This is an optimization exercise on Yosys and OpenROAD, whose aim is small area and a short achievable clock period, not a production implementation. Only simulation tests tie the RTL to the original design; equivalence was not proved. The series may have gaps, and a smaller design here may also do less where the tests do not look. No activity file was given, so power comes from the tool's default toggle rates.

[config.mk]
export PLATFORM = sky130hd
export DESIGN_NAME = rv32i_cpu
export DESIGN_NICKNAME = rv32i_cpu
export VERILOG_FILES = /design/flow/design.v
export SDC_FILE = /design/flow/constraint.sdc
export NUM_CORES = 8
export LEC_CHECK = 0
export CAP_MARGIN = 20
export CORE_MARGIN = 2
export CORE_UTILIZATION = 40
export PLACE_DENSITY = 0.6
export SLEW_MARGIN = 20
export SYNTH_HIERARCHICAL = 1
[constraint.sdc]
create_clock -name core_clock -period 19.5 [get_ports {clk}]
set_input_delay 3.9000 -clock core_clock [delete_from_list [all_inputs] [get_ports {clk}]]
set_output_delay 3.9000 -clock core_clock [all_outputs]
set_load 0.01 [all_outputs]
[design.v]
module c_inv   (input a, output y);                   assign y = ~a;                    endmodule
module c_nand2 (input a, input b, output y);          assign y = ~(a & b);              endmodule
module c_nand3 (input a, input b, input c, output y); assign y = ~(a & b & c);          endmodule
module c_nand4 (input a, input b, input c, input d, output y); assign y = ~(a & b & c & d); endmodule
module c_and2  (input a, input b, output y);          assign y = a & b;                 endmodule
module c_nor2  (input a, input b, output y);          assign y = ~(a | b);              endmodule
module c_or3   (input a, input b, input c, output y); assign y = a | b | c;            endmodule
module c_nor3  (input a, input b, input c, output y); assign y = ~(a | b | c);          endmodule
module c_xor2  (input a, input b, output y);          assign y = a ^ b;                 endmodule
module c_xnor2 (input a, input b, output y);          assign y = ~(a ^ b);              endmodule
module c_a21oi (input a, input b, input c, output y); assign y = ~((a & b) | c);        endmodule
module c_o21ai (input a, input b, input c, output y); assign y = ~((a | b) & c);        endmodule
module c_mux2i (input a, input b, input s, output y); assign y = ~(s ? b : a);          endmodule
module c_mxi   (input a, input b, input s, input sn, output y); assign y = ~((a | s) & (b | sn)); endmodule
module agu (
  input  [31:0] rn,
  input  [11:0] m,
  output [31:0] y
);
  wire a_n1, a_n2, a_n3, a_n4, a_n5, a_n6, a_n7, a_n8, a_n9, a_n10, a_n11, a_n12, a_n13, a_n14, a_n15, a_n16, a_n17, a_n18, a_n19, a_n20, a_n21, a_n22, a_n23, a_n24, a_n25, a_n26, a_n27, a_n28, a_n29, a_n30, a_n31, a_n32, a_n33, a_n34, a_n35, a_n36, a_n37, a_n38, a_n39, a_n40, a_n41, a_n42, a_n43, a_n44, a_n45, a_n46, a_n47, a_n48, a_n49, a_n50, a_n51, a_n52, a_n53, a_n54, a_n55, a_n56, a_n57, a_n58, a_n59, a_n60, a_n61, a_n62, a_n63, a_n64, a_n65, a_n66, a_n67, a_n68, a_n69, a_n70, a_n71, a_n72, a_n73, a_n74, a_n75, a_n76, a_n77, a_n78, a_n79, a_n80, a_n81, a_n82, a_n83, a_n84, a_n85, a_n86, a_n87, a_n88, a_n89, a_n90, a_n91, a_n92, a_n93, a_n94, a_n95, a_n96, a_n97, a_n98, a_n99, a_n100, a_n101, a_n102, a_n103, a_n104, a_n105, a_n106, a_n107, a_n108, a_n109, a_n110, a_n111, a_n112, a_n113, a_n114, a_n115, a_n116, a_n117, a_n118, a_n119, a_n120, a_n121, a_n122, a_n123, a_n124, a_n125, a_n126, a_n127, a_n128, a_n129, a_n130, a_n131, a_n132, a_n133, a_n134, a_n135, a_n136, a_n137, a_n138, a_n139, a_n140, a_n141, a_n142, a_n143, a_n144, a_n145, a_n146, a_n147, a_n148, a_n149, a_n150, a_n151, a_n152, a_n153, a_n154, a_n155, a_n156, a_n157, a_n158, a_n159, a_n160, a_n161, a_n162, a_n163, a_n164, a_n165, a_n166, a_n167, a_n168, a_n169, a_n170, a_n171, a_n172, a_n173, a_n174, a_n175, a_n176, a_n177, a_n178, a_n179, a_n180, a_n181, a_n182, a_n183, a_n184, a_n185, a_n186, a_n187, a_n188, a_n189, a_n190, a_n191, a_n192, a_n193, a_n194, a_n195, a_n196, a_n197, a_n198, a_n199, a_n200, a_n201, a_n202, a_n203, a_n204, a_n205, a_n206, a_n207, a_n208, a_n209, a_n210, a_n211, a_n212, a_n213, a_n214, a_n215, a_n216, a_n217, a_n218, a_n219, a_n220, a_n221, a_n222, a_n223, a_n224, a_n225, a_n226, a_n227;
  c_inv u_a_n1 (m[0], a_n1);
  c_inv u_a_n2 (m[1], a_n2);
  c_inv u_a_n3 (m[2], a_n3);
  c_inv u_a_n4 (m[3], a_n4);
  c_inv u_a_n5 (m[4], a_n5);
  c_inv u_a_n6 (m[5], a_n6);
  c_inv u_a_n7 (m[6], a_n7);
  c_inv u_a_n8 (m[7], a_n8);
  c_inv u_a_n9 (m[8], a_n9);
  c_inv u_a_n10 (m[9], a_n10);
  c_inv u_a_n11 (m[10], a_n11);
  c_inv u_a_n12 (m[11], a_n12);
  c_nor2 u_a_n13 (rn[0], a_n1, a_n13);
  c_nand2 u_a_n14 (rn[0], a_n1, a_n14);
  c_nor2 u_a_n15 (rn[1], a_n2, a_n15);
  c_nand2 u_a_n16 (rn[1], a_n2, a_n16);
  c_nor2 u_a_n17 (rn[2], a_n3, a_n17);
  c_nand2 u_a_n18 (rn[2], a_n3, a_n18);
  c_nor2 u_a_n19 (rn[3], a_n4, a_n19);
  c_nand2 u_a_n20 (rn[3], a_n4, a_n20);
  c_nor2 u_a_n21 (rn[4], a_n5, a_n21);
  c_nand2 u_a_n22 (rn[4], a_n5, a_n22);
  c_nor2 u_a_n23 (rn[5], a_n6, a_n23);
  c_nand2 u_a_n24 (rn[5], a_n6, a_n24);
  c_nor2 u_a_n25 (rn[6], a_n7, a_n25);
  c_nand2 u_a_n26 (rn[6], a_n7, a_n26);
  c_nor2 u_a_n27 (rn[7], a_n8, a_n27);
  c_nand2 u_a_n28 (rn[7], a_n8, a_n28);
  c_nor2 u_a_n29 (rn[8], a_n9, a_n29);
  c_nand2 u_a_n30 (rn[8], a_n9, a_n30);
  c_nor2 u_a_n31 (rn[9], a_n10, a_n31);
  c_nand2 u_a_n32 (rn[9], a_n10, a_n32);
  c_nor2 u_a_n33 (rn[10], a_n11, a_n33);
  c_nand2 u_a_n34 (rn[10], a_n11, a_n34);
  c_nor2 u_a_n35 (rn[11], a_n12, a_n35);
  c_nand2 u_a_n36 (rn[11], a_n12, a_n36);
  c_a21oi u_a_n37 (a_n16, a_n13, a_n15, a_n37);
  c_a21oi u_a_n38 (a_n20, a_n17, a_n19, a_n38);
  c_nand2 u_a_n39 (a_n20, a_n18, a_n39);
  c_a21oi u_a_n40 (a_n24, a_n21, a_n23, a_n40);
  c_nand2 u_a_n41 (a_n24, a_n22, a_n41);
  c_a21oi u_a_n42 (a_n28, a_n25, a_n27, a_n42);
  c_nand2 u_a_n43 (a_n28, a_n26, a_n43);
  c_a21oi u_a_n44 (a_n32, a_n29, a_n31, a_n44);
  c_nand2 u_a_n45 (a_n32, a_n30, a_n45);
  c_a21oi u_a_n46 (a_n36, a_n33, a_n35, a_n46);
  c_nand2 u_a_n47 (a_n36, a_n34, a_n47);
  c_inv u_a_n48 (a_n37, a_n48);
  c_a21oi u_a_n49 (a_n18, a_n48, a_n17, a_n49);
  c_o21ai u_a_n50 (a_n39, a_n37, a_n38, a_n50);
  c_inv u_a_n51 (a_n40, a_n51);
  c_a21oi u_a_n52 (a_n26, a_n51, a_n25, a_n52);
  c_inv u_a_n53 (a_n41, a_n53);
  c_nand2 u_a_n54 (a_n26, a_n53, a_n54);
  c_o21ai u_a_n55 (a_n43, a_n40, a_n42, a_n55);
  c_nor2 u_a_n56 (a_n43, a_n41, a_n56);
  c_inv u_a_n57 (a_n44, a_n57);
  c_a21oi u_a_n58 (a_n34, a_n57, a_n33, a_n58);
  c_inv u_a_n59 (a_n45, a_n59);
  c_nand2 u_a_n60 (a_n34, a_n59, a_n60);
  c_o21ai u_a_n61 (a_n47, a_n44, a_n46, a_n61);
  c_nor2 u_a_n62 (a_n47, a_n45, a_n62);
  c_a21oi u_a_n63 (a_n22, a_n50, a_n21, a_n63);
  c_inv u_a_n64 (a_n50, a_n64);
  c_o21ai u_a_n65 (a_n41, a_n64, a_n40, a_n65);
  c_o21ai u_a_n66 (a_n54, a_n64, a_n52, a_n66);
  c_a21oi u_a_n67 (a_n56, a_n50, a_n55, a_n67);
  c_inv u_a_n68 (a_n67, a_n68);
  c_a21oi u_a_n69 (a_n30, a_n68, a_n29, a_n69);
  c_o21ai u_a_n70 (a_n45, a_n67, a_n44, a_n70);
  c_o21ai u_a_n71 (a_n60, a_n67, a_n58, a_n71);
  c_a21oi u_a_n72 (a_n62, a_n68, a_n61, a_n72);
  c_a21oi u_a_n73 (a_n62, a_n68, a_n61, a_n73);
  c_a21oi u_a_n74 (a_n62, a_n68, a_n61, a_n74);
  c_a21oi u_a_n75 (a_n62, a_n68, a_n61, a_n75);
  c_xnor2 u_a_n76 (rn[0], m[0], a_n76);
  c_xnor2 u_a_n77 (rn[1], m[1], a_n77);
  c_xnor2 u_a_n78 (rn[2], m[2], a_n78);
  c_xnor2 u_a_n79 (rn[3], m[3], a_n79);
  c_xnor2 u_a_n80 (rn[4], m[4], a_n80);
  c_xnor2 u_a_n81 (rn[5], m[5], a_n81);
  c_xnor2 u_a_n82 (rn[6], m[6], a_n82);
  c_xnor2 u_a_n83 (rn[7], m[7], a_n83);
  c_xnor2 u_a_n84 (rn[8], m[8], a_n84);
  c_xnor2 u_a_n85 (rn[9], m[9], a_n85);
  c_xnor2 u_a_n86 (rn[10], m[10], a_n86);
  c_xnor2 u_a_n87 (rn[11], m[11], a_n87);
  c_xnor2 u_y_0 (rn[0], m[0], y[0]);
  c_xor2 u_y_1 (a_n77, a_n13, y[1]);
  c_xnor2 u_y_2 (a_n78, a_n37, y[2]);
  c_xnor2 u_y_3 (a_n79, a_n49, y[3]);
  c_xor2 u_y_4 (a_n80, a_n50, y[4]);
  c_xnor2 u_y_5 (a_n81, a_n63, y[5]);
  c_xor2 u_y_6 (a_n82, a_n65, y[6]);
  c_xor2 u_y_7 (a_n83, a_n66, y[7]);
  c_xnor2 u_y_8 (a_n84, a_n67, y[8]);
  c_xnor2 u_y_9 (a_n85, a_n69, y[9]);
  c_xor2 u_y_10 (a_n86, a_n70, y[10]);
  c_xor2 u_y_11 (a_n87, a_n71, y[11]);
  c_nor2 u_a_n88 (rn[12], m[11], a_n88);
  c_nor2 u_a_n89 (rn[14], rn[13], a_n89);
  c_nor2 u_a_n90 (rn[16], rn[15], a_n90);
  c_nor2 u_a_n91 (rn[18], rn[17], a_n91);
  c_nor2 u_a_n92 (rn[20], rn[19], a_n92);
  c_nor2 u_a_n93 (rn[22], rn[21], a_n93);
  c_nor2 u_a_n94 (rn[24], rn[23], a_n94);
  c_nor2 u_a_n95 (rn[26], rn[25], a_n95);
  c_nor2 u_a_n96 (rn[28], rn[27], a_n96);
  c_nor2 u_a_n97 (rn[30], rn[29], a_n97);
  c_inv u_a_n98 (rn[13], a_n98);
  c_nand2 u_a_n99 (a_n98, a_n88, a_n99);
  c_nand2 u_a_n100 (a_n89, a_n88, a_n100);
  c_inv u_a_n101 (rn[17], a_n101);
  c_nand2 u_a_n102 (a_n101, a_n90, a_n102);
  c_nand2 u_a_n103 (a_n91, a_n90, a_n103);
  c_inv u_a_n104 (rn[21], a_n104);
  c_nand2 u_a_n105 (a_n104, a_n92, a_n105);
  c_nand2 u_a_n106 (a_n93, a_n92, a_n106);
  c_inv u_a_n107 (rn[25], a_n107);
  c_nand2 u_a_n108 (a_n107, a_n94, a_n108);
  c_nand2 u_a_n109 (a_n95, a_n94, a_n109);
  c_inv u_a_n110 (rn[29], a_n110);
  c_nand2 u_a_n111 (a_n110, a_n96, a_n111);
  c_nand2 u_a_n112 (a_n97, a_n96, a_n112);
  c_nor2 u_a_n113 (rn[15], a_n100, a_n113);
  c_inv u_a_n114 (a_n100, a_n114);
  c_nand2 u_a_n115 (a_n90, a_n114, a_n115);
  c_nor2 u_a_n116 (a_n102, a_n100, a_n116);
  c_nor2 u_a_n117 (a_n103, a_n100, a_n117);
  c_nor2 u_a_n118 (rn[23], a_n106, a_n118);
  c_inv u_a_n119 (a_n106, a_n119);
  c_nand2 u_a_n120 (a_n94, a_n119, a_n120);
  c_nor2 u_a_n121 (a_n108, a_n106, a_n121);
  c_nor2 u_a_n122 (a_n109, a_n106, a_n122);
  c_inv u_a_n123 (rn[19], a_n123);
  c_nand2 u_a_n124 (a_n123, a_n117, a_n124);
  c_nand2 u_a_n125 (a_n92, a_n117, a_n125);
  c_inv u_a_n126 (a_n105, a_n126);
  c_nand2 u_a_n127 (a_n126, a_n117, a_n127);
  c_nand2 u_a_n128 (a_n119, a_n117, a_n128);
  c_nand2 u_a_n129 (a_n118, a_n117, a_n129);
  c_inv u_a_n130 (a_n120, a_n130);
  c_nand2 u_a_n131 (a_n130, a_n117, a_n131);
  c_nand2 u_a_n132 (a_n121, a_n117, a_n132);
  c_nand2 u_a_n133 (a_n122, a_n117, a_n133);
  c_nor2 u_a_n134 (rn[27], a_n133, a_n134);
  c_inv u_a_n135 (a_n133, a_n135);
  c_nand2 u_a_n136 (a_n96, a_n135, a_n136);
  c_nor2 u_a_n137 (a_n111, a_n133, a_n137);
  c_nor2 u_a_n138 (a_n112, a_n133, a_n138);
  c_nand2 u_a_n139 (rn[12], m[11], a_n139);
  c_nand2 u_a_n140 (rn[14], rn[13], a_n140);
  c_nand2 u_a_n141 (rn[16], rn[15], a_n141);
  c_nand2 u_a_n142 (rn[18], rn[17], a_n142);
  c_nand2 u_a_n143 (rn[20], rn[19], a_n143);
  c_nand2 u_a_n144 (rn[22], rn[21], a_n144);
  c_nand2 u_a_n145 (rn[24], rn[23], a_n145);
  c_nand2 u_a_n146 (rn[26], rn[25], a_n146);
  c_nand2 u_a_n147 (rn[28], rn[27], a_n147);
  c_nand2 u_a_n148 (rn[30], rn[29], a_n148);
  c_inv u_a_n149 (a_n139, a_n149);
  c_nand2 u_a_n150 (rn[13], a_n149, a_n150);
  c_nor2 u_a_n151 (a_n140, a_n139, a_n151);
  c_inv u_a_n152 (a_n141, a_n152);
  c_nand2 u_a_n153 (rn[17], a_n152, a_n153);
  c_nor2 u_a_n154 (a_n142, a_n141, a_n154);
  c_inv u_a_n155 (a_n143, a_n155);
  c_nand2 u_a_n156 (rn[21], a_n155, a_n156);
  c_nor2 u_a_n157 (a_n144, a_n143, a_n157);
  c_inv u_a_n158 (a_n145, a_n158);
  c_nand2 u_a_n159 (rn[25], a_n158, a_n159);
  c_nor2 u_a_n160 (a_n146, a_n145, a_n160);
  c_inv u_a_n161 (a_n147, a_n161);
  c_nand2 u_a_n162 (rn[29], a_n161, a_n162);
  c_nor2 u_a_n163 (a_n148, a_n147, a_n163);
  c_nand2 u_a_n164 (rn[15], a_n151, a_n164);
  c_nand2 u_a_n165 (a_n152, a_n151, a_n165);
  c_inv u_a_n166 (a_n153, a_n166);
  c_nand2 u_a_n167 (a_n166, a_n151, a_n167);
  c_nand2 u_a_n168 (a_n154, a_n151, a_n168);
  c_nand2 u_a_n169 (rn[23], a_n157, a_n169);
  c_nand2 u_a_n170 (a_n158, a_n157, a_n170);
  c_inv u_a_n171 (a_n159, a_n171);
  c_nand2 u_a_n172 (a_n171, a_n157, a_n172);
  c_nand2 u_a_n173 (a_n160, a_n157, a_n173);
  c_inv u_a_n174 (a_n168, a_n174);
  c_nand2 u_a_n175 (rn[19], a_n174, a_n175);
  c_nor2 u_a_n176 (a_n143, a_n168, a_n176);
  c_nor2 u_a_n177 (a_n156, a_n168, a_n177);
  c_nand2 u_a_n178 (a_n157, a_n174, a_n178);
  c_nor2 u_a_n179 (a_n169, a_n168, a_n179);
  c_nor2 u_a_n180 (a_n170, a_n168, a_n180);
  c_nor2 u_a_n181 (a_n172, a_n168, a_n181);
  c_nor2 u_a_n182 (a_n173, a_n168, a_n182);
  c_nand2 u_a_n183 (rn[27], a_n182, a_n183);
  c_nand2 u_a_n184 (a_n161, a_n182, a_n184);
  c_inv u_a_n185 (a_n162, a_n185);
  c_nand2 u_a_n186 (a_n185, a_n182, a_n186);
  c_nand2 u_a_n187 (a_n163, a_n182, a_n187);
  c_xnor2 u_a_n188 (rn[12], m[11], a_n188);
  c_xor2 u_a_n189 (rn[12], m[11], a_n189);
  c_mux2i u_y_12 (a_n188, a_n189, a_n72, y[12]);
  c_xor2 u_a_n190 (rn[13], a_n88, a_n190);
  c_xnor2 u_a_n191 (rn[13], a_n139, a_n191);
  c_mux2i u_y_13 (a_n190, a_n191, a_n73, y[13]);
  c_xnor2 u_a_n192 (rn[14], a_n99, a_n192);
  c_xnor2 u_a_n193 (rn[14], a_n150, a_n193);
  c_mux2i u_y_14 (a_n192, a_n193, a_n74, y[14]);
  c_xnor2 u_a_n194 (rn[15], a_n100, a_n194);
  c_xor2 u_a_n195 (rn[15], a_n151, a_n195);
  c_mux2i u_y_15 (a_n194, a_n195, a_n75, y[15]);
  c_xor2 u_a_n196 (rn[16], a_n113, a_n196);
  c_xnor2 u_a_n197 (rn[16], a_n164, a_n197);
  c_mux2i u_y_16 (a_n196, a_n197, a_n72, y[16]);
  c_xnor2 u_a_n198 (rn[17], a_n115, a_n198);
  c_xnor2 u_a_n199 (rn[17], a_n165, a_n199);
  c_mux2i u_y_17 (a_n198, a_n199, a_n73, y[17]);
  c_xor2 u_a_n200 (rn[18], a_n116, a_n200);
  c_xnor2 u_a_n201 (rn[18], a_n167, a_n201);
  c_mux2i u_y_18 (a_n200, a_n201, a_n74, y[18]);
  c_xor2 u_a_n202 (rn[19], a_n117, a_n202);
  c_xnor2 u_a_n203 (rn[19], a_n168, a_n203);
  c_mux2i u_y_19 (a_n202, a_n203, a_n75, y[19]);
  c_xnor2 u_a_n204 (rn[20], a_n124, a_n204);
  c_xnor2 u_a_n205 (rn[20], a_n175, a_n205);
  c_mux2i u_y_20 (a_n204, a_n205, a_n72, y[20]);
  c_xnor2 u_a_n206 (rn[21], a_n125, a_n206);
  c_xor2 u_a_n207 (rn[21], a_n176, a_n207);
  c_mux2i u_y_21 (a_n206, a_n207, a_n73, y[21]);
  c_xnor2 u_a_n208 (rn[22], a_n127, a_n208);
  c_xor2 u_a_n209 (rn[22], a_n177, a_n209);
  c_mux2i u_y_22 (a_n208, a_n209, a_n74, y[22]);
  c_xnor2 u_a_n210 (rn[23], a_n128, a_n210);
  c_xnor2 u_a_n211 (rn[23], a_n178, a_n211);
  c_mux2i u_y_23 (a_n210, a_n211, a_n75, y[23]);
  c_xnor2 u_a_n212 (rn[24], a_n129, a_n212);
  c_xor2 u_a_n213 (rn[24], a_n179, a_n213);
  c_mux2i u_y_24 (a_n212, a_n213, a_n72, y[24]);
  c_xnor2 u_a_n214 (rn[25], a_n131, a_n214);
  c_xor2 u_a_n215 (rn[25], a_n180, a_n215);
  c_mux2i u_y_25 (a_n214, a_n215, a_n73, y[25]);
  c_xnor2 u_a_n216 (rn[26], a_n132, a_n216);
  c_xor2 u_a_n217 (rn[26], a_n181, a_n217);
  c_mux2i u_y_26 (a_n216, a_n217, a_n74, y[26]);
  c_xnor2 u_a_n218 (rn[27], a_n133, a_n218);
  c_xor2 u_a_n219 (rn[27], a_n182, a_n219);
  c_mux2i u_y_27 (a_n218, a_n219, a_n75, y[27]);
  c_xor2 u_a_n220 (rn[28], a_n134, a_n220);
  c_xnor2 u_a_n221 (rn[28], a_n183, a_n221);
  c_mux2i u_y_28 (a_n220, a_n221, a_n72, y[28]);
  c_xnor2 u_a_n222 (rn[29], a_n136, a_n222);
  c_xnor2 u_a_n223 (rn[29], a_n184, a_n223);
  c_mux2i u_y_29 (a_n222, a_n223, a_n73, y[29]);
  c_xor2 u_a_n224 (rn[30], a_n137, a_n224);
  c_xnor2 u_a_n225 (rn[30], a_n186, a_n225);
  c_mux2i u_y_30 (a_n224, a_n225, a_n74, y[30]);
  c_xor2 u_a_n226 (rn[31], a_n138, a_n226);
  c_xnor2 u_a_n227 (rn[31], a_n187, a_n227);
  c_mux2i u_y_31 (a_n226, a_n227, a_n75, y[31]);
endmodule
module pc_add (
  input  [30:0] a, b,
  output [30:0] s
);
  wire r_n1, r_n2, r_n3, r_n4, r_n5, r_n6, r_n7, r_n8, r_n9, r_n10, r_n11, r_n12, r_n13, r_n14, r_n15, r_n16, r_n17, r_n18, r_n19, r_n20, r_n21, r_n22, r_n23, r_n24, r_n25, r_n26, r_n27, r_n28, r_n29, r_n30, r_n31, r_n32, r_n33, r_n34, r_n35, r_n36, r_n37, r_n38, r_n39, r_n40, r_n41, r_n42, r_n43, r_n44, r_n45, r_n46, r_n47, r_n48, r_n49, r_n50, r_n51, r_n52, r_n53, r_n54, r_n55, r_n56, r_n57, r_n58, r_n59, r_n60, r_n61, r_n62, r_n63, r_n64, r_n65, r_n66, r_n67, r_n68, r_n69, r_n70, r_n71, r_n72, r_n73, r_n74, r_n75, r_n76, r_n77, r_n78, r_n79, r_n80, r_n81, r_n82, r_n83, r_n84, r_n85, r_n86, r_n87, r_n88, r_n89, r_n90;
  c_xor2 u_s_0 (a[0], b[0], s[0]);
  c_nand2 u_r_n1 (a[0], b[0], r_n1);
  c_xnor2 u_r_n2 (a[1], b[1], r_n2);
  c_nand2 u_r_n3 (a[1], b[1], r_n3);
  c_xor2 u_s_1 (r_n2, r_n1, s[1]);
  c_o21ai u_r_n4 (r_n2, r_n1, r_n3, r_n4);
  c_xor2 u_r_n5 (a[2], b[2], r_n5);
  c_and2 u_r_n6 (a[2], b[2], r_n6);
  c_xor2 u_s_2 (r_n5, r_n4, s[2]);
  c_a21oi u_r_n7 (r_n5, r_n4, r_n6, r_n7);
  c_xnor2 u_r_n8 (a[3], b[3], r_n8);
  c_nand2 u_r_n9 (a[3], b[3], r_n9);
  c_xor2 u_s_3 (r_n8, r_n7, s[3]);
  c_o21ai u_r_n10 (r_n8, r_n7, r_n9, r_n10);
  c_xor2 u_r_n11 (a[4], b[4], r_n11);
  c_and2 u_r_n12 (a[4], b[4], r_n12);
  c_xor2 u_s_4 (r_n11, r_n10, s[4]);
  c_a21oi u_r_n13 (r_n11, r_n10, r_n12, r_n13);
  c_xnor2 u_r_n14 (a[5], b[5], r_n14);
  c_nand2 u_r_n15 (a[5], b[5], r_n15);
  c_xor2 u_s_5 (r_n14, r_n13, s[5]);
  c_o21ai u_r_n16 (r_n14, r_n13, r_n15, r_n16);
  c_xor2 u_r_n17 (a[6], b[6], r_n17);
  c_and2 u_r_n18 (a[6], b[6], r_n18);
  c_xor2 u_s_6 (r_n17, r_n16, s[6]);
  c_a21oi u_r_n19 (r_n17, r_n16, r_n18, r_n19);
  c_xnor2 u_r_n20 (a[7], b[7], r_n20);
  c_nand2 u_r_n21 (a[7], b[7], r_n21);
  c_xor2 u_s_7 (r_n20, r_n19, s[7]);
  c_o21ai u_r_n22 (r_n20, r_n19, r_n21, r_n22);
  c_xor2 u_r_n23 (a[8], b[8], r_n23);
  c_and2 u_r_n24 (a[8], b[8], r_n24);
  c_xor2 u_s_8 (r_n23, r_n22, s[8]);
  c_a21oi u_r_n25 (r_n23, r_n22, r_n24, r_n25);
  c_xnor2 u_r_n26 (a[9], b[9], r_n26);
  c_nand2 u_r_n27 (a[9], b[9], r_n27);
  c_xor2 u_s_9 (r_n26, r_n25, s[9]);
  c_o21ai u_r_n28 (r_n26, r_n25, r_n27, r_n28);
  c_xor2 u_r_n29 (a[10], b[10], r_n29);
  c_and2 u_r_n30 (a[10], b[10], r_n30);
  c_xor2 u_s_10 (r_n29, r_n28, s[10]);
  c_a21oi u_r_n31 (r_n29, r_n28, r_n30, r_n31);
  c_xnor2 u_r_n32 (a[11], b[11], r_n32);
  c_nand2 u_r_n33 (a[11], b[11], r_n33);
  c_xor2 u_s_11 (r_n32, r_n31, s[11]);
  c_o21ai u_r_n34 (r_n32, r_n31, r_n33, r_n34);
  c_xor2 u_r_n35 (a[12], b[12], r_n35);
  c_and2 u_r_n36 (a[12], b[12], r_n36);
  c_xor2 u_s_12 (r_n35, r_n34, s[12]);
  c_a21oi u_r_n37 (r_n35, r_n34, r_n36, r_n37);
  c_xnor2 u_r_n38 (a[13], b[13], r_n38);
  c_nand2 u_r_n39 (a[13], b[13], r_n39);
  c_xor2 u_s_13 (r_n38, r_n37, s[13]);
  c_o21ai u_r_n40 (r_n38, r_n37, r_n39, r_n40);
  c_xor2 u_r_n41 (a[14], b[14], r_n41);
  c_and2 u_r_n42 (a[14], b[14], r_n42);
  c_xor2 u_s_14 (r_n41, r_n40, s[14]);
  c_a21oi u_r_n43 (r_n41, r_n40, r_n42, r_n43);
  c_xnor2 u_r_n44 (a[15], b[15], r_n44);
  c_nand2 u_r_n45 (a[15], b[15], r_n45);
  c_xor2 u_s_15 (r_n44, r_n43, s[15]);
  c_o21ai u_r_n46 (r_n44, r_n43, r_n45, r_n46);
  c_xor2 u_r_n47 (a[16], b[16], r_n47);
  c_and2 u_r_n48 (a[16], b[16], r_n48);
  c_xor2 u_s_16 (r_n47, r_n46, s[16]);
  c_a21oi u_r_n49 (r_n47, r_n46, r_n48, r_n49);
  c_xnor2 u_r_n50 (a[17], b[17], r_n50);
  c_nand2 u_r_n51 (a[17], b[17], r_n51);
  c_xor2 u_s_17 (r_n50, r_n49, s[17]);
  c_o21ai u_r_n52 (r_n50, r_n49, r_n51, r_n52);
  c_xor2 u_r_n53 (a[18], b[18], r_n53);
  c_and2 u_r_n54 (a[18], b[18], r_n54);
  c_xor2 u_s_18 (r_n53, r_n52, s[18]);
  c_a21oi u_r_n55 (r_n53, r_n52, r_n54, r_n55);
  c_xnor2 u_r_n56 (a[19], b[19], r_n56);
  c_nand2 u_r_n57 (a[19], b[19], r_n57);
  c_xor2 u_s_19 (r_n56, r_n55, s[19]);
  c_o21ai u_r_n58 (r_n56, r_n55, r_n57, r_n58);
  c_xor2 u_r_n59 (a[20], b[20], r_n59);
  c_and2 u_r_n60 (a[20], b[20], r_n60);
  c_xor2 u_s_20 (r_n59, r_n58, s[20]);
  c_a21oi u_r_n61 (r_n59, r_n58, r_n60, r_n61);
  c_xnor2 u_r_n62 (a[21], b[21], r_n62);
  c_nand2 u_r_n63 (a[21], b[21], r_n63);
  c_xor2 u_s_21 (r_n62, r_n61, s[21]);
  c_o21ai u_r_n64 (r_n62, r_n61, r_n63, r_n64);
  c_xor2 u_r_n65 (a[22], b[22], r_n65);
  c_and2 u_r_n66 (a[22], b[22], r_n66);
  c_xor2 u_s_22 (r_n65, r_n64, s[22]);
  c_a21oi u_r_n67 (r_n65, r_n64, r_n66, r_n67);
  c_xnor2 u_r_n68 (a[23], b[23], r_n68);
  c_nand2 u_r_n69 (a[23], b[23], r_n69);
  c_xor2 u_s_23 (r_n68, r_n67, s[23]);
  c_o21ai u_r_n70 (r_n68, r_n67, r_n69, r_n70);
  c_xor2 u_r_n71 (a[24], b[24], r_n71);
  c_and2 u_r_n72 (a[24], b[24], r_n72);
  c_xor2 u_s_24 (r_n71, r_n70, s[24]);
  c_a21oi u_r_n73 (r_n71, r_n70, r_n72, r_n73);
  c_xnor2 u_r_n74 (a[25], b[25], r_n74);
  c_nand2 u_r_n75 (a[25], b[25], r_n75);
  c_xor2 u_s_25 (r_n74, r_n73, s[25]);
  c_o21ai u_r_n76 (r_n74, r_n73, r_n75, r_n76);
  c_xor2 u_r_n77 (a[26], b[26], r_n77);
  c_and2 u_r_n78 (a[26], b[26], r_n78);
  c_xor2 u_s_26 (r_n77, r_n76, s[26]);
  c_a21oi u_r_n79 (r_n77, r_n76, r_n78, r_n79);
  c_xnor2 u_r_n80 (a[27], b[27], r_n80);
  c_nand2 u_r_n81 (a[27], b[27], r_n81);
  c_xor2 u_s_27 (r_n80, r_n79, s[27]);
  c_o21ai u_r_n82 (r_n80, r_n79, r_n81, r_n82);
  c_xor2 u_r_n83 (a[28], b[28], r_n83);
  c_and2 u_r_n84 (a[28], b[28], r_n84);
  c_xor2 u_s_28 (r_n83, r_n82, s[28]);
  c_a21oi u_r_n85 (r_n83, r_n82, r_n84, r_n85);
  c_xnor2 u_r_n86 (a[29], b[29], r_n86);
  c_nand2 u_r_n87 (a[29], b[29], r_n87);
  c_xor2 u_s_29 (r_n86, r_n85, s[29]);
  c_o21ai u_r_n88 (r_n86, r_n85, r_n87, r_n88);
  c_xor2 u_r_n89 (a[30], b[30], r_n89);
  c_and2 u_r_n90 (a[30], b[30], r_n90);
  c_xor2 u_s_30 (r_n89, r_n88, s[30]);
endmodule
module add_bk #(parameter N = 32, parameter L = 5) (
  input  [N-1:0] a, b,
  input          cin,
  output [N-1:0] s,
  output         cout,
  output [N-1:0] p, g
);
  assign p = a ^ b;
  assign g = a & b;
  wire [N-1:0] G [0:2*L-1];
  wire [N-1:0] P [0:2*L-1];
  assign G[0] = {g[N-1:1], g[0] | (p[0] & cin)};
  assign P[0] = p;
  genvar st, i;
  generate
    for (st = 1; st < 2*L; st = st + 1) begin : g_st
      for (i = 0; i < N; i = i + 1) begin : g_i
        localparam integer l  = (st <= L) ? st - 1 : 2*L - 1 - st;
        localparam integer d  = 1 << l;
        localparam integer ok = (st <= L) ? (((i + 1) % (2*d)) == 0)
                                          : ((i >= 3*d - 1) && (((i + 1 - d) % (2*d)) == 0));
        if (ok && i - d >= 0) begin : g_c
          assign G[st][i] = G[st-1][i] | (P[st-1][i] & G[st-1][i-d]);
          assign P[st][i] = P[st-1][i] & P[st-1][i-d];
        end else begin : g_p
          assign G[st][i] = G[st-1][i];
          assign P[st][i] = P[st-1][i];
        end
      end
    end
  endgenerate
  assign s    = p ^ {G[2*L-1][N-2:0], cin};
  assign cout = G[2*L-1][N-1];
endmodule
module shr32 (
  input  [31:0] a,
  input  [4:0]  sh,
  input         left,
  input         fill,
  output [31:0] y
);
  wire [31:0] x0, x1, x2, x3, x4;
  wire [4:0] shn = ~sh;
  wire leftn = ~left;
  wire filln = ~fill;
  genvar i;
  generate
    for (i = 0; i < 32; i = i + 1) begin : g_i
      c_mxi m0 (.a(a[i]), .b(a[31-i]), .s(left), .sn(leftn), .y(x0[i]));
      if (i + 1 < 32) begin : s0
        c_mxi m (.a(x0[i]), .b(x0[i+1]), .s(sh[0]), .sn(shn[0]), .y(x1[i]));
      end else begin : f0
        c_mxi m (.a(x0[i]), .b(filln), .s(sh[0]), .sn(shn[0]), .y(x1[i]));
      end
      if (i + 2 < 32) begin : s1
        c_mxi m (.a(x1[i]), .b(x1[i+2]), .s(sh[1]), .sn(shn[1]), .y(x2[i]));
      end else begin : f1
        c_mxi m (.a(x1[i]), .b(fill), .s(sh[1]), .sn(shn[1]), .y(x2[i]));
      end
      if (i + 4 < 32) begin : s2
        c_mxi m (.a(x2[i]), .b(x2[i+4]), .s(sh[2]), .sn(shn[2]), .y(x3[i]));
      end else begin : f2
        c_mxi m (.a(x2[i]), .b(filln), .s(sh[2]), .sn(shn[2]), .y(x3[i]));
      end
      if (i + 8 < 32) begin : s3
        c_mxi m (.a(x3[i]), .b(x3[i+8]), .s(sh[3]), .sn(shn[3]), .y(x4[i]));
      end else begin : f3
        c_mxi m (.a(x3[i]), .b(fill), .s(sh[3]), .sn(shn[3]), .y(x4[i]));
      end
      if (i + 16 < 32) begin : s4
        c_mxi m (.a(x4[i]), .b(x4[i+16]), .s(sh[4]), .sn(shn[4]), .y(y[i]));
      end else begin : f4
        c_mxi m (.a(x4[i]), .b(filln), .s(sh[4]), .sn(shn[4]), .y(y[i]));
      end
    end
  endgenerate
endmodule
module rf_hold (input q, input d, input w, input wn, output y);
  assign y = (q & wn) | (d & w);
endmodule
module rf_aoi3 (input a, input sa, input b, input sb, input c, input sc, output y);
  assign y = ~((a & sa) | (b & sb) | (c & sc));
endmodule
module regfile (
  input             clk,
  input             we,
  input      [4:0]  rs1, rs2, rd,
  input      [31:0] rd_data,
  input             use_imm,
  input      [31:0] imm,
  output     [31:0] rs1v, rs1n_agu, rs2v, rs2v_mem
);
  wire [31:0] q [0:31];
  wire [31:0] s1, s2;
  assign q[0] = 32'b0;
  genvar r, k, j;
  generate
    for (r = 0; r < 32; r = r + 1) begin : g_dec
      assign s1[r] = (rs1 == r);
      assign s2[r] = (rs2 == r) & ~use_imm;
    end
    for (r = 1; r < 32; r = r + 1) begin : g_r
      reg  [31:0] x;
      wire [31:0] d;
      wire        w  = we & (rd == r);
      wire        wn = ~w;
      for (k = 0; k < 32; k = k + 1) begin : g_b
        rf_hold h (.q(x[k]), .d(rd_data[k]), .w(w), .wn(wn), .y(d[k]));
      end
      always @(posedge clk) x <= d;
      assign q[r] = x;
    end
    for (k = 0; k < 32; k = k + 1) begin : g_col
      wire [10:0] a1, a2;
      wire [2:0]  o1, o2;
      for (j = 0; j < 10; j = j + 1) begin : g_t
        rf_aoi3 t1 (.a(q[3*j+1][k]), .sa(s1[3*j+1]), .b(q[3*j+2][k]), .sb(s1[3*j+2]),
                    .c(q[3*j+3][k]), .sc(s1[3*j+3]), .y(a1[j]));
        rf_aoi3 t2 (.a(q[3*j+1][k]), .sa(s2[3*j+1]), .b(q[3*j+2][k]), .sb(s2[3*j+2]),
                    .c(q[3*j+3][k]), .sc(s2[3*j+3]), .y(a2[j]));
      end
      c_nand2 n1 (.a(q[31][k]), .b(s1[31]), .y(a1[10]));
      rf_aoi3 n2 (.a(q[31][k]), .sa(s2[31]), .b(imm[k]), .sb(use_imm), .c(1'b0), .sc(1'b0), .y(a2[10]));
      c_nand4 p10 (.a(a1[0]), .b(a1[1]), .c(a1[2]), .d(a1[3]), .y(o1[0]));
      c_nand4 p11 (.a(a1[4]), .b(a1[5]), .c(a1[6]), .d(a1[7]), .y(o1[1]));
      c_nand3 p12 (.a(a1[8]), .b(a1[9]), .c(a1[10]), .y(o1[2]));
      c_nand4 p20 (.a(a2[0]), .b(a2[1]), .c(a2[2]), .d(a2[3]), .y(o2[0]));
      c_nand4 p21 (.a(a2[4]), .b(a2[5]), .c(a2[6]), .d(a2[7]), .y(o2[1]));
      c_nand3 p22 (.a(a2[8]), .b(a2[9]), .c(a2[10]), .y(o2[2]));
      c_nor3 f1a (.a(o1[0]), .b(o1[1]), .c(o1[2]), .y(rs1n_agu[k]));
      c_or3  f1b (.a(o1[0]), .b(o1[1]), .c(o1[2]), .y(rs1v[k]));
      c_or3  f2a (.a(o2[0]), .b(o2[1]), .c(o2[2]), .y(rs2v[k]));
      c_or3  f2b (.a(o2[0]), .b(o2[1]), .c(o2[2]), .y(rs2v_mem[k]));
    end
  endgenerate
endmodule
module rv32i_cpu (
  input             clk,
  input             rst,
  output     [31:0] pc,
  input      [31:0] inst,
  output            MemWen,
  output     [31:0] MemAddr,
  output     [31:0] MemWdata,
  input      [31:0] MemRdata
);
  wire b6 = inst[6], b5 = inst[5], b4 = inst[4], b3 = inst[3], b2 = inst[2];
  wire [2:0] f3 = inst[14:12];
  wire is_store  = ~b6 &  b5 & ~b4;
  wire is_load   = ~b6 & ~b5 & ~b4;
  wire is_branch =  b6 & ~b2;
  wire is_jalr   =  b6 & ~b3 & b2;
  wire is_jal    =  b6 &  b3;
  wire is_lui    = ~b6 &  b5 & b4 &  b2;
  wire is_auipc  = ~b6 & ~b5 & b4 &  b2;
  wire is_alu    = ~b6 & b4 & ~b2;           
  wire regwrite  = ~(is_store | is_branch);
  wire [31:0] immI = {{20{inst[31]}}, inst[31:20]};
  wire [31:0] immB = {{20{inst[31]}}, inst[7], inst[30:25], inst[11:8], 1'b0};
  wire [31:0] immJ = {{12{inst[31]}}, inst[19:12], inst[20], inst[30:21], 1'b0};
  wire [31:0] immU = {inst[31:12], 12'b0};
  wire [31:0] rs1v, rs1n_agu, op2, rs2_mem;
  reg  [31:0] rd_data;
  regfile rf (
    .clk(clk), .we(regwrite), .rs1(inst[19:15]), .rs2(inst[24:20]), .rd(inst[11:7]),
    .rd_data(rd_data), .use_imm(~b5), .imm(immI),
    .rs1v(rs1v), .rs1n_agu(rs1n_agu), .rs2v(op2), .rs2v_mem(rs2_mem)
  );
  wire [31:0] agu_y;
  agu agu_i (.rn(rs1n_agu), .m({inst[31:25], is_store ? inst[11:7] : inst[24:20]}), .y(agu_y));
  assign MemAddr  = agu_y;
  assign MemWdata = rs2_mem;   
  assign MemWen   = is_store;
  wire sub = is_branch | (f3[2:1] == 2'b01) | (b5 & inst[30] & (f3 == 3'b000));
  wire [31:0] sum, p, g;
  wire cout;
  add_bk #(32, 5) alu_add (.a(rs1v), .b(op2 ^ {32{sub}}), .cin(sub), .s(sum), .cout(cout), .p(p), .g(g));
  wire ltu = ~cout;
  wire lt  = (rs1v[31] ^ op2[31]) ? rs1v[31] : ltu;
  wire eq  = &p;
  wire cond = f3[2] ? (f3[1] ? ltu : lt) : eq;
  wire taken = cond ^ f3[0];
  wire [31:0] shr;
  shr32 sh_i (.a(rs1v), .sh(op2[4:0]), .left(~f3[2]), .fill(inst[30] & rs1v[31]), .y(shr));
  wire [31:0] shl;
  genvar gi;
  generate for (gi = 0; gi < 32; gi = gi + 1) begin : g_shl
    assign shl[gi] = shr[31-gi];
  end endgenerate
  wire [31:0] logic_r = (p & {32{~(f3[1] & f3[0])}}) | (g & {32{f3[1]}});
  wire [31:0] pimm = b6 ? (b3 ? immJ : immB) : immU;
  wire [31:0] tgt;
  pc_add pc_add_i (.a(pc[31:1]), .b(pimm[31:1]), .s(tgt[31:1]));
  assign tgt[0] = 1'b0;
  wire [31:0] pc4;
  wire [30:0] ic;
  assign ic[0] = 1'b1;
  genvar ii;
  generate for (ii = 2; ii < 32; ii = ii + 1) begin : g_inc
    assign pc4[ii]  = pc[ii] ^ ic[ii-2];
    assign ic[ii-1] = pc[ii] & ic[ii-2];
  end endgenerate
  assign pc4[1:0] = pc[1:0];
  wire s_sum   = is_alu & (f3 == 3'b000);
  wire s_sll   = is_alu & (f3 == 3'b001);
  wire s_slt   = is_alu & (f3 == 3'b010);
  wire s_sltu  = is_alu & (f3 == 3'b011);
  wire s_logic = is_alu & f3[2] & (f3[1] | ~f3[0]);
  wire s_shr   = is_alu & (f3 == 3'b101);
  always @* begin
    rd_data = ({32{s_sum}}    & sum)
            | ({32{s_sll}}    & shl)
            | ({32{s_slt}}    & {31'b0, lt})
            | ({32{s_sltu}}   & {31'b0, ltu})
            | ({32{s_logic}}  & logic_r)
            | ({32{s_shr}}    & shr)
            | ({32{is_load}}  & MemRdata)
            | ({32{b6}}       & pc4)
            | ({32{is_lui}}   & immU)
            | ({32{is_auipc}} & tgt);
  end
  reg [31:1] pcr;
  assign pc = {pcr, 1'b0};
  always @(posedge clk or posedge rst) begin
    if (rst)                               pcr <= 31'b0;
    else if (is_jalr)                      pcr <= agu_y[31:1];
    else if (is_jal | (is_branch & taken)) pcr <= tgt[31:1];
    else                                   pcr <= pc4[31:1];
  end
endmodule
[flow/run.sh]
#!/bin/bash
# Own layout flow: the standard flow (standard.sh) with these changes:
#  - the standard synthesis runs first, on its own and unchanged;
#  - ports are buffered with buf_2 instead of the default delay cell;
#  - clock tree synthesis uses clusters of up to 14 sinks and 60 um, clkbuf_4/8, no dummy loads;
#  - the timing repair steps aim for a setup slack margin, which sizes up the critical path.
# Each step's full output goes to its own log file in this folder; ORFS's logs are under orfs/logs.
set -euo pipefail
cd "$(dirname "$0")/.."
MARGIN=${MARGIN:-9}
bash standard.sh synth > flow_synth.log 2>&1
bash standard.sh \
  "BUFFER_PORTS_ARGS=-buffer_cell sky130_fd_sc_hd__buf_2" \
  "CTS_ARGS=-sink_clustering_enable -repair_clock_nets -dont_use_dummy_load -sink_clustering_size 14 -sink_clustering_max_diameter 60 -buf_list {sky130_fd_sc_hd__clkbuf_4 sky130_fd_sc_hd__clkbuf_8}" \
  "SETUP_SLACK_MARGIN=$MARGIN" \
  "TNS_END_PERCENT=25" \
  finish > flow_finish.log 2>&1
[standard.sh]
#!/bin/bash
# synth_recipe.tcl (not shown) runs the flow's synth.tcl, then flattens the netlist and writes it again
# the make line also repeats each setting of config.mk as NAME=value (left out here)
make -C /OpenROAD-flow-scripts/flow DESIGN_CONFIG=/design/flow/config.mk WORK_HOME=/design/flow/orfs CLKGATE_MAP_FILE= SYNTH_SCRIPT=/design/flow/synth_recipe.tcl "${@:-finish}"
==> run notes, run 1 <==
- The flow ran to the end and the layout has no timing, DRC or antenna violations.
- Summing every instance area after synthesis gives 48000 sq um.
- The type of the worst setup path is in2out.
- Counting tap cells, the placed design contains a total of 6460 instances.
- The average instance in the mapped netlist occupies 10.5 sq um.
- The area added between synthesis and finish is 19.9%.
- The detail route stage leaves a number of antenna-violating nets equal to 0.
- The wire length of the first global-routing pass is roughly 350000 microns.
- The number of search-and-repair iterations in the first detailed-routing pass is 13.
- The final weighted congestion of routability-driven global placement is 1.06.
- The achievable frequency is slightly below 0.09 GHz.
- The slew of the pin with the lowest slew margin is 1.31 ns.
- Setup repair after global routing could not meet its margin everywhere.
- During I/O placement, the number of pins put on the boundary was 163.
- The startpoint identified for the worst hold timing path is rf.g_r[31].x[18].
- The compound-gate portion of the synthesized area is between 30% and 40%.
- In the synthesized netlist the dominant register cell turns out to be sky130_fd_sc_hd__dfxtp_1.
- The post-synthesis register bit count is 1023.
- The clock tree root buffer cell is sky130_fd_sc_hd__clkbuf_8.
- The number of enable flip-flop cells after synthesis is 0.
- The initialized floorplan defines 127 standard-cell rows.
- After synthesis, the netlist uses 83 different library cells.
- The max-capacitance violation count is 0.
- In the layout the commonest cells are sky130_fd_sc_hd__a22o_1, sky130_fd_sc_hd__dfxtp_1, sky130_fd_sc_hd__a222oi_1, sky130_fd_sc_hd__buf_4, sky130_fd_sc_hd__nand2_1.
- The termination of the worst setup path is MemAddr[30].
- In the routed design, unresolved DRC markers number 0.
- The via count of the first global-routing pass is 47100.
- The net count of the finished layout is 5289.
- Of all flip-flops after synthesis, the portion carrying an async set or reset was 3.03%.
- After legalization and detailed placement, the total HPWL measured 150000 microns.
- The clock network latency to the later pin of the worst-skew pair is 0.84 ns.
- The floorplan die width is 350 microns.
- Summing all non-filler instances in the final layout gives an area of around 58000 sq um.
- Counting every sink on the clock net gives around 1000.
- The worst setup slack for register-to-register paths is ~12 ns.
- Registers are responsible for 45.3% of the overall power.
- The combinational power is 2.89 mW.
- The combinational cell fraction of total power is between 30 and 40%.
- The cell area power density is 129 nW/um^2.
- The final count of negative-setup-slack endpoints is 0.
- Prior to clock tree synthesis, the placed netlist has a worst setup slack of 6.29 ns.
- The overall routing resource usage is 38.6%.
- The count of cells along the worst hold path is 1.
- The internal power contribution is around 4.5 mW.
- The worst clock skew is 0.126 ns.
- The portion of synthesized cell area occupied by the leading cell type is 41.4%.
- The clock tree from TritonCTS is yes.
- The combinational family with the most area after synthesis is compound AO/OA/AOI/OAI gates.
- The clock group power is about 1.2 mW.
- The leakage power total is between 20 and 25 nW.
- The most common cell in the synthesized netlist is sky130_fd_sc_hd__a22o_1.
- The adder and majority cell fraction of the synthesized area is 2.27%.
- In this run, post-CTS repair resized a total of ~190 instances.
- The die covers approximately 120000 sq um.
- The proportion of synthesized area in mux cells is less than 1%.
- The number of input and output port buffers inserted is 159.
- The core region is 119000 sq um.
- The buffer depth of the longest clock path is 3.
- The biggest fanout along the worst timing path is 32.
- The largest net degree at the start of global routing is 65.
- From bottom edge to top edge, the die measures around 350 microns.
- Summed over all instances, the cell type with the most area after synthesis is sky130_fd_sc_hd__dfxtp_1.
- By area the synthesized netlist is led by sky130_fd_sc_hd__dfxtp_1, sky130_fd_sc_hd__a22o_1, sky130_fd_sc_hd__a222oi_1.
- The number of clock buffers added by TritonCTS is 94.
- The H-tree was split into 3 levels.
- The share of the Yosys chip area taken by registers is 43.0%.
- The number of failing hold endpoints at the final stage is 0.
- The basic-gate share of the synthesized area counting and, or, nand and nor cells is about a tenth.
- In this run, the clock network consumes 15.8% of the power.
- After synthesis, the most frequently instantiated cells are sky130_fd_sc_hd__a22o_1, sky130_fd_sc_hd__dfxtp_1, sky130_fd_sc_hd__a222oi_1, sky130_fd_sc_hd__nand2_1, sky130_fd_sc_hd__o22ai_1.
- The arrival time reported for the critical path endpoint is 7.46 ns.
- STA classifies the critical path endpoint as an output pin.
- The library cell used most frequently in the layout, excluding fill and tap cells, is sky130_fd_sc_hd__a22o_1.
- The switching power total is 2.96 mW.
- In this run, the number of DRC markers left after iteration 0 of detailed routing was 12800.
- Clock-pin slew was measured on the worst setup and hold paths at 0.04 ns.
- The beginning of the worst register-to-register path is pcr[2].
- Measured in cells, the most critical reg-to-reg path has a length of 33.
- The final setup TNS is 0 ns.
- The share of the cycle needed by the critical path after routing is 58.3%.
- Leaving out filler cells and counting taps, the final layout contains around 6800.
- The most critical setup path has its startpoint at inst[19].
- Summing the areas of all xor and xnor instances in the mapped netlist gives 3.14% of the synthesized area.
- The type of element launching the critical path is an input pin.
- After clock tree synthesis, the setup repair step added 132 buffers.
- After detailed placement, the total cell area comes to 52800 sq um.
- The group that draws the most power in this run is sequential cells.
- The worst path meets setup with between 8 and 9 ns of slack.
- Summed over all layers, the routed wires come to 253000 microns.
- IR analysis of the VDD net gives a maximum drop of 0.0640 mV.
- The effective utilization at floorplan is 40.1%.
- The initial antenna violation count came to 14.
- For the sequential group, total power comes out at 3.37 mW.
- After global routing the overflow that remains totals 0.
- The endpoint identified for the worst register-to-register timing path is rf.g_r[22].x[30].
- The count of hold-fix buffers inserted at cts is 0.
- In the routed layout, each cell is associated on average with a via count of roughly 7.6.
- The count of warnings emitted by yosys is 9.
- The cell count after synthesis is 4547.
- The overall power consumption is 7.43 mW.
- The total number of vias is 51600.
- The class of the most critical hold timing path is reg2reg.
- The worst slew slack as a fraction of its limit is between 10 and 15%.
- In the final routed layout, each cell accounts on average for 37.4 microns.
- The clock period minus worst slack is 11.36 ns.
- The final max-slew violation count is 0.
- The worst endpoint required time is 15.60 ns.
- The proportion of layout cells with a drive suffix above 1 is between 10% and 20%.
- The worst min-delay path endpoint is rf.g_r[31].x[18].
- Net switching is between 30 and 40% of the power.
-- run 1: area by class of cell --
type	count	area [sq um]
diodes	8	20.0
flip-flops and latches	1023	20600
clock buffers	94	1290
repair buffers	519	4730
fillers	11100	62000
well taps	1612	2020
multi-input cells	3420	28500
inverters	88	335
-- run 1: layer usage --
layer  track usage (%)  vias to the layer above  wire length, microns
li1                  -                    21100                     -
met3              13.7                      821                 38900
met1              49.1                    25200                 93000
met4              27.4                        6                 19800
met5             0.314                        -                    39
met2              53.7                     4458                102000
-- run 1: flip-flops by register name (all words and copies together) (netlist names) --
signal,cells
pcr,31
rf.g_r.x,992
-- run 1: Yosys stat by module, one instance, submodules excluded, a selection --
module   cells inside  copies in the design  flip-flops and latches  area [sq um]
c_nor3              1                    32                       0          10.0
c_xnor2             1                    57                       0          8.76
c_or3               1                    96                       0          6.26
rf_hold             1                   992                       0          8.76
c_inv               1                    39                       0          3.75
c_o21ai             1                    22                       0          5.00
rf_aoi3             1                   672                       0          10.0
-- run 1: worst max-delay path, cell delays in order --
cell,delay (ns)
sky130_fd_sc_hd__buf_16,0.15
sky130_fd_sc_hd__nand2b_4,0.21
sky130_fd_sc_hd__buf_12,0.13
sky130_fd_sc_hd__buf_12,0.10
sky130_fd_sc_hd__nor2_4,0.03
sky130_fd_sc_hd__buf_6,0.22
sky130_fd_sc_hd__a222oi_1,0.29
sky130_fd_sc_hd__nand4_1,0.65
sky130_fd_sc_hd__nor3_4,0.71
sky130_fd_sc_hd__nand2_1,0.14
sky130_fd_sc_hd__inv_1,0.10
sky130_fd_sc_hd__nand2_1,0.05
sky130_fd_sc_hd__inv_1,0.07
sky130_fd_sc_hd__nand2_1,0.08
sky130_fd_sc_hd__xnor2_2,0.16
sky130_fd_sc_hd__mux2i_4,0.23
sky130_fd_sc_hd__buf_2,0.18
-- run 1: through the flow --
step	utilization (%)	hold WS (ns)
after floorplan	-	0.477
after global placement	44.1	0.487
after detailed placement	44.2	0.492
after CTS	47.2	0.507
after global routing	48.1	0.521
final	48.1	0.512
-- run 1: kinds of logic after synthesis --
group                      after synthesis
other                                    2
muxes                                   25
xor gates and xnor gates               172
buffers and inverters                  169
AOI/OAI and AO/OA                     2204
DFF                                   1023
adders and majority gates               77
and+or+nand+nor                        875
Figure 1. Congestion heat map (run 1).
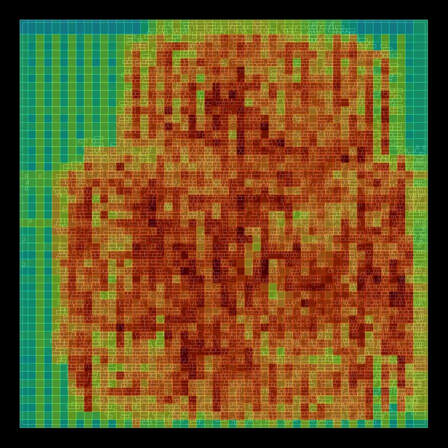
met2 capacity usage during global routing: 53.7%
met3 Resource Use GR: 13.7%

Figure 2. Met2 routing (run 1).
The bar under the picture is 100 microns long. Cells faint in the background.
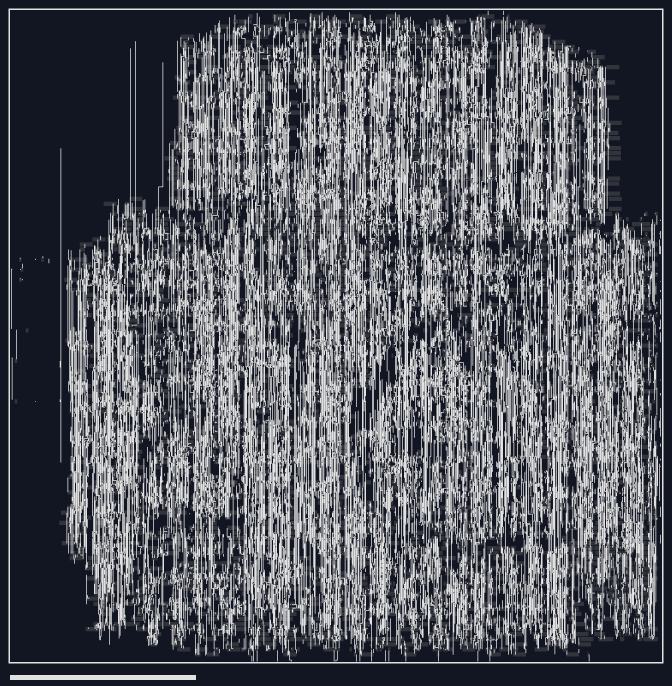
- share of all routed wire: 40%
- longest straight run: 169 microns
- nets with wire on the layer: 4647
- wire length on this layer: 102 mm

Figure 3. Placement by cell class (run 1).
Fill, decap, tap and diode cells in grey.
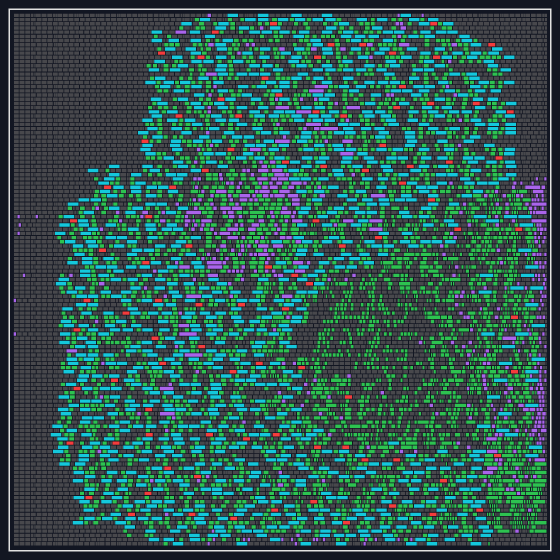
- purple: remaining buffers and delay cells (cells 519; share of their area 8.5%)
- red: clock-net drivers (cells 94; share of their area 2.3%)
- green: remaining logic cells (cells 3508; share of their area 52%)
- cyan: sequential cells (cells 1023; share of their area 37%)

## Run 2: what changed since run 1
--- a/design.v
+++ b/design.v
@@ -503,7 +503,26 @@
   genvar r, k, j;
   generate
-    for (r = 0; r < 32; r = r + 1) begin : g_dec
-      assign s1[r] = (rs1 == r);
-      assign s2[r] = (rs2 == r) & ~use_imm;
+    wire [4:0] rs1n, rs2n;
+    wire [3:0] lo1n, lo2n;
+    wire [7:0] hi1n, hi2n;
+    wire       use_imm_n;
+    c_inv ui (.a(use_imm), .y(use_imm_n));
+    for (j = 0; j < 5; j = j + 1) begin : g_inv
+      c_inv i1 (.a(rs1[j]), .y(rs1n[j]));
+      c_inv i2 (.a(rs2[j]), .y(rs2n[j]));
+    end
+    for (j = 0; j < 4; j = j + 1) begin : g_lo
+      c_nand2 l1 (.a(j[0] ? rs1[0] : rs1n[0]), .b(j[1] ? rs1[1] : rs1n[1]), .y(lo1n[j]));
+      c_nand3 l2 (.a(j[0] ? rs2[0] : rs2n[0]), .b(j[1] ? rs2[1] : rs2n[1]), .c(use_imm_n), .y(lo2n[j]));
+    end
+    for (j = 0; j < 8; j = j + 1) begin : g_hi
+      c_nand3 h1 (.a(j[0] ? rs1[2] : rs1n[2]), .b(j[1] ? rs1[3] : rs1n[3]), .c(j[2] ? rs1[4] : rs1n[4]), .y(hi1n[j]));
+      c_nand3 h2 (.a(j[0] ? rs2[2] : rs2n[2]), .b(j[1] ? rs2[3] : rs2n[3]), .c(j[2] ? rs2[4] : rs2n[4]), .y(hi2n[j]));
+    end
+    assign s1[0] = 1'b0;
+    assign s2[0] = 1'b0;
+    for (r = 1; r < 32; r = r + 1) begin : g_dec
+      c_nor2 d1 (.a(hi1n[r/4]), .b(lo1n[r%4]), .y(s1[r]));
+      c_nor2 d2 (.a(hi2n[r/4]), .b(lo2n[r%4]), .y(s2[r]));
     end
     for (r = 1; r < 32; r = r + 1) begin : g_r
@@ -521,4 +540,5 @@
       wire [10:0] a1, a2;
       wire [2:0]  o1, o2;
+      wire        a2i;
       for (j = 0; j < 10; j = j + 1) begin : g_t
         rf_aoi3 t1 (.a(q[3*j+1][k]), .sa(s1[3*j+1]), .b(q[3*j+2][k]), .sb(s1[3*j+2]),
@@ -528,5 +548,6 @@
       end
       c_nand2 n1 (.a(q[31][k]), .b(s1[31]), .y(a1[10]));
-      rf_aoi3 n2 (.a(q[31][k]), .sa(s2[31]), .b(imm[k]), .sb(use_imm), .c(1'b0), .sc(1'b0), .y(a2[10]));
+      c_nand2 n2 (.a(q[31][k]), .b(s2[31]), .y(a2[10]));
+      c_nand2 n3 (.a(imm[k]), .b(use_imm), .y(a2i));
       c_nand4 p10 (.a(a1[0]), .b(a1[1]), .c(a1[2]), .d(a1[3]), .y(o1[0]));
       c_nand4 p11 (.a(a1[4]), .b(a1[5]), .c(a1[6]), .d(a1[7]), .y(o1[1]));
@@ -534,5 +555,5 @@
       c_nand4 p20 (.a(a2[0]), .b(a2[1]), .c(a2[2]), .d(a2[3]), .y(o2[0]));
       c_nand4 p21 (.a(a2[4]), .b(a2[5]), .c(a2[6]), .d(a2[7]), .y(o2[1]));
-      c_nand3 p22 (.a(a2[8]), .b(a2[9]), .c(a2[10]), .y(o2[2]));
+      c_nand4 p22 (.a(a2[8]), .b(a2[9]), .c(a2[10]), .d(a2i), .y(o2[2]));
       c_nor3 f1a (.a(o1[0]), .b(o1[1]), .c(o1[2]), .y(rs1n_agu[k]));
       c_or3  f1b (.a(o1[0]), .b(o1[1]), .c(o1[2]), .y(rs1v[k]));
--- a/flow/run.sh
+++ b/flow/run.sh
@@ -14,4 +14,4 @@
   "CTS_ARGS=-sink_clustering_enable -repair_clock_nets -dont_use_dummy_load -sink_clustering_size 14 -sink_clustering_max_diameter 60 -buf_list {sky130_fd_sc_hd__clkbuf_4 sky130_fd_sc_hd__clkbuf_8}" \
   "SETUP_SLACK_MARGIN=$MARGIN" \
-  "TNS_END_PERCENT=25" \
+  "TNS_END_PERCENT=5" \
   finish > flow_finish.log 2>&1
--- a/config.mk
+++ b/config.mk
@@ -8,6 +8,6 @@
 export CAP_MARGIN = 20
 export CORE_MARGIN = 2
-export CORE_UTILIZATION = 40
-export PLACE_DENSITY = 0.6
+export CORE_UTILIZATION = 50
+export PLACE_DENSITY = 0.65
 export SLEW_MARGIN = 20
 export SYNTH_HIERARCHICAL = 1
Figure 4. Met2 routing (run 2).
The bar under the picture is 100 microns long. Cells faint in the background.
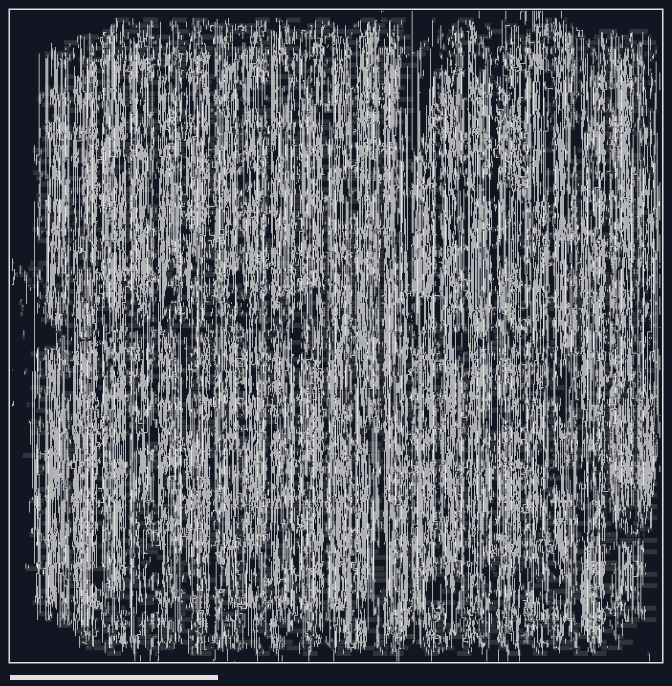
- nets with wire on the layer: 4623
- share of all routed wire: 39%
- main direction: vertical
- longest straight run: 174 microns

Figure 5. Wire density map (run 2).
31 x 31 tiles, from white (low) to dark blue (high), scaled to the fullest tile. Values are wire area over tile area, all layers added.
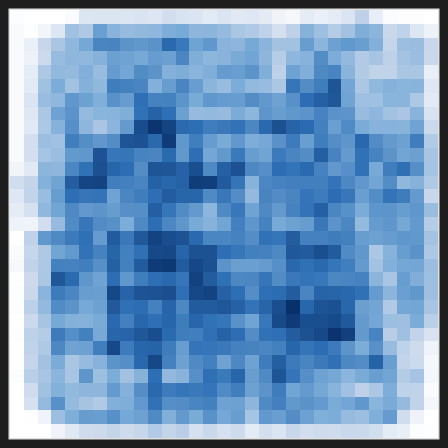
- densest ninth of the die: centre
- fullest tile: 0.92
- mean over tiles: 0.48

Figure 6. Placement by cell class (run 2).
Fill, decap, tap and diode cells in grey.
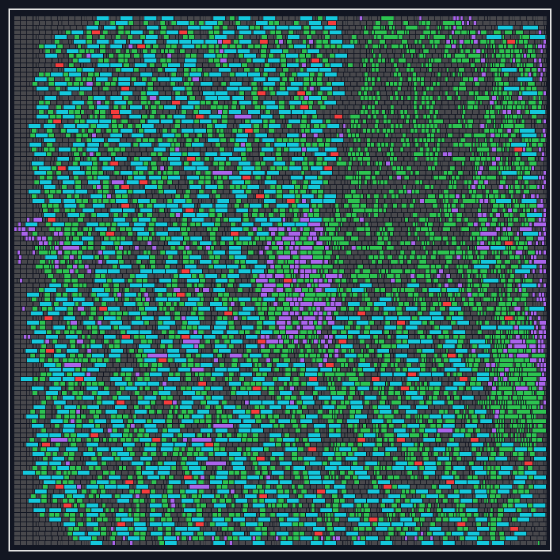
- red: clock-net drivers (cells 92; share of their area 2.3%)
- purple: remaining buffers and delay cells (cells 482; share of their area 7.6%)
- cyan: sequential cells (cells 1023; share of their area 38%)
- green: remaining logic cells (cells 3493; share of their area 52%)

Figure 7. Congestion heat map (run 2).
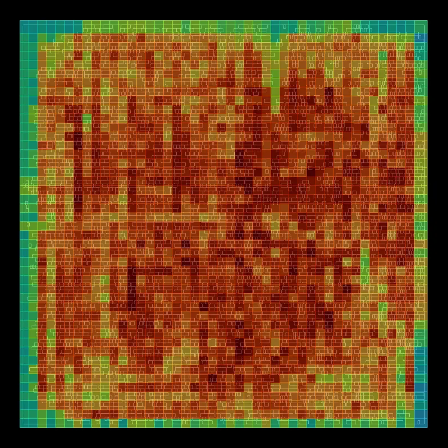
global-route usage over all layers: 47.7%
met2 capacity usage during global routing: 66.4%
fraction of met1 tracks used by global routing: 58.3%
wire length per cell after detailed routing: 39.4 microns
post-layout utilization of the core: 59.0%

==> run 2 against run 1 <==
Compared with the run above:
- global-route usage up 9.2 points
- wire length down 0.86%
- utilization up 11 points
- still clean on timing, DRC and antenna
- clock power about the same
- cell count down 5.8%
- register-to-register slack better by 0.48 ns
- clock-buffer cell count down 2
- die area down 20%
- sequential power about the same
- largest power group unchanged
- critical path depth down 1
==> run notes, run 2 <==
- The flow ran to the end and the layout has no timing, DRC or antenna violations.
- In the final layout, the registers with the most flip-flops are rf.g_r.x x992, pcr x31.
- In this run the worst hold path is classified as reg2reg.
- The highest cell delay on the worst timing path is 0.80 ns.
- Walking the worst path, the cells encountered are buf_12, clkinvlp_4, buf_6, nand3_4, nor2_4, buf_4, bufbuf_16, a222oi_1, nand4_1, nor3_4, nand2_1, nor2_1, nand2_1, xnor2_1, mux2i_2, buf_2.
- The floorplan die width is 314 microns.
- The total number of vias is between 50000 and 60000.
- Setup repair after global routing could not meet its margin everywhere.
- The final weighted congestion of routability-driven global placement is 1.04.
- The endpoint class of the critical path is an output pin.
- The worst slew slack as a fraction of its limit is 10.3%.
- STA puts the critical path data required time at 15.60 ns.
- The mean cell area of the mapped netlist is approximately 10 sq um.
- The clock transition at the register clock pins on the worst setup and hold paths after CTS is 0.06 ns.
- In this run, post-CTS hold repair placed 0 buffers.
- The proportion of layout cells with a drive suffix above 1 is between 10% and 20%.
- The buffer depth of the longest clock path is 3.
- Row generation in the floorplan step produced 113 rows.
- After synthesis, the share of flip-flops with an asynchronous set or reset is 3.03%.
- The arrival time reported for the critical path endpoint is ~7.8 ns.
- The slew of the pin with the lowest slew margin is 1.34 ns.
- The proportion of synthesized area in mux cells is 0.522%.
- The adder and majority cell fraction of the synthesized area is between 2 and 2.5%.
- The remaining routing DRC violations is 0.
- For this design the top-level I/O count stands at ~160.
- The cell family with the largest share of critical-path delay is simple AND/OR/NAND/NOR gates.
- The leakage power total is around 21 nW.
- Synthesis inferred 1023 register bits.
- In the post-synthesis netlist, the biggest area contributors are sky130_fd_sc_hd__dfxtp_1, sky130_fd_sc_hd__a22o_1, sky130_fd_sc_hd__a222oi_1.
- The area added between synthesis and finish is 17.1%.
- In the post-route analysis, the smallest setup slack over all paths is between 7 and 8 ns.
- The tree is rooted in a sky130_fd_sc_hd__clkbuf_8.
- In the synthesized netlist, the number of instances is 4587.
- The final layout net count is 5235.
- The share of the cycle needed by the critical path after routing is between 50% and 60%.
- The library cells used most frequently in the layout, excluding fill and tap cells, are sky130_fd_sc_hd__a22o_1, sky130_fd_sc_hd__dfxtp_1, sky130_fd_sc_hd__a222oi_1, sky130_fd_sc_hd__nand2_1, sky130_fd_sc_hd__buf_4.
- The synthesized design contains 0 enable-type register cells.
- The sequential share of the synthesized area is 43.1%.
- Based on the critical path, the design can be clocked at up to 0.0859 GHz.
- Setup violations remaining at the end of the flow were counted as 0.
- The initial antenna violation count is 15.
- The ratio of routed vias to standard cells is 8.12.
- The number of buffers created by CTS is 92.
- For the worst-skew pair, the clock arrives at the later sink with an insertion delay of 0.82 ns.
- The number of buffer and inverter instances along the worst setup path is 6.
- The smallest clock period supported by the final layout is computed as 11.65 ns.
- STA classifies the critical path startpoint as an input pin.
- TritonCTS built the clock tree.
- After detailed routing, the total wire length is 251000 microns.
- The final max-slew violation count is 0.
- The number of failing hold endpoints at the final stage came to 0.
- The via count of the first global-routing pass is ~46000.
- Yosys instantiated no cell more often than sky130_fd_sc_hd__a22o_1.
- The worst-case IR drop observed on VDD is 0.0590 mV.
- The full die area is 98300 sq um.
- In this run the vertical extent of the chip is 314 microns.
- The placeable core area is between 90000 and 100000 sq um.
- The first global-routing pass estimated 342000 microns of wire.
- The main flop type after synthesis is sky130_fd_sc_hd__dfxtp_1.
- Leaving out filler cells and counting taps, the final layout contains 6370.
- The worst setup path is of the in2out kind.
- The antenna violation net count after detailed routing is 0.
- The cell area power density is 132 nW/um^2.
- The final setup TNS is 0 ns.
- In this run the tool buffered the top-level ports with approximately 160 buffer cells.
- The max-capacitance violation count is 0.
- The number of distinct library cells after synthesis is 78.
- The worst clock skew is 0.0977 ns.
- Counting stages on the worst path, the most repeated cell is sky130_fd_sc_hd__nand2_1.
- At the placement stage, the worst setup path has a slack of 6.61 ns.
- The largest total area in the synthesized netlist belongs to sky130_fd_sc_hd__dfxtp_1.
- After Yosys synthesis, XOR and XNOR cells account for around 3.1% of the synthesized area.
- The effective utilization at floorplan is 50.4%.
- The portion of synthesized cell area occupied by the leading cell type is 41.5%.
- The iteration-0 DRC count of the detailed router is between 10000 and 15000.
- The basic-gate share of the synthesized area counting and, or, nand and nor cells is 10.2%.
- The slowest library cell on the worst path is sky130_fd_sc_hd__nand4_1.
- After synthesis, the most frequently instantiated cells are sky130_fd_sc_hd__a22o_1, sky130_fd_sc_hd__dfxtp_1, sky130_fd_sc_hd__a222oi_1, sky130_fd_sc_hd__nand2_1, sky130_fd_sc_hd__o22ai_1.
- The number of search-and-repair iterations in the first detailed-routing pass is 14.
- The largest net degree at the start of global routing is 65.
- Summing the areas of all compound-gate instances in the mapped netlist gives 39.4% of the synthesized area.
- In this run the worst path has a maximum fanout of 16.
- The library cell used most frequently in the layout, excluding fill and tap cells, is sky130_fd_sc_hd__a22o_1.
- The post-synthesis instance area is 47900 sq um.
- The total global routing overflow is 0.
- The combinational family with the most area after synthesis is compound AO/OA/AOI/OAI gates.
- The overall power consumption is 7.40 mW.
- The number of instances in the placed design is 6096.
- The count of warnings emitted by yosys is 9.
- The clock net in this run drives a total of 1023 sinks.
- rf.g_r.x holds more flip-flops than any other register.
- The H-tree generated during clock tree synthesis spans 3 levels.
- The register with the most flip-flops in the layout has 992 of them.
- The sum of net half-perimeters after detailed placement is 148000 microns.
[run 2: cell types whose count changed after synthesis, moves of 3 or more]
| cell | previous run | this run |
|---|---|---|
| sky130_fd_sc_hd__a222oi_1 | 703 | 671 |
| sky130_fd_sc_hd__clkbuf_1 | 64 | 56 |
| sky130_fd_sc_hd__inv_1 | 86 | 97 |
| sky130_fd_sc_hd__nand2_1 | 264 | 321 |
| sky130_fd_sc_hd__nand3_1 | 85 | 80 |
| sky130_fd_sc_hd__nand3b_1 | 4 | 1 |
| sky130_fd_sc_hd__nand4_1 | 139 | 171 |
| sky130_fd_sc_hd__nand4bb_1 | 6 | 3 |
| sky130_fd_sc_hd__nor2_1 | 153 | 147 |
| sky130_fd_sc_hd__nor3_1 | 3 | 10 |
| sky130_fd_sc_hd__or2_2 | 3 | 0 |
| sky130_fd_sc_hd__or3b_1 | 3 | 0 |
[run 2: final cells by class]
class                      count  area, sq um
fill                        8092        38900
timing repair buffer         482         4130
multi-input combinational   3394        28100
inverter                      99          394
clock buffer                  92         1270
sequential                  1023        20600
tap                         1265         1580
antenna                       15         37.5
[run 2: per-stage QoR]
stage	instance area [sq um]	hold slack, ns
CTS	55000	0.509
finish	56100	0.513
global route	56100	0.527
floorplan	47900	0.477
detailed placement	51900	0.492
global placement	51800	0.487
[run 2: report_power, final]
part,internal [mW],switching (mW),leakage (nW)
Sequential,2.79,0.571,8.58
Clock,0.419,0.739,0.662
Combinational,1.21,1.67,12.2
Total,4.42,2.98,21.5
[run 2: layer usage]
layer	vias to the layer above	wire length (microns)	global-route usage [%]
met3	996	42000	21.5
li1	21000	-	-
met1	25000	87600	58.3
met2	4676	98400	66.4
met4	10	22700	34.0
met5	-	239	0
[run 2: path summary, 6_finish.rpt]
kind	slack (ns)	start	depth (start not counted)	endpoint
max in group asynchronous	15.93	rst	3	pcr[16]
setup / recovery	7.85	inst[19]	16	MemAddr[31]
min in group asynchronous	3.21	rst	3	pcr[23]
hold / removal	0.51	rf.g_r[31].x[15]	1	rf.g_r[31].x[15]
hold reg to reg	0.51	rf.g_r[31].x[15]	1	rf.g_r[31].x[15]
setup reg to reg	12.13	pcr[2]	33	rf.g_r[4].x[30]
[run 2: repair_timing]
item,in CTS,in global routing
gates cloned,7,5
endpoints found under the hold margin,0,0
buffers inserted,92,57
setup endpoints to repair,313,711
pin swaps,99,74
resized for setup,175,90
--- run 3 (changed files replaced; the others as in run 2) ---
==> design.v <==
module c_inv   (input a, output y);                   assign y = ~a;                    endmodule
module c_nand2 (input a, input b, output y);          assign y = ~(a & b);              endmodule
module c_nand3 (input a, input b, input c, output y); assign y = ~(a & b & c);          endmodule
module c_nand4 (input a, input b, input c, input d, output y); assign y = ~(a & b & c & d); endmodule
module c_and2  (input a, input b, output y);          assign y = a & b;                 endmodule
module c_and3  (input a, input b, input c, output y); assign y = a & b & c;            endmodule
module c_and4  (input a, input b, input c, input d, output y); assign y = a & b & c & d;  endmodule
module c_or2   (input a, input b, output y);          assign y = a | b;                 endmodule
module c_or4   (input a, input b, input c, input d, output y); assign y = a | b | c | d;  endmodule
module c_nor2  (input a, input b, output y);          assign y = ~(a | b);              endmodule
module c_or3   (input a, input b, input c, output y); assign y = a | b | c;            endmodule
module c_nor3  (input a, input b, input c, output y); assign y = ~(a | b | c);          endmodule
module c_xor2  (input a, input b, output y);          assign y = a ^ b;                 endmodule
module c_xnor2 (input a, input b, output y);          assign y = ~(a ^ b);              endmodule
module c_nor4  (input a, input b, input c, input d, output y); assign y = ~(a | b | c | d); endmodule
module c_a221oi (input a1, input a2, input b1, input b2, input c, output y); assign y = ~((a1 & a2) | (b1 & b2) | c); endmodule
module c_a21oi (input a, input b, input c, output y); assign y = ~((a & b) | c);        endmodule
module c_o21ai (input a, input b, input c, output y); assign y = ~((a | b) & c);        endmodule
module c_mux2i (input a, input b, input s, output y); assign y = ~(s ? b : a);          endmodule
module c_mxi   (input a, input b, input s, input sn, output y); assign y = ~((a | s) & (b | sn)); endmodule
module agu (
  input  [31:0] rn,
  input  [11:0] m,
  output [31:0] y
);
  wire a_n1, a_n2, a_n3, a_n4, a_n5, a_n6, a_n7, a_n8, a_n9, a_n10, a_n11, a_n12, a_n13, a_n14, a_n15, a_n16, a_n17, a_n18, a_n19, a_n20, a_n21, a_n22, a_n23, a_n24, a_n25, a_n26, a_n27, a_n28, a_n29, a_n30, a_n31, a_n32, a_n33, a_n34, a_n35, a_n36, a_n37, a_n38, a_n39, a_n40, a_n41, a_n42, a_n43, a_n44, a_n45, a_n46, a_n47, a_n48, a_n49, a_n50, a_n51, a_n52, a_n53, a_n54, a_n55, a_n56, a_n57, a_n58, a_n59, a_n60, a_n61, a_n62, a_n63, a_n64, a_n65, a_n66, a_n67, a_n68, a_n69, a_n70, a_n71, a_n72, a_n73, a_n74, a_n75, a_n76, a_n77, a_n78, a_n79, a_n80, a_n81, a_n82, a_n83, a_n84, a_n85, a_n86, a_n87, a_n88, a_n89, a_n90, a_n91, a_n92, a_n93, a_n94, a_n95, a_n96, a_n97, a_n98, a_n99, a_n100, a_n101, a_n102, a_n103, a_n104, a_n105, a_n106, a_n107, a_n108, a_n109, a_n110, a_n111, a_n112, a_n113, a_n114, a_n115, a_n116, a_n117, a_n118, a_n119, a_n120, a_n121, a_n122, a_n123, a_n124, a_n125, a_n126, a_n127, a_n128, a_n129, a_n130, a_n131, a_n132, a_n133, a_n134, a_n135, a_n136, a_n137, a_n138, a_n139, a_n140, a_n141, a_n142, a_n143, a_n144, a_n145, a_n146, a_n147, a_n148, a_n149, a_n150, a_n151, a_n152, a_n153, a_n154, a_n155, a_n156, a_n157, a_n158, a_n159, a_n160, a_n161, a_n162, a_n163, a_n164, a_n165, a_n166, a_n167, a_n168, a_n169, a_n170, a_n171, a_n172, a_n173, a_n174, a_n175, a_n176, a_n177, a_n178, a_n179, a_n180, a_n181, a_n182, a_n183, a_n184, a_n185, a_n186, a_n187, a_n188, a_n189, a_n190, a_n191, a_n192, a_n193, a_n194, a_n195, a_n196, a_n197, a_n198, a_n199, a_n200, a_n201, a_n202, a_n203, a_n204, a_n205, a_n206, a_n207, a_n208, a_n209, a_n210, a_n211, a_n212, a_n213, a_n214, a_n215, a_n216, a_n217, a_n218, a_n219, a_n220, a_n221, a_n222;
  c_inv u_a_n1 (m[0], a_n1);
  c_inv u_a_n2 (m[1], a_n2);
  c_inv u_a_n3 (m[2], a_n3);
  c_inv u_a_n4 (m[3], a_n4);
  c_inv u_a_n5 (m[4], a_n5);
  c_inv u_a_n6 (m[5], a_n6);
  c_inv u_a_n7 (m[6], a_n7);
  c_inv u_a_n8 (m[7], a_n8);
  c_inv u_a_n9 (m[8], a_n9);
  c_inv u_a_n10 (m[9], a_n10);
  c_inv u_a_n11 (m[10], a_n11);
  c_inv u_a_n12 (m[11], a_n12);
  c_nor2 u_a_n13 (rn[0], a_n1, a_n13);
  c_nor2 u_a_n14 (rn[1], a_n2, a_n14);
  c_nor2 u_a_n15 (rn[2], a_n3, a_n15);
  c_nor2 u_a_n16 (rn[3], a_n4, a_n16);
  c_nor2 u_a_n17 (rn[4], a_n5, a_n17);
  c_nor2 u_a_n18 (rn[5], a_n6, a_n18);
  c_nor2 u_a_n19 (rn[6], a_n7, a_n19);
  c_nor2 u_a_n20 (rn[7], a_n8, a_n20);
  c_nor2 u_a_n21 (rn[8], a_n9, a_n21);
  c_nor2 u_a_n22 (rn[9], a_n10, a_n22);
  c_nor2 u_a_n23 (rn[10], a_n11, a_n23);
  c_nor2 u_a_n24 (rn[11], a_n12, a_n24);
  c_nand2 u_a_n25 (rn[0], a_n1, a_n25);
  c_nand2 u_a_n26 (rn[1], a_n2, a_n26);
  c_nand2 u_a_n27 (rn[2], a_n3, a_n27);
  c_nand2 u_a_n28 (rn[3], a_n4, a_n28);
  c_nand2 u_a_n29 (rn[4], a_n5, a_n29);
  c_nand2 u_a_n30 (rn[5], a_n6, a_n30);
  c_nand2 u_a_n31 (rn[6], a_n7, a_n31);
  c_nand2 u_a_n32 (rn[7], a_n8, a_n32);
  c_nand2 u_a_n33 (rn[8], a_n9, a_n33);
  c_nand2 u_a_n34 (rn[9], a_n10, a_n34);
  c_nand2 u_a_n35 (rn[10], a_n11, a_n35);
  c_nand2 u_a_n36 (rn[11], a_n12, a_n36);
  c_a21oi u_a_n37 (a_n26, a_n13, a_n14, a_n37);
  c_nand2 u_a_n38 (a_n26, a_n25, a_n38);
  c_a21oi u_a_n39 (a_n28, a_n15, a_n16, a_n39);
  c_nand2 u_a_n40 (a_n28, a_n27, a_n40);
  c_a21oi u_a_n41 (a_n30, a_n17, a_n18, a_n41);
  c_nand2 u_a_n42 (a_n30, a_n29, a_n42);
  c_a21oi u_a_n43 (a_n32, a_n19, a_n20, a_n43);
  c_nand2 u_a_n44 (a_n32, a_n31, a_n44);
  c_a21oi u_a_n45 (a_n34, a_n21, a_n22, a_n45);
  c_nand2 u_a_n46 (a_n34, a_n33, a_n46);
  c_a21oi u_a_n47 (a_n36, a_n23, a_n24, a_n47);
  c_nand2 u_a_n48 (a_n36, a_n35, a_n48);
  c_o21ai u_a_n49 (a_n40, a_n37, a_n39, a_n49);
  c_nor2 u_a_n50 (a_n40, a_n38, a_n50);
  c_o21ai u_a_n51 (a_n44, a_n41, a_n43, a_n51);
  c_nor2 u_a_n52 (a_n44, a_n42, a_n52);
  c_o21ai u_a_n53 (a_n48, a_n45, a_n47, a_n53);
  c_nor2 u_a_n54 (a_n48, a_n46, a_n54);
  c_nor4 u_a_n55 (a_n48, a_n46, a_n44, a_n42, a_n55);
  c_a221oi u_a_n56 (a_n54, a_n51, a_n55, a_n49, a_n53, a_n56);
  c_a221oi u_a_n57 (a_n54, a_n51, a_n55, a_n49, a_n53, a_n57);
  c_a221oi u_a_n58 (a_n54, a_n51, a_n55, a_n49, a_n53, a_n58);
  c_a221oi u_a_n59 (a_n54, a_n51, a_n55, a_n49, a_n53, a_n59);
  c_inv u_a_n60 (a_n37, a_n60);
  c_a21oi u_a_n61 (a_n27, a_n60, a_n15, a_n61);
  c_a21oi u_a_n62 (a_n29, a_n49, a_n17, a_n62);
  c_inv u_a_n63 (a_n49, a_n63);
  c_o21ai u_a_n64 (a_n42, a_n63, a_n41, a_n64);
  c_a21oi u_a_n65 (a_n31, a_n64, a_n19, a_n65);
  c_a21oi u_a_n66 (a_n52, a_n49, a_n51, a_n66);
  c_inv u_a_n67 (a_n66, a_n67);
  c_a21oi u_a_n68 (a_n33, a_n67, a_n21, a_n68);
  c_o21ai u_a_n69 (a_n46, a_n66, a_n45, a_n69);
  c_a21oi u_a_n70 (a_n35, a_n69, a_n23, a_n70);
  c_xnor2 u_a_n71 (rn[0], m[0], a_n71);
  c_xnor2 u_a_n72 (rn[1], m[1], a_n72);
  c_xnor2 u_a_n73 (rn[2], m[2], a_n73);
  c_xnor2 u_a_n74 (rn[3], m[3], a_n74);
  c_xnor2 u_a_n75 (rn[4], m[4], a_n75);
  c_xnor2 u_a_n76 (rn[5], m[5], a_n76);
  c_xnor2 u_a_n77 (rn[6], m[6], a_n77);
  c_xnor2 u_a_n78 (rn[7], m[7], a_n78);
  c_xnor2 u_a_n79 (rn[8], m[8], a_n79);
  c_xnor2 u_a_n80 (rn[9], m[9], a_n80);
  c_xnor2 u_a_n81 (rn[10], m[10], a_n81);
  c_xnor2 u_a_n82 (rn[11], m[11], a_n82);
  c_xnor2 u_y_0 (rn[0], m[0], y[0]);
  c_xor2 u_y_1 (a_n72, a_n13, y[1]);
  c_xnor2 u_y_2 (a_n73, a_n37, y[2]);
  c_xnor2 u_y_3 (a_n74, a_n61, y[3]);
  c_xor2 u_y_4 (a_n75, a_n49, y[4]);
  c_xnor2 u_y_5 (a_n76, a_n62, y[5]);
  c_xor2 u_y_6 (a_n77, a_n64, y[6]);
  c_xnor2 u_y_7 (a_n78, a_n65, y[7]);
  c_xnor2 u_y_8 (a_n79, a_n66, y[8]);
  c_xnor2 u_y_9 (a_n80, a_n68, y[9]);
  c_xor2 u_y_10 (a_n81, a_n69, y[10]);
  c_xnor2 u_y_11 (a_n82, a_n70, y[11]);
  c_nor2 u_a_n83 (rn[12], m[11], a_n83);
  c_nor2 u_a_n84 (rn[14], rn[13], a_n84);
  c_nor2 u_a_n85 (rn[16], rn[15], a_n85);
  c_nor2 u_a_n86 (rn[18], rn[17], a_n86);
  c_nor2 u_a_n87 (rn[20], rn[19], a_n87);
  c_nor2 u_a_n88 (rn[22], rn[21], a_n88);
  c_nor2 u_a_n89 (rn[24], rn[23], a_n89);
  c_nor2 u_a_n90 (rn[26], rn[25], a_n90);
  c_nor2 u_a_n91 (rn[28], rn[27], a_n91);
  c_nor2 u_a_n92 (rn[30], rn[29], a_n92);
  c_inv u_a_n93 (rn[13], a_n93);
  c_nand2 u_a_n94 (a_n93, a_n83, a_n94);
  c_nand2 u_a_n95 (a_n84, a_n83, a_n95);
  c_inv u_a_n96 (rn[17], a_n96);
  c_nand2 u_a_n97 (a_n96, a_n85, a_n97);
  c_nand2 u_a_n98 (a_n86, a_n85, a_n98);
  c_inv u_a_n99 (rn[21], a_n99);
  c_nand2 u_a_n100 (a_n99, a_n87, a_n100);
  c_nand2 u_a_n101 (a_n88, a_n87, a_n101);
  c_inv u_a_n102 (rn[25], a_n102);
  c_nand2 u_a_n103 (a_n102, a_n89, a_n103);
  c_nand2 u_a_n104 (a_n90, a_n89, a_n104);
  c_inv u_a_n105 (rn[29], a_n105);
  c_nand2 u_a_n106 (a_n105, a_n91, a_n106);
  c_nand2 u_a_n107 (a_n92, a_n91, a_n107);
  c_nor2 u_a_n108 (rn[15], a_n95, a_n108);
  c_inv u_a_n109 (a_n95, a_n109);
  c_nand2 u_a_n110 (a_n85, a_n109, a_n110);
  c_nor2 u_a_n111 (a_n97, a_n95, a_n111);
  c_nor2 u_a_n112 (a_n98, a_n95, a_n112);
  c_nor2 u_a_n113 (rn[23], a_n101, a_n113);
  c_inv u_a_n114 (a_n101, a_n114);
  c_nand2 u_a_n115 (a_n89, a_n114, a_n115);
  c_nor2 u_a_n116 (a_n103, a_n101, a_n116);
  c_nor2 u_a_n117 (a_n104, a_n101, a_n117);
  c_inv u_a_n118 (rn[19], a_n118);
  c_nand2 u_a_n119 (a_n118, a_n112, a_n119);
  c_nand2 u_a_n120 (a_n87, a_n112, a_n120);
  c_inv u_a_n121 (a_n100, a_n121);
  c_nand2 u_a_n122 (a_n121, a_n112, a_n122);
  c_nand2 u_a_n123 (a_n114, a_n112, a_n123);
  c_nand2 u_a_n124 (a_n113, a_n112, a_n124);
  c_inv u_a_n125 (a_n115, a_n125);
  c_nand2 u_a_n126 (a_n125, a_n112, a_n126);
  c_nand2 u_a_n127 (a_n116, a_n112, a_n127);
  c_nand2 u_a_n128 (a_n117, a_n112, a_n128);
  c_nor2 u_a_n129 (rn[27], a_n128, a_n129);
  c_inv u_a_n130 (a_n128, a_n130);
  c_nand2 u_a_n131 (a_n91, a_n130, a_n131);
  c_nor2 u_a_n132 (a_n106, a_n128, a_n132);
  c_nor2 u_a_n133 (a_n107, a_n128, a_n133);
  c_nand2 u_a_n134 (rn[12], m[11], a_n134);
  c_nand2 u_a_n135 (rn[14], rn[13], a_n135);
  c_nand2 u_a_n136 (rn[16], rn[15], a_n136);
  c_nand2 u_a_n137 (rn[18], rn[17], a_n137);
  c_nand2 u_a_n138 (rn[20], rn[19], a_n138);
  c_nand2 u_a_n139 (rn[22], rn[21], a_n139);
  c_nand2 u_a_n140 (rn[24], rn[23], a_n140);
  c_nand2 u_a_n141 (rn[26], rn[25], a_n141);
  c_nand2 u_a_n142 (rn[28], rn[27], a_n142);
  c_nand2 u_a_n143 (rn[30], rn[29], a_n143);
  c_inv u_a_n144 (a_n134, a_n144);
  c_nand2 u_a_n145 (rn[13], a_n144, a_n145);
  c_nor2 u_a_n146 (a_n135, a_n134, a_n146);
  c_inv u_a_n147 (a_n136, a_n147);
  c_nand2 u_a_n148 (rn[17], a_n147, a_n148);
  c_nor2 u_a_n149 (a_n137, a_n136, a_n149);
  c_inv u_a_n150 (a_n138, a_n150);
  c_nand2 u_a_n151 (rn[21], a_n150, a_n151);
  c_nor2 u_a_n152 (a_n139, a_n138, a_n152);
  c_inv u_a_n153 (a_n140, a_n153);
  c_nand2 u_a_n154 (rn[25], a_n153, a_n154);
  c_nor2 u_a_n155 (a_n141, a_n140, a_n155);
  c_inv u_a_n156 (a_n142, a_n156);
  c_nand2 u_a_n157 (rn[29], a_n156, a_n157);
  c_nor2 u_a_n158 (a_n143, a_n142, a_n158);
  c_nand2 u_a_n159 (rn[15], a_n146, a_n159);
  c_nand2 u_a_n160 (a_n147, a_n146, a_n160);
  c_inv u_a_n161 (a_n148, a_n161);
  c_nand2 u_a_n162 (a_n161, a_n146, a_n162);
  c_nand2 u_a_n163 (a_n149, a_n146, a_n163);
  c_nand2 u_a_n164 (rn[23], a_n152, a_n164);
  c_nand2 u_a_n165 (a_n153, a_n152, a_n165);
  c_inv u_a_n166 (a_n154, a_n166);
  c_nand2 u_a_n167 (a_n166, a_n152, a_n167);
  c_nand2 u_a_n168 (a_n155, a_n152, a_n168);
  c_inv u_a_n169 (a_n163, a_n169);
  c_nand2 u_a_n170 (rn[19], a_n169, a_n170);
  c_nor2 u_a_n171 (a_n138, a_n163, a_n171);
  c_nor2 u_a_n172 (a_n151, a_n163, a_n172);
  c_nand2 u_a_n173 (a_n152, a_n169, a_n173);
  c_nor2 u_a_n174 (a_n164, a_n163, a_n174);
  c_nor2 u_a_n175 (a_n165, a_n163, a_n175);
  c_nor2 u_a_n176 (a_n167, a_n163, a_n176);
  c_nor2 u_a_n177 (a_n168, a_n163, a_n177);
  c_nand2 u_a_n178 (rn[27], a_n177, a_n178);
  c_nand2 u_a_n179 (a_n156, a_n177, a_n179);
  c_inv u_a_n180 (a_n157, a_n180);
  c_nand2 u_a_n181 (a_n180, a_n177, a_n181);
  c_nand2 u_a_n182 (a_n158, a_n177, a_n182);
  c_xnor2 u_a_n183 (rn[12], m[11], a_n183);
  c_xor2 u_a_n184 (rn[12], m[11], a_n184);
  c_mux2i u_y_12 (a_n183, a_n184, a_n56, y[12]);
  c_xor2 u_a_n185 (rn[13], a_n83, a_n185);
  c_xnor2 u_a_n186 (rn[13], a_n134, a_n186);
  c_mux2i u_y_13 (a_n185, a_n186, a_n57, y[13]);
  c_xnor2 u_a_n187 (rn[14], a_n94, a_n187);
  c_xnor2 u_a_n188 (rn[14], a_n145, a_n188);
  c_mux2i u_y_14 (a_n187, a_n188, a_n58, y[14]);
  c_xnor2 u_a_n189 (rn[15], a_n95, a_n189);
  c_xor2 u_a_n190 (rn[15], a_n146, a_n190);
  c_mux2i u_y_15 (a_n189, a_n190, a_n59, y[15]);
  c_xor2 u_a_n191 (rn[16], a_n108, a_n191);
  c_xnor2 u_a_n192 (rn[16], a_n159, a_n192);
  c_mux2i u_y_16 (a_n191, a_n192, a_n56, y[16]);
  c_xnor2 u_a_n193 (rn[17], a_n110, a_n193);
  c_xnor2 u_a_n194 (rn[17], a_n160, a_n194);
  c_mux2i u_y_17 (a_n193, a_n194, a_n57, y[17]);
  c_xor2 u_a_n195 (rn[18], a_n111, a_n195);
  c_xnor2 u_a_n196 (rn[18], a_n162, a_n196);
  c_mux2i u_y_18 (a_n195, a_n196, a_n58, y[18]);
  c_xor2 u_a_n197 (rn[19], a_n112, a_n197);
  c_xnor2 u_a_n198 (rn[19], a_n163, a_n198);
  c_mux2i u_y_19 (a_n197, a_n198, a_n59, y[19]);
  c_xnor2 u_a_n199 (rn[20], a_n119, a_n199);
  c_xnor2 u_a_n200 (rn[20], a_n170, a_n200);
  c_mux2i u_y_20 (a_n199, a_n200, a_n56, y[20]);
  c_xnor2 u_a_n201 (rn[21], a_n120, a_n201);
  c_xor2 u_a_n202 (rn[21], a_n171, a_n202);
  c_mux2i u_y_21 (a_n201, a_n202, a_n57, y[21]);
  c_xnor2 u_a_n203 (rn[22], a_n122, a_n203);
  c_xor2 u_a_n204 (rn[22], a_n172, a_n204);
  c_mux2i u_y_22 (a_n203, a_n204, a_n58, y[22]);
  c_xnor2 u_a_n205 (rn[23], a_n123, a_n205);
  c_xnor2 u_a_n206 (rn[23], a_n173, a_n206);
  c_mux2i u_y_23 (a_n205, a_n206, a_n59, y[23]);
  c_xnor2 u_a_n207 (rn[24], a_n124, a_n207);
  c_xor2 u_a_n208 (rn[24], a_n174, a_n208);
  c_mux2i u_y_24 (a_n207, a_n208, a_n56, y[24]);
  c_xnor2 u_a_n209 (rn[25], a_n126, a_n209);
  c_xor2 u_a_n210 (rn[25], a_n175, a_n210);
  c_mux2i u_y_25 (a_n209, a_n210, a_n57, y[25]);
  c_xnor2 u_a_n211 (rn[26], a_n127, a_n211);
  c_xor2 u_a_n212 (rn[26], a_n176, a_n212);
  c_mux2i u_y_26 (a_n211, a_n212, a_n58, y[26]);
  c_xnor2 u_a_n213 (rn[27], a_n128, a_n213);
  c_xor2 u_a_n214 (rn[27], a_n177, a_n214);
  c_mux2i u_y_27 (a_n213, a_n214, a_n59, y[27]);
  c_xor2 u_a_n215 (rn[28], a_n129, a_n215);
  c_xnor2 u_a_n216 (rn[28], a_n178, a_n216);
  c_mux2i u_y_28 (a_n215, a_n216, a_n56, y[28]);
  c_xnor2 u_a_n217 (rn[29], a_n131, a_n217);
  c_xnor2 u_a_n218 (rn[29], a_n179, a_n218);
  c_mux2i u_y_29 (a_n217, a_n218, a_n57, y[29]);
  c_xor2 u_a_n219 (rn[30], a_n132, a_n219);
  c_xnor2 u_a_n220 (rn[30], a_n181, a_n220);
  c_mux2i u_y_30 (a_n219, a_n220, a_n58, y[30]);
  c_xor2 u_a_n221 (rn[31], a_n133, a_n221);
  c_xnor2 u_a_n222 (rn[31], a_n182, a_n222);
  c_mux2i u_y_31 (a_n221, a_n222, a_n59, y[31]);
endmodule
module pc_add (
  input  [30:0] a, b,
  output [30:0] s
);
  wire r_n1, r_n2, r_n3, r_n4, r_n5, r_n6, r_n7, r_n8, r_n9, r_n10, r_n11, r_n12, r_n13, r_n14, r_n15, r_n16, r_n17, r_n18, r_n19, r_n20, r_n21, r_n22, r_n23, r_n24, r_n25, r_n26, r_n27, r_n28, r_n29, r_n30, r_n31, r_n32, r_n33, r_n34, r_n35, r_n36, r_n37, r_n38, r_n39, r_n40, r_n41, r_n42, r_n43, r_n44, r_n45, r_n46, r_n47, r_n48, r_n49, r_n50, r_n51, r_n52, r_n53, r_n54, r_n55, r_n56, r_n57, r_n58, r_n59, r_n60, r_n61, r_n62, r_n63, r_n64, r_n65, r_n66, r_n67, r_n68, r_n69, r_n70, r_n71, r_n72, r_n73, r_n74, r_n75, r_n76, r_n77, r_n78, r_n79, r_n80, r_n81, r_n82, r_n83, r_n84, r_n85, r_n86, r_n87, r_n88, r_n89, r_n90;
  c_xor2 u_s_0 (a[0], b[0], s[0]);
  c_nand2 u_r_n1 (a[0], b[0], r_n1);
  c_xnor2 u_r_n2 (a[1], b[1], r_n2);
  c_nand2 u_r_n3 (a[1], b[1], r_n3);
  c_xor2 u_s_1 (r_n2, r_n1, s[1]);
  c_o21ai u_r_n4 (r_n2, r_n1, r_n3, r_n4);
  c_xor2 u_r_n5 (a[2], b[2], r_n5);
  c_and2 u_r_n6 (a[2], b[2], r_n6);
  c_xor2 u_s_2 (r_n5, r_n4, s[2]);
  c_a21oi u_r_n7 (r_n5, r_n4, r_n6, r_n7);
  c_xnor2 u_r_n8 (a[3], b[3], r_n8);
  c_nand2 u_r_n9 (a[3], b[3], r_n9);
  c_xor2 u_s_3 (r_n8, r_n7, s[3]);
  c_o21ai u_r_n10 (r_n8, r_n7, r_n9, r_n10);
  c_xor2 u_r_n11 (a[4], b[4], r_n11);
  c_and2 u_r_n12 (a[4], b[4], r_n12);
  c_xor2 u_s_4 (r_n11, r_n10, s[4]);
  c_a21oi u_r_n13 (r_n11, r_n10, r_n12, r_n13);
  c_xnor2 u_r_n14 (a[5], b[5], r_n14);
  c_nand2 u_r_n15 (a[5], b[5], r_n15);
  c_xor2 u_s_5 (r_n14, r_n13, s[5]);
  c_o21ai u_r_n16 (r_n14, r_n13, r_n15, r_n16);
  c_xor2 u_r_n17 (a[6], b[6], r_n17);
  c_and2 u_r_n18 (a[6], b[6], r_n18);
  c_xor2 u_s_6 (r_n17, r_n16, s[6]);
  c_a21oi u_r_n19 (r_n17, r_n16, r_n18, r_n19);
  c_xnor2 u_r_n20 (a[7], b[7], r_n20);
  c_nand2 u_r_n21 (a[7], b[7], r_n21);
  c_xor2 u_s_7 (r_n20, r_n19, s[7]);
  c_o21ai u_r_n22 (r_n20, r_n19, r_n21, r_n22);
  c_xor2 u_r_n23 (a[8], b[8], r_n23);
  c_and2 u_r_n24 (a[8], b[8], r_n24);
  c_xor2 u_s_8 (r_n23, r_n22, s[8]);
  c_a21oi u_r_n25 (r_n23, r_n22, r_n24, r_n25);
  c_xnor2 u_r_n26 (a[9], b[9], r_n26);
  c_nand2 u_r_n27 (a[9], b[9], r_n27);
  c_xor2 u_s_9 (r_n26, r_n25, s[9]);
  c_o21ai u_r_n28 (r_n26, r_n25, r_n27, r_n28);
  c_xor2 u_r_n29 (a[10], b[10], r_n29);
  c_and2 u_r_n30 (a[10], b[10], r_n30);
  c_xor2 u_s_10 (r_n29, r_n28, s[10]);
  c_a21oi u_r_n31 (r_n29, r_n28, r_n30, r_n31);
  c_xnor2 u_r_n32 (a[11], b[11], r_n32);
  c_nand2 u_r_n33 (a[11], b[11], r_n33);
  c_xor2 u_s_11 (r_n32, r_n31, s[11]);
  c_o21ai u_r_n34 (r_n32, r_n31, r_n33, r_n34);
  c_xor2 u_r_n35 (a[12], b[12], r_n35);
  c_and2 u_r_n36 (a[12], b[12], r_n36);
  c_xor2 u_s_12 (r_n35, r_n34, s[12]);
  c_a21oi u_r_n37 (r_n35, r_n34, r_n36, r_n37);
  c_xnor2 u_r_n38 (a[13], b[13], r_n38);
  c_nand2 u_r_n39 (a[13], b[13], r_n39);
  c_xor2 u_s_13 (r_n38, r_n37, s[13]);
  c_o21ai u_r_n40 (r_n38, r_n37, r_n39, r_n40);
  c_xor2 u_r_n41 (a[14], b[14], r_n41);
  c_and2 u_r_n42 (a[14], b[14], r_n42);
  c_xor2 u_s_14 (r_n41, r_n40, s[14]);
  c_a21oi u_r_n43 (r_n41, r_n40, r_n42, r_n43);
  c_xnor2 u_r_n44 (a[15], b[15], r_n44);
  c_nand2 u_r_n45 (a[15], b[15], r_n45);
  c_xor2 u_s_15 (r_n44, r_n43, s[15]);
  c_o21ai u_r_n46 (r_n44, r_n43, r_n45, r_n46);
  c_xor2 u_r_n47 (a[16], b[16], r_n47);
  c_and2 u_r_n48 (a[16], b[16], r_n48);
  c_xor2 u_s_16 (r_n47, r_n46, s[16]);
  c_a21oi u_r_n49 (r_n47, r_n46, r_n48, r_n49);
  c_xnor2 u_r_n50 (a[17], b[17], r_n50);
  c_nand2 u_r_n51 (a[17], b[17], r_n51);
  c_xor2 u_s_17 (r_n50, r_n49, s[17]);
  c_o21ai u_r_n52 (r_n50, r_n49, r_n51, r_n52);
  c_xor2 u_r_n53 (a[18], b[18], r_n53);
  c_and2 u_r_n54 (a[18], b[18], r_n54);
  c_xor2 u_s_18 (r_n53, r_n52, s[18]);
  c_a21oi u_r_n55 (r_n53, r_n52, r_n54, r_n55);
  c_xnor2 u_r_n56 (a[19], b[19], r_n56);
  c_nand2 u_r_n57 (a[19], b[19], r_n57);
  c_xor2 u_s_19 (r_n56, r_n55, s[19]);
  c_o21ai u_r_n58 (r_n56, r_n55, r_n57, r_n58);
  c_xor2 u_r_n59 (a[20], b[20], r_n59);
  c_and2 u_r_n60 (a[20], b[20], r_n60);
  c_xor2 u_s_20 (r_n59, r_n58, s[20]);
  c_a21oi u_r_n61 (r_n59, r_n58, r_n60, r_n61);
  c_xnor2 u_r_n62 (a[21], b[21], r_n62);
  c_nand2 u_r_n63 (a[21], b[21], r_n63);
  c_xor2 u_s_21 (r_n62, r_n61, s[21]);
  c_o21ai u_r_n64 (r_n62, r_n61, r_n63, r_n64);
  c_xor2 u_r_n65 (a[22], b[22], r_n65);
  c_and2 u_r_n66 (a[22], b[22], r_n66);
  c_xor2 u_s_22 (r_n65, r_n64, s[22]);
  c_a21oi u_r_n67 (r_n65, r_n64, r_n66, r_n67);
  c_xnor2 u_r_n68 (a[23], b[23], r_n68);
  c_nand2 u_r_n69 (a[23], b[23], r_n69);
  c_xor2 u_s_23 (r_n68, r_n67, s[23]);
  c_o21ai u_r_n70 (r_n68, r_n67, r_n69, r_n70);
  c_xor2 u_r_n71 (a[24], b[24], r_n71);
  c_and2 u_r_n72 (a[24], b[24], r_n72);
  c_xor2 u_s_24 (r_n71, r_n70, s[24]);
  c_a21oi u_r_n73 (r_n71, r_n70, r_n72, r_n73);
  c_xnor2 u_r_n74 (a[25], b[25], r_n74);
  c_nand2 u_r_n75 (a[25], b[25], r_n75);
  c_xor2 u_s_25 (r_n74, r_n73, s[25]);
  c_o21ai u_r_n76 (r_n74, r_n73, r_n75, r_n76);
  c_xor2 u_r_n77 (a[26], b[26], r_n77);
  c_and2 u_r_n78 (a[26], b[26], r_n78);
  c_xor2 u_s_26 (r_n77, r_n76, s[26]);
  c_a21oi u_r_n79 (r_n77, r_n76, r_n78, r_n79);
  c_xnor2 u_r_n80 (a[27], b[27], r_n80);
  c_nand2 u_r_n81 (a[27], b[27], r_n81);
  c_xor2 u_s_27 (r_n80, r_n79, s[27]);
  c_o21ai u_r_n82 (r_n80, r_n79, r_n81, r_n82);
  c_xor2 u_r_n83 (a[28], b[28], r_n83);
  c_and2 u_r_n84 (a[28], b[28], r_n84);
  c_xor2 u_s_28 (r_n83, r_n82, s[28]);
  c_a21oi u_r_n85 (r_n83, r_n82, r_n84, r_n85);
  c_xnor2 u_r_n86 (a[29], b[29], r_n86);
  c_nand2 u_r_n87 (a[29], b[29], r_n87);
  c_xor2 u_s_29 (r_n86, r_n85, s[29]);
  c_o21ai u_r_n88 (r_n86, r_n85, r_n87, r_n88);
  c_xor2 u_r_n89 (a[30], b[30], r_n89);
  c_and2 u_r_n90 (a[30], b[30], r_n90);
  c_xor2 u_s_30 (r_n89, r_n88, s[30]);
endmodule
module add_bk #(parameter N = 32, parameter L = 5) (
  input  [N-1:0] a, b,
  input          cin,
  output [N-1:0] s,
  output         cout,
  output [N-1:0] p, g
);
  assign p = a ^ b;
  assign g = a & b;
  wire [N-1:0] G [0:2*L-1];
  wire [N-1:0] P [0:2*L-1];
  assign G[0] = {g[N-1:1], g[0] | (p[0] & cin)};
  assign P[0] = p;
  genvar st, i;
  generate
    for (st = 1; st < 2*L; st = st + 1) begin : g_st
      for (i = 0; i < N; i = i + 1) begin : g_i
        localparam integer l  = (st <= L) ? st - 1 : 2*L - 1 - st;
        localparam integer d  = 1 << l;
        localparam integer ok = (st <= L) ? (((i + 1) % (2*d)) == 0)
                                          : ((i >= 3*d - 1) && (((i + 1 - d) % (2*d)) == 0));
        if (ok && i - d >= 0) begin : g_c
          assign G[st][i] = G[st-1][i] | (P[st-1][i] & G[st-1][i-d]);
          assign P[st][i] = P[st-1][i] & P[st-1][i-d];
        end else begin : g_p
          assign G[st][i] = G[st-1][i];
          assign P[st][i] = P[st-1][i];
        end
      end
    end
  endgenerate
  assign s    = p ^ {G[2*L-1][N-2:0], cin};
  assign cout = G[2*L-1][N-1];
endmodule
module shr32 (
  input  [31:0] a,
  input  [4:0]  sh,
  input         left,
  input         fill,
  output [31:0] y
);
  wire [31:0] x0, x1, x2, x3, x4;
  wire [4:0] shn = ~sh;
  wire leftn = ~left;
  wire filln = ~fill;
  genvar i;
  generate
    for (i = 0; i < 32; i = i + 1) begin : g_i
      c_mxi m0 (.a(a[i]), .b(a[31-i]), .s(left), .sn(leftn), .y(x0[i]));
      if (i + 1 < 32) begin : s0
        c_mxi m (.a(x0[i]), .b(x0[i+1]), .s(sh[0]), .sn(shn[0]), .y(x1[i]));
      end else begin : f0
        c_mxi m (.a(x0[i]), .b(filln), .s(sh[0]), .sn(shn[0]), .y(x1[i]));
      end
      if (i + 2 < 32) begin : s1
        c_mxi m (.a(x1[i]), .b(x1[i+2]), .s(sh[1]), .sn(shn[1]), .y(x2[i]));
      end else begin : f1
        c_mxi m (.a(x1[i]), .b(fill), .s(sh[1]), .sn(shn[1]), .y(x2[i]));
      end
      if (i + 4 < 32) begin : s2
        c_mxi m (.a(x2[i]), .b(x2[i+4]), .s(sh[2]), .sn(shn[2]), .y(x3[i]));
      end else begin : f2
        c_mxi m (.a(x2[i]), .b(filln), .s(sh[2]), .sn(shn[2]), .y(x3[i]));
      end
      if (i + 8 < 32) begin : s3
        c_mxi m (.a(x3[i]), .b(x3[i+8]), .s(sh[3]), .sn(shn[3]), .y(x4[i]));
      end else begin : f3
        c_mxi m (.a(x3[i]), .b(fill), .s(sh[3]), .sn(shn[3]), .y(x4[i]));
      end
      if (i + 16 < 32) begin : s4
        c_mxi m (.a(x4[i]), .b(x4[i+16]), .s(sh[4]), .sn(shn[4]), .y(y[i]));
      end else begin : f4
        c_mxi m (.a(x4[i]), .b(filln), .s(sh[4]), .sn(shn[4]), .y(y[i]));
      end
    end
  endgenerate
endmodule
module rf_hold (input q, input d, input w, input wn, output y);
  assign y = (q & wn) | (d & w);
endmodule
module rf_aoi3 (input a, input sa, input b, input sb, input c, input sc, output y);
  assign y = ~((a & sa) | (b & sb) | (c & sc));
endmodule
module regfile (
  input             clk,
  input             we,
  input      [4:0]  rs1, rs2, rd,
  input      [31:0] rd_data,
  input             use_imm,
  input      [31:0] imm,
  output     [31:0] rs1v, rs1n_agu, rs2v, rs2v_mem
);
  wire [31:0] q [0:31];
  wire [31:0] s1, s2;
  assign q[0] = 32'b0;
  genvar r, k, j;
  generate
    wire [4:0] rs1n, rs2n;
    wire [3:0] lo1n, lo2n;
    wire [7:0] hi1n, hi2n;
    wire       use_imm_n;
    c_inv ui (.a(use_imm), .y(use_imm_n));
    for (j = 0; j < 5; j = j + 1) begin : g_inv
      c_inv i1 (.a(rs1[j]), .y(rs1n[j]));
      c_inv i2 (.a(rs2[j]), .y(rs2n[j]));
    end
    for (j = 0; j < 4; j = j + 1) begin : g_lo
      c_nand2 l1 (.a(j[0] ? rs1[0] : rs1n[0]), .b(j[1] ? rs1[1] : rs1n[1]), .y(lo1n[j]));
      c_nand3 l2 (.a(j[0] ? rs2[0] : rs2n[0]), .b(j[1] ? rs2[1] : rs2n[1]), .c(use_imm_n), .y(lo2n[j]));
    end
    for (j = 0; j < 8; j = j + 1) begin : g_hi
      c_nand3 h1 (.a(j[0] ? rs1[2] : rs1n[2]), .b(j[1] ? rs1[3] : rs1n[3]), .c(j[2] ? rs1[4] : rs1n[4]), .y(hi1n[j]));
      c_nand3 h2 (.a(j[0] ? rs2[2] : rs2n[2]), .b(j[1] ? rs2[3] : rs2n[3]), .c(j[2] ? rs2[4] : rs2n[4]), .y(hi2n[j]));
    end
    assign s1[0] = 1'b0;
    assign s2[0] = 1'b0;
    for (r = 1; r < 32; r = r + 1) begin : g_dec
      c_nor2 d1 (.a(hi1n[r/4]), .b(lo1n[r%4]), .y(s1[r]));
      c_nor2 d2 (.a(hi2n[r/4]), .b(lo2n[r%4]), .y(s2[r]));
    end
    for (r = 1; r < 32; r = r + 1) begin : g_r
      reg  [31:0] x;
      wire [31:0] d;
      wire        w  = we & (rd == r);
      wire        wn = ~w;
      for (k = 0; k < 32; k = k + 1) begin : g_b
        rf_hold h (.q(x[k]), .d(rd_data[k]), .w(w), .wn(wn), .y(d[k]));
      end
      always @(posedge clk) x <= d;
      assign q[r] = x;
    end
    for (k = 0; k < 32; k = k + 1) begin : g_col
      wire [10:0] a1, a2;
      wire [2:0]  o1, o2;
      wire        a2i;
      for (j = 0; j < 10; j = j + 1) begin : g_t
        rf_aoi3 t1 (.a(q[3*j+1][k]), .sa(s1[3*j+1]), .b(q[3*j+2][k]), .sb(s1[3*j+2]),
                    .c(q[3*j+3][k]), .sc(s1[3*j+3]), .y(a1[j]));
        rf_aoi3 t2 (.a(q[3*j+1][k]), .sa(s2[3*j+1]), .b(q[3*j+2][k]), .sb(s2[3*j+2]),
                    .c(q[3*j+3][k]), .sc(s2[3*j+3]), .y(a2[j]));
      end
      c_nand2 n1 (.a(q[31][k]), .b(s1[31]), .y(a1[10]));
      c_nand2 n2 (.a(q[31][k]), .b(s2[31]), .y(a2[10]));
      c_nand2 n3 (.a(imm[k]), .b(use_imm), .y(a2i));
      c_nand4 p10 (.a(a1[0]), .b(a1[1]), .c(a1[2]), .d(a1[3]), .y(o1[0]));
      c_nand4 p11 (.a(a1[4]), .b(a1[5]), .c(a1[6]), .d(a1[7]), .y(o1[1]));
      c_nand3 p12 (.a(a1[8]), .b(a1[9]), .c(a1[10]), .y(o1[2]));
      c_nand4 p20 (.a(a2[0]), .b(a2[1]), .c(a2[2]), .d(a2[3]), .y(o2[0]));
      c_nand4 p21 (.a(a2[4]), .b(a2[5]), .c(a2[6]), .d(a2[7]), .y(o2[1]));
      c_nand4 p22 (.a(a2[8]), .b(a2[9]), .c(a2[10]), .d(a2i), .y(o2[2]));
      c_nor3 f1a (.a(o1[0]), .b(o1[1]), .c(o1[2]), .y(rs1n_agu[k]));
      c_or3  f1b (.a(o1[0]), .b(o1[1]), .c(o1[2]), .y(rs1v[k]));
      c_or3  f2a (.a(o2[0]), .b(o2[1]), .c(o2[2]), .y(rs2v[k]));
      c_or3  f2b (.a(o2[0]), .b(o2[1]), .c(o2[2]), .y(rs2v_mem[k]));
    end
  endgenerate
endmodule
module rv32i_cpu (
  input             clk,
  input             rst,
  output     [31:0] pc,
  input      [31:0] inst,
  output            MemWen,
  output     [31:0] MemAddr,
  output     [31:0] MemWdata,
  input      [31:0] MemRdata
);
  wire b6 = inst[6], b5 = inst[5], b4 = inst[4], b3 = inst[3], b2 = inst[2];
  wire [2:0] f3 = inst[14:12];
  wire is_store  = ~b6 &  b5 & ~b4;
  wire is_load   = ~b6 & ~b5 & ~b4;
  wire is_branch =  b6 & ~b2;
  wire is_jalr   =  b6 & ~b3 & b2;
  wire is_jal    =  b6 &  b3;
  wire is_lui    = ~b6 &  b5 & b4 &  b2;
  wire is_auipc  = ~b6 & ~b5 & b4 &  b2;
  wire is_alu    = ~b6 & b4 & ~b2;           
  wire regwrite  = ~(is_store | is_branch);
  wire [31:0] immI = {{20{inst[31]}}, inst[31:20]};
  wire [31:0] immB = {{20{inst[31]}}, inst[7], inst[30:25], inst[11:8], 1'b0};
  wire [31:0] immJ = {{12{inst[31]}}, inst[19:12], inst[20], inst[30:21], 1'b0};
  wire [31:0] immU = {inst[31:12], 12'b0};
  wire [31:0] rs1v, rs1n_agu, op2, rs2_mem;
  reg  [31:0] rd_data;
  regfile rf (
    .clk(clk), .we(regwrite), .rs1(inst[19:15]), .rs2(inst[24:20]), .rd(inst[11:7]),
    .rd_data(rd_data), .use_imm(~b5), .imm(immI),
    .rs1v(rs1v), .rs1n_agu(rs1n_agu), .rs2v(op2), .rs2v_mem(rs2_mem)
  );
  wire [31:0] agu_y;
  agu agu_i (.rn(rs1n_agu), .m({inst[31:25], is_store ? inst[11:7] : inst[24:20]}), .y(agu_y));
  assign MemAddr  = agu_y;
  assign MemWdata = rs2_mem;   
  assign MemWen   = is_store;
  wire sub = is_branch | (f3[2:1] == 2'b01) | (b5 & inst[30] & (f3 == 3'b000));
  wire [31:0] sum, p, g;
  wire cout;
  add_bk #(32, 5) alu_add (.a(rs1v), .b(op2 ^ {32{sub}}), .cin(sub), .s(sum), .cout(cout), .p(p), .g(g));
  wire ltu = ~cout;
  wire lt  = (rs1v[31] ^ op2[31]) ? rs1v[31] : ltu;
  wire eq  = &p;
  wire cond = f3[2] ? (f3[1] ? ltu : lt) : eq;
  wire taken = cond ^ f3[0];
  wire [31:0] shr;
  shr32 sh_i (.a(rs1v), .sh(op2[4:0]), .left(~f3[2]), .fill(inst[30] & rs1v[31]), .y(shr));
  wire [31:0] shl;
  genvar gi;
  generate for (gi = 0; gi < 32; gi = gi + 1) begin : g_shl
    assign shl[gi] = shr[31-gi];
  end endgenerate
  wire [31:0] logic_r = (p & {32{~(f3[1] & f3[0])}}) | (g & {32{f3[1]}});
  wire [31:0] pimm = b6 ? (b3 ? immJ : immB) : immU;
  wire [31:0] tgt;
  pc_add pc_add_i (.a(pc[31:1]), .b(pimm[31:1]), .s(tgt[31:1]));
  assign tgt[0] = 1'b0;
  wire [31:0] pc4;
  wire [30:0] ic;
  assign ic[0] = 1'b1;
  genvar ii;
  generate for (ii = 2; ii < 32; ii = ii + 1) begin : g_inc
    assign pc4[ii]  = pc[ii] ^ ic[ii-2];
    assign ic[ii-1] = pc[ii] & ic[ii-2];
  end endgenerate
  assign pc4[1:0] = pc[1:0];
  wire s_sum   = is_alu & (f3 == 3'b000);
  wire s_sll   = is_alu & (f3 == 3'b001);
  wire s_slt   = is_alu & (f3 == 3'b010);
  wire s_sltu  = is_alu & (f3 == 3'b011);
  wire s_logic = is_alu & f3[2] & (f3[1] | ~f3[0]);
  wire s_shr   = is_alu & (f3 == 3'b101);
  always @* begin
    rd_data = ({32{s_sum}}    & sum)
            | ({32{s_sll}}    & shl)
            | ({32{s_slt}}    & {31'b0, lt})
            | ({32{s_sltu}}   & {31'b0, ltu})
            | ({32{s_logic}}  & logic_r)
            | ({32{s_shr}}    & shr)
            | ({32{is_load}}  & MemRdata)
            | ({32{b6}}       & pc4)
            | ({32{is_lui}}   & immU)
            | ({32{is_auipc}} & tgt);
  end
  reg [31:1] pcr;
  assign pc = {pcr, 1'b0};
  always @(posedge clk or posedge rst) begin
    if (rst)                               pcr <= 31'b0;
    else if (is_jalr)                      pcr <= agu_y[31:1];
    else if (is_jal | (is_branch & taken)) pcr <= tgt[31:1];
    else                                   pcr <= pc4[31:1];
  end
endmodule
Figure 8. Wire density map (run 3).
31 x 31 tiles, from white (low) to dark blue (high), scaled to the fullest tile. Values are wire area over tile area, all layers added.
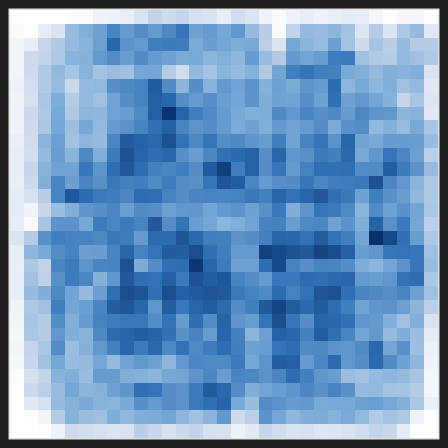
- densest ninth of the die: centre
- mean over tiles: 0.49
- fullest tile: 0.94

Figure 9. Placement by cell class (run 3).
Fill, decap, tap and diode cells in grey.
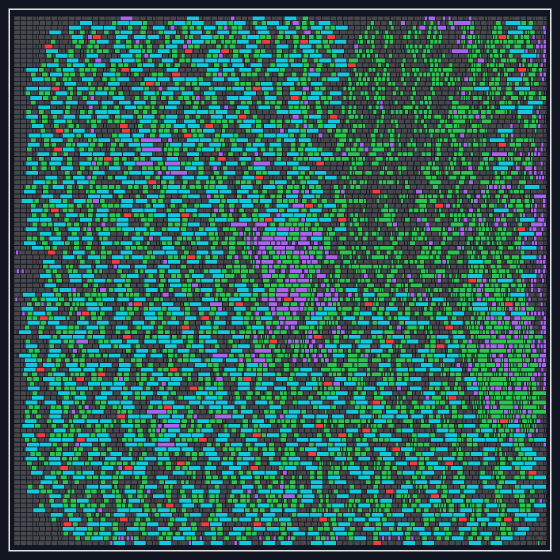
- green: remaining logic cells (cells 3482; share of their area 52%)
- red: clock-net drivers (cells 97; share of their area 2.4%)
- purple: remaining buffers and delay cells (cells 508; share of their area 7.9%)
- cyan: sequential cells (cells 1023; share of their area 38%)

Figure 10. Met2 routing (run 3).
The bar under the picture is 100 microns long. Cells faint in the background.
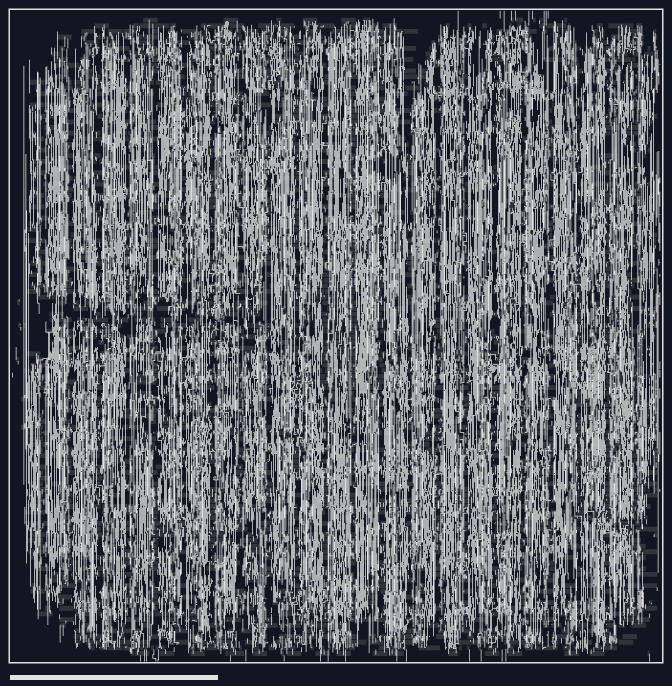
- wire length on this layer: 102 mm
- main direction: vertical
- share of all routed wire: 40%
- longest straight run: 201 microns

Figure 11. Congestion heat map (run 3).
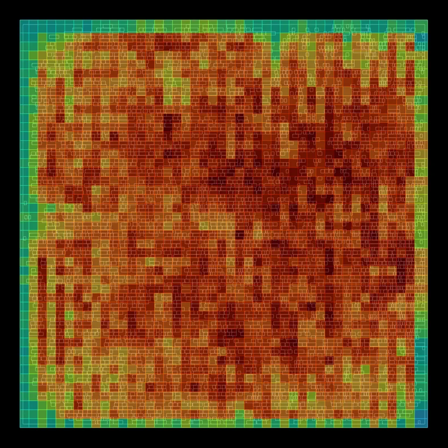
GRT Max-Usage Layer: met2
met3 Resource Use GR: 20.0%
post-layout utilization of the core: 59.4%
fraction of met1 tracks used by global routing: 58.7%
wire length per cell after detailed routing: 40.0 microns

==> run 3 against run 2 <==
Compared with the run above:
- synthesized area is essentially flat
- flip-flop and latch count is the same
- cell count rose by 0.19%
- clock power about the same
==> run notes, run 3 <==
- After synthesis, the netlist uses 79 different library cells.
- The first detailed-routing pass took 15 iterations.
- After floorplanning, the core was sized to cover roughly 95000 sq um.
- The synthesized design spends more area on one cell type than any other, namely sky130_fd_sc_hd__dfxtp_1.
- The setup path with the least slack is of type in2out.
- The boundary pin count is 163.
- The via count of the first global-routing pass is 47300.
- The largest registers in the layout are rf.g_r.x x992, pcr x31.
- The wire length after detailed routing is 256000 microns.
- The clock tree from TritonCTS is yes.
- The start point of the critical path is inst[5].
- After legalization and detailed placement, the total HPWL measured between 150000 and 200000 microns.
- The clock network accounts for 15.7% of the total power.
- Yosys mapped a number of flops with a built-in enable equal to 0.
- The register with the most flip-flops in the layout has 992 of them.
- The worst-case vdd ir drop is 0.0674 mV.
- The final critical path takes up 58.8% of the cycle.
- After synthesis, the most frequently instantiated cells are sky130_fd_sc_hd__a22o_1, sky130_fd_sc_hd__dfxtp_1, sky130_fd_sc_hd__a222oi_1, sky130_fd_sc_hd__nand2_1, sky130_fd_sc_hd__o22ai_1.
- The most frequent standard cell in the layout excluding fill and tap cells is sky130_fd_sc_hd__a22o_1.
- The ratio of routed vias to standard cells is 8.20.
- For the pin with the worst max-slew slack, the measured transition is 1.32 ns.
- On the final layout, the worst hold slack is 0.513 ns.
- The worst pin sits at a relative slew slack of between 10% and 20%.
- Clock-pin slew was measured on the worst setup and hold paths at 0.07 ns.
- The final weighted congestion of routability-driven global placement is 1.02.
- The biggest fanout along the worst timing path is 34.
- In this run the top signal layer used is met5.
- The cell count after synthesis is ~4600.
- The worst clock skew is ~0.15 ns.
- The final layout contains 5255 nets.
- The final count of negative-setup-slack endpoints is 0.
- Timing analysis after detailed placement gives a worst setup slack of 6.58 ns.
- The launch point of the worst hold path is rf.g_r[31].x[4].
- The clock network latency to the later pin of the worst-skew pair is 0.85 ns.
- The beginning of the worst register-to-register path is pcr[2].
- Summing the areas of all compound-gate instances in the mapped netlist gives ~40% of the synthesized area.
- The number of levels in the clock H-tree is 3.
- Data on the critical path is required at its endpoint by 15.60 ns.
- Of the post-synthesis cell area, the dominant cell type holds 41.4%.
- Walking the worst path, the cells encountered are buf_2, inv_1, buf_4, inv_1, nand3_2, nor2_4, buf_4, a222oi_1, nand4_1, or3_1, buf_2.
- The final max-slew violation count was 0.
- The fraction of power consumed by sequential logic is 44.8%.
- The total global routing overflow is 0.
- The floorplan step set the die width to roughly 310 microns.
- The most frequent cell after synthesis is sky130_fd_sc_hd__a22o_1.
- The combinational cell fraction of total power is 39.5%.
- The count of hold-fix buffers inserted at cts is 0.
- The wire length of the first global-routing pass is about 350000 microns.
- Summed over all nets, wire length on met3 after detailed routing comes to 41600 microns.
- After detailed routing, the number of remaining DRC violations is 0.
- The arrival time reported for the critical path endpoint is 7.57 ns.
- The proportion of layout cells with a drive suffix above 1 is 17.5%.
- For this design the total switching power over the nets is between 3 and 4 mW.
- After detailed routing, the wire length on met1 is 87700 microns.
- The highest cell delay on the worst timing path is 0.61 ns.
- Dividing total power by cell area gives a power density of 133 nW/um^2.
- The number of rows created at floorplan is 113.
- The y dimension of the die is 314 microns.
- Among all flip-flop cells after synthesis, the most frequent one is sky130_fd_sc_hd__dfxtp_1.
- The number of buffers created by CTS is 97.
- The post-synthesis instance area is 47900 sq um.
- The count of warnings emitted by yosys is 9.
- Global routing used around half of the available tracks across all layers.
- The slowest library cell on the worst path is sky130_fd_sc_hd__or3_1.
- The area added between synthesis and finish is 17.7%.
- By area the synthesized netlist is led by sky130_fd_sc_hd__dfxtp_1, sky130_fd_sc_hd__a22o_1, sky130_fd_sc_hd__a222oi_1.
- Setup slack on the critical path of the routed design comes to 8.03 ns.
- The basic-gate share of the synthesized area counting and, or, nand and nor cells is 10.2%.
- The clock period minus worst slack is 11.47 ns.
- The synthesized netlist devotes 2.28% of its cell area to adder and majority cells.
- Net switching is 40.4% of the power.
- The worst register-to-register path has a depth of 33.
- The post-synthesis register bit count is 1023.
- The buffer depth of the longest clock path is 3.
- STA classifies the critical path endpoint as an output pin.
- Averaged over all synthesized cells, the footprint is 10.5 sq um.
- The sequential share of the synthesized area is between 40 and 50%.
- The completed layout was analyzed and its total power is 7.51 mW.
- The full die area is 98300 sq um.
- The antenna violation net count after detailed routing is 0.
- The largest net degree at the start of global routing is 65.
- The achievable frequency is 0.0872 GHz.
- The run finished with no timing, DRC or antenna violations.
- The proportion of synthesized flip-flops having asynchronous set or reset is 3.03%.
- The path class of the tightest hold or removal check is reg2reg.
- After synthesis, the share of cell area in mux cells is less than 1%.
- The initial antenna violation count was 15.
- Across the run, the number of max-cap violations was 0.
-- run 3: what timing repair did --
action,CTS,global route
setup buffers,140,38
pin swaps,124,66
setup endpoints to repair,479,710
gates cloned,8,4
resized for setup,221,69
-- run 3: kinds of logic after synthesis --
group	count (synthesis)
compound gates	2170
flops	1023
simple gates	942
xor+xnor	172
buf+inv	170
fa+ha+maj	77
mux	25
other cells	1
-- run 3: metal layers --
| layer | up-vias | GRT usage, % |
|---|---|---|
| li1 | 21100 | - |
| met1 | 25200 | 58.7 |
| met2 | 4970 | 68.7 |
| met3 | 1056 | 20.0 |
| met4 | 6 | 36.6 |
| met5 | - | 0 |
-- run 3: path summary, 6_finish.rpt --
kind | to | slack, ns
worst max-delay path | MemWdata[4] | 8.03
min in group asynchronous | pcr[24] | 3.25
worst min register to register | rf.g_r[31].x[4] | 0.51
worst min-delay path | rf.g_r[31].x[4] | 0.51
max in group asynchronous | pcr[4] | 15.87
worst max register to register | rf.g_r[15].x[30] | 11.91
-- run 3: critical path: cells and delay by family --
family / cells / cell delay, ns
buf+inv: 6 / 1.46
simple gates: 4 / 1.55
compound gates: 1 / 0.59
-- run 3: layout make-up --
class / instances / area (sq um)
repair buffers: 508 / 4330
diodes: 7 / 17.5
fillers: 8202 / 38600
clock buffers: 97 / 1340
inverters: 95 / 368
well taps: 1265 / 1580
flip-flops and latches: 1023 / 20600
multi-input cells: 3387 / 28100
-- run 3: modules after synthesis, one instance, submodules excluded, excerpt --
module	cells inside	times used	flops+latches
c_nand3	1	52	0
c_and2	1	14	0
c_nor4	1	1	0
c_nand4	1	160	0
c_xnor2	1	59	0
c_nand2	1	182	0
c_a21oi	1	26	0
c_nor3	1	32	0
c_or3	1	96	0
regfile	1092	1	992
c_xor2	1	65	0
c_mxi	1	192	0
c_o21ai	1	20	0
c_a221oi	1	4	0
rf_aoi3	1	640	0
-- run 3: power groups by stage --
stage	logic, mW	registers, mW	clock network [mW]
final	2.97	3.36	1.18
after global routing	3.05	3.43	1.24
after CTS	2.75	3.32	1.17
after detailed placement	2.55	3.36	0
after global placement	2.52	3.34	0
after floorplan	1.69	3.25	0
-- run 3: through the flow --
step                      std cells  area (sq um)
after floorplan                4580         47900
after global placement         6084         51800
after detailed placement       6086         51900
after CTS                      6331         55700
after global routing           6376         56400
final                          6382         56400
## Run 4: what changed since run 3
--- a/config.mk
+++ b/config.mk
@@ -8,6 +8,6 @@
 export CAP_MARGIN = 20
 export CORE_MARGIN = 2
-export CORE_UTILIZATION = 50
-export PLACE_DENSITY = 0.65
+export CORE_UTILIZATION = 40
+export PLACE_DENSITY = 0.6
 export SLEW_MARGIN = 20
 export SYNTH_HIERARCHICAL = 1
Figure 12. Placement by cell class (run 4).
Fill, decap, tap and diode cells in grey.
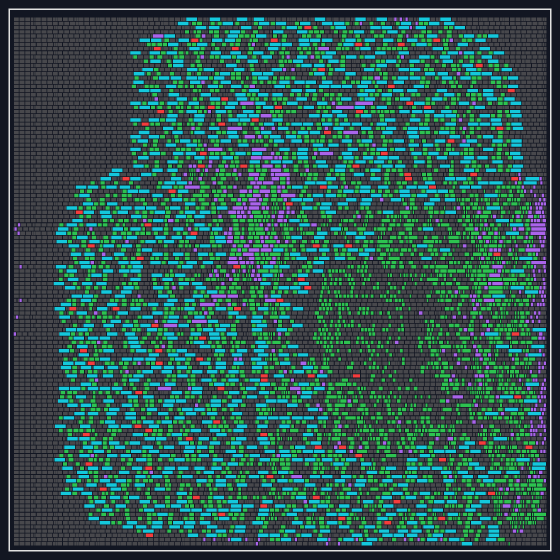
- purple: remaining buffers and delay cells (cells 477; share of their area 7.6%)
- green: remaining logic cells (cells 3482; share of their area 52%)
- cyan: sequential cells (cells 1023; share of their area 38%)
- red: clock-net drivers (cells 95; share of their area 2.4%)

Figure 13. Met2 routing (run 4).
The bar under the picture is 100 microns long. Cells faint in the background.
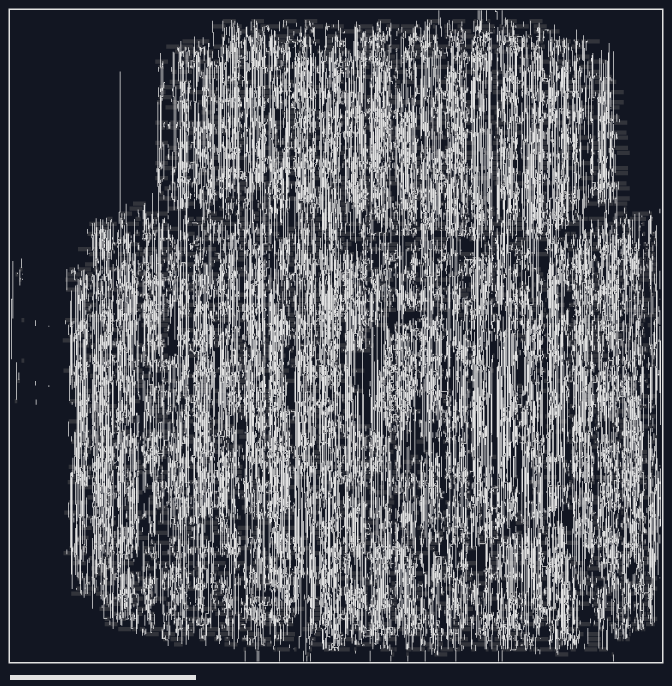
- wire length on this layer: 103 mm
- main direction: vertical
- longest straight run: 171 microns
- share of all routed wire: 41%

Figure 14. Congestion heat map (run 4).
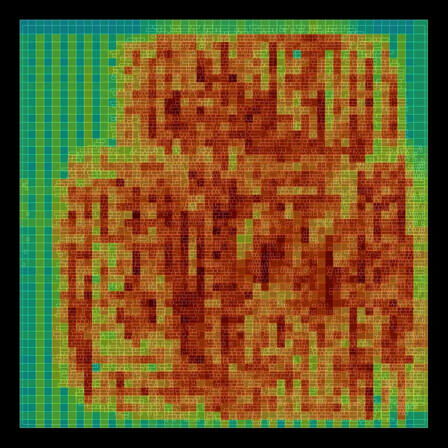
met3 Resource Use GR: 15.2%
global-route usage over all layers: 38.7%
fraction of met1 tracks used by global routing: 47.9%
met2 capacity usage during global routing: 54.9%

Figure 15. Clock wires, drivers and flops (run 4).
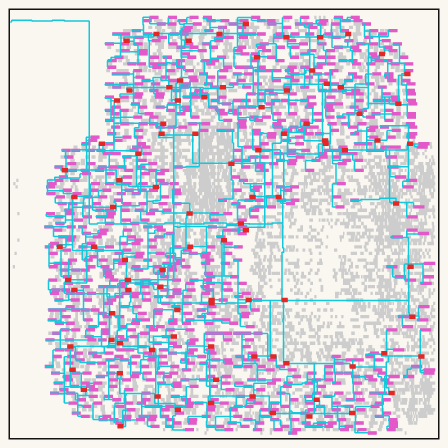
- magenta: flip-flops (count 1023)
- red: clock-net drivers (count 95)
- cyan: clock wires (length 12800 microns)
- routed clock nets: 96
- flops lie: widely spread

==> run 4 against run 3 <==
Compared with the run above:
- flip-flop and latch count is the same
- cell area grew 0.20%
- largest power group unchanged
- clock skew is 0.037 ns lower
- non-clock buffer count fell by 31
- sequential power barely moved
- via count decreased by 2.3%
- still clean
- combinational power decreased by 4%
- critical path type unchanged
==> run notes, run 4 <==
- The worst slew slack as a fraction of its limit is 13.0%.
- The count of hold-fix buffers inserted at cts is 0.
- The proportion of synthesized flip-flops having asynchronous set or reset is 3.03%.
- The number of buffers created by CTS is 95.
- The run finished with no timing, DRC or antenna violations.
- For this block, the routed nets add up to between 200000 and 300000 microns of wire.
- The final setup TNS is 0 ns.
- In this design, the stage delay of the slowest critical-path cell is between 0.4 and 0.5 ns.
- The initial antenna violation count is 13.
- After layout, the design draws a total of 7.39 mW.
- The class of the most critical hold timing path is reg2reg.
- The total global routing overflow is 0.
- The main flop type after synthesis is sky130_fd_sc_hd__dfxtp_1.
- STA puts the critical path data arrival time at roughly 7.5 ns.
- The clock sink count is 1023.
- Grouping stages by cell kind, the critical path spends the most delay in buffers and inverters.
- The portion of synthesized cell area occupied by the leading cell type is 41.4%.
- For this block, the initial DRC count from the detailed router was 12200.
- In the final routed layout, each cell accounts on average for between 30 and 40 microns.
- The y dimension of the die is 350 microns.
- about 160 I/O pins were placed.
- After detailed routing, the number of remaining DRC violations is 0.
- Setup repair after global routing could not meet its margin everywhere.
- Per report_power, the top consumer among the power groups is sequential cells.
- The top cell types in the final layout, fill and taps aside, are sky130_fd_sc_hd__a22o_1, sky130_fd_sc_hd__dfxtp_1, sky130_fd_sc_hd__a222oi_1, sky130_fd_sc_hd__nand2_1, sky130_fd_sc_hd__buf_4.
- The worst setup path is captured at an output pin.
- The number of input and output port buffers inserted is 159.
- The met1 wire length is 92200 microns.
- The cell taking the most area after synthesis is sky130_fd_sc_hd__dfxtp_1.
- The cell count after synthesis is 4580.
- In this run the most critical hold path is launched from rf.g_r[2].x[23].
- The placement-stage worst setup slack is 6.20 ns.
- Counting instances in the post-synthesis netlist gives the leading cell types as sky130_fd_sc_hd__a22o_1, sky130_fd_sc_hd__dfxtp_1, sky130_fd_sc_hd__a222oi_1, sky130_fd_sc_hd__nand2_1, sky130_fd_sc_hd__o22ai_1.
- The most frequent cell after synthesis is sky130_fd_sc_hd__a22o_1.
- Dividing the detail-routed via count by the number of cells gives between 7 and 8.
- The net count of the finished layout is about 5200.
- The number of buffer and inverter instances along the worst setup path is 8.
- In this run the cell area measured after placement is 52500 sq um.
- Combinational logic burns about 39% of the power.
- The area added between synthesis and finish is 18.0%.
- For this design, the slowest cell found on the critical path is sky130_fd_sc_hd__a222oi_1.
- The leakage power total is 21.5 nW.
- The switching power total is approximately 3.0 mW.
- The wire length of the first global-routing pass is 346000 microns.
- The signal on the critical path passes through buf_16, clkinvlp_4, nand2_8, buf_12, nor2_4, buf_12, a222oi_1, nand4_1, buf_6, nor3_4, nand2_2, a21oi_4, o21ai_4, a221oi_4, buf_12, buf_8, mux2i_4, buf_2.
- The clock passes through at most 3 buffers.
- The first TritonRoute pass finished after 16 iterations.
- After synthesis, the mean cell area works out to between 10 and 15 sq um.
- The library cell used most frequently in the layout, excluding fill and tap cells, is sky130_fd_sc_hd__a22o_1.
- The fraction of power consumed by sequential logic is between 40% and 50%.
- The wire length on met2 is between 100000 and 150000 microns.
- The cell area that synthesis handed to floorplanning was 47900 sq um.
- The share of the cycle needed by the critical path after routing is 58.4%.
- The sequential share of the synthesized area is a little over two fifths.
- Of the total power, the share spent switching nets is approximately two fifths.
- The slew of the pin with the lowest slew margin is 1.30 ns.
- The type of the worst setup path is in2out.
- Across all setup checks in the final design, the least slack found is 8.11 ns.
- Yosys printed 9 warnings.
- On the final layout, the worst hold slack is roughly 0.51 ns.
- The finished layout holds ~6700 standard cells, fillers aside.
- The clock arrives with 0.116 ns of skew.
- The post-synthesis register bit count is 1023.
- After routing the design area is 56500 sq um.
- Across the VDD grid, the largest voltage drop is 0.0605 mV.
- Power attributed to sequential cells is 3.37 mW.
- The clock network latency to the later pin of the worst-skew pair is just over 0.8 ns.
- At the end of routability-driven placement, the weighted congestion stood at 1.06.
- The internal power contribution is 4.43 mW.
- The number of failing hold endpoints at the final stage came to 0.
- After synthesis, the netlist uses slightly below 80 different library cells.
- For this run, the share of the core covered by cells in the final layout is 47.7%.
- The post-route netlist has 16.7% of its cells at a drive strength greater than 1.
- The cell that appears most often on the critical path is sky130_fd_sc_hd__buf_12.
- Clock-pin slew was measured on the worst setup and hold paths at 0.05 ns.
- The largest net degree at the start of global routing is 65.
- The cell area power density is 131 nW/um^2.
- Wire segments on met3 add up to ~38000 microns in the final route.
- The biggest fanout along the worst timing path is 8.
- The beginning of the worst register-to-register path is pcr[2].
- For the finished layout, the period the worst path requires is roughly 11 ns.
- For the worst setup path, the data required time is roughly 16 ns.
- The part of the total power dissipated in the clock network is between 10% and 20%.
- TritonCTS built the clock tree.
- Counting tap cells, the placed design contains a total of 6430 instances.
- The floorplan die width is around 350 microns.
- Sorting the synthesized cells by area gives the leading types as sky130_fd_sc_hd__dfxtp_1, sky130_fd_sc_hd__a22o_1, sky130_fd_sc_hd__a222oi_1.
- For this run, the top clock speed supported by timing is about 0.088 GHz.
- The via count of the first global-routing pass was 46900.
- The clock tree root buffer cell is sky130_fd_sc_hd__clkbuf_8.
- The antenna violation net count after detailed routing is 0.
- In this run the core area contains around 130 standard-cell rows.
- The combinational power is between 2 and 3 mW.
- The synthesized design contains 0 enable-type register cells.
- The clock tree synthesis step divided the H-tree into 3 levels.
- The die covers about 120000 sq um.
- The total number of vias is 51100.
- Across the run, the number of max-cap violations was 0.
- The initial utilization of the core area, before any placement, comes to 40.5%.
- The highest metal layer with signal wires is met5.
- The final count of negative-setup-slack endpoints is 0.
- The register with the most flip-flops in the final layout is rf.g_r.x.
- The register with the most flip-flops in the layout has 992 of them.
- The type of element launching the critical path is an input pin.
- In this run the standard cell core region covers 118000 sq um.
- In the final layout, the registers with the most flip-flops are rf.g_r.x x992, pcr x31.
- The clock group power is about 1.2 mW.
- The start point of the critical path is inst[15].
- The final max-slew violation count is 0.
- Once detailed placement completed, the half-perimeter wirelength came to 151000 microns.
==> run 4: cell counts after synthesis <==
Identical to the previous run, type by type.
==> run 4: routing by layer <==
metal	global-route usage, %	up-vias
li1	-	21000
met2	54.9	4344
met5	0	-
met1	47.9	25000
met3	15.2	822
met4	26.8	2
==> run 4: cells by family (layout without fill, tap and decap cells) <==
| family | after synthesis | count (layout) | share of synthesized area (%) |
|---|---|---|---|
| multiplexers | 25 | 25 | 0.522 |
| adder cells (fa/ha/maj) | 77 | 77 | 2.28 |
| other | 1 | 12 | 0.00783 |
| AO/OA/AOI/OAI | 2170 | 2170 | 39.4 |
| XOR/XNOR | 172 | 172 | 3.14 |
| flip-flops | 1023 | 1023 | 43.1 |
| buffers and inverters | 170 | 667 | 1.41 |
| AND/OR/NAND/NOR | 942 | 942 | 10.2 |
==> run 4: final cells by class <==
class                   count  area [sq um]
well taps                1600          2000
repair buffers            477          4120
multi-input cells        3387         28100
diodes                     11          27.5
inverters                  95           379
clock buffers              95          1310
fillers                 11000         61900
flip-flops and latches   1023         20600
==> run 4: per-module statistics from Yosys, one instance, submodules excluded, excerpt <==
| module | area, sq um | copies in the design |
|---|---|---|
| c_or3 | 6.26 | 96 |
| c_and2 | 6.26 | 14 |
| c_nor4 | 12.5 | 1 |
| c_a21oi | 8.76 | 26 |
| c_nand3 | 5.00 | 52 |
| rf_aoi3 | 10.0 | 640 |
| c_xor2 | 8.76 | 65 |
| c_mxi | 6.26 | 192 |
| c_nor3 | 10.0 | 32 |
| c_xnor2 | 8.76 | 59 |
| c_nand2 | 3.75 | 182 |
| rf_hold | 8.76 | 992 |
| regfile | 20400 | 1 |
| c_mux2i | 10.0 | 20 |
| c_inv | 3.75 | 46 |
| c_a221oi | 15.0 | 4 |
==> run 4: worst paths after layout <==
check / endpoint / slack (ns) / depth (start not counted)
max in group asynchronous: pcr[21] / 15.86 / 3
min: rf.g_r[2].x[23] / 0.51 / 1
max reg2reg: rf.g_r[23].x[30] / 11.70 / 33
max: MemAddr[21] / 8.11 / 18
min in group asynchronous: pcr[29] / 3.21 / 3
min reg2reg: rf.g_r[2].x[23] / 0.51 / 1
==> run 4: what timing repair did <==
| action | 4_1_cts | 5_1_grt |
|---|---|---|
| setup endpoints to repair | 357 | 494 |
| cloned | 3 | 4 |
| setup buffers | 113 | 26 |
| gates resized for setup | 183 | 63 |
| pin swaps | 99 | 63 |
## Run 5: what changed since run 4
--- a/design.v
+++ b/design.v
@@ -500,5 +500,5 @@
 );
   wire [31:0] q [0:31];
-  wire [31:0] s1, s2;
+  wire [127:0] s1f, s2f, wf, wnf;
   assign q[0] = 32'b0;
   genvar r, k, j;
@@ -521,17 +521,29 @@
       c_nand3 h2 (.a(j[0] ? rs2[2] : rs2n[2]), .b(j[1] ? rs2[3] : rs2n[3]), .c(j[2] ? rs2[4] : rs2n[4]), .y(hi2n[j]));
     end
-    assign s1[0] = 1'b0;
-    assign s2[0] = 1'b0;
+    wire [4:0] rdn;
+    wire [3:0] low_n;
+    wire [7:0] hiw_n;
+    for (j = 0; j < 5; j = j + 1) begin : g_invw
+      c_inv iw (.a(rd[j]), .y(rdn[j]));
+    end
+    for (j = 0; j < 4; j = j + 1) begin : g_low
+      c_nand3 lw (.a(j[0] ? rd[0] : rdn[0]), .b(j[1] ? rd[1] : rdn[1]), .c(we), .y(low_n[j]));
+    end
+    for (j = 0; j < 8; j = j + 1) begin : g_hiw
+      c_nand3 hw (.a(j[0] ? rd[2] : rdn[2]), .b(j[1] ? rd[3] : rdn[3]), .c(j[2] ? rd[4] : rdn[4]), .y(hiw_n[j]));
+    end
     for (r = 1; r < 32; r = r + 1) begin : g_dec
-      c_nor2 d1 (.a(hi1n[r/4]), .b(lo1n[r%4]), .y(s1[r]));
-      c_nor2 d2 (.a(hi2n[r/4]), .b(lo2n[r%4]), .y(s2[r]));
+      for (j = 0; j < 4; j = j + 1) begin : g_grp
+        c_nor2 d1 (.a(hi1n[r/4]), .b(lo1n[r%4]), .y(s1f[32*j+r]));
+        c_nor2 d2 (.a(hi2n[r/4]), .b(lo2n[r%4]), .y(s2f[32*j+r]));
+        c_nor2 dw (.a(hiw_n[r/4]), .b(low_n[r%4]), .y(wf[32*j+r]));
+        c_inv  dn (.a(wf[32*j+r]), .y(wnf[32*j+r]));
+      end
     end
     for (r = 1; r < 32; r = r + 1) begin : g_r
       reg  [31:0] x;
       wire [31:0] d;
-      wire        w  = we & (rd == r);
-      wire        wn = ~w;
       for (k = 0; k < 32; k = k + 1) begin : g_b
-        rf_hold h (.q(x[k]), .d(rd_data[k]), .w(w), .wn(wn), .y(d[k]));
+        rf_hold h (.q(x[k]), .d(rd_data[k]), .w(wf[32*(k/8)+r]), .wn(wnf[32*(k/8)+r]), .y(d[k]));
       end
       always @(posedge clk) x <= d;
@@ -543,11 +555,11 @@
       wire        a2i;
       for (j = 0; j < 10; j = j + 1) begin : g_t
-        rf_aoi3 t1 (.a(q[3*j+1][k]), .sa(s1[3*j+1]), .b(q[3*j+2][k]), .sb(s1[3*j+2]),
-                    .c(q[3*j+3][k]), .sc(s1[3*j+3]), .y(a1[j]));
-        rf_aoi3 t2 (.a(q[3*j+1][k]), .sa(s2[3*j+1]), .b(q[3*j+2][k]), .sb(s2[3*j+2]),
-                    .c(q[3*j+3][k]), .sc(s2[3*j+3]), .y(a2[j]));
+        rf_aoi3 t1 (.a(q[3*j+1][k]), .sa(s1f[32*(k/8)+3*j+1]), .b(q[3*j+2][k]), .sb(s1f[32*(k/8)+3*j+2]),
+                    .c(q[3*j+3][k]), .sc(s1f[32*(k/8)+3*j+3]), .y(a1[j]));
+        rf_aoi3 t2 (.a(q[3*j+1][k]), .sa(s2f[32*(k/8)+3*j+1]), .b(q[3*j+2][k]), .sb(s2f[32*(k/8)+3*j+2]),
+                    .c(q[3*j+3][k]), .sc(s2f[32*(k/8)+3*j+3]), .y(a2[j]));
       end
-      c_nand2 n1 (.a(q[31][k]), .b(s1[31]), .y(a1[10]));
-      c_nand2 n2 (.a(q[31][k]), .b(s2[31]), .y(a2[10]));
+      c_nand2 n1 (.a(q[31][k]), .b(s1f[32*(k/8)+31]), .y(a1[10]));
+      c_nand2 n2 (.a(q[31][k]), .b(s2f[32*(k/8)+31]), .y(a2[10]));
       c_nand2 n3 (.a(imm[k]), .b(use_imm), .y(a2i));
       c_nand4 p10 (.a(a1[0]), .b(a1[1]), .c(a1[2]), .d(a1[3]), .y(o1[0]));
Figure 16. Placement by cell class (run 5).
Fill, decap, tap and diode cells in grey.
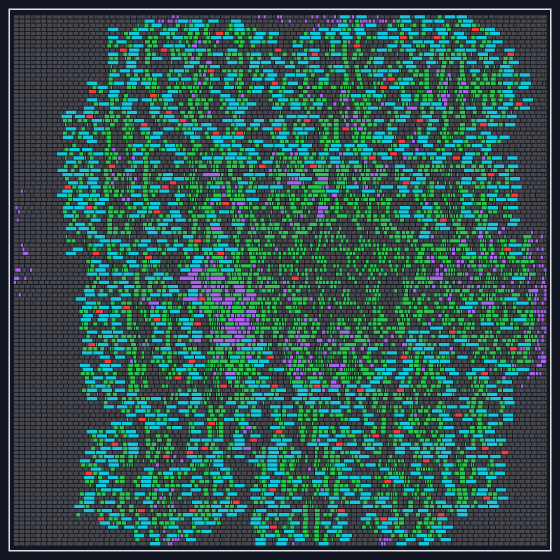
- cyan: sequential cells (cells 1023; share of their area 38%)
- green: remaining logic cells (cells 3836; share of their area 53%)
- red: clock-net drivers (cells 97; share of their area 2.4%)
- purple: remaining buffers and delay cells (cells 432; share of their area 6.5%)

Figure 17. Clock wires, drivers and flops (run 5).
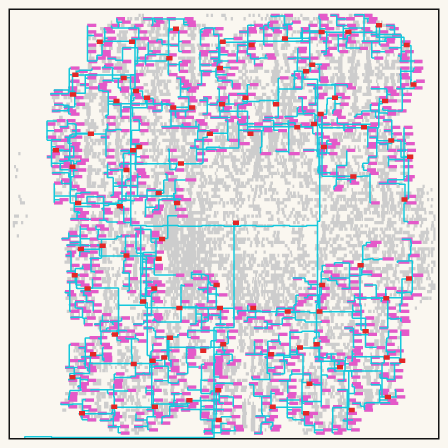
- magenta: flip-flops (count 1023)
- cyan: clock wires (length 12100 microns)
- red: clock-net drivers (count 97)
- flops lie: widely spread

Figure 18. Congestion heat map (run 5).
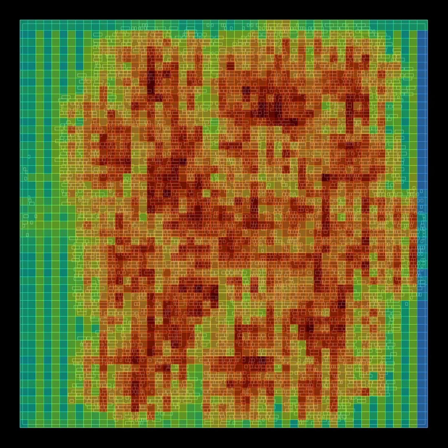
global-route usage over all layers: 34.5%
fraction of met1 tracks used by global routing: 46.5%
met3 Resource Use GR: 10.5%
post-layout utilization of the core: 46.8%

Figure 19. Met2 routing (run 5).
The bar under the picture is 100 microns long. Cells faint in the background.
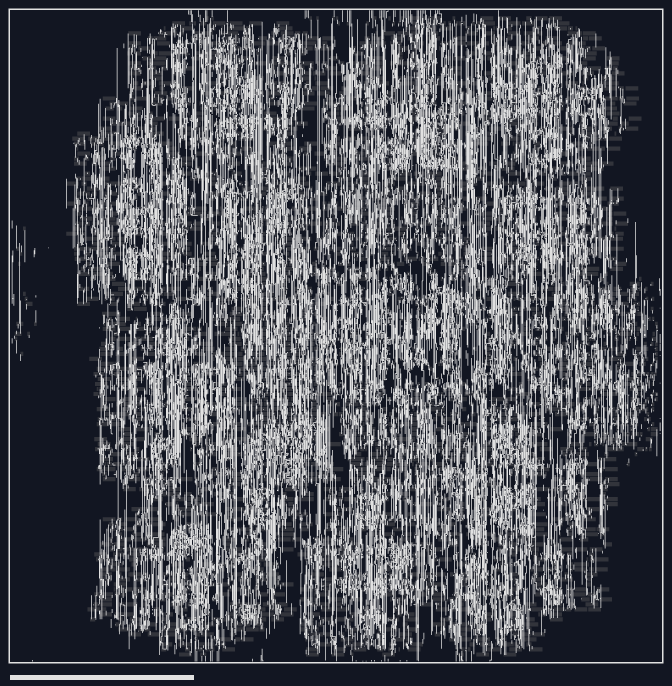
- wire length on this layer: 91.5 mm
- longest straight run: 116 microns
- nets with wire on the layer: 4943
- main direction: vertical

==> run 5 against run 4 <==
Compared with the run above:
- first-iteration DRC count increased by 4.0%
- clock power about the same
- non-clock buffer count is 45 lower
- maximum frequency increased by 0.66%
- utilization is 0.98 points lower
- synthesized cell count increased by 7.5%
- largest cell class unchanged
- cell count grew 4.9%
- sequential share of layout area decreased by 0.25 points
- power grew 2.2%
- synthesized area is 2.3% higher
- hold slack gained 0.0032 ns
- worst setup slack better by 0.075 ns
- still clean on timing, DRC and antenna
- critical endpoint is now MemWdata[31]
==> run notes, run 5 <==
- The worst hold slack is 0.518 ns.
- In this run the clock root is driven by a sky130_fd_sc_hd__clkbuf_8.
- The commonest cells after synthesis are sky130_fd_sc_hd__a22o_1, sky130_fd_sc_hd__dfxtp_1, sky130_fd_sc_hd__a222oi_1, sky130_fd_sc_hd__nor2_1, sky130_fd_sc_hd__nand2_1.
- The endpoint class of the critical path is an output pin.
- The largest registers in the layout are rf.g_r.x x992, pcr x31.
- In the final routed layout, each cell accounts on average for 32.9 microns.
- 163 I/O pins were placed.
- The die covers 125000 sq um.
- The H-tree was split into 3 levels.
- The final layout contains around 5500 nets.
- Counting the buffers created by CTS gives 97.
- The y dimension of the die is 354 microns.
- The initial antenna violation count is 9.
- Buffers inserted to repair hold after CTS numbered 0.
- The worst endpoint required time is 15.60 ns.
- The via count of the first global-routing pass came to 46100.
- No sink is reached through more buffers than the 3 on the longest clock path.
- Headroom to the max-slew limit came out at 19.3%.
- The final instance count without filler cells is between 7000 and 8000.
- For this run, the register share of the synthesized area comes to 42.1%.
- The clock network latency to the later pin of the worst-skew pair is between 0.8 and 0.9 ns.
- The leakage power total is around 22 nW.
- sky130_fd_sc_hd__dfxtp_1 takes more of the synthesized area than any other cell.
- TritonCTS built the clock tree.
- Along the worst hold path, the cell count comes to 1.
- The most frequent cell after synthesis is sky130_fd_sc_hd__a22o_1.
- The routed design has 230000 microns of wire.
- By area the synthesized netlist is led by sky130_fd_sc_hd__dfxtp_1, sky130_fd_sc_hd__a22o_1, sky130_fd_sc_hd__a222oi_1.
- Setup repair after global routing could not meet its margin everywhere.
- In this run the power density over the cells is 133 nW/um^2.
- The floorplan step defined a core boundary enclosing 122000 sq um.
- The final weighted congestion of routability-driven global placement is between 1 and 1.5.
- The clock period could shrink to about 11 ns.
- Entering global routing, the biggest net connects 63 pins.
- Of all nets on the critical path, the largest fanout is 9.
- After detailed placement, the total cell area comes to 52400 sq um.
- The most used flip-flop cell after synthesis is sky130_fd_sc_hd__dfxtp_1.
- The count of cells along the worst register-to-register path is 33.
- The placement-stage worst setup slack is about 6 ns.
- The clock transition at the register clock pins on the worst setup and hold paths after CTS is 0.08 ns.
- Synthesis inferred between 1000 and 1500 register bits.
- The worst path meets setup with 8.19 ns of slack.
- The tool flagged a number of max-cap violations equal to 0.
- The most frequent standard cell in the layout excluding fill and tap cells is sky130_fd_sc_hd__a22o_1.
- Counting tap cells, the placed design contains a total of 6732 instances.
- Detailed placement ended at an HPWL of 155000 microns.
- The number of rows created at floorplan is 128.
- The effective utilization at floorplan is 40.3%.
- Once layout is done, the placed cells without fillers occupy 56900 sq um.
- The number of failing hold endpoints at the final stage is 0.
- The clock sink count is approximately 1000.
- The final max-slew violation count came to 0.
- The detail route stage leaves a number of antenna-violating nets equal to 0.
- The portion of synthesized cell area occupied by the leading cell type is 40.5%.
- More flip-flops sit in one register than any other, and that register is rf.g_r.x.
- Overall power consumption after layout is estimated at 7.55 mW.
- The proportion of synthesized flip-flops having asynchronous set or reset is 3.03%.
- The type of the worst setup path is in2out.
- The worst clock skew is 0.112 ns.
- In the layout the commonest cells are sky130_fd_sc_hd__a22o_1, sky130_fd_sc_hd__dfxtp_1, sky130_fd_sc_hd__a222oi_1, sky130_fd_sc_hd__nor2_1, sky130_fd_sc_hd__nand2_1.
- The cell count after synthesis is 4922.
- The slew of the pin with the lowest slew margin is 1.21 ns.
- The final setup TNS is 0 ns.
- The total number of vias is 51900.
- The total global routing overflow is 0.
- After detailed routing, the number of vias per cell comes to around 7.4.
- Yosys printed 9 warnings.
- The remaining routing DRC violations is 0.
- The first global-routing pass estimated 324000 microns of wire.
- The final count of negative-setup-slack endpoints is 0.
- The arrival time reported for the critical path endpoint is 7.41 ns.
- The number of enable flip-flop cells after synthesis is 0.
- The achievable frequency is between 0.08 and 0.09 GHz.
- The class of the most critical hold timing path is reg2reg.
- The floorplan die width is roughly 350 microns.
- The run finished with no timing, DRC or antenna violations.
- The number of input and output port buffers inserted is approximately 160.
- The area added between synthesis and finish is 16.1%.
- The number of distinct library cells after synthesis is 69.
- The number of search-and-repair iterations in the first detailed-routing pass is 17.
- The proportion of layout cells with a drive suffix above 1 is 14.3%.
- The number of flip-flops in the largest register is 992.
- The share of the cycle needed by the critical path after routing is 58.0%.
- The post-synthesis instance area is 49000 sq um.
- Dividing the synthesized area by the synthesized cell count gives 9.96 sq um.
- STA classifies the critical path startpoint as an input pin.
- The worst-case vdd ir drop is 0.0548 mV.
- The first routing iteration left 12700 violations.
run 5: path summary, 6_finish.rpt:
check	from	end	slack, ns
min in group asynchronous	rst	pcr[6]	3.35
hold / removal	rf.g_r[17].x[20]	rf.g_r[17].x[20]	0.52
max in group asynchronous	rst	pcr[22]	15.48
setup / recovery	inst[24]	MemWdata[31]	8.19
hold reg to reg	rf.g_r[17].x[20]	rf.g_r[17].x[20]	0.52
setup reg to reg	pcr[2]	rf.g_r[21].x[30]	11.56
run 5: cells by family after synthesis:
kind of cell             synth area share, %
AO/OA/AOI/OAI                           38.5
AND/OR/NAND/NOR                         11.2
flip-flops                              42.1
buffers and inverters                   2.32
XOR/XNOR                                3.07
adder cells (fa/ha/maj)                 2.23
multiplexers                           0.511
other                                0.00765
run 5: timing repair:
item / CTS / global route
buffers inserted: 140 / 36
resized for setup: 256 / 74
setup endpoints to repair: 359 / 501
pin swaps: 134 / 74
cloned: 4 / 2
run 5: layer usage:
metal	part of all wire, %	GRT usage [%]
met5	0.020	0
met4	7.2	20.4
met3	14	10.5
met2	40	48.1
met1	39	46.5
run 5: where the power goes:
group | switching, mW | internal, mW | leakage, nW
Combinational | 1.67 | 1.25 | 12.2
Sequential | 0.684 | 2.79 | 8.58
Clock | 0.713 | 0.441 | 0.697
Total | 3.07 | 4.48 | 21.5
run 5: area by class of cell:
cell class	count	area (sq um)
diodes	2	5.00
fillers	11500	64800
inverters	229	878
multi-input cells	3607	28500
well taps	1625	2030
repair buffers	432	3560
flip-flops and latches	1023	20600
clock buffers	97	1340
run 5: per-module statistics from Yosys, one instance, submodules excluded, excerpt:
module | flops+latches | cell area (sq um)
c_a221oi | 0 | 15.0
c_and2 | 0 | 6.26
c_inv | 0 | 3.75
c_nand2 | 0 | 3.75
c_nor3 | 0 | 10.0
c_xnor2 | 0 | 8.76
c_xor2 | 0 | 8.76
regfile | 992 | 19900
rf_hold | 0 | 8.76
run 5: worst max-delay path, cell delays in order:
cell,delay (ns)
sky130_fd_sc_hd__buf_2,0.29
sky130_fd_sc_hd__inv_1,0.14
sky130_fd_sc_hd__nand3_1,0.68
sky130_fd_sc_hd__buf_4,0.42
sky130_fd_sc_hd__nor2_1,0.20
sky130_fd_sc_hd__a222oi_1,0.59
sky130_fd_sc_hd__nand4_1,0.44
sky130_fd_sc_hd__or3_1,0.55
sky130_fd_sc_hd__buf_2,0.17
## Run 6: what changed since run 5
--- a/flow/run.sh
+++ b/flow/run.sh
@@ -8,5 +8,5 @@
 set -euo pipefail
 cd "$(dirname "$0")/.."
-MARGIN=${MARGIN:-9}
+MARGIN=${MARGIN:-10}
 bash standard.sh synth > flow_synth.log 2>&1
 bash standard.sh \
Figure 20. Congestion heat map (run 6).
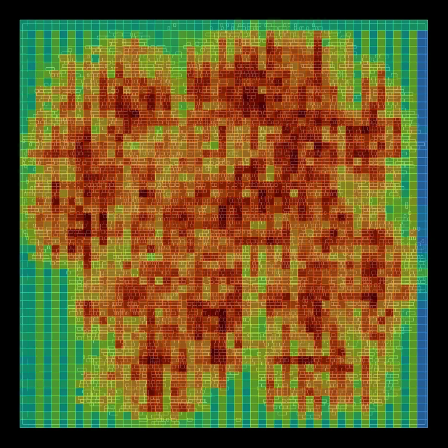
fraction of met1 tracks used by global routing: 47.5%
post-layout utilization of the core: 49.0%

Figure 21. Clock wires, drivers and flops (run 6).
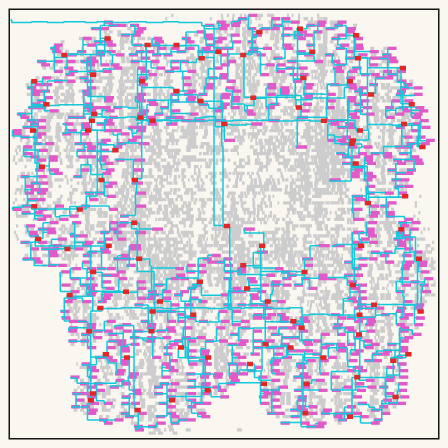
- cyan: clock wires (length 12700 microns)
- red: clock-net drivers (count 99)
- magenta: flip-flops (count 1023)
- flops lie: widely spread
- routed clock nets: 100

Figure 22. Met2 routing (run 6).
The bar under the picture is 100 microns long. Cells faint in the background.
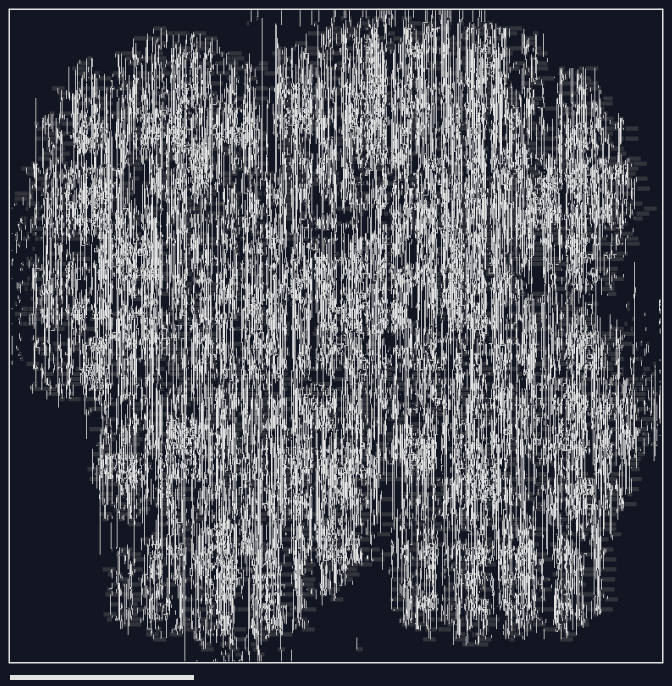
- share of all routed wire: 38%
- main direction: vertical

Figure 23. Wire density map (run 6).
35 x 35 tiles, from white (low) to dark blue (high), scaled to the fullest tile. Values are wire area over tile area, all layers added.
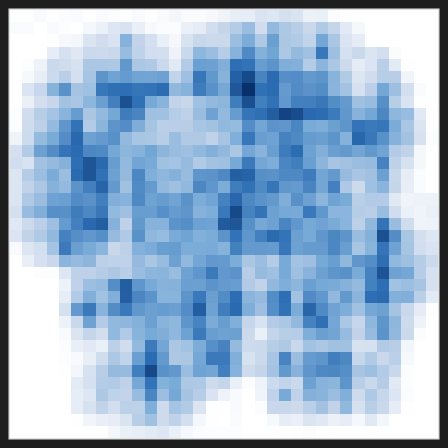
- densest ninth of the die: centre
- tiles over half the peak: 32%
- nearly empty tiles: 15%
- fullest tile: 1.0
- mean over tiles: 0.36
- emptiest ninth of the die: lower left

==> run 6 against run 5 <==
Compared with the run above:
- die area is the same
- worst setup slack lost 0.15 ns
- global-route usage grew 1.8 points
- power grew 2.2%
- synthesized cell count is the same
- largest power group unchanged
- still clean on timing, DRC and antenna
- hold slack lost 0.0023 ns
- first-iteration DRC count grew 0.56%
==> run notes, run 6 <==
- The flow ran to the end and the layout has no timing, DRC or antenna violations.
- In this run the worst path has a maximum fanout of 17.
- The register with the most flip-flops in the layout has 992 of them.
- The area growth from synthesis to layout is 21.6%.
- The basic-gate share of the synthesized area counting and, or, nand and nor cells is between 10 and 15%.
- The clock sink count is 1023.
- Leaving out fill and tap cells, the most frequent cell in the layout is sky130_fd_sc_hd__a22o_1.
- In the final routed layout, each cell accounts on average for 34.2 microns.
- The biggest area contributor in the post-synthesis netlist is sky130_fd_sc_hd__dfxtp_1.
- Broken down by cell family, the worst path's largest delay share belongs to compound AO/OA/AOI/OAI gates.
- The critical path contains buffers and inverters numbering 4 combined.
- The number of enable flip-flop cells after synthesis is 0.
- The portion of synthesized cell area occupied by the leading cell type is 40.5%.
- The critical path goes through buf_16, nand2_8, buf_12, nor2_2, a222oi_1, nand4_1, nor3_2, nand2_1, a21oi_2, o21ai_4, a221oi_4, buf_12, mux2i_2, buf_2.
- The number of failing hold endpoints at the final stage was 0.
- The top cell types in the final layout, fill and taps aside, are sky130_fd_sc_hd__a22o_1, sky130_fd_sc_hd__dfxtp_1, sky130_fd_sc_hd__a222oi_1, sky130_fd_sc_hd__nor2_1, sky130_fd_sc_hd__nand2_1.
- After synthesis, the largest family of logic cells by area is compound AO/OA/AOI/OAI gates.
- In this run the number of H-tree levels came out at 3.
- For met3 alone, demand over resource in global routing was 14.0%.
- The ratio of routed vias to standard cells is 7.42.
- Global routing used 36.3% of the available tracks across all layers.
- The clock period minus worst slack is 11.46 ns.
- The effective utilization at floorplan is 40.3%.
- The register with the most flip-flops in the final layout is rf.g_r.x.
- The cell area power density is 130 nW/um^2.
- VDD sags by at most 0.0814 mV.
- The tool flagged a number of max-cap violations equal to 0.
- Setup repair after global routing could not meet its margin everywhere.
- Global routing finished with a remaining overflow of 0.
- Counting the buffers created by CTS gives 99.
- In this run the tool buffered the top-level ports with about 160 buffer cells.
- The clock tree root buffer cell is sky130_fd_sc_hd__clkbuf_8.
- The adder and majority cell fraction of the synthesized area is 2.23%.
- In the post-synthesis netlist, the biggest area contributors are sky130_fd_sc_hd__dfxtp_1, sky130_fd_sc_hd__a22o_1, sky130_fd_sc_hd__a222oi_1.
- The number of search-and-repair iterations in the first detailed-routing pass is 14.
- The class of the most critical hold timing path is reg2reg.
- Synthesis instantiated 69 different standard cells from the library.
- The sequential share of the synthesized area is 42.1%.
- The commonest cells after synthesis are sky130_fd_sc_hd__a22o_1, sky130_fd_sc_hd__dfxtp_1, sky130_fd_sc_hd__a222oi_1, sky130_fd_sc_hd__nor2_1, sky130_fd_sc_hd__nand2_1.
- In the final layout, the registers with the most flip-flops are rf.g_r.x x992, pcr x31.
- Yosys printed 9 warnings.
- For this run, global-route usage on met2 was measured as 48.9%.
- The worst setup path is captured at an output pin.
- Synthesis produced 4922 cells.
- The type of element launching the critical path is an input pin.
- In this run the standard cell core region covers between 100000 and 150000 sq um.
- For the worst setup path, the data arrival time is 7.56 ns.
- The worst slew slack as a fraction of its limit is between 10% and 20%.
- Setup violations remaining at the end of the flow were counted as 0.
- By instance count, the cell type seen most on the critical path is sky130_fd_sc_hd__buf_12.
- The sum of net half-perimeters after detailed placement is 155000 microns.
- The most common cell in the synthesized netlist is sky130_fd_sc_hd__a22o_1.
- The first global-routing pass estimated between 300000 and 400000 microns of wire.
- 163 I/O pins were placed.
- The number of rows created at floorplan is 128.
- The post-synthesis register bit count is 1023.
- Clock-pin slew was measured on the worst setup and hold paths at 0.06 ns.
- The initial antenna violation count is 15.
- The count of nets left with antenna violations once routing finished came out at 0.
- The net count of the finished layout is 5652.
- The clock tree from TritonCTS is yes.
- The highest cell delay on the worst timing path is 0.55 ns.
- The post-synthesis instance area is 49000 sq um.
- The mean cell area of the mapped netlist is approximately 10 sq um.
- The layer with the highest usage is met2.
- Cells with a size suffix above 1 make up between 10% and 20% of the layout.
- Between clock sinks in the finished design, the worst skew comes to roughly 0.089 ns.
- The proportion of synthesized area in mux cells is 0.511%.
- After detailed routing, the total wire length is ~240000 microns.
- The post-synthesis xor/xnor area fraction is 3.07%.
- In the routed design, unresolved DRC markers number 0.
- Routability-driven placement finished with a final weighted congestion of 1.03.
- The via count of the first global-routing pass is 47300.
- Counting along the longest clock path gives a buffer depth of 3.
- The die is 354 microns wide.
- The final max-slew violation count is 0.
- The slowest library cell on the worst path is sky130_fd_sc_hd__a222oi_1.
- The critical path is of the in2out type.
- The final setup TNS is 0 ns.
- At the later pin of the worst-skew pair, clock insertion delay measures 0.83 ns.
- The compound-gate portion of the synthesized area is 38.5%.
- The floorplan step defined a die boundary enclosing 125000 sq um.
- The achievable frequency is slightly below 0.09 GHz.
- The slew of the pin with the lowest slew margin is between 1 and 1.5 ns.
- For this block, the initial DRC count from the detailed router was ~13000.
- The filler cells instantiated in the layout total approximately 11000.
- The worst endpoint required time is 15.60 ns.
- The proportion of synthesized flip-flops having asynchronous set or reset is 3.03%.
- The main flop type after synthesis is sky130_fd_sc_hd__dfxtp_1.
- Entering global routing, the biggest net connects 54 pins.
- The leakage power total is between 20 and 25 nW.
- In this run the vertical extent of the chip is about 350 microns.
- The worst path uses a little under 60% of the clock period.
- The final route contains 53000 vias.
## run 6: cell counts after synthesis
Identical to the previous run, type by type.
## run 6: path summary, 6_finish.rpt
path                       slack, ns               end  cells after the start            start
setup reg to reg               11.72  rf.g_r[14].x[29]                     31           pcr[2]
hold / removal                  0.52   rf.g_r[16].x[3]                      1  rf.g_r[16].x[3]
min in group asynchronous       3.29           pcr[10]                      2              rst
max in group asynchronous      15.58            pcr[4]                      2              rst
setup / recovery                8.04       MemAddr[13]                     14         inst[16]
hold reg to reg                 0.52   rf.g_r[16].x[3]                      1  rf.g_r[16].x[3]
## run 6: worst register-to-register path, delay by kind of cell, from the launching register on
kind	cells	cell delay, ns
adder cells (fa/ha/maj)	27	5.48
AO/OA/AOI/OAI	4	1.74
flip-flops	1	0.50
## run 6: layer usage
layer	share of wire, %	up-vias
met4	8.3	14
met1	38	25400
met2	38	4407
met5	0.065	-
li1	-	22100
met3	15	1031
## run 6: area by class of cell
type | count | area [sq um] | share of cell area [%]
diodes | 9 | 22.5 | 0.0378
clock buffers | 99 | 1360 | 2.29
inverters | 229 | 893 | 1.50
multi-input cells | 3620 | 29500 | 49.6
flip-flops and latches | 1023 | 20600 | 34.6
well taps | 1625 | 2030 | 3.41
repair buffers | 535 | 5110 | 8.58
repair inverters | 1 | 7.51 | 0.0126
## run 6: cell families (layout without fill, tap and decap cells)
group / after synthesis / count (layout)
AOI/OAI and AO/OA: 2168 / 2168
and+or+nand+nor: 1162 / 1177
DFF: 1023 / 1023
buffers and inverters: 294 / 864
xor gates and xnor gates: 172 / 172
adders and majority gates: 77 / 77
muxes: 25 / 25
other: 1 / 10
## run 6: what timing repair did
action	in CTS	in global routing
pin swaps	267	127
cloned	14	7
setup buffers	225	71
hold endpoints to repair	0	0
setup endpoints to repair	1088	1065
resized for setup	403	96
hold buffers	0	0
## run 6: where the power goes
| part | switching [mW] | internal (mW) |
|---|---|---|
| sequential | 0.669 | 2.79 |
| combinational | 1.75 | 1.33 |
| clock | 0.733 | 0.450 |
## run 6: per-stage QoR
stage                     setup slack, ns  hold WS, ns  instances  power (mW)  cell area, sq um
after detailed placement             6.93        0.493       6716        6.03             52700
final                                8.04        0.516       7141        7.72             59600
after global routing                 8.08        0.527       7135        7.98             59600
after global placement               6.95        0.487       6716        5.98             52700
after CTS                            8.29        0.512       7054        7.46             58500
after floorplan                      9.28        0.477       4922        4.97             49500
## Run 7: what changed since run 6
--- a/flow/run.sh
+++ b/flow/run.sh
@@ -8,5 +8,5 @@
 set -euo pipefail
 cd "$(dirname "$0")/.."
-MARGIN=${MARGIN:-10}
+MARGIN=${MARGIN:-8.5}
 bash standard.sh synth > flow_synth.log 2>&1
 bash standard.sh \
Figure 24. Met2 routing (run 7).
The bar under the picture is 100 microns long. Cells faint in the background.
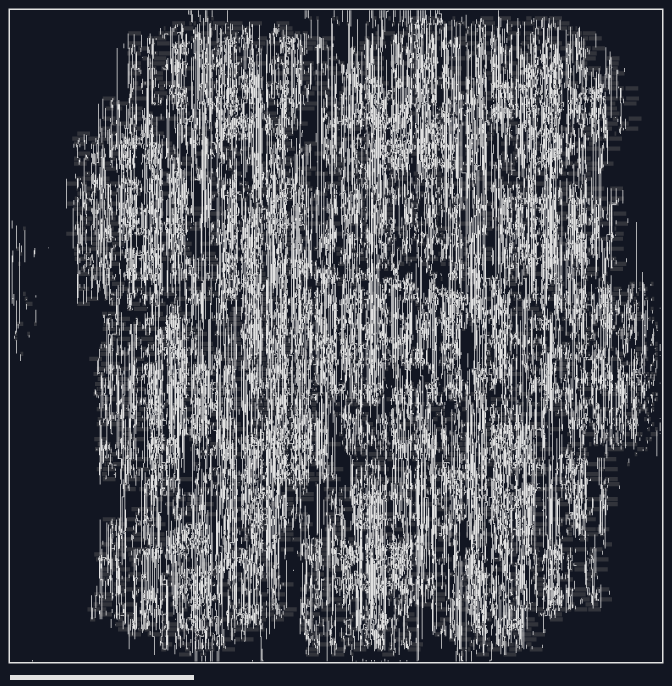
- main direction: vertical
- wire length on this layer: 91.1 mm
- longest straight run: 113 microns

Figure 25. Congestion heat map (run 7).
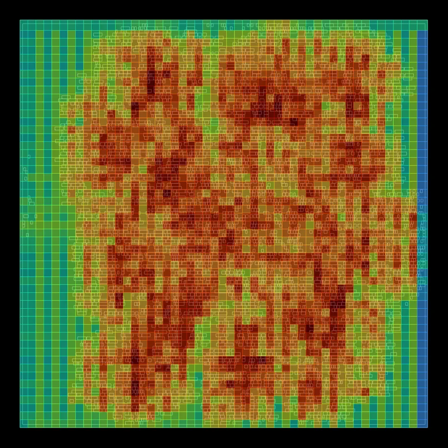
met2 capacity usage during global routing: 47.9%
met3 Resource Use GR: 10.4%
wire length per cell after detailed routing: 32.9 microns

Figure 26. Wire density map (run 7).
35 x 35 tiles, from white (low) to dark blue (high), scaled to the fullest tile. Values are wire area over tile area, all layers added.
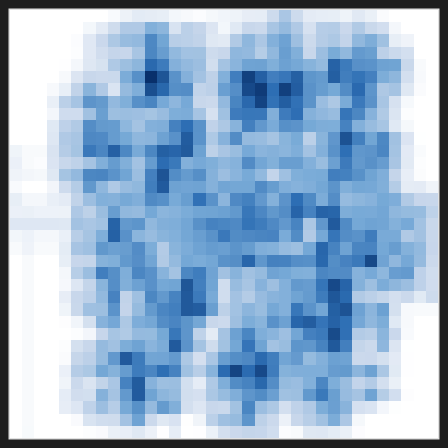
- fullest tile: 0.91
- densest ninth of the die: centre
- tiles over half the peak: 33%
- nearly empty tiles: 14%
- mean over tiles: 0.33

Figure 27. Clock wires, drivers and flops (run 7).
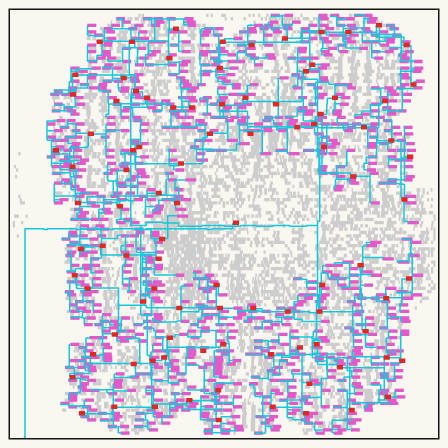
- cyan: clock wires (length 12100 microns)
- magenta: flip-flops (count 1023)
- red: clock-net drivers (count 97)
- flops lie: widely spread

==> run 7 against run 6 <==
Compared with the run above:
- first-iteration DRC count shrank 2.7%
- synthesized cell count is the same
- worst setup slack gained 0.086 ns
- clock skew grew 0.020 ns
- critical path depth grew 4
- cell count shrank 2.3%
- clock-buffer cell count shrank 2
- utilization shrank 2.8 points
==> run notes, run 7 <==
- By instance count, the leading cell after synthesis is sky130_fd_sc_hd__a22o_1.
- The cell taking the most area after synthesis is sky130_fd_sc_hd__dfxtp_1.
- The iteration-0 DRC count of the detailed router is about 12000.
- Dividing the synthesized area by the synthesized cell count gives between 9 and 10 sq um.
- The clock period minus worst slack is 11.38 ns.
- The top cell type by area accounts for 40.5% of the synthesized area.
- The effective utilization at floorplan is 40.3%.
- Counting the fill cells in the layout gives ~12000.
- The placement-stage worst setup slack is 6.17 ns.
- Hold repair after CTS inserted 0 buffers.
- The cell area power density is 133 nW/um^2.
- The final weighted congestion of routability-driven global placement is about 1.1.
- The type of element launching the critical path is an input pin.
- The worst setup slack for register-to-register paths is ~12 ns.
- The final critical path takes up 58.4% of the cycle.
- The endpoint of the lowest-slack register-to-register path is rf.g_r[19].x[29].
- For this run, the number of Yosys warnings is 9.
- The cell family with the largest share of critical-path delay is buffers and inverters.
- The clock sink count is 1023.
- The wire length after detailed routing is 230000 microns.
- Global routing used 46.5% of the available met1 tracks.
- The number of levels in the clock H-tree is 3.
- For hold timing, the worst endpoint is rf.g_r[17].x[20].
- After detailed routing, the number of vias per cell comes to about 7.4.
- The worst clock skew is 0.109 ns.
- Leaving out fill and tap cells, the most frequent cells in the layout are sky130_fd_sc_hd__a22o_1, sky130_fd_sc_hd__dfxtp_1, sky130_fd_sc_hd__a222oi_1, sky130_fd_sc_hd__nor2_1, sky130_fd_sc_hd__nand2_1.
- The initial antenna violation count is 12.
- The setup path with the least slack is of type in2out.
- The boundary pin count is 163.
- The number of rows created at floorplan is 128.
- Among all flip-flop cells after synthesis, the most frequent one is sky130_fd_sc_hd__dfxtp_1.
- In this run the static leakage power is 21.2 nW.
- The first detailed-routing pass ran for 22 iterations.
- Port buffering added 159 buffers.
- The final instance count without filler cells is 6975.
- Walking the worst path, the cells encountered are buf_12, clkinvlp_4, buf_6, nand3_4, buf_12, nor2_4, a222oi_1, nand4_1, buf_6, nor3_4, nor2_2, a21oi_2, o21ai_1, buf_6, a221oi_4, buf_6, mux2i_4, buf_2.
- Of the cells placed in the final design, the portion with a size suffix greater than 1 is 12.8%.
- The floorplan die width is 354 microns.
- The final layout net count is around 5500.
- The flow ran to the end and the layout has no timing, DRC or antenna violations.
- The most critical setup path has its startpoint at inst[18].
- The detailed route wirelength on metal3 is approximately 33000 microns.
- The number of enable flip-flop cells after synthesis is 0.
- After detailed routing, the met2 layer carries 91100 microns of wire.
- The final max-slew violation count is 0.
- The region available for standard cell placement spans around 120000 sq um.
- The wire length of the first global-routing pass is between 300000 and 400000 microns.
- The arrival time reported for the critical path endpoint is 7.48 ns.
- For the pin with the worst max-slew slack, the measured transition is 1.22 ns.
- The largest registers in the layout are rf.g_r.x x992, pcr x31.
- Counting instances, the worst hold path has a depth of 1.
- The full die area is 125000 sq um.
- The tree is rooted in a sky130_fd_sc_hd__clkbuf_8.
- The cell area that synthesis handed to floorplanning was 49000 sq um.
- Entering global routing, the biggest net connects 63 pins.
- The overall routing resource usage is 34.4%.
- The worst-case vdd ir drop is 0.0544 mV.
- After technology mapping, the gate count stands at ~5000.
- From synthesis to final layout, the design area changed by 14.7%.
- The least setup slack across all paths after layout is 8.12 ns.
- Along the worst path, the maximum fanout reaches 8.
run 7: worst reg2reg max path, delay by kind of cell, from the launching register on:
family | cells | cell delay (ns)
compound gates | 4 | 1.36
fa+ha+maj | 27 | 5.58
buf+inv | 1 | 0.31
flops | 1 | 0.45
run 7: power breakdown:
| part | internal, mW | total (mW) | switching (mW) |
|---|---|---|---|
| Sequential | 2.79 | 3.48 | 0.686 |
| Combinational | 1.20 | 2.84 | 1.64 |
| Clock | 0.441 | 1.16 | 0.714 |
run 7: worst max-delay path by stage:
stage | to | cells after the start
after global placement | MemAddr[15] | 15
after global routing | MemAddr[28] | 17
after floorplan | rf.g_r[10].x[31] | 39
after detailed placement | MemAddr[15] | 15
final | MemAddr[30] | 18
after CTS | MemAddr[12] | 18
run 7: layout make-up:
type | count | area, sq um | share of cell area [%]
Tap cell | 1625 | 2030 | 3.62
Timing Repair Buffer | 389 | 3090 | 5.49
Multi-Input combinational cell | 3607 | 28200 | 50.2
Antenna cell | 5 | 12.5 | 0.0223
Inverter | 229 | 878 | 1.56
Sequential cell | 1023 | 20600 | 36.7
Clock buffer | 97 | 1340 | 2.37
run 7: timing repair:
action	in CTS	in global routing
setup buffers	132	3
setup endpoints to repair	89	324
gates resized for setup	231	17
gates cloned	4	1
pin swaps	133	6
run 7: cell families (layout without fill, tap and decap cells):
logic type	count (synthesis)	in the layout	share of synthesized area [%]
buf+inv	294	715	2.32
simple gates	1162	1164	11.2
other cells	1	6	0.00765
flops	1023	1023	42.1
fa+ha+maj	77	77	2.23
xor+xnor	172	172	3.07
mux	25	25	0.511
compound gates	2168	2168	38.5
run 7: modules after synthesis, one instance, submodules excluded, a selection:
module / flip-flops and latches / area [sq um] / cells inside / times used
rv32i_cpu: 31 / 4500 / 608 / 1
shr32: 0 / 26.3 / 7 / 1
c_nor4: 0 / 12.5 / 1 / 1
c_mux2i: 0 / 10.0 / 1 / 20
rf_aoi3: 0 / 10.0 / 1 / 640
c_xnor2: 0 / 8.76 / 1 / 59
c_xor2: 0 / 8.76 / 1 / 65
rf_hold: 0 / 8.76 / 1 / 992
c_nand4: 0 / 6.26 / 1 / 160
c_nand3: 0 / 5.00 / 1 / 64
c_inv: 0 / 3.75 / 1 / 175
c_nor2: 0 / 3.75 / 1 / 416
## Run 8: what changed since run 7
--- a/flow/run.sh
+++ b/flow/run.sh
@@ -8,5 +8,5 @@
 set -euo pipefail
 cd "$(dirname "$0")/.."
-MARGIN=${MARGIN:-8.5}
+MARGIN=${MARGIN:-9}
 bash standard.sh synth > flow_synth.log 2>&1
 bash standard.sh \
--- a/config.mk
+++ b/config.mk
@@ -8,6 +8,6 @@
 export CAP_MARGIN = 20
 export CORE_MARGIN = 2
-export CORE_UTILIZATION = 40
-export PLACE_DENSITY = 0.6
+export CORE_UTILIZATION = 55
+export PLACE_DENSITY = 0.68
 export SLEW_MARGIN = 20
 export SYNTH_HIERARCHICAL = 1
Figure 28. Placement by cell class (run 8).
Fill, decap, tap and diode cells in grey.
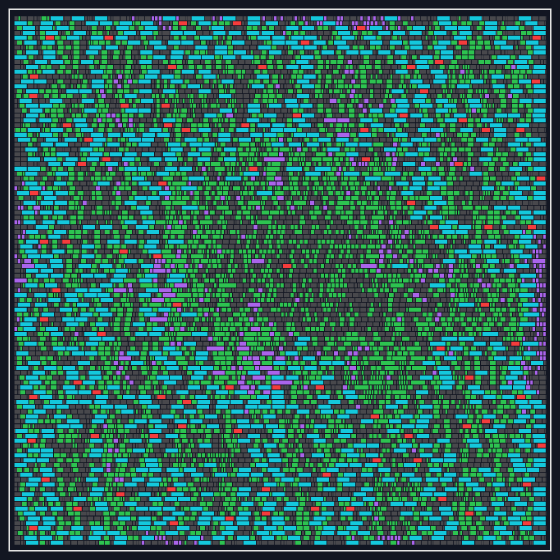
- red: clock-net drivers (cells 91; share of their area 2.3%)
- green: remaining logic cells (cells 3834; share of their area 54%)
- purple: remaining buffers and delay cells (cells 378; share of their area 5.4%)
- cyan: sequential cells (cells 1023; share of their area 38%)

Figure 29. Clock wires, drivers and flops (run 8).
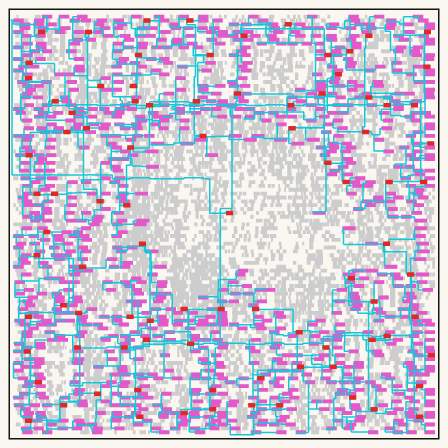
- cyan: clock wires (length 11500 microns)
- magenta: flip-flops (count 1023)
- red: clock-net drivers (count 91)
- flops lie: widely spread

Figure 30. Met2 routing (run 8).
The bar under the picture is 100 microns long. Cells faint in the background.
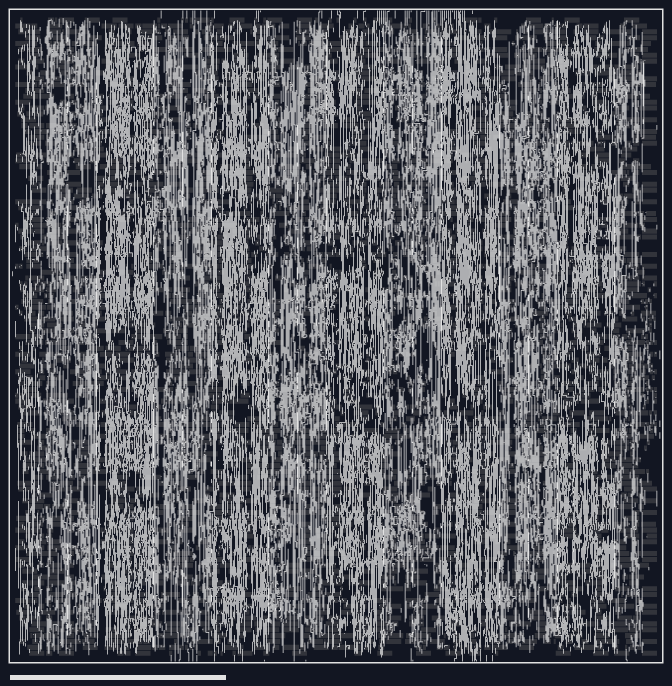
- wire length on this layer: 86.9 mm
- longest straight run: 101 microns
- share of all routed wire: 39%

Figure 31. Wire density map (run 8).
30 x 30 tiles, from white (low) to dark blue (high), scaled to the fullest tile. Values are wire area over tile area, all layers added.
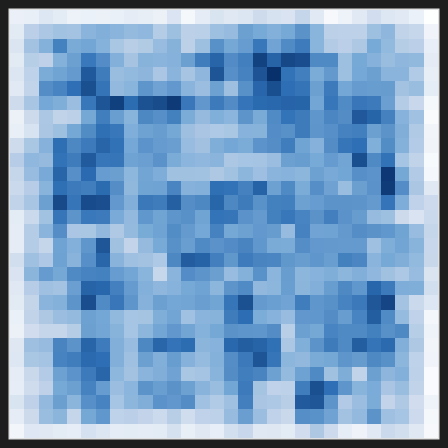
- tiles over half the peak: 48%
- nearly empty tiles: 0.10%
- mean over tiles: 0.45
- fullest tile: 0.93

==> run 8 against run 7 <==
Compared with the run above:
- clock skew fell by 0.024 ns
- hold slack barely moved
- worst setup slack got worse by 0.063 ns
- die area fell by 27%
- clock power fell by 3%
- global-route usage rose by 11 points
- combinational power barely moved
- maximum frequency fell by 0.55%
- first-iteration DRC count rose by 9.1%
- non-clock buffer count fell by 11
- via count rose by 0.65%
- wire length fell by 3.6%
- highest routed layer unchanged
==> run notes, run 8 <==
- The post-synthesis instance area is 49000 sq um.
- In this run switching power makes up 40.6% of total power.
- The clock sink count is 1023.
- The beginning of the worst register-to-register path is pcr[2].
- Across the routed clock network, the largest skew measured is 0.0850 ns.
- By instance count, the cell type seen most on the critical path is sky130_fd_sc_hd__buf_2.
- The endpoint class of the critical path is an output pin.
- The final max-slew violation count is 0.
- The per-cell routed wire length is 34.1 microns.
- Hold repair after CTS inserted 0 buffers.
- For this run, the detailed router's first-pass iteration total came to 22.
- The placeable core area is 88400 sq um.
- Measured against the total synthesized area, the mux share comes to less than 1%.
- In this run the biggest area consumer among cell types represents 40.5% of the synthesized area.
- By count the netlist is led by sky130_fd_sc_hd__a22o_1, sky130_fd_sc_hd__dfxtp_1, sky130_fd_sc_hd__a222oi_1, sky130_fd_sc_hd__nor2_1, sky130_fd_sc_hd__nand2_1.
- The clock period minus worst slack is 11.44 ns.
- Timing would allow up to 0.0874 GHz.
- The net count of the finished layout is roughly 5500.
- The max-capacitance violation count is 0.
- The start point of the critical path is inst[20].
- Sequential cells were found to cover 42.1% of the synthesized design area.
- The internal power contribution is roughly 4.4 mW.
- The cell taking the most area after synthesis is sky130_fd_sc_hd__dfxtp_1.
- The die covers slightly above 90000 sq um.
- The tree is rooted in a sky130_fd_sc_hd__clkbuf_8.
- The most used flip-flop cell after synthesis is sky130_fd_sc_hd__dfxtp_1.
- By area the synthesized netlist is led by sky130_fd_sc_hd__dfxtp_1, sky130_fd_sc_hd__a22o_1, sky130_fd_sc_hd__a222oi_1.
- Synthesis inferred 1023 register bits.
- In this run the count of I/O pins placed on the die edge is 163.
- The clock tree from TritonCTS is yes.
- The register name with the most flops is rf.g_r.x.
- The ratio of routed vias to standard cells is 8.01.
- The total number of vias is 52100.
- The final setup TNS is 0 ns.
- The number of buffer and inverter instances along the worst setup path is 4.
- Timing analysis after detailed placement gives a worst setup slack of between 6 and 7 ns.
- The launch point of the worst hold path is rf.g_r[31].x[0].
- The highest cell delay on the worst timing path is 0.75 ns.
- The share of the cycle needed by the critical path after routing is a little under 60%.
- The type of element launching the critical path is an input pin.
- The combinational cell fraction of total power is a little under two fifths.
- The most frequent cell after synthesis is sky130_fd_sc_hd__a22o_1.
- After detailed routing, the number of remaining DRC violations is 0.
- After routing the design area is 55500 sq um.
- The count of nets left with antenna violations once routing finished came out at 0.
- The slowest stage of the critical path is the sky130_fd_sc_hd__a222oi_1 cell.
- The proportion of layout cells with a drive suffix above 1 is approximately an eighth.
- For the worst-skew pair, the clock arrives at the later sink with an insertion delay of 0.83 ns.
- The worst path meets setup with 8.06 ns of slack.
- The wire length after detailed routing is between 200000 and 250000 microns.
- The library cell used most frequently in the layout, excluding fill and tap cells, is sky130_fd_sc_hd__a22o_1.
- The Yosys step of the flow raised 9 warnings.
- The number of rows created at floorplan is 109.
- The compound-gate portion of the synthesized area is 38.5%.
- The overall routing resource usage is 45.7%.
- The total global routing overflow is 0.
- The y dimension of the die is between 300 and 400 microns.
- The number of distinct library cells after synthesis is 69.
- The leakage power total is 21.1 nW.
- The part of the total power dissipated in the clock network is 15.1%.
- The final weighted congestion of routability-driven global placement is around 1.1.
- The number of enable flip-flop cells after synthesis is 0.
- No sink is reached through more buffers than the 3 on the longest clock path.
- The arrival time reported for the critical path endpoint is between 7 and 8 ns.
- VDD sags by at most between 0.1 and 0.15 mV.
- The final count of negative-setup-slack endpoints is 0.
- The switching power total is approximately 3.0 mW.
- The run finished with no timing, DRC or antenna violations.
- The type of the worst setup path is in2out.
- In the layout the commonest cells are sky130_fd_sc_hd__a22o_1, sky130_fd_sc_hd__dfxtp_1, sky130_fd_sc_hd__a222oi_1, sky130_fd_sc_hd__nor2_1, sky130_fd_sc_hd__nand2_1.
- The floorplan step set the die width to slightly above 300 microns.
- In this run the number of H-tree levels came out at 3.
- The largest registers in the layout are rf.g_r.x x992, pcr x31.
- The worst slew slack as a fraction of its limit is between 10% and 20%.
- The cell area power density is ~130 nW/um^2.
- For this configuration, the core starts out at a cell density of 55.5%.
- Entering global routing, the biggest net connects 64 pins.
- Clock tree synthesis inserted a total of between 90 and 100 buffers.
- The placed instance area is 51800 sq um.
- Setup repair after global routing could not meet its margin everywhere.
- Compared with the post-synthesis result, the final layout area differs by 13.1%.
- The cell count after synthesis is around 5000.
- Of the total synthesized cell area, the portion taken by AND, OR, NAND and NOR gates is 11.2%.
- The iteration-0 DRC count of the detailed router is roughly 14000.
- The worst endpoint required time is around 16 ns.
- Of the total synthesized cell area, the portion taken by full adders, half adders and majority gates is 2.23%.
- The proportion of synthesized flip-flops having asynchronous set or reset is approximately 3%.
- The cell family with the largest share of critical-path delay is simple AND/OR/NAND/NOR gates.
- The number of flip-flops in the largest register is 992.
- Traced cell by cell, the critical path runs through buf_2, inv_1, nand3_2, buf_4, nor2_1, a222oi_1, nand4_1, or3_1, buf_2.
- The count of buffers added on input and output ports is 159.
- The slew of the pin with the lowest slew margin is 1.29 ns.
- Dividing the synthesized area by the synthesized cell count gives between 9 and 10 sq um.
- The tightest min-delay check is of the reg2reg type.
- The number of failing hold endpoints at the final stage is 0.
- The sum of net half-perimeters after detailed placement is 149000 microns.
## run 8: kinds of logic (layout without fill, tap and decap cells)
logic type,after synthesis,in the layout
compound gates,2168,2168
xor+xnor,172,172
fa+ha+maj,77,77
buf+inv,294,698
flops,1023,1023
mux,25,25
other cells,1,9
simple gates,1162,1162
## run 8: final timing paths
check                                    to  cells after the start  slack (ns)
max reg2reg                rf.g_r[24].x[30]                     33       11.78
min reg2reg                 rf.g_r[31].x[0]                      1        0.52
max in group asynchronous           pcr[27]                      2       15.61
min                         rf.g_r[31].x[0]                      1        0.52
max                            MemWdata[25]                      9        8.06
min in group asynchronous           pcr[13]                      2        3.31
## run 8: metrics by stage
stage / hold slack [ns] / power [mW] / utilization (%) / instances
2_1_floorplan: 0.477 / 4.93 / - / 4922
3_3_place_gp: 0.488 / 5.89 / 58.6 / 6270
3_5_place_dp: 0.492 / 5.95 / 58.6 / 6270
4_1_cts: 0.510 / 7.20 / 62.2 / 6462
5_1_grt: 0.529 / 7.64 / 62.7 / 6495
6_report: 0.518 / 7.41 / 62.8 / 6499
## run 8: area by class of cell
type	instances	area (sq um)	area share (%)
Inverter	229	878	1.58
Sequential cell	1023	20600	37.2
Timing Repair Buffer	378	2920	5.26
Tap cell	1165	1460	2.63
Clock buffer	91	1250	2.26
Antenna cell	8	20.0	0.0361
Multi-Input combinational cell	3605	28300	51.0
## run 8: layer usage
layer	track usage, %	part of all wire, %
met4	25.7	7.4
met1	62.6	38
met2	63.4	39
met5	0.828	0.083
met3	14.0	15
## run 8: worst register-to-register path, delay by kind of cell (launching register included)
kind / cells / cell delay (ns)
flip-flops: 1 / 0.47
adder cells (fa/ha/maj): 28 / 5.70
AO/OA/AOI/OAI: 4 / 1.10
buffers and inverters: 1 / 0.28
## run 8: power by group through the flow
stage / sequential (mW) / clock [mW] / combinational [mW]
after detailed placement: 3.46 / 0 / 2.49
after CTS: 3.43 / 1.12 / 2.65
after global routing: 3.53 / 1.19 / 2.92
after floorplan: 3.25 / 0 / 1.68
after global placement: 3.45 / 0 / 2.45
final: 3.48 / 1.12 / 2.81
## run 8: timing repair
| action | in CTS | in global routing |
|---|---|---|
| gates resized for setup | 214 | 53 |
| pin swaps | 103 | 49 |
| endpoints found under the setup margin | 346 | 499 |
| gates cloned | 2 | 1 |
| buffers inserted | 99 | 28 |
## Run 9: what changed since run 8
--- a/flow/run.sh
+++ b/flow/run.sh
@@ -8,5 +8,5 @@
 set -euo pipefail
 cd "$(dirname "$0")/.."
-MARGIN=${MARGIN:-9}
+MARGIN=${MARGIN:-8}
 bash standard.sh synth > flow_synth.log 2>&1
 bash standard.sh \
Figure 32. Congestion heat map (run 9).
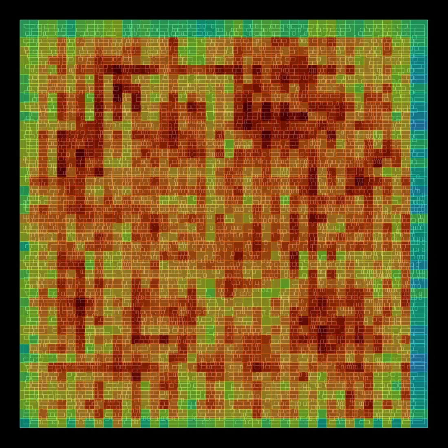
met2 capacity usage during global routing: 57.3%
met3 Resource Use GR: 16.1%

Figure 33. Clock wires, drivers and flops (run 9).
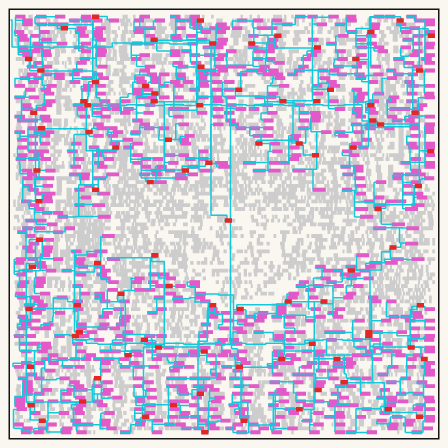
- red: clock-net drivers (count 94)
- magenta: flip-flops (count 1023)
- cyan: clock wires (length 11500 microns)
- routed clock nets: 95

Figure 34. Met2 routing (run 9).
The bar under the picture is 100 microns long. Cells faint in the background.
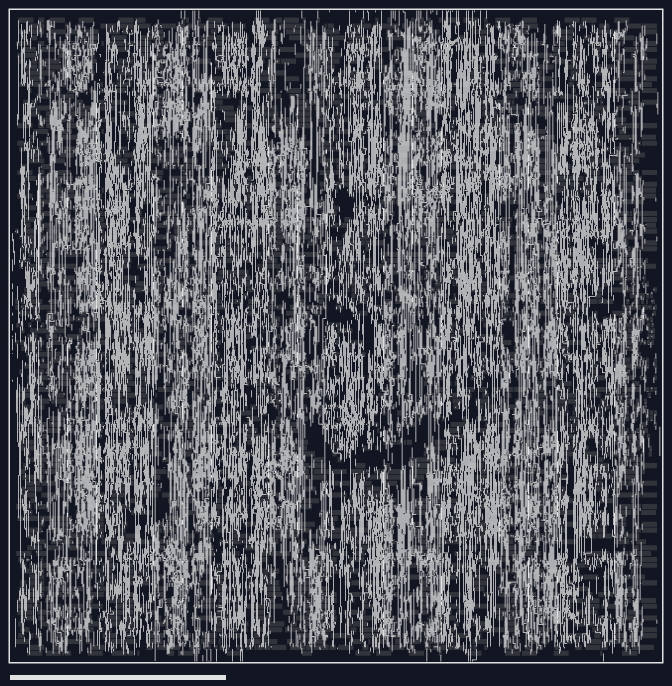
- longest straight run: 130 microns
- main direction: vertical

Figure 35. Wire density map (run 9).
30 x 30 tiles, from white (low) to dark blue (high), scaled to the fullest tile. Values are wire area over tile area, all layers added.
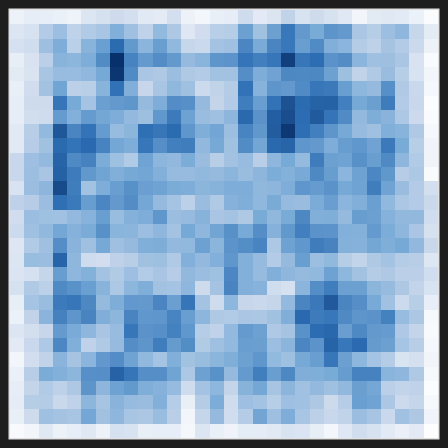
- densest ninth of the die: top centre
- mean over tiles: 0.43
- nearly empty tiles: 0.30%

==> run 9 against run 8 <==
Compared with the run above:
- non-clock buffer count fell by 47
- sequential power fell by 1%
- clock skew up 0.0040 ns
- highest routed layer is now met4
- critical path type unchanged
- via count decreased by 1.9%
- power fell by 1.8%
- register-to-register slack about the same
- combinational power decreased by 4%
- sequential share of layout area is 0.57 points higher
- cell count decreased by 0.69%
- utilization decreased by 0.95 points
- cell area is 1.5% lower
==> run notes, run 9 <==
- The flow ran to the end and the layout has no timing, DRC or antenna violations.
- The full die area is 91500 sq um.
- Ranked by flip-flop count, first place goes to rf.g_r.x.
- The sum of net half-perimeters after detailed placement is 147000 microns.
- In this run, CTS created clock tree buffers numbering 94.
- On the critical path the largest part of the delay comes from compound AO/OA/AOI/OAI gates.
- The register with the most flip-flops in the layout has 992 of them.
- The tightest min-delay check is of the reg2reg type.
- Global routing used 44.0% of the available tracks across all layers.
- The share of the cycle needed by the critical path after routing is 59.2%.
- The largest single stage delay on the critical path is 0.68 ns.
- From bottom edge to top edge, the die measures 303 microns.
- In this run the tool buffered the top-level ports with 159 buffer cells.
- The ratio of routed vias to standard cells is 7.92.
- Once detail routing completed, the nets flagged for antenna violations numbered 0.
- The initial antenna violation count is 8.
- The slew of the pin with the lowest slew margin is roughly 1.1 ns.
- The sequential share of the synthesized area is 42.1%.
- The worst setup path is of the in2out kind.
- The overall power consumption is 7.28 mW.
- In this run, post-CTS hold repair placed 0 buffers.
- The synthesized design spends more area on one cell type than any other, namely sky130_fd_sc_hd__dfxtp_1.
- The largest registers in the layout are rf.g_r.x x992, pcr x31.
- Summed over all cells, the static leakage comes to 20.8 nW.
- The final setup TNS is 0 ns.
- The worst endpoint required time is approximately 16 ns.
- The number of enable flip-flop cells after synthesis is 0.
- For this block, the initial DRC count from the detailed router was about 13000.
- The most common cell in the synthesized netlist is sky130_fd_sc_hd__a22o_1.
- The post-synthesis register bit count is a little over 1000.
- Measured against its own limit, the worst slew margin works out to 24.4%.
- The per-cell routed wire length is 33.1 microns.
- TritonCTS built the clock tree.
- Cells with a size suffix above 1 make up 11.2% of the layout.
- STA classifies the critical path endpoint as an output pin.
- The wire length of the first global-routing pass is between 300000 and 400000 microns.
- Cells fill 61.8% of the core in the end.
- The final layout net count is 5427.
- In the layout the commonest cells are sky130_fd_sc_hd__a22o_1, sky130_fd_sc_hd__dfxtp_1, sky130_fd_sc_hd__a222oi_1, sky130_fd_sc_hd__nor2_1, sky130_fd_sc_hd__nand2_1.
- VDD sags by at most roughly 0.082 mV.
- Traced cell by cell, the critical path runs through buf_8, clkinvlp_4, nand2_8, buf_12, nor2_2, a222oi_1, nand4_1, nor3_4, nand2_1, a21oi_2, o21ai_4, a221oi_2, buf_6, mux2i_4, buf_2.
- The total overflow left after global routing is 0.
- The number of search-and-repair iterations in the first detailed-routing pass is 20.
- The final max-slew violation count is 0.
- In this run, distinct cell masters in the synthesized netlist total 69.
- The main flop type after synthesis is sky130_fd_sc_hd__dfxtp_1.
- The largest individual stage delay along the critical path comes from the cell sky130_fd_sc_hd__a222oi_1.
- After clock tree synthesis, the clock-pin slew on the worst setup and hold paths is 0.06 ns.
- The type of element launching the critical path is an input pin.
- By area the synthesized netlist is led by sky130_fd_sc_hd__dfxtp_1, sky130_fd_sc_hd__a22o_1, sky130_fd_sc_hd__a222oi_1.
- Along the worst path, the maximum fanout reaches 16.
- Yosys printed 9 warnings.
- The achievable frequency is roughly 0.087 GHz.
- Summed over all layers, the routed wires come to about 210000 microns.
- For this run, design rule violations remaining after detail routing come to 0.
- At the end of routability-driven placement, the weighted congestion stood at 1.05.
- The clock period minus worst slack is 11.55 ns.
- The number of failing hold endpoints at the final stage is 0.
- Setup violations remaining at the end of the flow were counted as 0.
- After synthesis, the most frequently instantiated cells are sky130_fd_sc_hd__a22o_1, sky130_fd_sc_hd__dfxtp_1, sky130_fd_sc_hd__a222oi_1, sky130_fd_sc_hd__nor2_1, sky130_fd_sc_hd__nand2_1.
- Setup repair after global routing could not meet its margin everywhere.
- For this run, asynchronously set or reset flops after synthesis account for 3.03%.
- The clock drives 1023 sinks.
- The via count of the first global-routing pass is 44800.
- The routed layout has 51100 vias.
- The critical path contains buffers and inverters numbering 5 combined.
- For this design the ratio of total power to cell area is 133 nW/um^2.
- The post-synthesis instance area is about 49000 sq um.
- Data on the critical path arrives at its endpoint at ~7.7 ns.
- The clock tree root buffer cell is sky130_fd_sc_hd__clkbuf_8.
- The filler cells instantiated in the layout total 7675.
- The worst clock skew is 0.0890 ns.
- The number of levels in the clock H-tree is 3.
- The mean cell area of the mapped netlist is 9.96 sq um.
- The max-capacitance violation count is 0.
- The area added between synthesis and finish is 11.4%.
- The cell count after synthesis is slightly below 5000.
- The final instance count without filler cells is 6454.
- The placeable core area is 88400 sq um.
- The buffer depth of the longest clock path is 3.
- The clock network latency to the later pin of the worst-skew pair is 0.81 ns.
- Entering global routing, the biggest net connects 65 pins.
- The most frequent standard cell in the layout excluding fill and tap cells is sky130_fd_sc_hd__a22o_1.
- For this configuration, the core starts out at a cell density of 55.5%.
- The number of rows created at floorplan is 109.
- The number of instances in the placed design is 6273.
- The top cell type by area accounts for between 40% and 50% of the synthesized area.
- The boundary pin count is 163.
- Measured along the x axis, the die boundary spans around 300 microns.
-- run 9: cells by family after synthesis --
kind of cell	count (synthesis)	share of synthesized area, %
AO/OA/AOI/OAI	2168	38.5
XOR/XNOR	172	3.07
adder cells (fa/ha/maj)	77	2.23
buffers and inverters	294	2.32
flip-flops	1023	42.1
multiplexers	25	0.511
other	1	0.00765
AND/OR/NAND/NOR	1162	11.2
-- run 9: final timing paths --
path / endpoint / slack [ns] / cells past startpoint / startpoint
max: MemAddr[19] / 7.95 / 15 / inst[15]
min: rf.g_r[2].x[6] / 0.52 / 1 / rf.g_r[2].x[6]
max reg2reg: rf.g_r[19].x[29] / 11.77 / 34 / pcr[1]
min reg2reg: rf.g_r[2].x[6] / 0.52 / 1 / rf.g_r[2].x[6]
max in group asynchronous: pcr[3] / 15.89 / 3 / rst
min in group asynchronous: pcr[27] / 3.19 / 3 / rst
-- run 9: routing by layer --
layer | up-vias | track usage (%) | wire [microns] | part of all wire, %
met3 | 735 | 16.1 | 35100 | 16
met4 | 0 | 24.0 | 14300 | 6.7
met5 | - | 0 | 0 | 0
li1 | 21600 | - | - | -
met2 | 4317 | 57.3 | 80300 | 38
met1 | 24400 | 62.1 | 83800 | 39
-- run 9: final cells by class --
cell class	count	area, sq um	share of cell area (%)
antenna	7	17.5	0.0321
clock buffer	94	1290	2.37
inverter	229	875	1.60
multi-input combinational	3605	28000	51.2
sequential	1023	20600	37.8
tap	1165	1460	2.67
timing repair buffer	331	2390	4.37
-- run 9: what timing repair did --
item / in CTS / in global routing
pin swaps: 51 / 54
setup buffers: 42 / 36
gates cloned: 0 / 2
resized for setup: 97 / 63
endpoints found under the setup margin: 29 / 203
-- run 9: report_power, final --
group	internal [mW]	switching [mW]	total, mW
logic	1.14	1.55	2.70
registers	2.79	0.655	3.44
clock network	0.428	0.704	1.13
total	4.36	2.91	7.28
-- run 9: metrics by stage --
| step | setup slack, ns | hold slack (ns) | cell area [sq um] |
|---|---|---|---|
| 2_1_floorplan | 8.33 | 0.477 | 49000 |
| 3_3_place_gp | 6.69 | 0.487 | 51800 |
| 3_5_place_dp | 6.65 | 0.494 | 51800 |
| 4_1_cts | 7.99 | 0.513 | 54000 |
| 5_1_grt | 7.99 | 0.526 | 54600 |
| 6_report | 7.95 | 0.518 | 54600 |
## Run 10: what changed since run 9
--- a/flow/run.sh
+++ b/flow/run.sh
@@ -8,5 +8,5 @@
 set -euo pipefail
 cd "$(dirname "$0")/.."
-MARGIN=${MARGIN:-8}
+MARGIN=${MARGIN:-9}
 bash standard.sh synth > flow_synth.log 2>&1
 bash standard.sh \
--- a/config.mk
+++ b/config.mk
@@ -8,6 +8,6 @@
 export CAP_MARGIN = 20
 export CORE_MARGIN = 2
-export CORE_UTILIZATION = 55
-export PLACE_DENSITY = 0.68
+export CORE_UTILIZATION = 62
+export PLACE_DENSITY = 0.72
 export SLEW_MARGIN = 20
 export SYNTH_HIERARCHICAL = 1
Figure 36. Placement by cell class (run 10).
Fill, decap, tap and diode cells in grey.
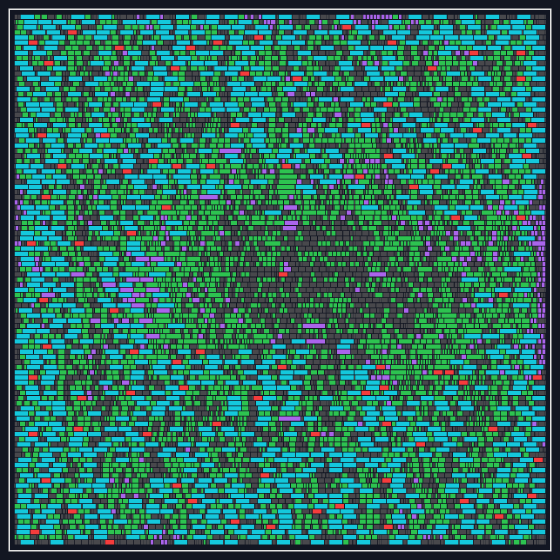
- green: remaining logic cells (cells 3835; share of their area 54%)
- purple: remaining buffers and delay cells (cells 363; share of their area 5.1%)
- red: clock-net drivers (cells 89; share of their area 2.3%)
- cyan: sequential cells (cells 1023; share of their area 38%)

Figure 37. Congestion heat map (run 10).
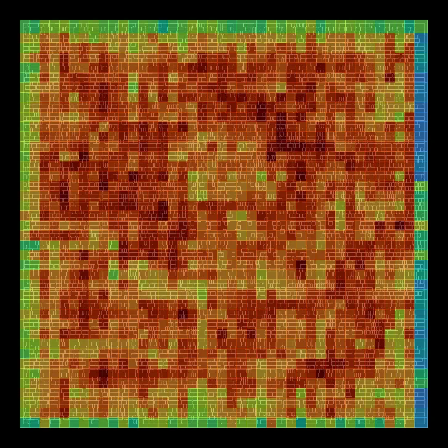
met2 capacity usage during global routing: 66.9%
global-route usage over all layers: 49.8%

Figure 38. Wire density map (run 10).
29 x 29 tiles, from white (low) to dark blue (high), scaled to the fullest tile. Values are wire area over tile area, all layers added.
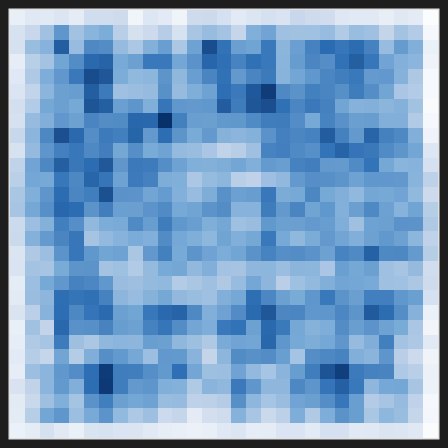
- fullest tile: 1.0
- mean over tiles: 0.50
- tiles over half the peak: 52%

Figure 39. Clock wires, drivers and flops (run 10).
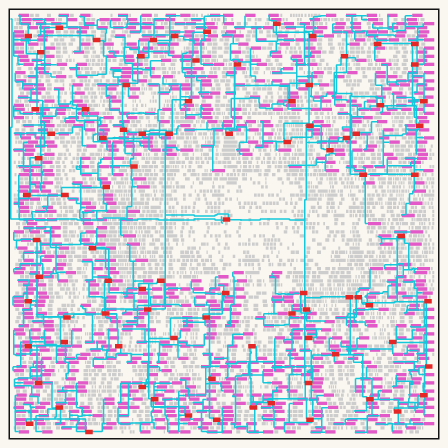
- cyan: clock wires (length 10900 microns)
- magenta: flip-flops (count 1023)
- red: clock-net drivers (count 89)
- flops lie: widely spread

==> run 10 against run 9 <==
Compared with the run above:
- still clean
- utilization is 8.3 points higher
- clock power about the same
- combinational power grew 5%
- cell area up 0.92%
- critical path depth is 6 lower
- first-iteration DRC count increased by 17%
- global-route usage up 5.8 points
- largest cell class unchanged
==> run notes, run 10 <==
- The flow ran to the end and the layout has no timing, DRC or antenna violations.
- Setup violations remaining at the end of the flow were counted as 0.
- Setup repair after global routing could not meet its margin everywhere.
- Across the whole layout, storage elements account for between 20000 and 25000 sq um.
- The wire length of the first global-routing pass is 308000 microns.
- For this run, the slowest stage of the critical path takes 0.62 ns.
- For the worst setup path, the data required time is 15.60 ns.
- Yosys instantiated no cell more often than sky130_fd_sc_hd__a22o_1.
- The initialized floorplan defines 103 standard-cell rows.
- STA classifies the critical path startpoint as an input pin.
- The clock sink count is 1023.
- The post-synthesis register bit count is just over 1000.
- The signal on the critical path passes through buf_2, inv_1, nand3_2, buf_4, nor2_1, a222oi_1, nand4_1, or3_1, buf_2.
- The number of enable flip-flop cells after synthesis is 0.
- Static timing analysis puts the maximum clock frequency at 0.0875 GHz.
- The commonest cells after synthesis are sky130_fd_sc_hd__a22o_1, sky130_fd_sc_hd__dfxtp_1, sky130_fd_sc_hd__a222oi_1, sky130_fd_sc_hd__nor2_1, sky130_fd_sc_hd__nand2_1.
- Yosys attributes the largest share of cell area to sky130_fd_sc_hd__dfxtp_1, sky130_fd_sc_hd__a22o_1, sky130_fd_sc_hd__a222oi_1.
- The initial utilization of the core area, before any placement, comes to 62.3%.
- In the routed design, unresolved DRC markers number 0.
- The worst path in the final design needs a cycle of 11.42 ns, including I/O delays and setup.
- The initial antenna violation count is 6.
- Among all flip-flop cells after synthesis, the most frequent one is sky130_fd_sc_hd__dfxtp_1.
- In this run the number of H-tree levels came out at 3.
- The critical path is of the in2out type.
- The area of the multi-input gates is 28300 sq um.
- The power of the sequential group is 3.46 mW.
- Max-cap violations in this run came to 0.
- After detailed routing, the total wire length is between 200000 and 250000 microns.
- The slowest library cell on the worst path is sky130_fd_sc_hd__buf_4.
- In this run the power spent charging and discharging nets is 3.00 mW.
- The final max-slew violation count was 0.
- The slew of the pin with the lowest slew margin is 1.18 ns.
- Of the synthesized area, sequential elements account for between 40% and 50%.
- In this run the worst path has a maximum fanout of 19.
- The combinational cell fraction of total power is between 30% and 40%.
- The most frequent standard cell in the layout excluding fill and tap cells is sky130_fd_sc_hd__a22o_1.
- The full die area is 81300 sq um.
- The worst slew slack as a fraction of its limit is a little over a fifth.
- The number of clock buffers added by TritonCTS is 89.
- The fill cell instance count of the final layout is 6112.
- The total number of vias is 53200.
- The worst-case IR drop observed on VDD is ~0.1 mV.
- The per-cell routed wire length is 33.9 microns.
- The share of the cycle needed by the critical path after routing is 58.6%.
- Power attributed to the clock group is roughly 1.1 mW.
- The detail route stage leaves a number of antenna-violating nets equal to 0.
- The final setup TNS is 0 ns.
- The worst setup path is captured at an output pin.
- TritonCTS built the clock tree.
- The mean cell area of the mapped netlist is 9.96 sq um.
- The number of distinct library cells after synthesis is ~70.
- Entering global routing, the biggest net connects 64 pins.
- STA puts the critical path data arrival time at 7.52 ns.
- For this run, the number of Yosys warnings is 9.
- The ratio of routed vias to standard cells is 8.35.
- The via count of the first global-routing pass is 47200.
- The tree is rooted in a sky130_fd_sc_hd__clkbuf_8.
- The y dimension of the die is 285 microns.
- The switching power share of the total is 40.6%.
- The class of the most critical hold timing path is reg2reg.
- The top cell types in the final layout, fill and taps aside, are sky130_fd_sc_hd__a22o_1, sky130_fd_sc_hd__dfxtp_1, sky130_fd_sc_hd__a222oi_1, sky130_fd_sc_hd__nor2_1, sky130_fd_sc_hd__nand2_1.
- The longest clock path from root to sink contains 3 buffers.
- Summed over all combinational cells, the power is approximately 2.8 mW.
- Cell internal power was estimated by the tool at about 4.4 mW.
==> run 10: what timing repair did <==
action / 4_1_cts / 5_1_grt
endpoints found under the setup margin: 315 / 476
setup buffers: 97 / 7
pin swaps: 104 / 13
cloned: 6 / 1
hold buffers: 0 / 0
gates resized for setup: 229 / 31
==> run 10: routing by layer <==
layer  global-route usage, %  wire (microns)  share of wire [%]
met4                    30.0           16500                7.6
met2                    66.9           83400                 39
met5                       0              15             0.0069
met1                    66.2           77700                 36
met3                    20.3           38300                 18
==> run 10: cell type report <==
class,count,area share (%)
inverter,229,1.57
antenna,8,0.0363
tap,1050,2.38
clock buffer,89,2.22
sequential,1023,37.4
timing repair buffer,363,5.01
multi-input combinational,3606,51.3
==> run 10: worst max-delay path: cells and delay by family <==
family | cells | cell delay [ns]
buffers and inverters | 4 | 1.24
and+or+nand+nor | 4 | 1.77
AOI/OAI and AO/OA | 1 | 0.59
==> run 10: cell families (layout without fill, tap and decap cells) <==
group           count (synthesis)  count (layout)  synth area share [%]
mux                            25              25                 0.511
buf+inv                       294             681                  2.32
fa+ha+maj                      77              77                  2.23
compound gates               2168            2168                  38.5
xor+xnor                      172             172                  3.07
simple gates                 1162            1163                  11.2
other cells                     1               9               0.00765
flops                        1023            1023                  42.1
==> run 10: stage by stage <==
step / util, % / power, mW / area [sq um] / instances / hold WS [ns]
after global routing: 70.1 / 7.61 / 55100 / 6363 / 0.529
after detailed placement: 65.7 / 5.92 / 51700 / 6159 / 0.493
after floorplan: - / 4.93 / 49000 / 4922 / 0.477
after CTS: 69.8 / 7.16 / 54900 / 6351 / 0.510
after global placement: 65.7 / 5.84 / 51700 / 6158 / 0.488
final: 70.1 / 7.39 / 55100 / 6368 / 0.516
==> run 10: worst paths after layout <==
kind / from / endpoint / slack (ns) / cells past startpoint
setup / recovery: inst[20] / MemWdata[31] / 8.08 / 9
hold reg to reg: rf.g_r[31].x[1] / rf.g_r[31].x[1] / 0.52 / 1
hold / removal: rf.g_r[31].x[1] / rf.g_r[31].x[1] / 0.52 / 1
max in group asynchronous: rst / pcr[16] / 15.83 / 3
setup reg to reg: pcr[2] / rf.g_r[22].x[30] / 11.85 / 33
min in group asynchronous: rst / pcr[22] / 3.26 / 3
## Run 11: what changed since run 10
--- a/flow/run.sh
+++ b/flow/run.sh
@@ -8,5 +8,5 @@
 set -euo pipefail
 cd "$(dirname "$0")/.."
-MARGIN=${MARGIN:-9}
+MARGIN=${MARGIN:-8.5}
 bash standard.sh synth > flow_synth.log 2>&1
 bash standard.sh \
Figure 40. Clock wires, drivers and flops (run 11).
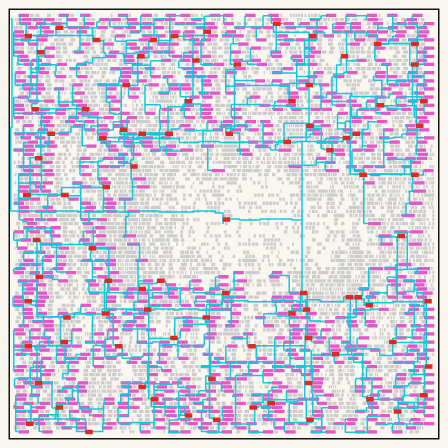
- cyan: clock wires (length 10900 microns)
- magenta: flip-flops (count 1023)
- red: clock-net drivers (count 89)
- flops lie: widely spread
- routed clock nets: 90

Figure 41. Placement by cell class (run 11).
Fill, decap, tap and diode cells in grey.
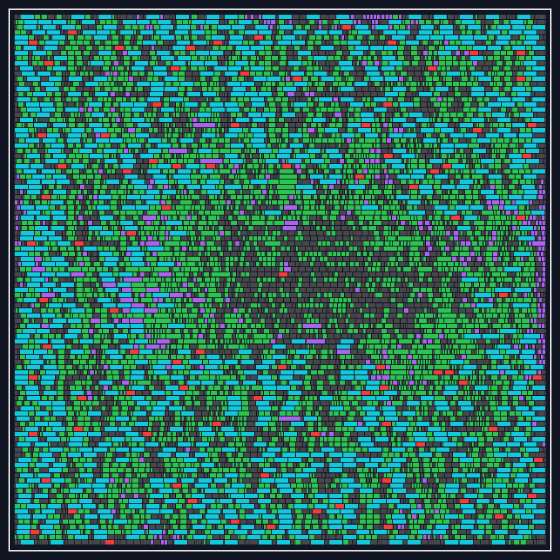
- purple: remaining buffers and delay cells (cells 386; share of their area 5.5%)
- cyan: sequential cells (cells 1023; share of their area 38%)
- red: clock-net drivers (cells 89; share of their area 2.3%)
- green: remaining logic cells (cells 3835; share of their area 54%)

Figure 42. Congestion heat map (run 11).
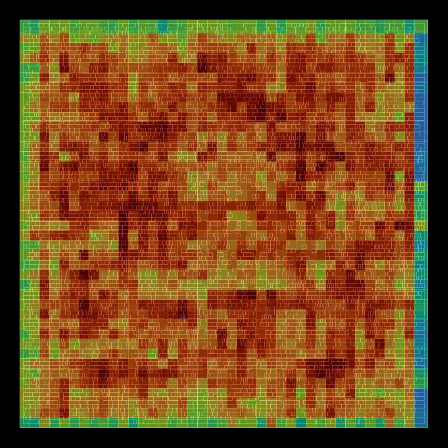
fraction of met1 tracks used by global routing: 66.2%
global-route usage over all layers: 49.9%

Figure 43. Met2 routing (run 11).
The bar under the picture is 100 microns long. Cells faint in the background.
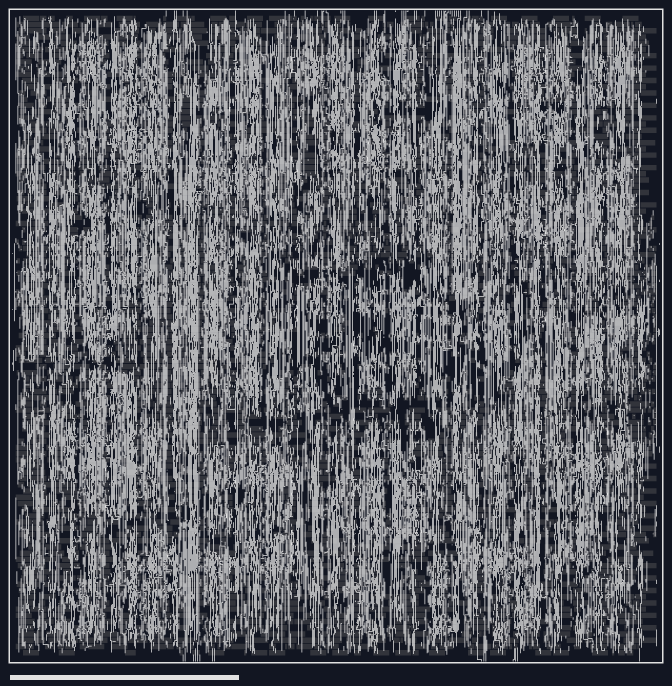
- main direction: vertical
- wire length on this layer: 83.3 mm
- share of all routed wire: 38%
- nets with wire on the layer: 5015

==> run 11 against run 10 <==
Compared with the run above:
- non-clock buffer count increased by 23
- sequential power about the same
- clock skew decreased by 0.0042 ns
- synthesized area unchanged
- global-route usage increased by 0.16 points
- utilization increased by 0.46 points
- cell count increased by 0.38%
- critical endpoint is now MemWdata[29]
- highest routed layer unchanged
==> run notes, run 11 <==
- The run finished with no timing, DRC or antenna violations.
- For flop-to-flop paths, the worst setup slack is around 12 ns.
- Setup repair after global routing could not meet its margin everywhere.
- In the synthesized netlist the async set-or-reset flop fraction comes to 3.03%.
- The remaining routing DRC violations is 0.
- The post-synthesis register bit count is roughly 1000.
- The cell count after synthesis is 4922.
- In this run the most critical hold path is launched from rf.g_r[31].x[1].
- Clock tree synthesis found a total of 1023 sinks.
- The clock tree root buffer cell is sky130_fd_sc_hd__clkbuf_8.
- The cell area power density is 134 nW/um^2.
- From left edge to right edge, the die measures about 290 microns.
- The worst path needs about 12 ns of the cycle, external delays included.
- The full die area is 81300 sq um.
- At the later pin of the worst-skew pair, clock insertion delay measures 0.80 ns.
- The internal power of the cells totals 4.40 mW.
- Cells with a size suffix above 1 make up 13.4% of the layout.
- The count of warnings emitted by yosys is 9.
- The path class of the tightest hold or removal check is reg2reg.
- In this run the remaining antenna-violating nets after routing total 0.
- Measured in cells, the most critical reg-to-reg path has a length of 33.
- The combinational cell fraction of total power is 38.4%.
- The highest metal layer carrying signal wires in the routed design is met5.
- The library cells used most frequently in the layout, excluding fill and tap cells, are sky130_fd_sc_hd__a22o_1, sky130_fd_sc_hd__dfxtp_1, sky130_fd_sc_hd__a222oi_1, sky130_fd_sc_hd__nor2_1, sky130_fd_sc_hd__nand2_1.
- The number of failing hold endpoints at the final stage is 0.
- The fill cell instance count of the final layout is 6052.
- After clock tree synthesis, the clock-pin slew on the worst setup and hold paths is 0.06 ns.
- The wire length on met2 is ~83000 microns.
- Entering global routing, the biggest net connects 64 pins.
- Sorting the synthesized cells by how often they occur yields sky130_fd_sc_hd__a22o_1, sky130_fd_sc_hd__dfxtp_1, sky130_fd_sc_hd__a222oi_1, sky130_fd_sc_hd__nor2_1, sky130_fd_sc_hd__nand2_1.
- The placed instance area is 51700 sq um.
- In this run the vertical extent of the chip is 285 microns.
- Buffers inserted during clock tree synthesis total 89.
- The leakage power total is 21.1 nW.
- The number of different library cells used by synthesis comes to 69.
- The type of element launching the critical path is an input pin.
- The slew of the pin with the lowest slew margin is 1.30 ns.
- The pre-antenna-repair detailed-routing pass consisted of 23 iterations.
- Cells fill approximately 71% of the core in the end.
- On the final layout, the worst clock skew is 0.125 ns.
- Counting instances, the worst hold path has a depth of 1.
- For this block, the via count after detailed routing is 53400.
- The final weighted congestion of routability-driven global placement is 1.04.
- The final setup TNS is 0 ns.
- The placeable core area is 78600 sq um.
- After detailed routing, the met3 layer carries 38200 microns of wire.
- STA puts the critical path data required time at 15.60 ns.
- Setup violations remaining at the end of the flow were counted as 0.
- The worst min-delay path endpoint is rf.g_r[31].x[1].
- In the final routing, the length of wire on met1 measures 78100 microns.
- The termination of the worst setup path is MemWdata[29].
- The most frequent cell after synthesis is sky130_fd_sc_hd__a22o_1.
- Leaving out fill and tap cells, the most frequent cell in the layout is sky130_fd_sc_hd__a22o_1.
- TritonCTS built the clock tree.
- Once layout is done, the placed cells without fillers occupy roughly 55000 sq um.
- The endpoint of the lowest-slack register-to-register path is rf.g_r[22].x[30].
- The worst-case IR drop observed on VDD is ~0.098 mV.
- The number of input and output port buffers inserted is 159.
- The via count of the first global-routing pass was approximately 47000.
- The most used flip-flop cell after synthesis is sky130_fd_sc_hd__dfxtp_1.
- Summing every instance area after synthesis gives 49000 sq um.
- The ratio of routed vias to standard cells is 8.35.
- Final hold analysis gives a worst-case slack of 0.514 ns.
- The number of enable flip-flop cells after synthesis is 0.
- The final layout net count is 5478.
- For the combinational group, total power comes out at 2.85 mW.
- In the final layout, the registers with the most flip-flops are rf.g_r.x x992, pcr x31.
- The per-cell routed wire length is 33.9 microns.
- Across the run, the number of max-cap violations was 0.
- The sequential share of the synthesized area is 42.1%.
- Of the total power, the clock network draws between 10 and 15%.
- From synthesis to final layout, the design area changed by 13.2%.
- For this design the top-level I/O count stands at 163.
- The switching power total is 3.01 mW.
- The start point of the critical path is inst[24].
- The share of the cycle needed by the critical path after routing is 59.0%.
- The beginning of the worst register-to-register path is pcr[2].
- The initial utilization of the core area, before any placement, comes to just over 60%.
- The type of the worst setup path is in2out.
- The overall power consumption is 7.41 mW.
- The final max-slew violation count is 0.
- The initial antenna violation count is 10.
- The initialized floorplan defines slightly above 100 standard-cell rows.
- The cell taking the most area after synthesis is sky130_fd_sc_hd__dfxtp_1.
- The count of hold-fix buffers inserted at cts is 0.
- Global routing finished with a remaining overflow of 0.
- The wire length after detailed routing is 217000 microns.
- The register name with the most flops is rf.g_r.x.
- The switching power share of the total is 40.6%.
- The fraction of power consumed by sequential logic is about 47%.
- The portion of synthesized cell area occupied by the leading cell type is 40.5%.
- The first global-routing pass estimated 309000 microns of wire.
- The number of flip-flops in the largest register is 992.
- The power of the sequential group is 3.46 mW.
- The biggest fanout along the worst timing path is 9.
- STA puts the critical path data arrival time at 7.60 ns.
- The first routing iteration left 14600 violations.
- The achievable frequency is slightly below 0.09 GHz.
- The worst slew slack as a fraction of its limit is 12.8%.
- Sorting the synthesized cells by area gives the leading types as sky130_fd_sc_hd__dfxtp_1, sky130_fd_sc_hd__a22o_1, sky130_fd_sc_hd__a222oi_1.
- The mean cell area of the mapped netlist is 9.96 sq um.
- The endpoint class of the critical path is an output pin.
- The longest clock path from root to sink contains 3 buffers.
- The H-tree generated during clock tree synthesis spans 3 levels.
- The largest power group is sequential cells.
- Detailed placement ended at an HPWL of between 100000 and 150000 microns.
- The clock group power is 1.10 mW.
[run 11: cell counts after synthesis]
Identical to the previous run, type by type.
[run 11: cell families after synthesis]
kind of cell | count (synthesis) | share of synthesized area (%)
other cells | 1 | 0.00765
mux | 25 | 0.511
flops | 1023 | 42.1
xor+xnor | 172 | 3.07
simple gates | 1162 | 11.2
buf+inv | 294 | 2.32
compound gates | 2168 | 38.5
fa+ha+maj | 77 | 2.23
[run 11: what timing repair did]
| item | CTS | global route |
|---|---|---|
| setup endpoints to repair | 111 | 305 |
| pin swaps | 112 | 42 |
| setup buffers | 105 | 23 |
| resized for setup | 243 | 65 |
| cloned | 7 | 0 |
[run 11: critical path, cell delays in order]
cell	delay, ns
sky130_fd_sc_hd__buf_2	0.33
sky130_fd_sc_hd__inv_1	0.16
sky130_fd_sc_hd__nand3_1	0.89
sky130_fd_sc_hd__buf_4	0.42
sky130_fd_sc_hd__nor2_1	0.19
sky130_fd_sc_hd__a222oi_1	0.64
sky130_fd_sc_hd__nand4_1	0.36
sky130_fd_sc_hd__or3_1	0.52
sky130_fd_sc_hd__buf_2	0.18
[run 11: Yosys stat by module, one instance, submodules excluded, excerpt]
| module | cell area, sq um | times used | flops+latches |
|---|---|---|---|
| c_mxi | 6.26 | 192 | 0 |
| rv32i_cpu | 4500 | 1 | 31 |
| c_inv | 3.75 | 175 | 0 |
| c_and2 | 6.26 | 14 | 0 |
| c_o21ai | 5.00 | 20 | 0 |
| c_a221oi | 15.0 | 4 | 0 |
| c_nor2 | 3.75 | 416 | 0 |
[run 11: final cells by class]
| class | instances | area (sq um) | area share, % |
|---|---|---|---|
| repair buffers | 386 | 3000 | 5.40 |
| clock buffers | 89 | 1220 | 2.21 |
| flip-flops and latches | 1023 | 20600 | 37.2 |
| inverters | 229 | 872 | 1.57 |
| well taps | 1050 | 1310 | 2.37 |
| diodes | 9 | 22.5 | 0.0406 |
| multi-input cells | 3606 | 28400 | 51.2 |
[run 11: through the flow]
step / setup WS, ns / std cells
final: 8.00 / 6392
after global routing: 8.17 / 6384
after CTS: 8.40 / 6360
after detailed placement: 6.92 / 6159
after global placement: 6.67 / 6158
after floorplan: 8.60 / 4922
[run 11: per-layer routing]
metal	vias to the layer above	global-route usage (%)
met3	1240	21.5
met2	5207	66.7
met1	25200	66.2
met4	10	29.9
li1	21700	-
met5	-	0
## Run 12: what changed since run 11
--- a/flow/run.sh
+++ b/flow/run.sh
@@ -8,5 +8,5 @@
 set -euo pipefail
 cd "$(dirname "$0")/.."
-MARGIN=${MARGIN:-8.5}
+MARGIN=${MARGIN:-9}
 bash standard.sh synth > flow_synth.log 2>&1
 bash standard.sh \
@@ -14,4 +14,4 @@
   "CTS_ARGS=-sink_clustering_enable -repair_clock_nets -dont_use_dummy_load -sink_clustering_size 14 -sink_clustering_max_diameter 60 -buf_list {sky130_fd_sc_hd__clkbuf_4 sky130_fd_sc_hd__clkbuf_8}" \
   "SETUP_SLACK_MARGIN=$MARGIN" \
-  "TNS_END_PERCENT=5" \
+  "TNS_END_PERCENT=2" \
   finish > flow_finish.log 2>&1
--- a/config.mk
+++ b/config.mk
@@ -8,6 +8,6 @@
 export CAP_MARGIN = 20
 export CORE_MARGIN = 2
-export CORE_UTILIZATION = 62
-export PLACE_DENSITY = 0.72
+export CORE_UTILIZATION = 55
+export PLACE_DENSITY = 0.68
 export SLEW_MARGIN = 20
 export SYNTH_HIERARCHICAL = 1
Figure 44. Wire density map (run 12).
30 x 30 tiles, from white (low) to dark blue (high), scaled to the fullest tile. Values are wire area over tile area, all layers added.
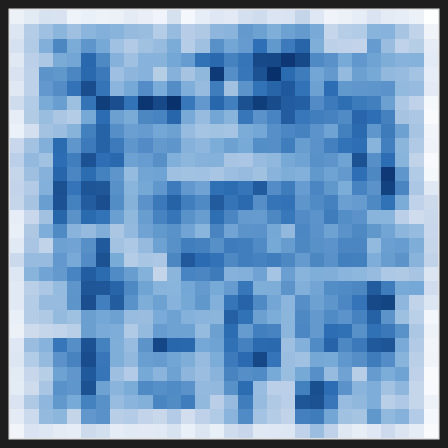
- tiles over half the peak: 52%
- fullest tile: 0.90
- nearly empty tiles: 0.10%
- mean over tiles: 0.45

Figure 45. Placement by cell class (run 12).
Fill, decap, tap and diode cells in grey.
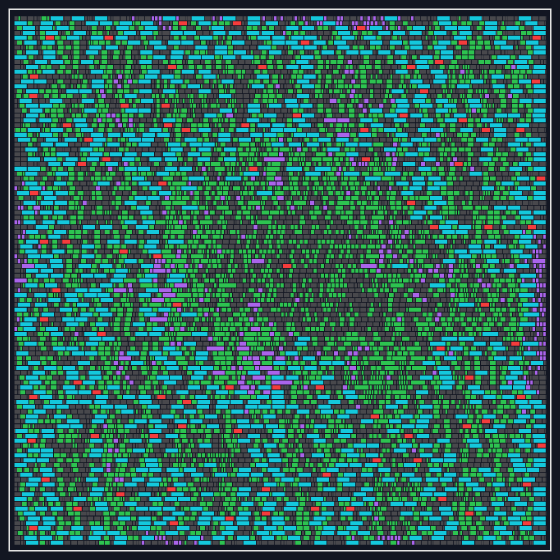
- purple: remaining buffers and delay cells (cells 374; share of their area 5.3%)
- red: clock-net drivers (cells 91; share of their area 2.3%)
- cyan: sequential cells (cells 1023; share of their area 38%)
- green: remaining logic cells (cells 3834; share of their area 54%)

Figure 46. Met2 routing (run 12).
The bar under the picture is 100 microns long. Cells faint in the background.
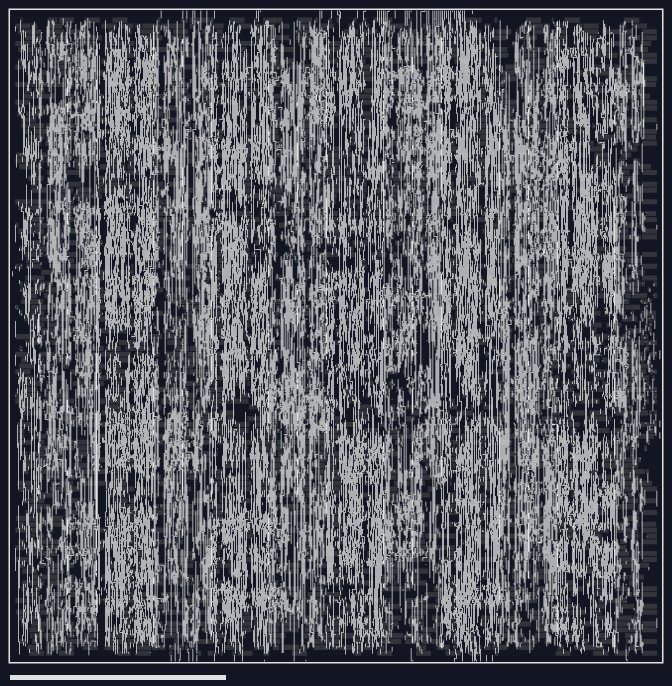
- nets with wire on the layer: 4936
- wire length on this layer: 87.3 mm
- share of all routed wire: 39%

Figure 47. Congestion heat map (run 12).
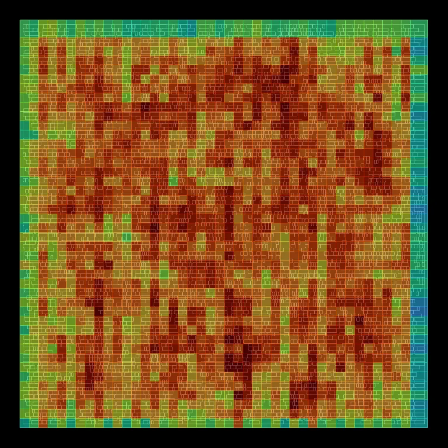
wire length per cell after detailed routing: 34.1 microns
met3 Resource Use GR: 14.1%

==> run 12 against run 11 <==
Compared with the run above:
- hold slack worse by 0.0030 ns
- clock-buffer cell count up 2
- critical path type unchanged
- critical endpoint is now MemAddr[23]
- wire length up 2.2%
- sequential power about the same
- utilization down 7.9 points
- critical path depth up 7
- power down 0.17%
- synthesized area unchanged
- sequential share of layout area about the same
- combinational power down 2%
- highest routed layer unchanged
- largest power group unchanged
- first-iteration DRC count down 6.8%
==> run notes, run 12 <==
- Summed over all instances, the cell type with the most area after synthesis is sky130_fd_sc_hd__dfxtp_1.
- In this run the static leakage power is 21.1 nW.
- STA classifies the critical path endpoint as an output pin.
- The final weighted congestion of routability-driven global placement is about 1.1.
- Ranked by total cell area, the synthesized netlist is headed by sky130_fd_sc_hd__dfxtp_1, sky130_fd_sc_hd__a22o_1, sky130_fd_sc_hd__a222oi_1.
- The ratio of routed vias to standard cells is about 8.
- The overall routing resource usage is ~46%.
- In this run the count of I/O pins placed on the die edge is 163.
- The H-tree was split into 3 levels.
- The full die area is 91500 sq um.
- The sum of net half-perimeters after detailed placement is 149000 microns.
- In this run the core area contains 109 standard-cell rows.
- The synthesized netlist occupies a cell area of 49000 sq um.
- The combinational cell fraction of total power is 37.8%.
- The library cell appearing most often on the critical path is sky130_fd_sc_hd__buf_12.
- The worst path uses 58.4% of the clock period.
- The cell count after synthesis came out at 4922.
- The top cell types in the final layout, fill and taps aside, are sky130_fd_sc_hd__a22o_1, sky130_fd_sc_hd__dfxtp_1, sky130_fd_sc_hd__a222oi_1, sky130_fd_sc_hd__nor2_1, sky130_fd_sc_hd__nand2_1.
- The mean cell area of the mapped netlist is 9.96 sq um.
- The flow ran to the end and the layout has no timing, DRC or antenna violations.
- The clock period minus worst slack is 11.39 ns.
- The number of buffers created by CTS is 91.
- Across the VDD grid, the largest voltage drop is approximately 0.10 mV.
- The most common cell in the synthesized netlist is sky130_fd_sc_hd__a22o_1.
- The number of search-and-repair iterations in the first detailed-routing pass is 17.
- Broken down by cell family, the worst path's largest delay share belongs to compound AO/OA/AOI/OAI gates.
- The worst register-to-register path has a setup slack of roughly 12 ns.
- The slew of the pin with the lowest slew margin is 1.31 ns.
- After detailed placement, the total cell area comes to ~52000 sq um.
- The number of distinct library cells after synthesis is 69.
- For this design, the CTS-stage hold fixing added 0 buffers.
- Setup repair after global routing could not meet its margin everywhere.
- The sequential share of the synthesized area is 42.1%.
- The effective utilization at floorplan is 55.5%.
- The number of failing hold endpoints at the final stage is 0.
- The layer with the highest usage is met2.
- The worst setup path is launched from an input pin.
- The main flop type after synthesis is sky130_fd_sc_hd__dfxtp_1.
- In this run the most critical hold path is launched from rf.g_r[31].x[0].
- Once placement completed, the tool counted placed cells totaling 6270.
- The via count of the first global-routing pass was approximately 46000.
- Global routing used 62.5% of the available met1 tracks.
- The overall power consumption is ~7.4 mW.
- The achievable frequency is 0.0878 GHz.
- The Yosys step of the flow raised 9 warnings.
- The beginning of the worst register-to-register path is pcr[2].
- The least setup slack across all paths after layout is 8.11 ns.
- The library cell used most frequently in the layout, excluding fill and tap cells, is sky130_fd_sc_hd__a22o_1.
- The final max-slew violation count is 0.
- By count the netlist is led by sky130_fd_sc_hd__a22o_1, sky130_fd_sc_hd__dfxtp_1, sky130_fd_sc_hd__a222oi_1, sky130_fd_sc_hd__nor2_1, sky130_fd_sc_hd__nand2_1.
- The fill cell instance count of the final layout is 7638.
- Global routing finished with a remaining overflow of 0.
- The antenna violation net count after detailed routing is 0.
- The buffer depth of the longest clock path is 3.
- In the routed design, unresolved DRC markers number 0.
- Headroom to the max-slew limit came out at 12.5%.
- Clock tree synthesis selected as its root buffer the cell sky130_fd_sc_hd__clkbuf_8.
- The worst clock skew is 0.0865 ns.
- From left edge to right edge, the die measures 303 microns.
- The signal on the critical path passes through buf_12, clkinvlp_4, buf_12, nand3_4, buf_12, nor2_4, a222oi_1, nand4_1, nor3_4, nand2_2, a21oi_4, o21ai_4, a221oi_2, buf_6, mux2i_4, buf_2.
- The largest net degree at the start of global routing is 64.
- TritonCTS built the clock tree.
- The number of flip-flops in the largest register is just under 1000.
- Per report_power, the clock group accounts for 15.2% of the total.
- Of all nets on the critical path, the largest fanout is 8.
- The type of the worst setup path is in2out.
- The summed area of non-filler cells in the final layout is 55400 sq um.
- Synthesis inferred 1023 register bits.
- Setup violations remaining at the end of the flow were counted as 0.
- For this run, the slowest stage of the critical path takes 0.46 ns.
- The class of the most critical hold timing path is reg2reg.
- The area added between synthesis and finish is 13.1%.
- The final layout net count is around 5500.
- The switching power share of the total is 40.6%.
- Summed over all nets, the switching power comes to between 3 and 4 mW.
[run 12: cell counts after synthesis]
No cell type changed its count.
[run 12: per-module statistics from Yosys, one instance, submodules excluded, a selection]
module     flops+latches  cells  times used
c_a21oi                0      1          26
c_mux2i                0      1          20
c_nand3                0      1          64
c_nor3                 0      1          32
c_or3                  0      1          96
rf_aoi3                0      1         640
rv32i_cpu             31    608           1
[run 12: layout make-up]
| type | instances | area (sq um) | share of cell area, % |
|---|---|---|---|
| multi-input combinational | 3605 | 28300 | 51.1 |
| tap | 1165 | 1460 | 2.63 |
| clock buffer | 91 | 1250 | 2.26 |
| antenna | 8 | 20.0 | 0.0361 |
| timing repair buffer | 374 | 2880 | 5.20 |
| inverter | 229 | 878 | 1.58 |
| sequential | 1023 | 20600 | 37.2 |
[run 12: worst paths after layout]
path | endpoint | depth (start not counted)
setup / recovery | MemAddr[23] | 16
hold / removal | rf.g_r[31].x[0] | 1
setup reg to reg | rf.g_r[24].x[30] | 33
hold reg to reg | rf.g_r[31].x[0] | 1
max in group asynchronous | pcr[26] | 2
min in group asynchronous | pcr[13] | 2
[run 12: logic make-up (layout without fill, tap and decap cells)]
family	after synthesis	after routing	share of synthesized area, %
AOI/OAI and AO/OA	2168	2168	38.5
and+or+nand+nor	1162	1162	11.2
DFF	1023	1023	42.1
buffers and inverters	294	694	2.32
xor gates and xnor gates	172	172	3.07
adders and majority gates	77	77	2.23
muxes	25	25	0.511
other	1	9	0.00765
[run 12: per-stage QoR]
stage | util (%) | hold WS, ns
floorplan | - | 0.477
CTS | 62.2 | 0.510
detailed placement | 58.6 | 0.492
global placement | 58.6 | 0.488
finish | 62.7 | 0.511
global route | 62.7 | 0.529
[run 12: repair_timing]
item | 4_1_cts | 5_1_grt
endpoints found under the setup margin | 346 | 499
gates resized for setup | 213 | 53
pin swaps | 103 | 48
gates cloned | 2 | 1
setup buffers | 96 | 27
[run 12: metal layers]
layer	up-vias	wire length, microns
met4	14	16100
met3	909	34900
li1	21700	-
met2	4557	87300
met1	24900	82900
met5	-	190
[run 12: power groups by stage]
| stage | clock network [mW] | logic [mW] | registers [mW] |
|---|---|---|---|
| after CTS | 1.12 | 2.64 | 3.43 |
| final | 1.12 | 2.80 | 3.48 |
| after global placement | 0 | 2.45 | 3.45 |
| after floorplan | 0 | 1.68 | 3.25 |
| after detailed placement | 0 | 2.49 | 3.46 |
| after global routing | 1.19 | 2.91 | 3.53 |
## Run 13: what changed since run 12
--- a/flow/run.sh
+++ b/flow/run.sh
@@ -14,4 +14,4 @@
   "CTS_ARGS=-sink_clustering_enable -repair_clock_nets -dont_use_dummy_load -sink_clustering_size 14 -sink_clustering_max_diameter 60 -buf_list {sky130_fd_sc_hd__clkbuf_4 sky130_fd_sc_hd__clkbuf_8}" \
   "SETUP_SLACK_MARGIN=$MARGIN" \
-  "TNS_END_PERCENT=2" \
+  "TNS_END_PERCENT=1" \
   finish > flow_finish.log 2>&1
Figure 48. Wire density map (run 13).
30 x 30 tiles, from white (low) to dark blue (high), scaled to the fullest tile. Values are wire area over tile area, all layers added.
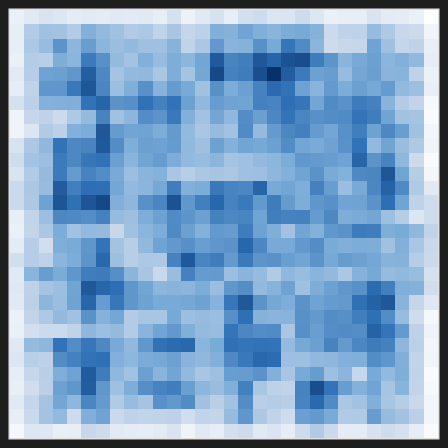
- nearly empty tiles: 0.10%
- mean over tiles: 0.44
- tiles over half the peak: 43%
- fullest tile: 0.97

Figure 49. Met2 routing (run 13).
The bar under the picture is 100 microns long. Cells faint in the background.
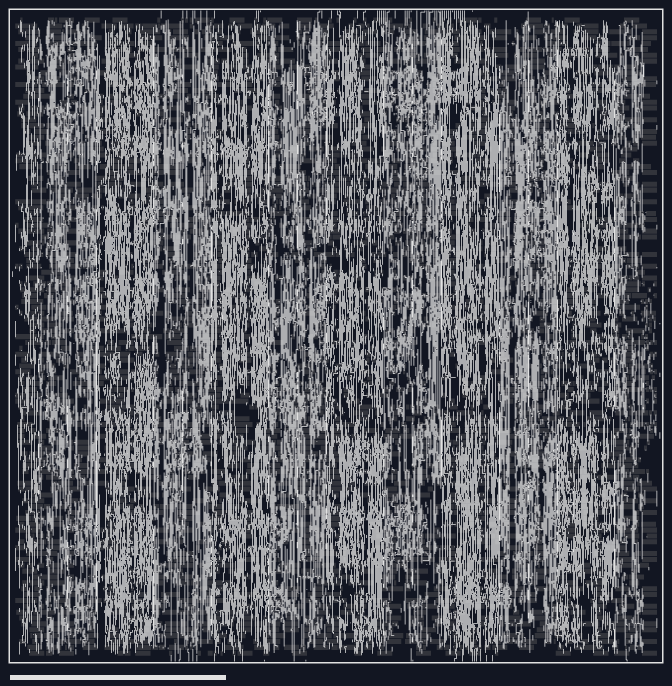
- main direction: vertical
- share of all routed wire: 39%

Figure 50. Clock wires, drivers and flops (run 13).
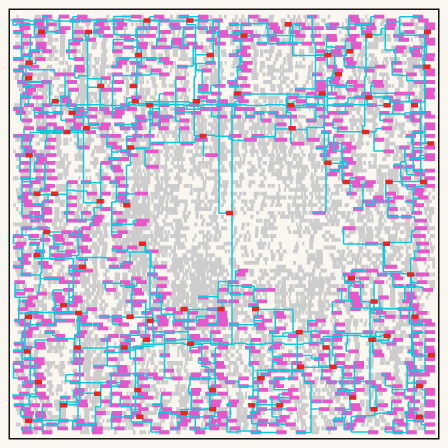
- red: clock-net drivers (count 91)
- cyan: clock wires (length 11500 microns)
- magenta: flip-flops (count 1023)
- routed clock nets: 92
- flops lie: widely spread

Figure 51. Congestion heat map (run 13).
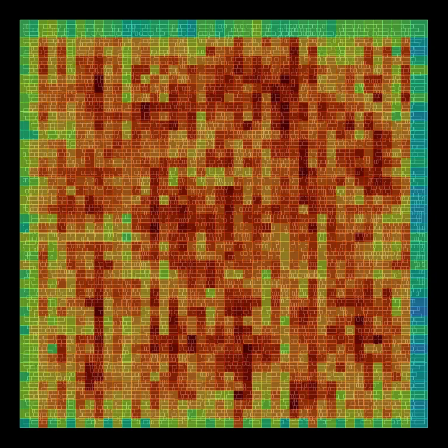
post-layout utilization of the core: 62.7%
met2 capacity usage during global routing: 63.0%
global-route usage over all layers: 45.6%
fraction of met1 tracks used by global routing: 62.4%
wire length per cell after detailed routing: 34.1 microns

==> run 13 against run 12 <==
Compared with the run above:
- synthesized cell count stayed put
- clock-buffer cell count unchanged
- maximum frequency decreased by 0.60%
- combinational power is essentially flat
- synthesized area is the same
- still clean on timing, DRC and antenna
- sequential power barely moved
==> run notes, run 13 <==
- The run finished with no timing, DRC or antenna violations.
- The start point of the critical path is inst[19].
- The via count of the first global-routing pass was 45700.
- In this run the tightest slew margin relative to its limit is 10.9%.
- The first global-routing pass estimated around 310000 microns of wire.
- Clock-pin slew was measured on the worst setup and hold paths at 0.06 ns.
- At the worst endpoint, the required time is 15.60 ns.
- Dividing the detail-routed via count by the number of cells gives 8.03.
- For this run, the number of Yosys warnings is 9.
- The class of the most critical hold timing path is reg2reg.
- The arrival time reported for the critical path endpoint is 7.56 ns.
- The y dimension of the die is ~300 microns.
- The number of enable flip-flop cells after synthesis is 0.
- The clock period minus worst slack is 11.46 ns.
- The die covers 91500 sq um.
- The adder and majority cell fraction of the synthesized area is roughly 2.2%.
- The basic-gate share of the synthesized area counting and, or, nand and nor cells is 11.2%.
- The detail route stage leaves a number of antenna-violating nets equal to 0.
- In the post-synthesis netlist, the biggest area contributors are sky130_fd_sc_hd__dfxtp_1, sky130_fd_sc_hd__a22o_1, sky130_fd_sc_hd__a222oi_1.
- The number of levels in the clock H-tree is 3.
- IR analysis of the VDD net gives a maximum drop of just over 0.1 mV.
- The overall power consumption is 7.40 mW.
- Power spread over the standard cell area amounts to 134 nW/um^2.
- The floorplan step defined a core boundary enclosing 88400 sq um.
- For this run, global-route usage on met3 was measured as 14.5%.
- In the synthesized netlist the dominant register cell turns out to be sky130_fd_sc_hd__dfxtp_1.
- The least setup slack across all paths after layout is 8.04 ns.
- The count of hold-fix buffers inserted at cts is 0.
- The final setup TNS is 0 ns.
- Wires add up to approximately 220000 microns.
- The sum of net half-perimeters after detailed placement is 149000 microns.
- Entering global routing, the biggest net connects 64 pins.
- The leakage power total is 21.1 nW.
- The number of input and output port buffers inserted is 159.
- STA classifies the critical path endpoint as an output pin.
- Setup violations remaining at the end of the flow were counted as 0.
- STA classifies the critical path startpoint as an input pin.
- Of the post-synthesis cell area, the dominant cell type holds between 40% and 50%.
- In this run the cell area of the synthesized design comes to 49000 sq um.
- On the worst path, the slowest cell contributes a delay of between 0.6 and 0.7 ns.
- The largest registers in the layout are rf.g_r.x x992, pcr x31.
- In the synthesized netlist the async set-or-reset flop fraction comes to 3.03%.
- The initial antenna violation count is 9.
- The max-capacitance violation count is 0.
- The combinational family with the most area after synthesis is compound AO/OA/AOI/OAI gates.
- The biggest fanout along the worst timing path is 8.
- For the worst flop-to-flop path, the logic depth is 33.
- The number of distinct library cells after synthesis is between 60 and 70.
- The global routing stage identified its most utilized layer as met2.
- The clock tree root buffer cell is sky130_fd_sc_hd__clkbuf_8.
- On the critical path, the stage with the largest delay is an instance of sky130_fd_sc_hd__a222oi_1.
- The library cells used most frequently in the layout, excluding fill and tap cells, are sky130_fd_sc_hd__a22o_1, sky130_fd_sc_hd__dfxtp_1, sky130_fd_sc_hd__a222oi_1, sky130_fd_sc_hd__nor2_1, sky130_fd_sc_hd__nand2_1.
- The buffer depth of the longest clock path is 3.
- The number of search-and-repair iterations in the first detailed-routing pass is 22.
- The effective utilization at floorplan is 55.5%.
- At the end of the flow, the number of nets in the layout was roughly 5500.
- Counting every sink on the clock net gives 1023.
- After floorplanning, the core was divided into between 100 and 150 placement rows.
- The placement-stage worst setup slack is between 6 and 7 ns.
- The congestion estimate from routability-driven global placement came to 1.06.
- In this run, the number of DRC markers left after iteration 0 of detailed routing was ~13000.
- In this run the most critical hold path is launched from rf.g_r[1].x[12].
- The remaining routing DRC violations is 0.
- Summed over all layers, the global routing overflow is 0.
- Summing the areas of all xor and xnor instances in the mapped netlist gives 3.07% of the synthesized area.
- The final max-slew violation count is 0.
- Traced cell by cell, the critical path runs through buf_8, clkinvlp_4, buf_4, nand3_4, buf_12, nor2_2, a222oi_1, nand4_1, nor3_2, buf_4, nand2_2, nand2_2, nor4_4, a221oi_2, buf_6, mux2i_4, buf_2.
- The number of flip-flops in the largest register is approximately 990.
- The register name with the most flops is rf.g_r.x.
- For the pin with the worst max-slew slack, the measured transition is 1.33 ns.
- The area added between synthesis and finish is 13.1%.
- In this run the critical register-to-register path is launched from pcr[2].
- The total number of vias is 52100.
- On the critical path the largest part of the delay comes from buffers and inverters.
- The number of failing hold endpoints at the final stage is 0.
- The critical path is of the in2out type.
- Summing the areas of all compound-gate instances in the mapped netlist gives approximately 39% of the synthesized area.
- The proportion of layout cells with a drive suffix above 1 is 13.1%.
- The number of buffers created by CTS is 91.
- The worst clock skew is 0.0919 ns.
- The most frequent cell after synthesis is sky130_fd_sc_hd__a22o_1.
- In the synthesized netlist, the number of instances is 4922.
- Along the worst hold path, the cell count comes to 1.
- Synthesis inferred between 1000 and 1500 register bits.
- Setup repair after global routing could not meet its margin everywhere.
- The boundary pin count is 163.
- The commonest cells after synthesis are sky130_fd_sc_hd__a22o_1, sky130_fd_sc_hd__dfxtp_1, sky130_fd_sc_hd__a222oi_1, sky130_fd_sc_hd__nor2_1, sky130_fd_sc_hd__nand2_1.
- For the worst-skew pair, the clock arrives at the later sink with an insertion delay of 0.83 ns.
- After synthesis, the share of cell area in mux cells is 0.511%.
- For this run, the register share of the synthesized area comes to 42.1%.
- TritonCTS built the clock tree.
- The mean cell area of the mapped netlist is 9.96 sq um.
- Counting both buffers and inverters, the worst setup path holds a total of 7.
- The largest total area in the synthesized netlist belongs to sky130_fd_sc_hd__dfxtp_1.
- The share of the cycle needed by the critical path after routing is 58.8%.
- The floorplan die width is 303 microns.
- The number of stages on the worst setup path is 17.
- Derived from the worst setup path, the maximum achievable clock frequency is 0.0872 GHz.
- The library cell used most frequently in the layout, excluding fill and tap cells, is sky130_fd_sc_hd__a22o_1.
[run 13: cell counts after synthesis]
No cell type changed its count.
[run 13: power by group]
| part | switching (mW) | leakage, nW | internal [mW] | total (mW) |
|---|---|---|---|---|
| Sequential | 0.690 | 8.58 | 2.79 | 3.48 |
| Combinational | 1.61 | 11.8 | 1.19 | 2.80 |
| Clock | 0.707 | 0.654 | 0.415 | 1.12 |
[run 13: final cells by class]
cell class / instances / area (sq um)
clock buffers: 91 / 1250
repair buffers: 372 / 2870
fillers: 7642 / 33000
flip-flops and latches: 1023 / 20600
diodes: 6 / 15.0
inverters: 229 / 878
well taps: 1165 / 1460
multi-input cells: 3605 / 28300
[run 13: repair_timing]
| item | in CTS | in global routing |
|---|---|---|
| pin swaps | 100 | 61 |
| setup endpoints to repair | 346 | 496 |
| buffers inserted | 95 | 26 |
| gates cloned | 2 | 1 |
| resized for setup | 205 | 69 |
[run 13: kinds of logic after synthesis]
kind of cell	count (synthesis)
fa+ha+maj	77
simple gates	1162
other cells	1
compound gates	2168
buf+inv	294
flops	1023
xor+xnor	172
mux	25
[run 13: per-module statistics from Yosys, one instance, submodules excluded, a selection]
module    flip-flops and latches  area, sq um
c_a221oi                       0         15.0
c_inv                          0         3.75
c_nor2                         0         3.75
c_xnor2                        0         8.76
shr32                          0         26.3
c_nand4                        0         6.26
c_mux2i                        0         10.0
c_nor4                         0         12.5
c_nand3                        0         5.00
c_nand2                        0         3.75
[run 13: worst paths after layout]
path                                     to  slack, ns
min                         rf.g_r[1].x[12]       0.52
max in group asynchronous           pcr[22]      15.61
min reg2reg                 rf.g_r[1].x[12]       0.52
max reg2reg                rf.g_r[24].x[30]      11.74
max                             MemAddr[19]       8.04
min in group asynchronous           pcr[18]       3.33
[run 13: per-layer routing]
| layer | part of all wire (%) | up-vias |
|---|---|---|
| met4 | 7.1 | 8 |
| met2 | 39 | 4583 |
| li1 | - | 21700 |
| met3 | 16 | 919 |
| met5 | 0.022 | - |
| met1 | 38 | 24900 |
[run 13: through the flow]
step | area, sq um | hold WS (ns) | instances
2_1_floorplan | 49000 | 0.477 | 4922
3_3_place_gp | 51800 | 0.488 | 6270
3_5_place_dp | 51800 | 0.492 | 6270
4_1_cts | 54900 | 0.510 | 6458
5_1_grt | 55400 | 0.529 | 6489
6_report | 55400 | 0.518 | 6491
## Run 14: what changed since run 13
--- a/flow/run.sh
+++ b/flow/run.sh
@@ -8,5 +8,5 @@
 set -euo pipefail
 cd "$(dirname "$0")/.."
-MARGIN=${MARGIN:-9}
+MARGIN=${MARGIN:-8.5}
 bash standard.sh synth > flow_synth.log 2>&1
 bash standard.sh \
@@ -14,4 +14,4 @@
   "CTS_ARGS=-sink_clustering_enable -repair_clock_nets -dont_use_dummy_load -sink_clustering_size 14 -sink_clustering_max_diameter 60 -buf_list {sky130_fd_sc_hd__clkbuf_4 sky130_fd_sc_hd__clkbuf_8}" \
   "SETUP_SLACK_MARGIN=$MARGIN" \
-  "TNS_END_PERCENT=1" \
+  "TNS_END_PERCENT=2" \
   finish > flow_finish.log 2>&1
Figure 52. Placement by cell class (run 14).
Fill, decap, tap and diode cells in grey.
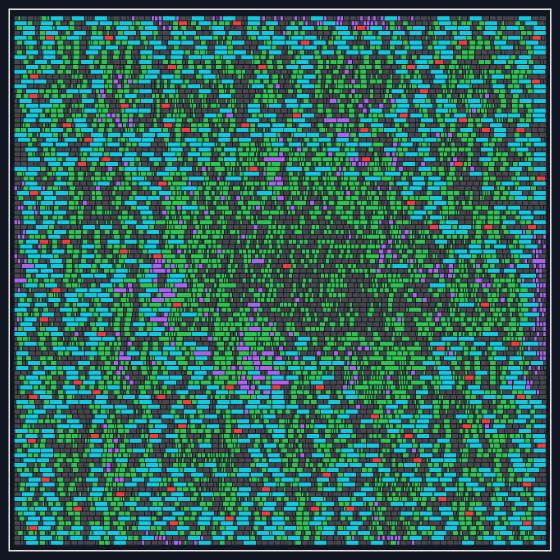
- cyan: sequential cells (cells 1023; share of their area 38%)
- purple: remaining buffers and delay cells (cells 371; share of their area 5.3%)
- red: clock-net drivers (cells 91; share of their area 2.3%)
- green: remaining logic cells (cells 3834; share of their area 54%)

Figure 53. Clock wires, drivers and flops (run 14).
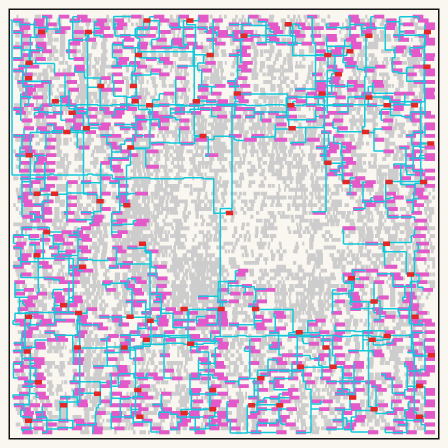
- red: clock-net drivers (count 91)
- cyan: clock wires (length 11500 microns)
- magenta: flip-flops (count 1023)
- flops lie: widely spread

Figure 54. Met2 routing (run 14).
The bar under the picture is 100 microns long. Cells faint in the background.
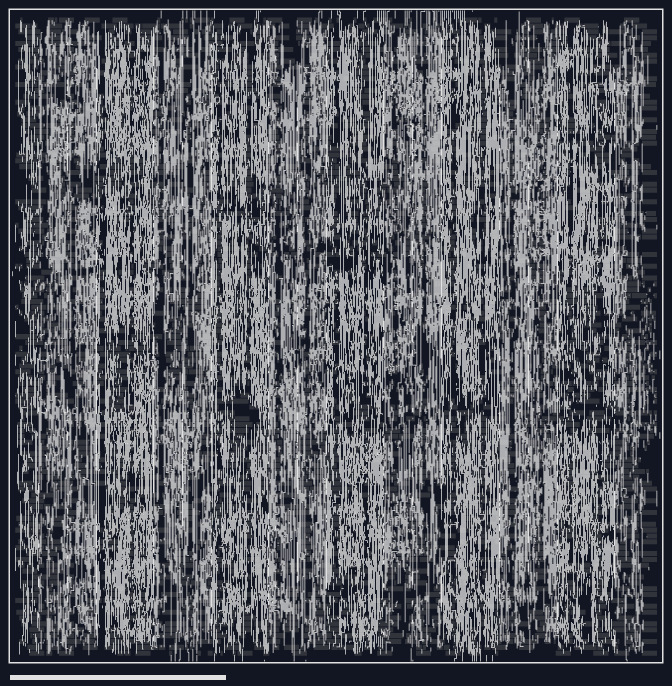
- wire length on this layer: 86.8 mm
- share of all routed wire: 39%

Figure 55. Wire density map (run 14).
30 x 30 tiles, from white (low) to dark blue (high), scaled to the fullest tile. Values are wire area over tile area, all layers added.
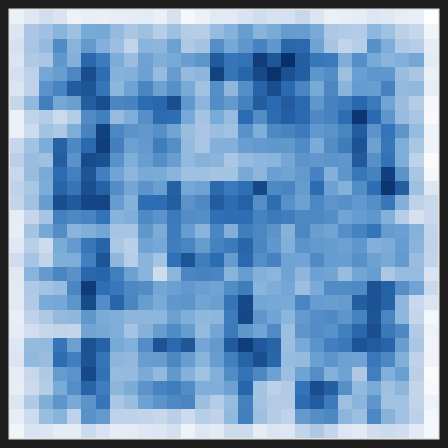
- mean over tiles: 0.44
- fullest tile: 0.88
- tiles over half the peak: 54%
- nearly empty tiles: 0.10%

==> run 14 against run 13 <==
Compared with the run above:
- still clean
- sequential share of layout area hardly changed
- clock skew is 0.0032 ns lower
- hold slack better by 0.00080 ns
- maximum frequency is 0.42% higher
- critical path depth is 8 lower
- sequential power hardly changed
- global-route usage hardly changed
- die area stayed put
- power is 0.15% lower
- via count is 0.31% lower
- largest power group unchanged
==> run notes, run 14 <==
- In the final routed layout, each cell accounts on average for between 30 and 40 microns.
- The flow ran to the end and the layout has no timing, DRC or antenna violations.
- Yosys attributes the largest share of cell area to sky130_fd_sc_hd__dfxtp_1, sky130_fd_sc_hd__a22o_1, sky130_fd_sc_hd__a222oi_1.
- In the finished design, the share of the clock period the worst path needs comes to ~59%.
- The number of distinct library cells after synthesis is 69.
- The library cell appearing most often on the critical path is sky130_fd_sc_hd__buf_2.
- The number of post-CTS setup repair buffers is 92.
- The combinational family with the most area after synthesis is compound AO/OA/AOI/OAI gates.
- Summing all placed instances gives a cell area of 51800 sq um.
- The first global-routing pass estimated ~310000 microns of wire.
- The worst slew slack as a fraction of its limit is 10.8%.
- The total global routing overflow is 0.
- IR analysis of the VDD net gives a maximum drop of 0.103 mV.
- The top cell types in the final layout, fill and taps aside, are sky130_fd_sc_hd__a22o_1, sky130_fd_sc_hd__dfxtp_1, sky130_fd_sc_hd__a222oi_1, sky130_fd_sc_hd__nor2_1, sky130_fd_sc_hd__nand2_1.
- The die covers 91500 sq um.
- Entering global routing, the biggest net connects 64 pins.
- Relative to the synthesized area, the layout overhead comes to 13.0%.
- Based on the critical path, the design can be clocked at up to approximately 0.088 GHz.
- The die is ~300 microns tall.
- The routed design has 221000 microns of wire.
- Yosys mapped a number of flops with a built-in enable equal to 0.
- The number of buffers created by CTS is 91.
- 163 I/O pins were placed.
- The mean cell area of the mapped netlist is 9.96 sq um.
- Counting both buffers and inverters, the worst setup path holds a total of 4.
- The clock tree synthesis step divided the H-tree into 3 levels.
- The number of failing hold endpoints at the final stage was 0.
- The initialized floorplan defines 109 standard-cell rows.
- The max-capacitance violation count is 0.
- The largest single stage delay on the critical path is 0.71 ns.
- The detail route stage leaves a number of antenna-violating nets equal to 0.
- The wire-length estimate of the detail-placed layout is approximately 150000 microns.
- After detailed routing, the number of vias per cell comes to 8.01.
- The path class of the tightest hold or removal check is reg2reg.
- The synthesized netlist devotes 38.5% of its cell area to compound gates.
- At the pin with the least slew margin, the transition time is ~1.3 ns.
- The worst path needs 11.41 ns of the cycle, external delays included.
- In this run the power density over the cells is about 130 nW/um^2.
- The buffer depth of the longest clock path is 3.
- The biggest fanout along the worst timing path is 19.
- The total number of vias is 52000.
- The area of the multi-input gates is 28300 sq um.
- The placeable core area is 88400 sq um.
- Synthesis produced 4922 cells.
- In the synthesized netlist, the cells that appear most often are sky130_fd_sc_hd__a22o_1, sky130_fd_sc_hd__dfxtp_1, sky130_fd_sc_hd__a222oi_1, sky130_fd_sc_hd__nor2_1, sky130_fd_sc_hd__nand2_1.
- The portion of synthesized area spent on multiplexers is 0.511%.
- Summed over all cells, the static leakage comes to 21.0 nW.
- The clock tree root buffer cell is sky130_fd_sc_hd__clkbuf_8.
- Counting flops per register, the top entry is rf.g_r.x.
- The final count of negative-setup-slack endpoints is 0.
- TritonCTS built the clock tree.
- The first detailed-routing pass took 22 iterations.
- In this run, post-CTS hold repair placed 0 buffers.
- The endpoint class of the critical path is an output pin.
- The main flop type after synthesis is sky130_fd_sc_hd__dfxtp_1.
- The basic-gate share of the synthesized area counting and, or, nand and nor cells is approximately 11%.
- The worst setup path is of the in2out kind.
- Walking the worst path, the cells encountered are buf_2, inv_1, nand3_2, buf_4, nor2_1, a222oi_1, nand4_1, or3_1, buf_2.
- Leaving out fill and tap cells, the most frequent cell in the layout is sky130_fd_sc_hd__a22o_1.
- The worst endpoint required time is 15.60 ns.
- Once the clock tree was built, the resizer swapped 201 gates to a different size.
- The clock sink count is a little over 1000.
- In the routed design, unresolved DRC markers number 0.
- The iteration-0 DRC count of the detailed router is 13600.
- Clock skew on the completed layout was measured at 0.0887 ns.
- Once the floorplan was initialized, standard cells occupied 55.5% of the core.
- Once routing completed, OpenROAD measured the worst setup slack at 8.09 ns.
- For this run, the register share of the synthesized area comes to 42.1%.
- The congestion estimate from routability-driven global placement came to 1.06.
- From left edge to right edge, the die measures around 300 microns.
- The type of element launching the critical path is an input pin.
- The initial antenna violation count was 8.
- The fill cell instance count of the final layout is 7649.
- The summed area of non-filler cells in the final layout is 55400 sq um.
- The cell family with the largest share of critical-path delay is simple AND/OR/NAND/NOR gates.
- For this design, the slowest cell found on the critical path is sky130_fd_sc_hd__a222oi_1.
- The clock network latency to the later pin of the worst-skew pair is around 0.83 ns.
- sky130_fd_sc_hd__dfxtp_1 takes more of the synthesized area than any other cell.
- The portion of synthesized cell area occupied by the leading cell type is 40.5%.
- The via count of the first global-routing pass is approximately 46000.
- The final max-slew violation count is 0.
- In the synthesized netlist the async set-or-reset flop fraction comes to 3.03%.
- After synthesis the netlist holds a flip-flop and latch count of 1023.
- In this run the tool buffered the top-level ports with 159 buffer cells.
- Setup repair after global routing could not meet its margin everywhere.
- The most frequent cell after synthesis is sky130_fd_sc_hd__a22o_1.
- The Yosys step of the flow raised 9 warnings.
- The footprint of the flip-flops and latches is 20600 sq um.
- Measured on the finished design, the core utilization comes to between 60% and 70%.
- The adder and majority cell fraction of the synthesized area is 2.23%.
- Setup total negative slack on the finished layout was measured at 0 ns.
- The post-synthesis instance area is 49000 sq um.
==> run 14: metal layers <==
layer	GRT usage (%)	vias to the layer above	routed length, microns	share of wire, %
li1	-	21700	-	-
met1	62.3	24900	84300	38
met2	63.2	4518	86800	39
met3	14.7	895	34000	15
met4	25.7	8	15700	7.1
met5	0	-	51	0.023
==> run 14: cells by family (layout without fill, tap and decap cells) <==
group,Yosys count,in the layout
AO/OA/AOI/OAI,2168,2168
AND/OR/NAND/NOR,1162,1162
flip-flops,1023,1023
buffers and inverters,294,691
XOR/XNOR,172,172
adder cells (fa/ha/maj),77,77
multiplexers,25,25
other,1,8
==> run 14: stage by stage <==
stage | hold slack (ns) | power, mW | cells
floorplan | 0.477 | 4.93 | 4922
global placement | 0.488 | 5.89 | 6270
detailed placement | 0.492 | 5.95 | 6270
CTS | 0.510 | 7.18 | 6455
global route | 0.529 | 7.63 | 6488
finish | 0.519 | 7.39 | 6491
==> run 14: cell type report <==
class / count / share of cell area (%)
Inverter: 229 / 1.59
Multi-Input combinational cell: 3605 / 51.1
Tap cell: 1165 / 2.63
Clock buffer: 91 / 2.26
Timing Repair Buffer: 371 / 5.12
Sequential cell: 1023 / 37.3
Antenna cell: 7 / 0.0316
==> run 14: Yosys stat by module, one instance, submodules excluded, a selection <==
module     cells inside  area (sq um)  times used
rv32i_cpu           608          4500           1
c_nor3                1          10.0          32
c_a221oi              1          15.0           4
c_a21oi               1          8.76          26
c_xnor2               1          8.76          59
c_nand3               1          5.00          64
regfile             992         19900           1
c_mxi                 1          6.26         192
c_nor4                1          12.5           1
c_mux2i               1          10.0          20
==> run 14: worst paths after layout <==
path,from,endpoint,slack (ns),depth (start not counted)
max,inst[20],MemWdata[25],8.09,9
min,rf.g_r[26].x[0],rf.g_r[26].x[0],0.52,1
max in group asynchronous,rst,pcr[26],15.61,2
min reg2reg,rf.g_r[26].x[0],rf.g_r[26].x[0],0.52,1
max reg2reg,pcr[2],rf.g_r[17].x[29],11.72,32
min in group asynchronous,rst,pcr[12],3.32,2
==> run 14: where the power goes <==
group / leakage, nW / total, mW / switching, mW / internal [mW]
registers: 8.58 / 3.48 / 0.689 / 2.79
clock network: 0.654 / 1.12 / 0.707 / 0.415
logic: 11.8 / 2.79 / 1.61 / 1.18

==> layout pictures side by side <==
Wire density map.
shot_01.png
29 x 29 tiles, from white (low) to dark blue (high), scaled to the fullest tile. Values are wire area over tile area, all layers added.
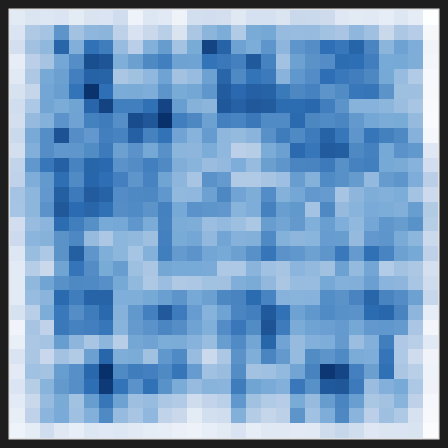
shot_02.png
35 x 35 tiles, from white (low) to dark blue (high), scaled to the fullest tile. Values are wire area over tile area, all layers added.
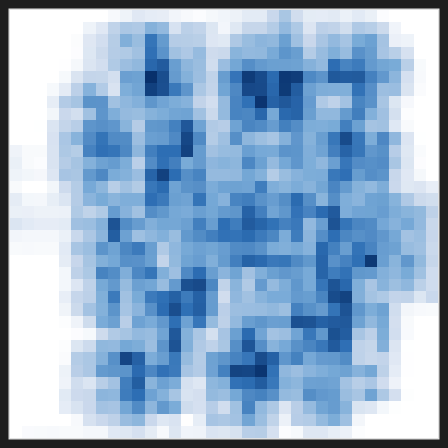
shot_03.png
35 x 35 tiles, from white (low) to dark blue (high), scaled to the fullest tile. Values are wire area over tile area, all layers added.
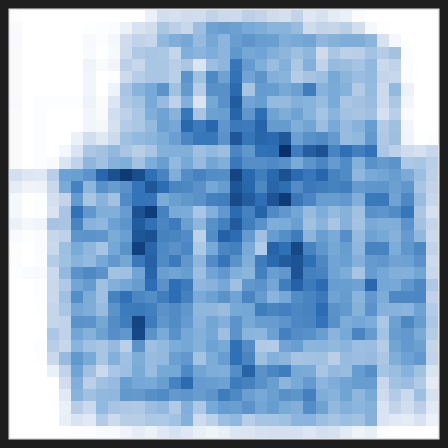
- shot_03.png = run 1
- shot_02.png = run 5
- shot_01.png = run 11

Key to shot_01.png:
- nearly empty tiles: 0.10%
- tiles over half the peak: 50%
- fullest tile: 1.0
- mean over tiles: 0.50


==> screenshots <==
Clock wires, drivers and flops.
panel A
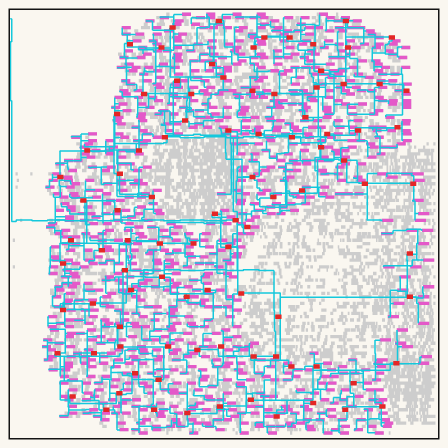
panel B
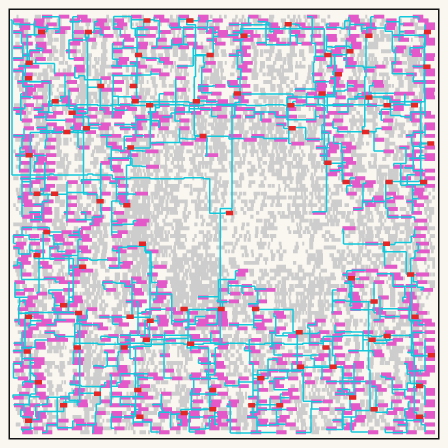
panel C
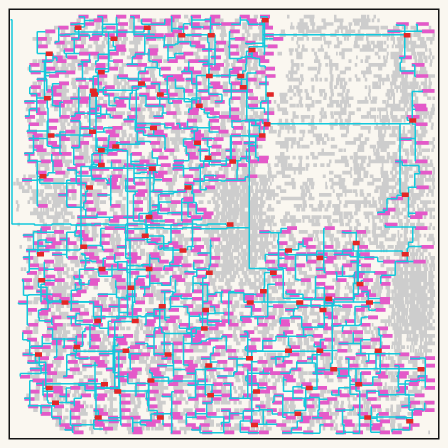
| from | picture |
|---|---|
| run 2 | panel C |
| run 12 | panel B |
| run 1 | panel A |

-- afterwards: timing with drivers on the ports --
No port has a modelled driver above. Below, the same layouts with a new extraction and two added sets of constraints.
Step 1 assumes that a clkbuf_16 drives the clock port and a buf_2 every other input.
Step 2 times the ports against the registers' clock, not the clock port: input delays grow and output delays shrink by t, the midpoint of the rising clock arrivals with the driver on.
a / b / c = ideal ports / drivers / drivers and shift; a / b = the first two.
| run | t (ns) | setup slack, ns | worst setup path at the end | worst data-port slew with drivers (ns) | cell pins on the clock port's net |
|---|---|---|---|---|---|
| run 1 | 0.850 | 8.139 / 7.996 / 7.996 | input to output | 0.27 | 1 |
| run 2 | 0.842 | 7.854 / 7.786 / 7.786 | input to output | 0.21 | 1 |
| run 3 | 0.844 | 8.028 / 7.957 / 7.463 | input to register | 0.09 | 1 |
| run 4 | 0.852 | 8.111 / 8.018 / 7.736 | input to register | 0.11 | 1 |
| run 5 | 0.829 | 8.186 / 8.021 / 7.711 | input to register | 0.19 | 1 |
| run 6 | 0.865 | 8.036 / 7.866 / 7.866 | input to output | 0.23 | 1 |
| run 7 | 0.829 | 8.121 / 7.956 / 7.655 | input to register | 0.18 | 1 |
| run 8 | 0.850 | 8.058 / 7.942 / 7.618 | input to register | 0.22 | 1 |
| run 9 | 0.841 | 7.952 / 7.887 / 7.282 | input to register | 0.12 | 1 |
| run 10 | 0.790 | 8.075 / 7.960 / 7.671 | input to register | 0.11 | 1 |
| run 11 | 0.804 | 7.996 / 7.968 / 7.437 | input to register | 0.14 | 1 |
| run 12 | 0.849 | 8.107 / 7.962 / 7.564 | input to register | 0.22 | 1 |
| run 13 | 0.850 | 8.038 / 7.915 / 7.543 | input to register | 0.23 | 1 |
| run 14 | 0.848 | 8.086 / 7.991 / 7.493 | input to register | 0.22 | 1 |
After both steps every run listed still meets setup and hold. For run 9, which loses most, drivers alone change the setup slack by -0.065 ns; drivers and shift together by -0.670 ns.
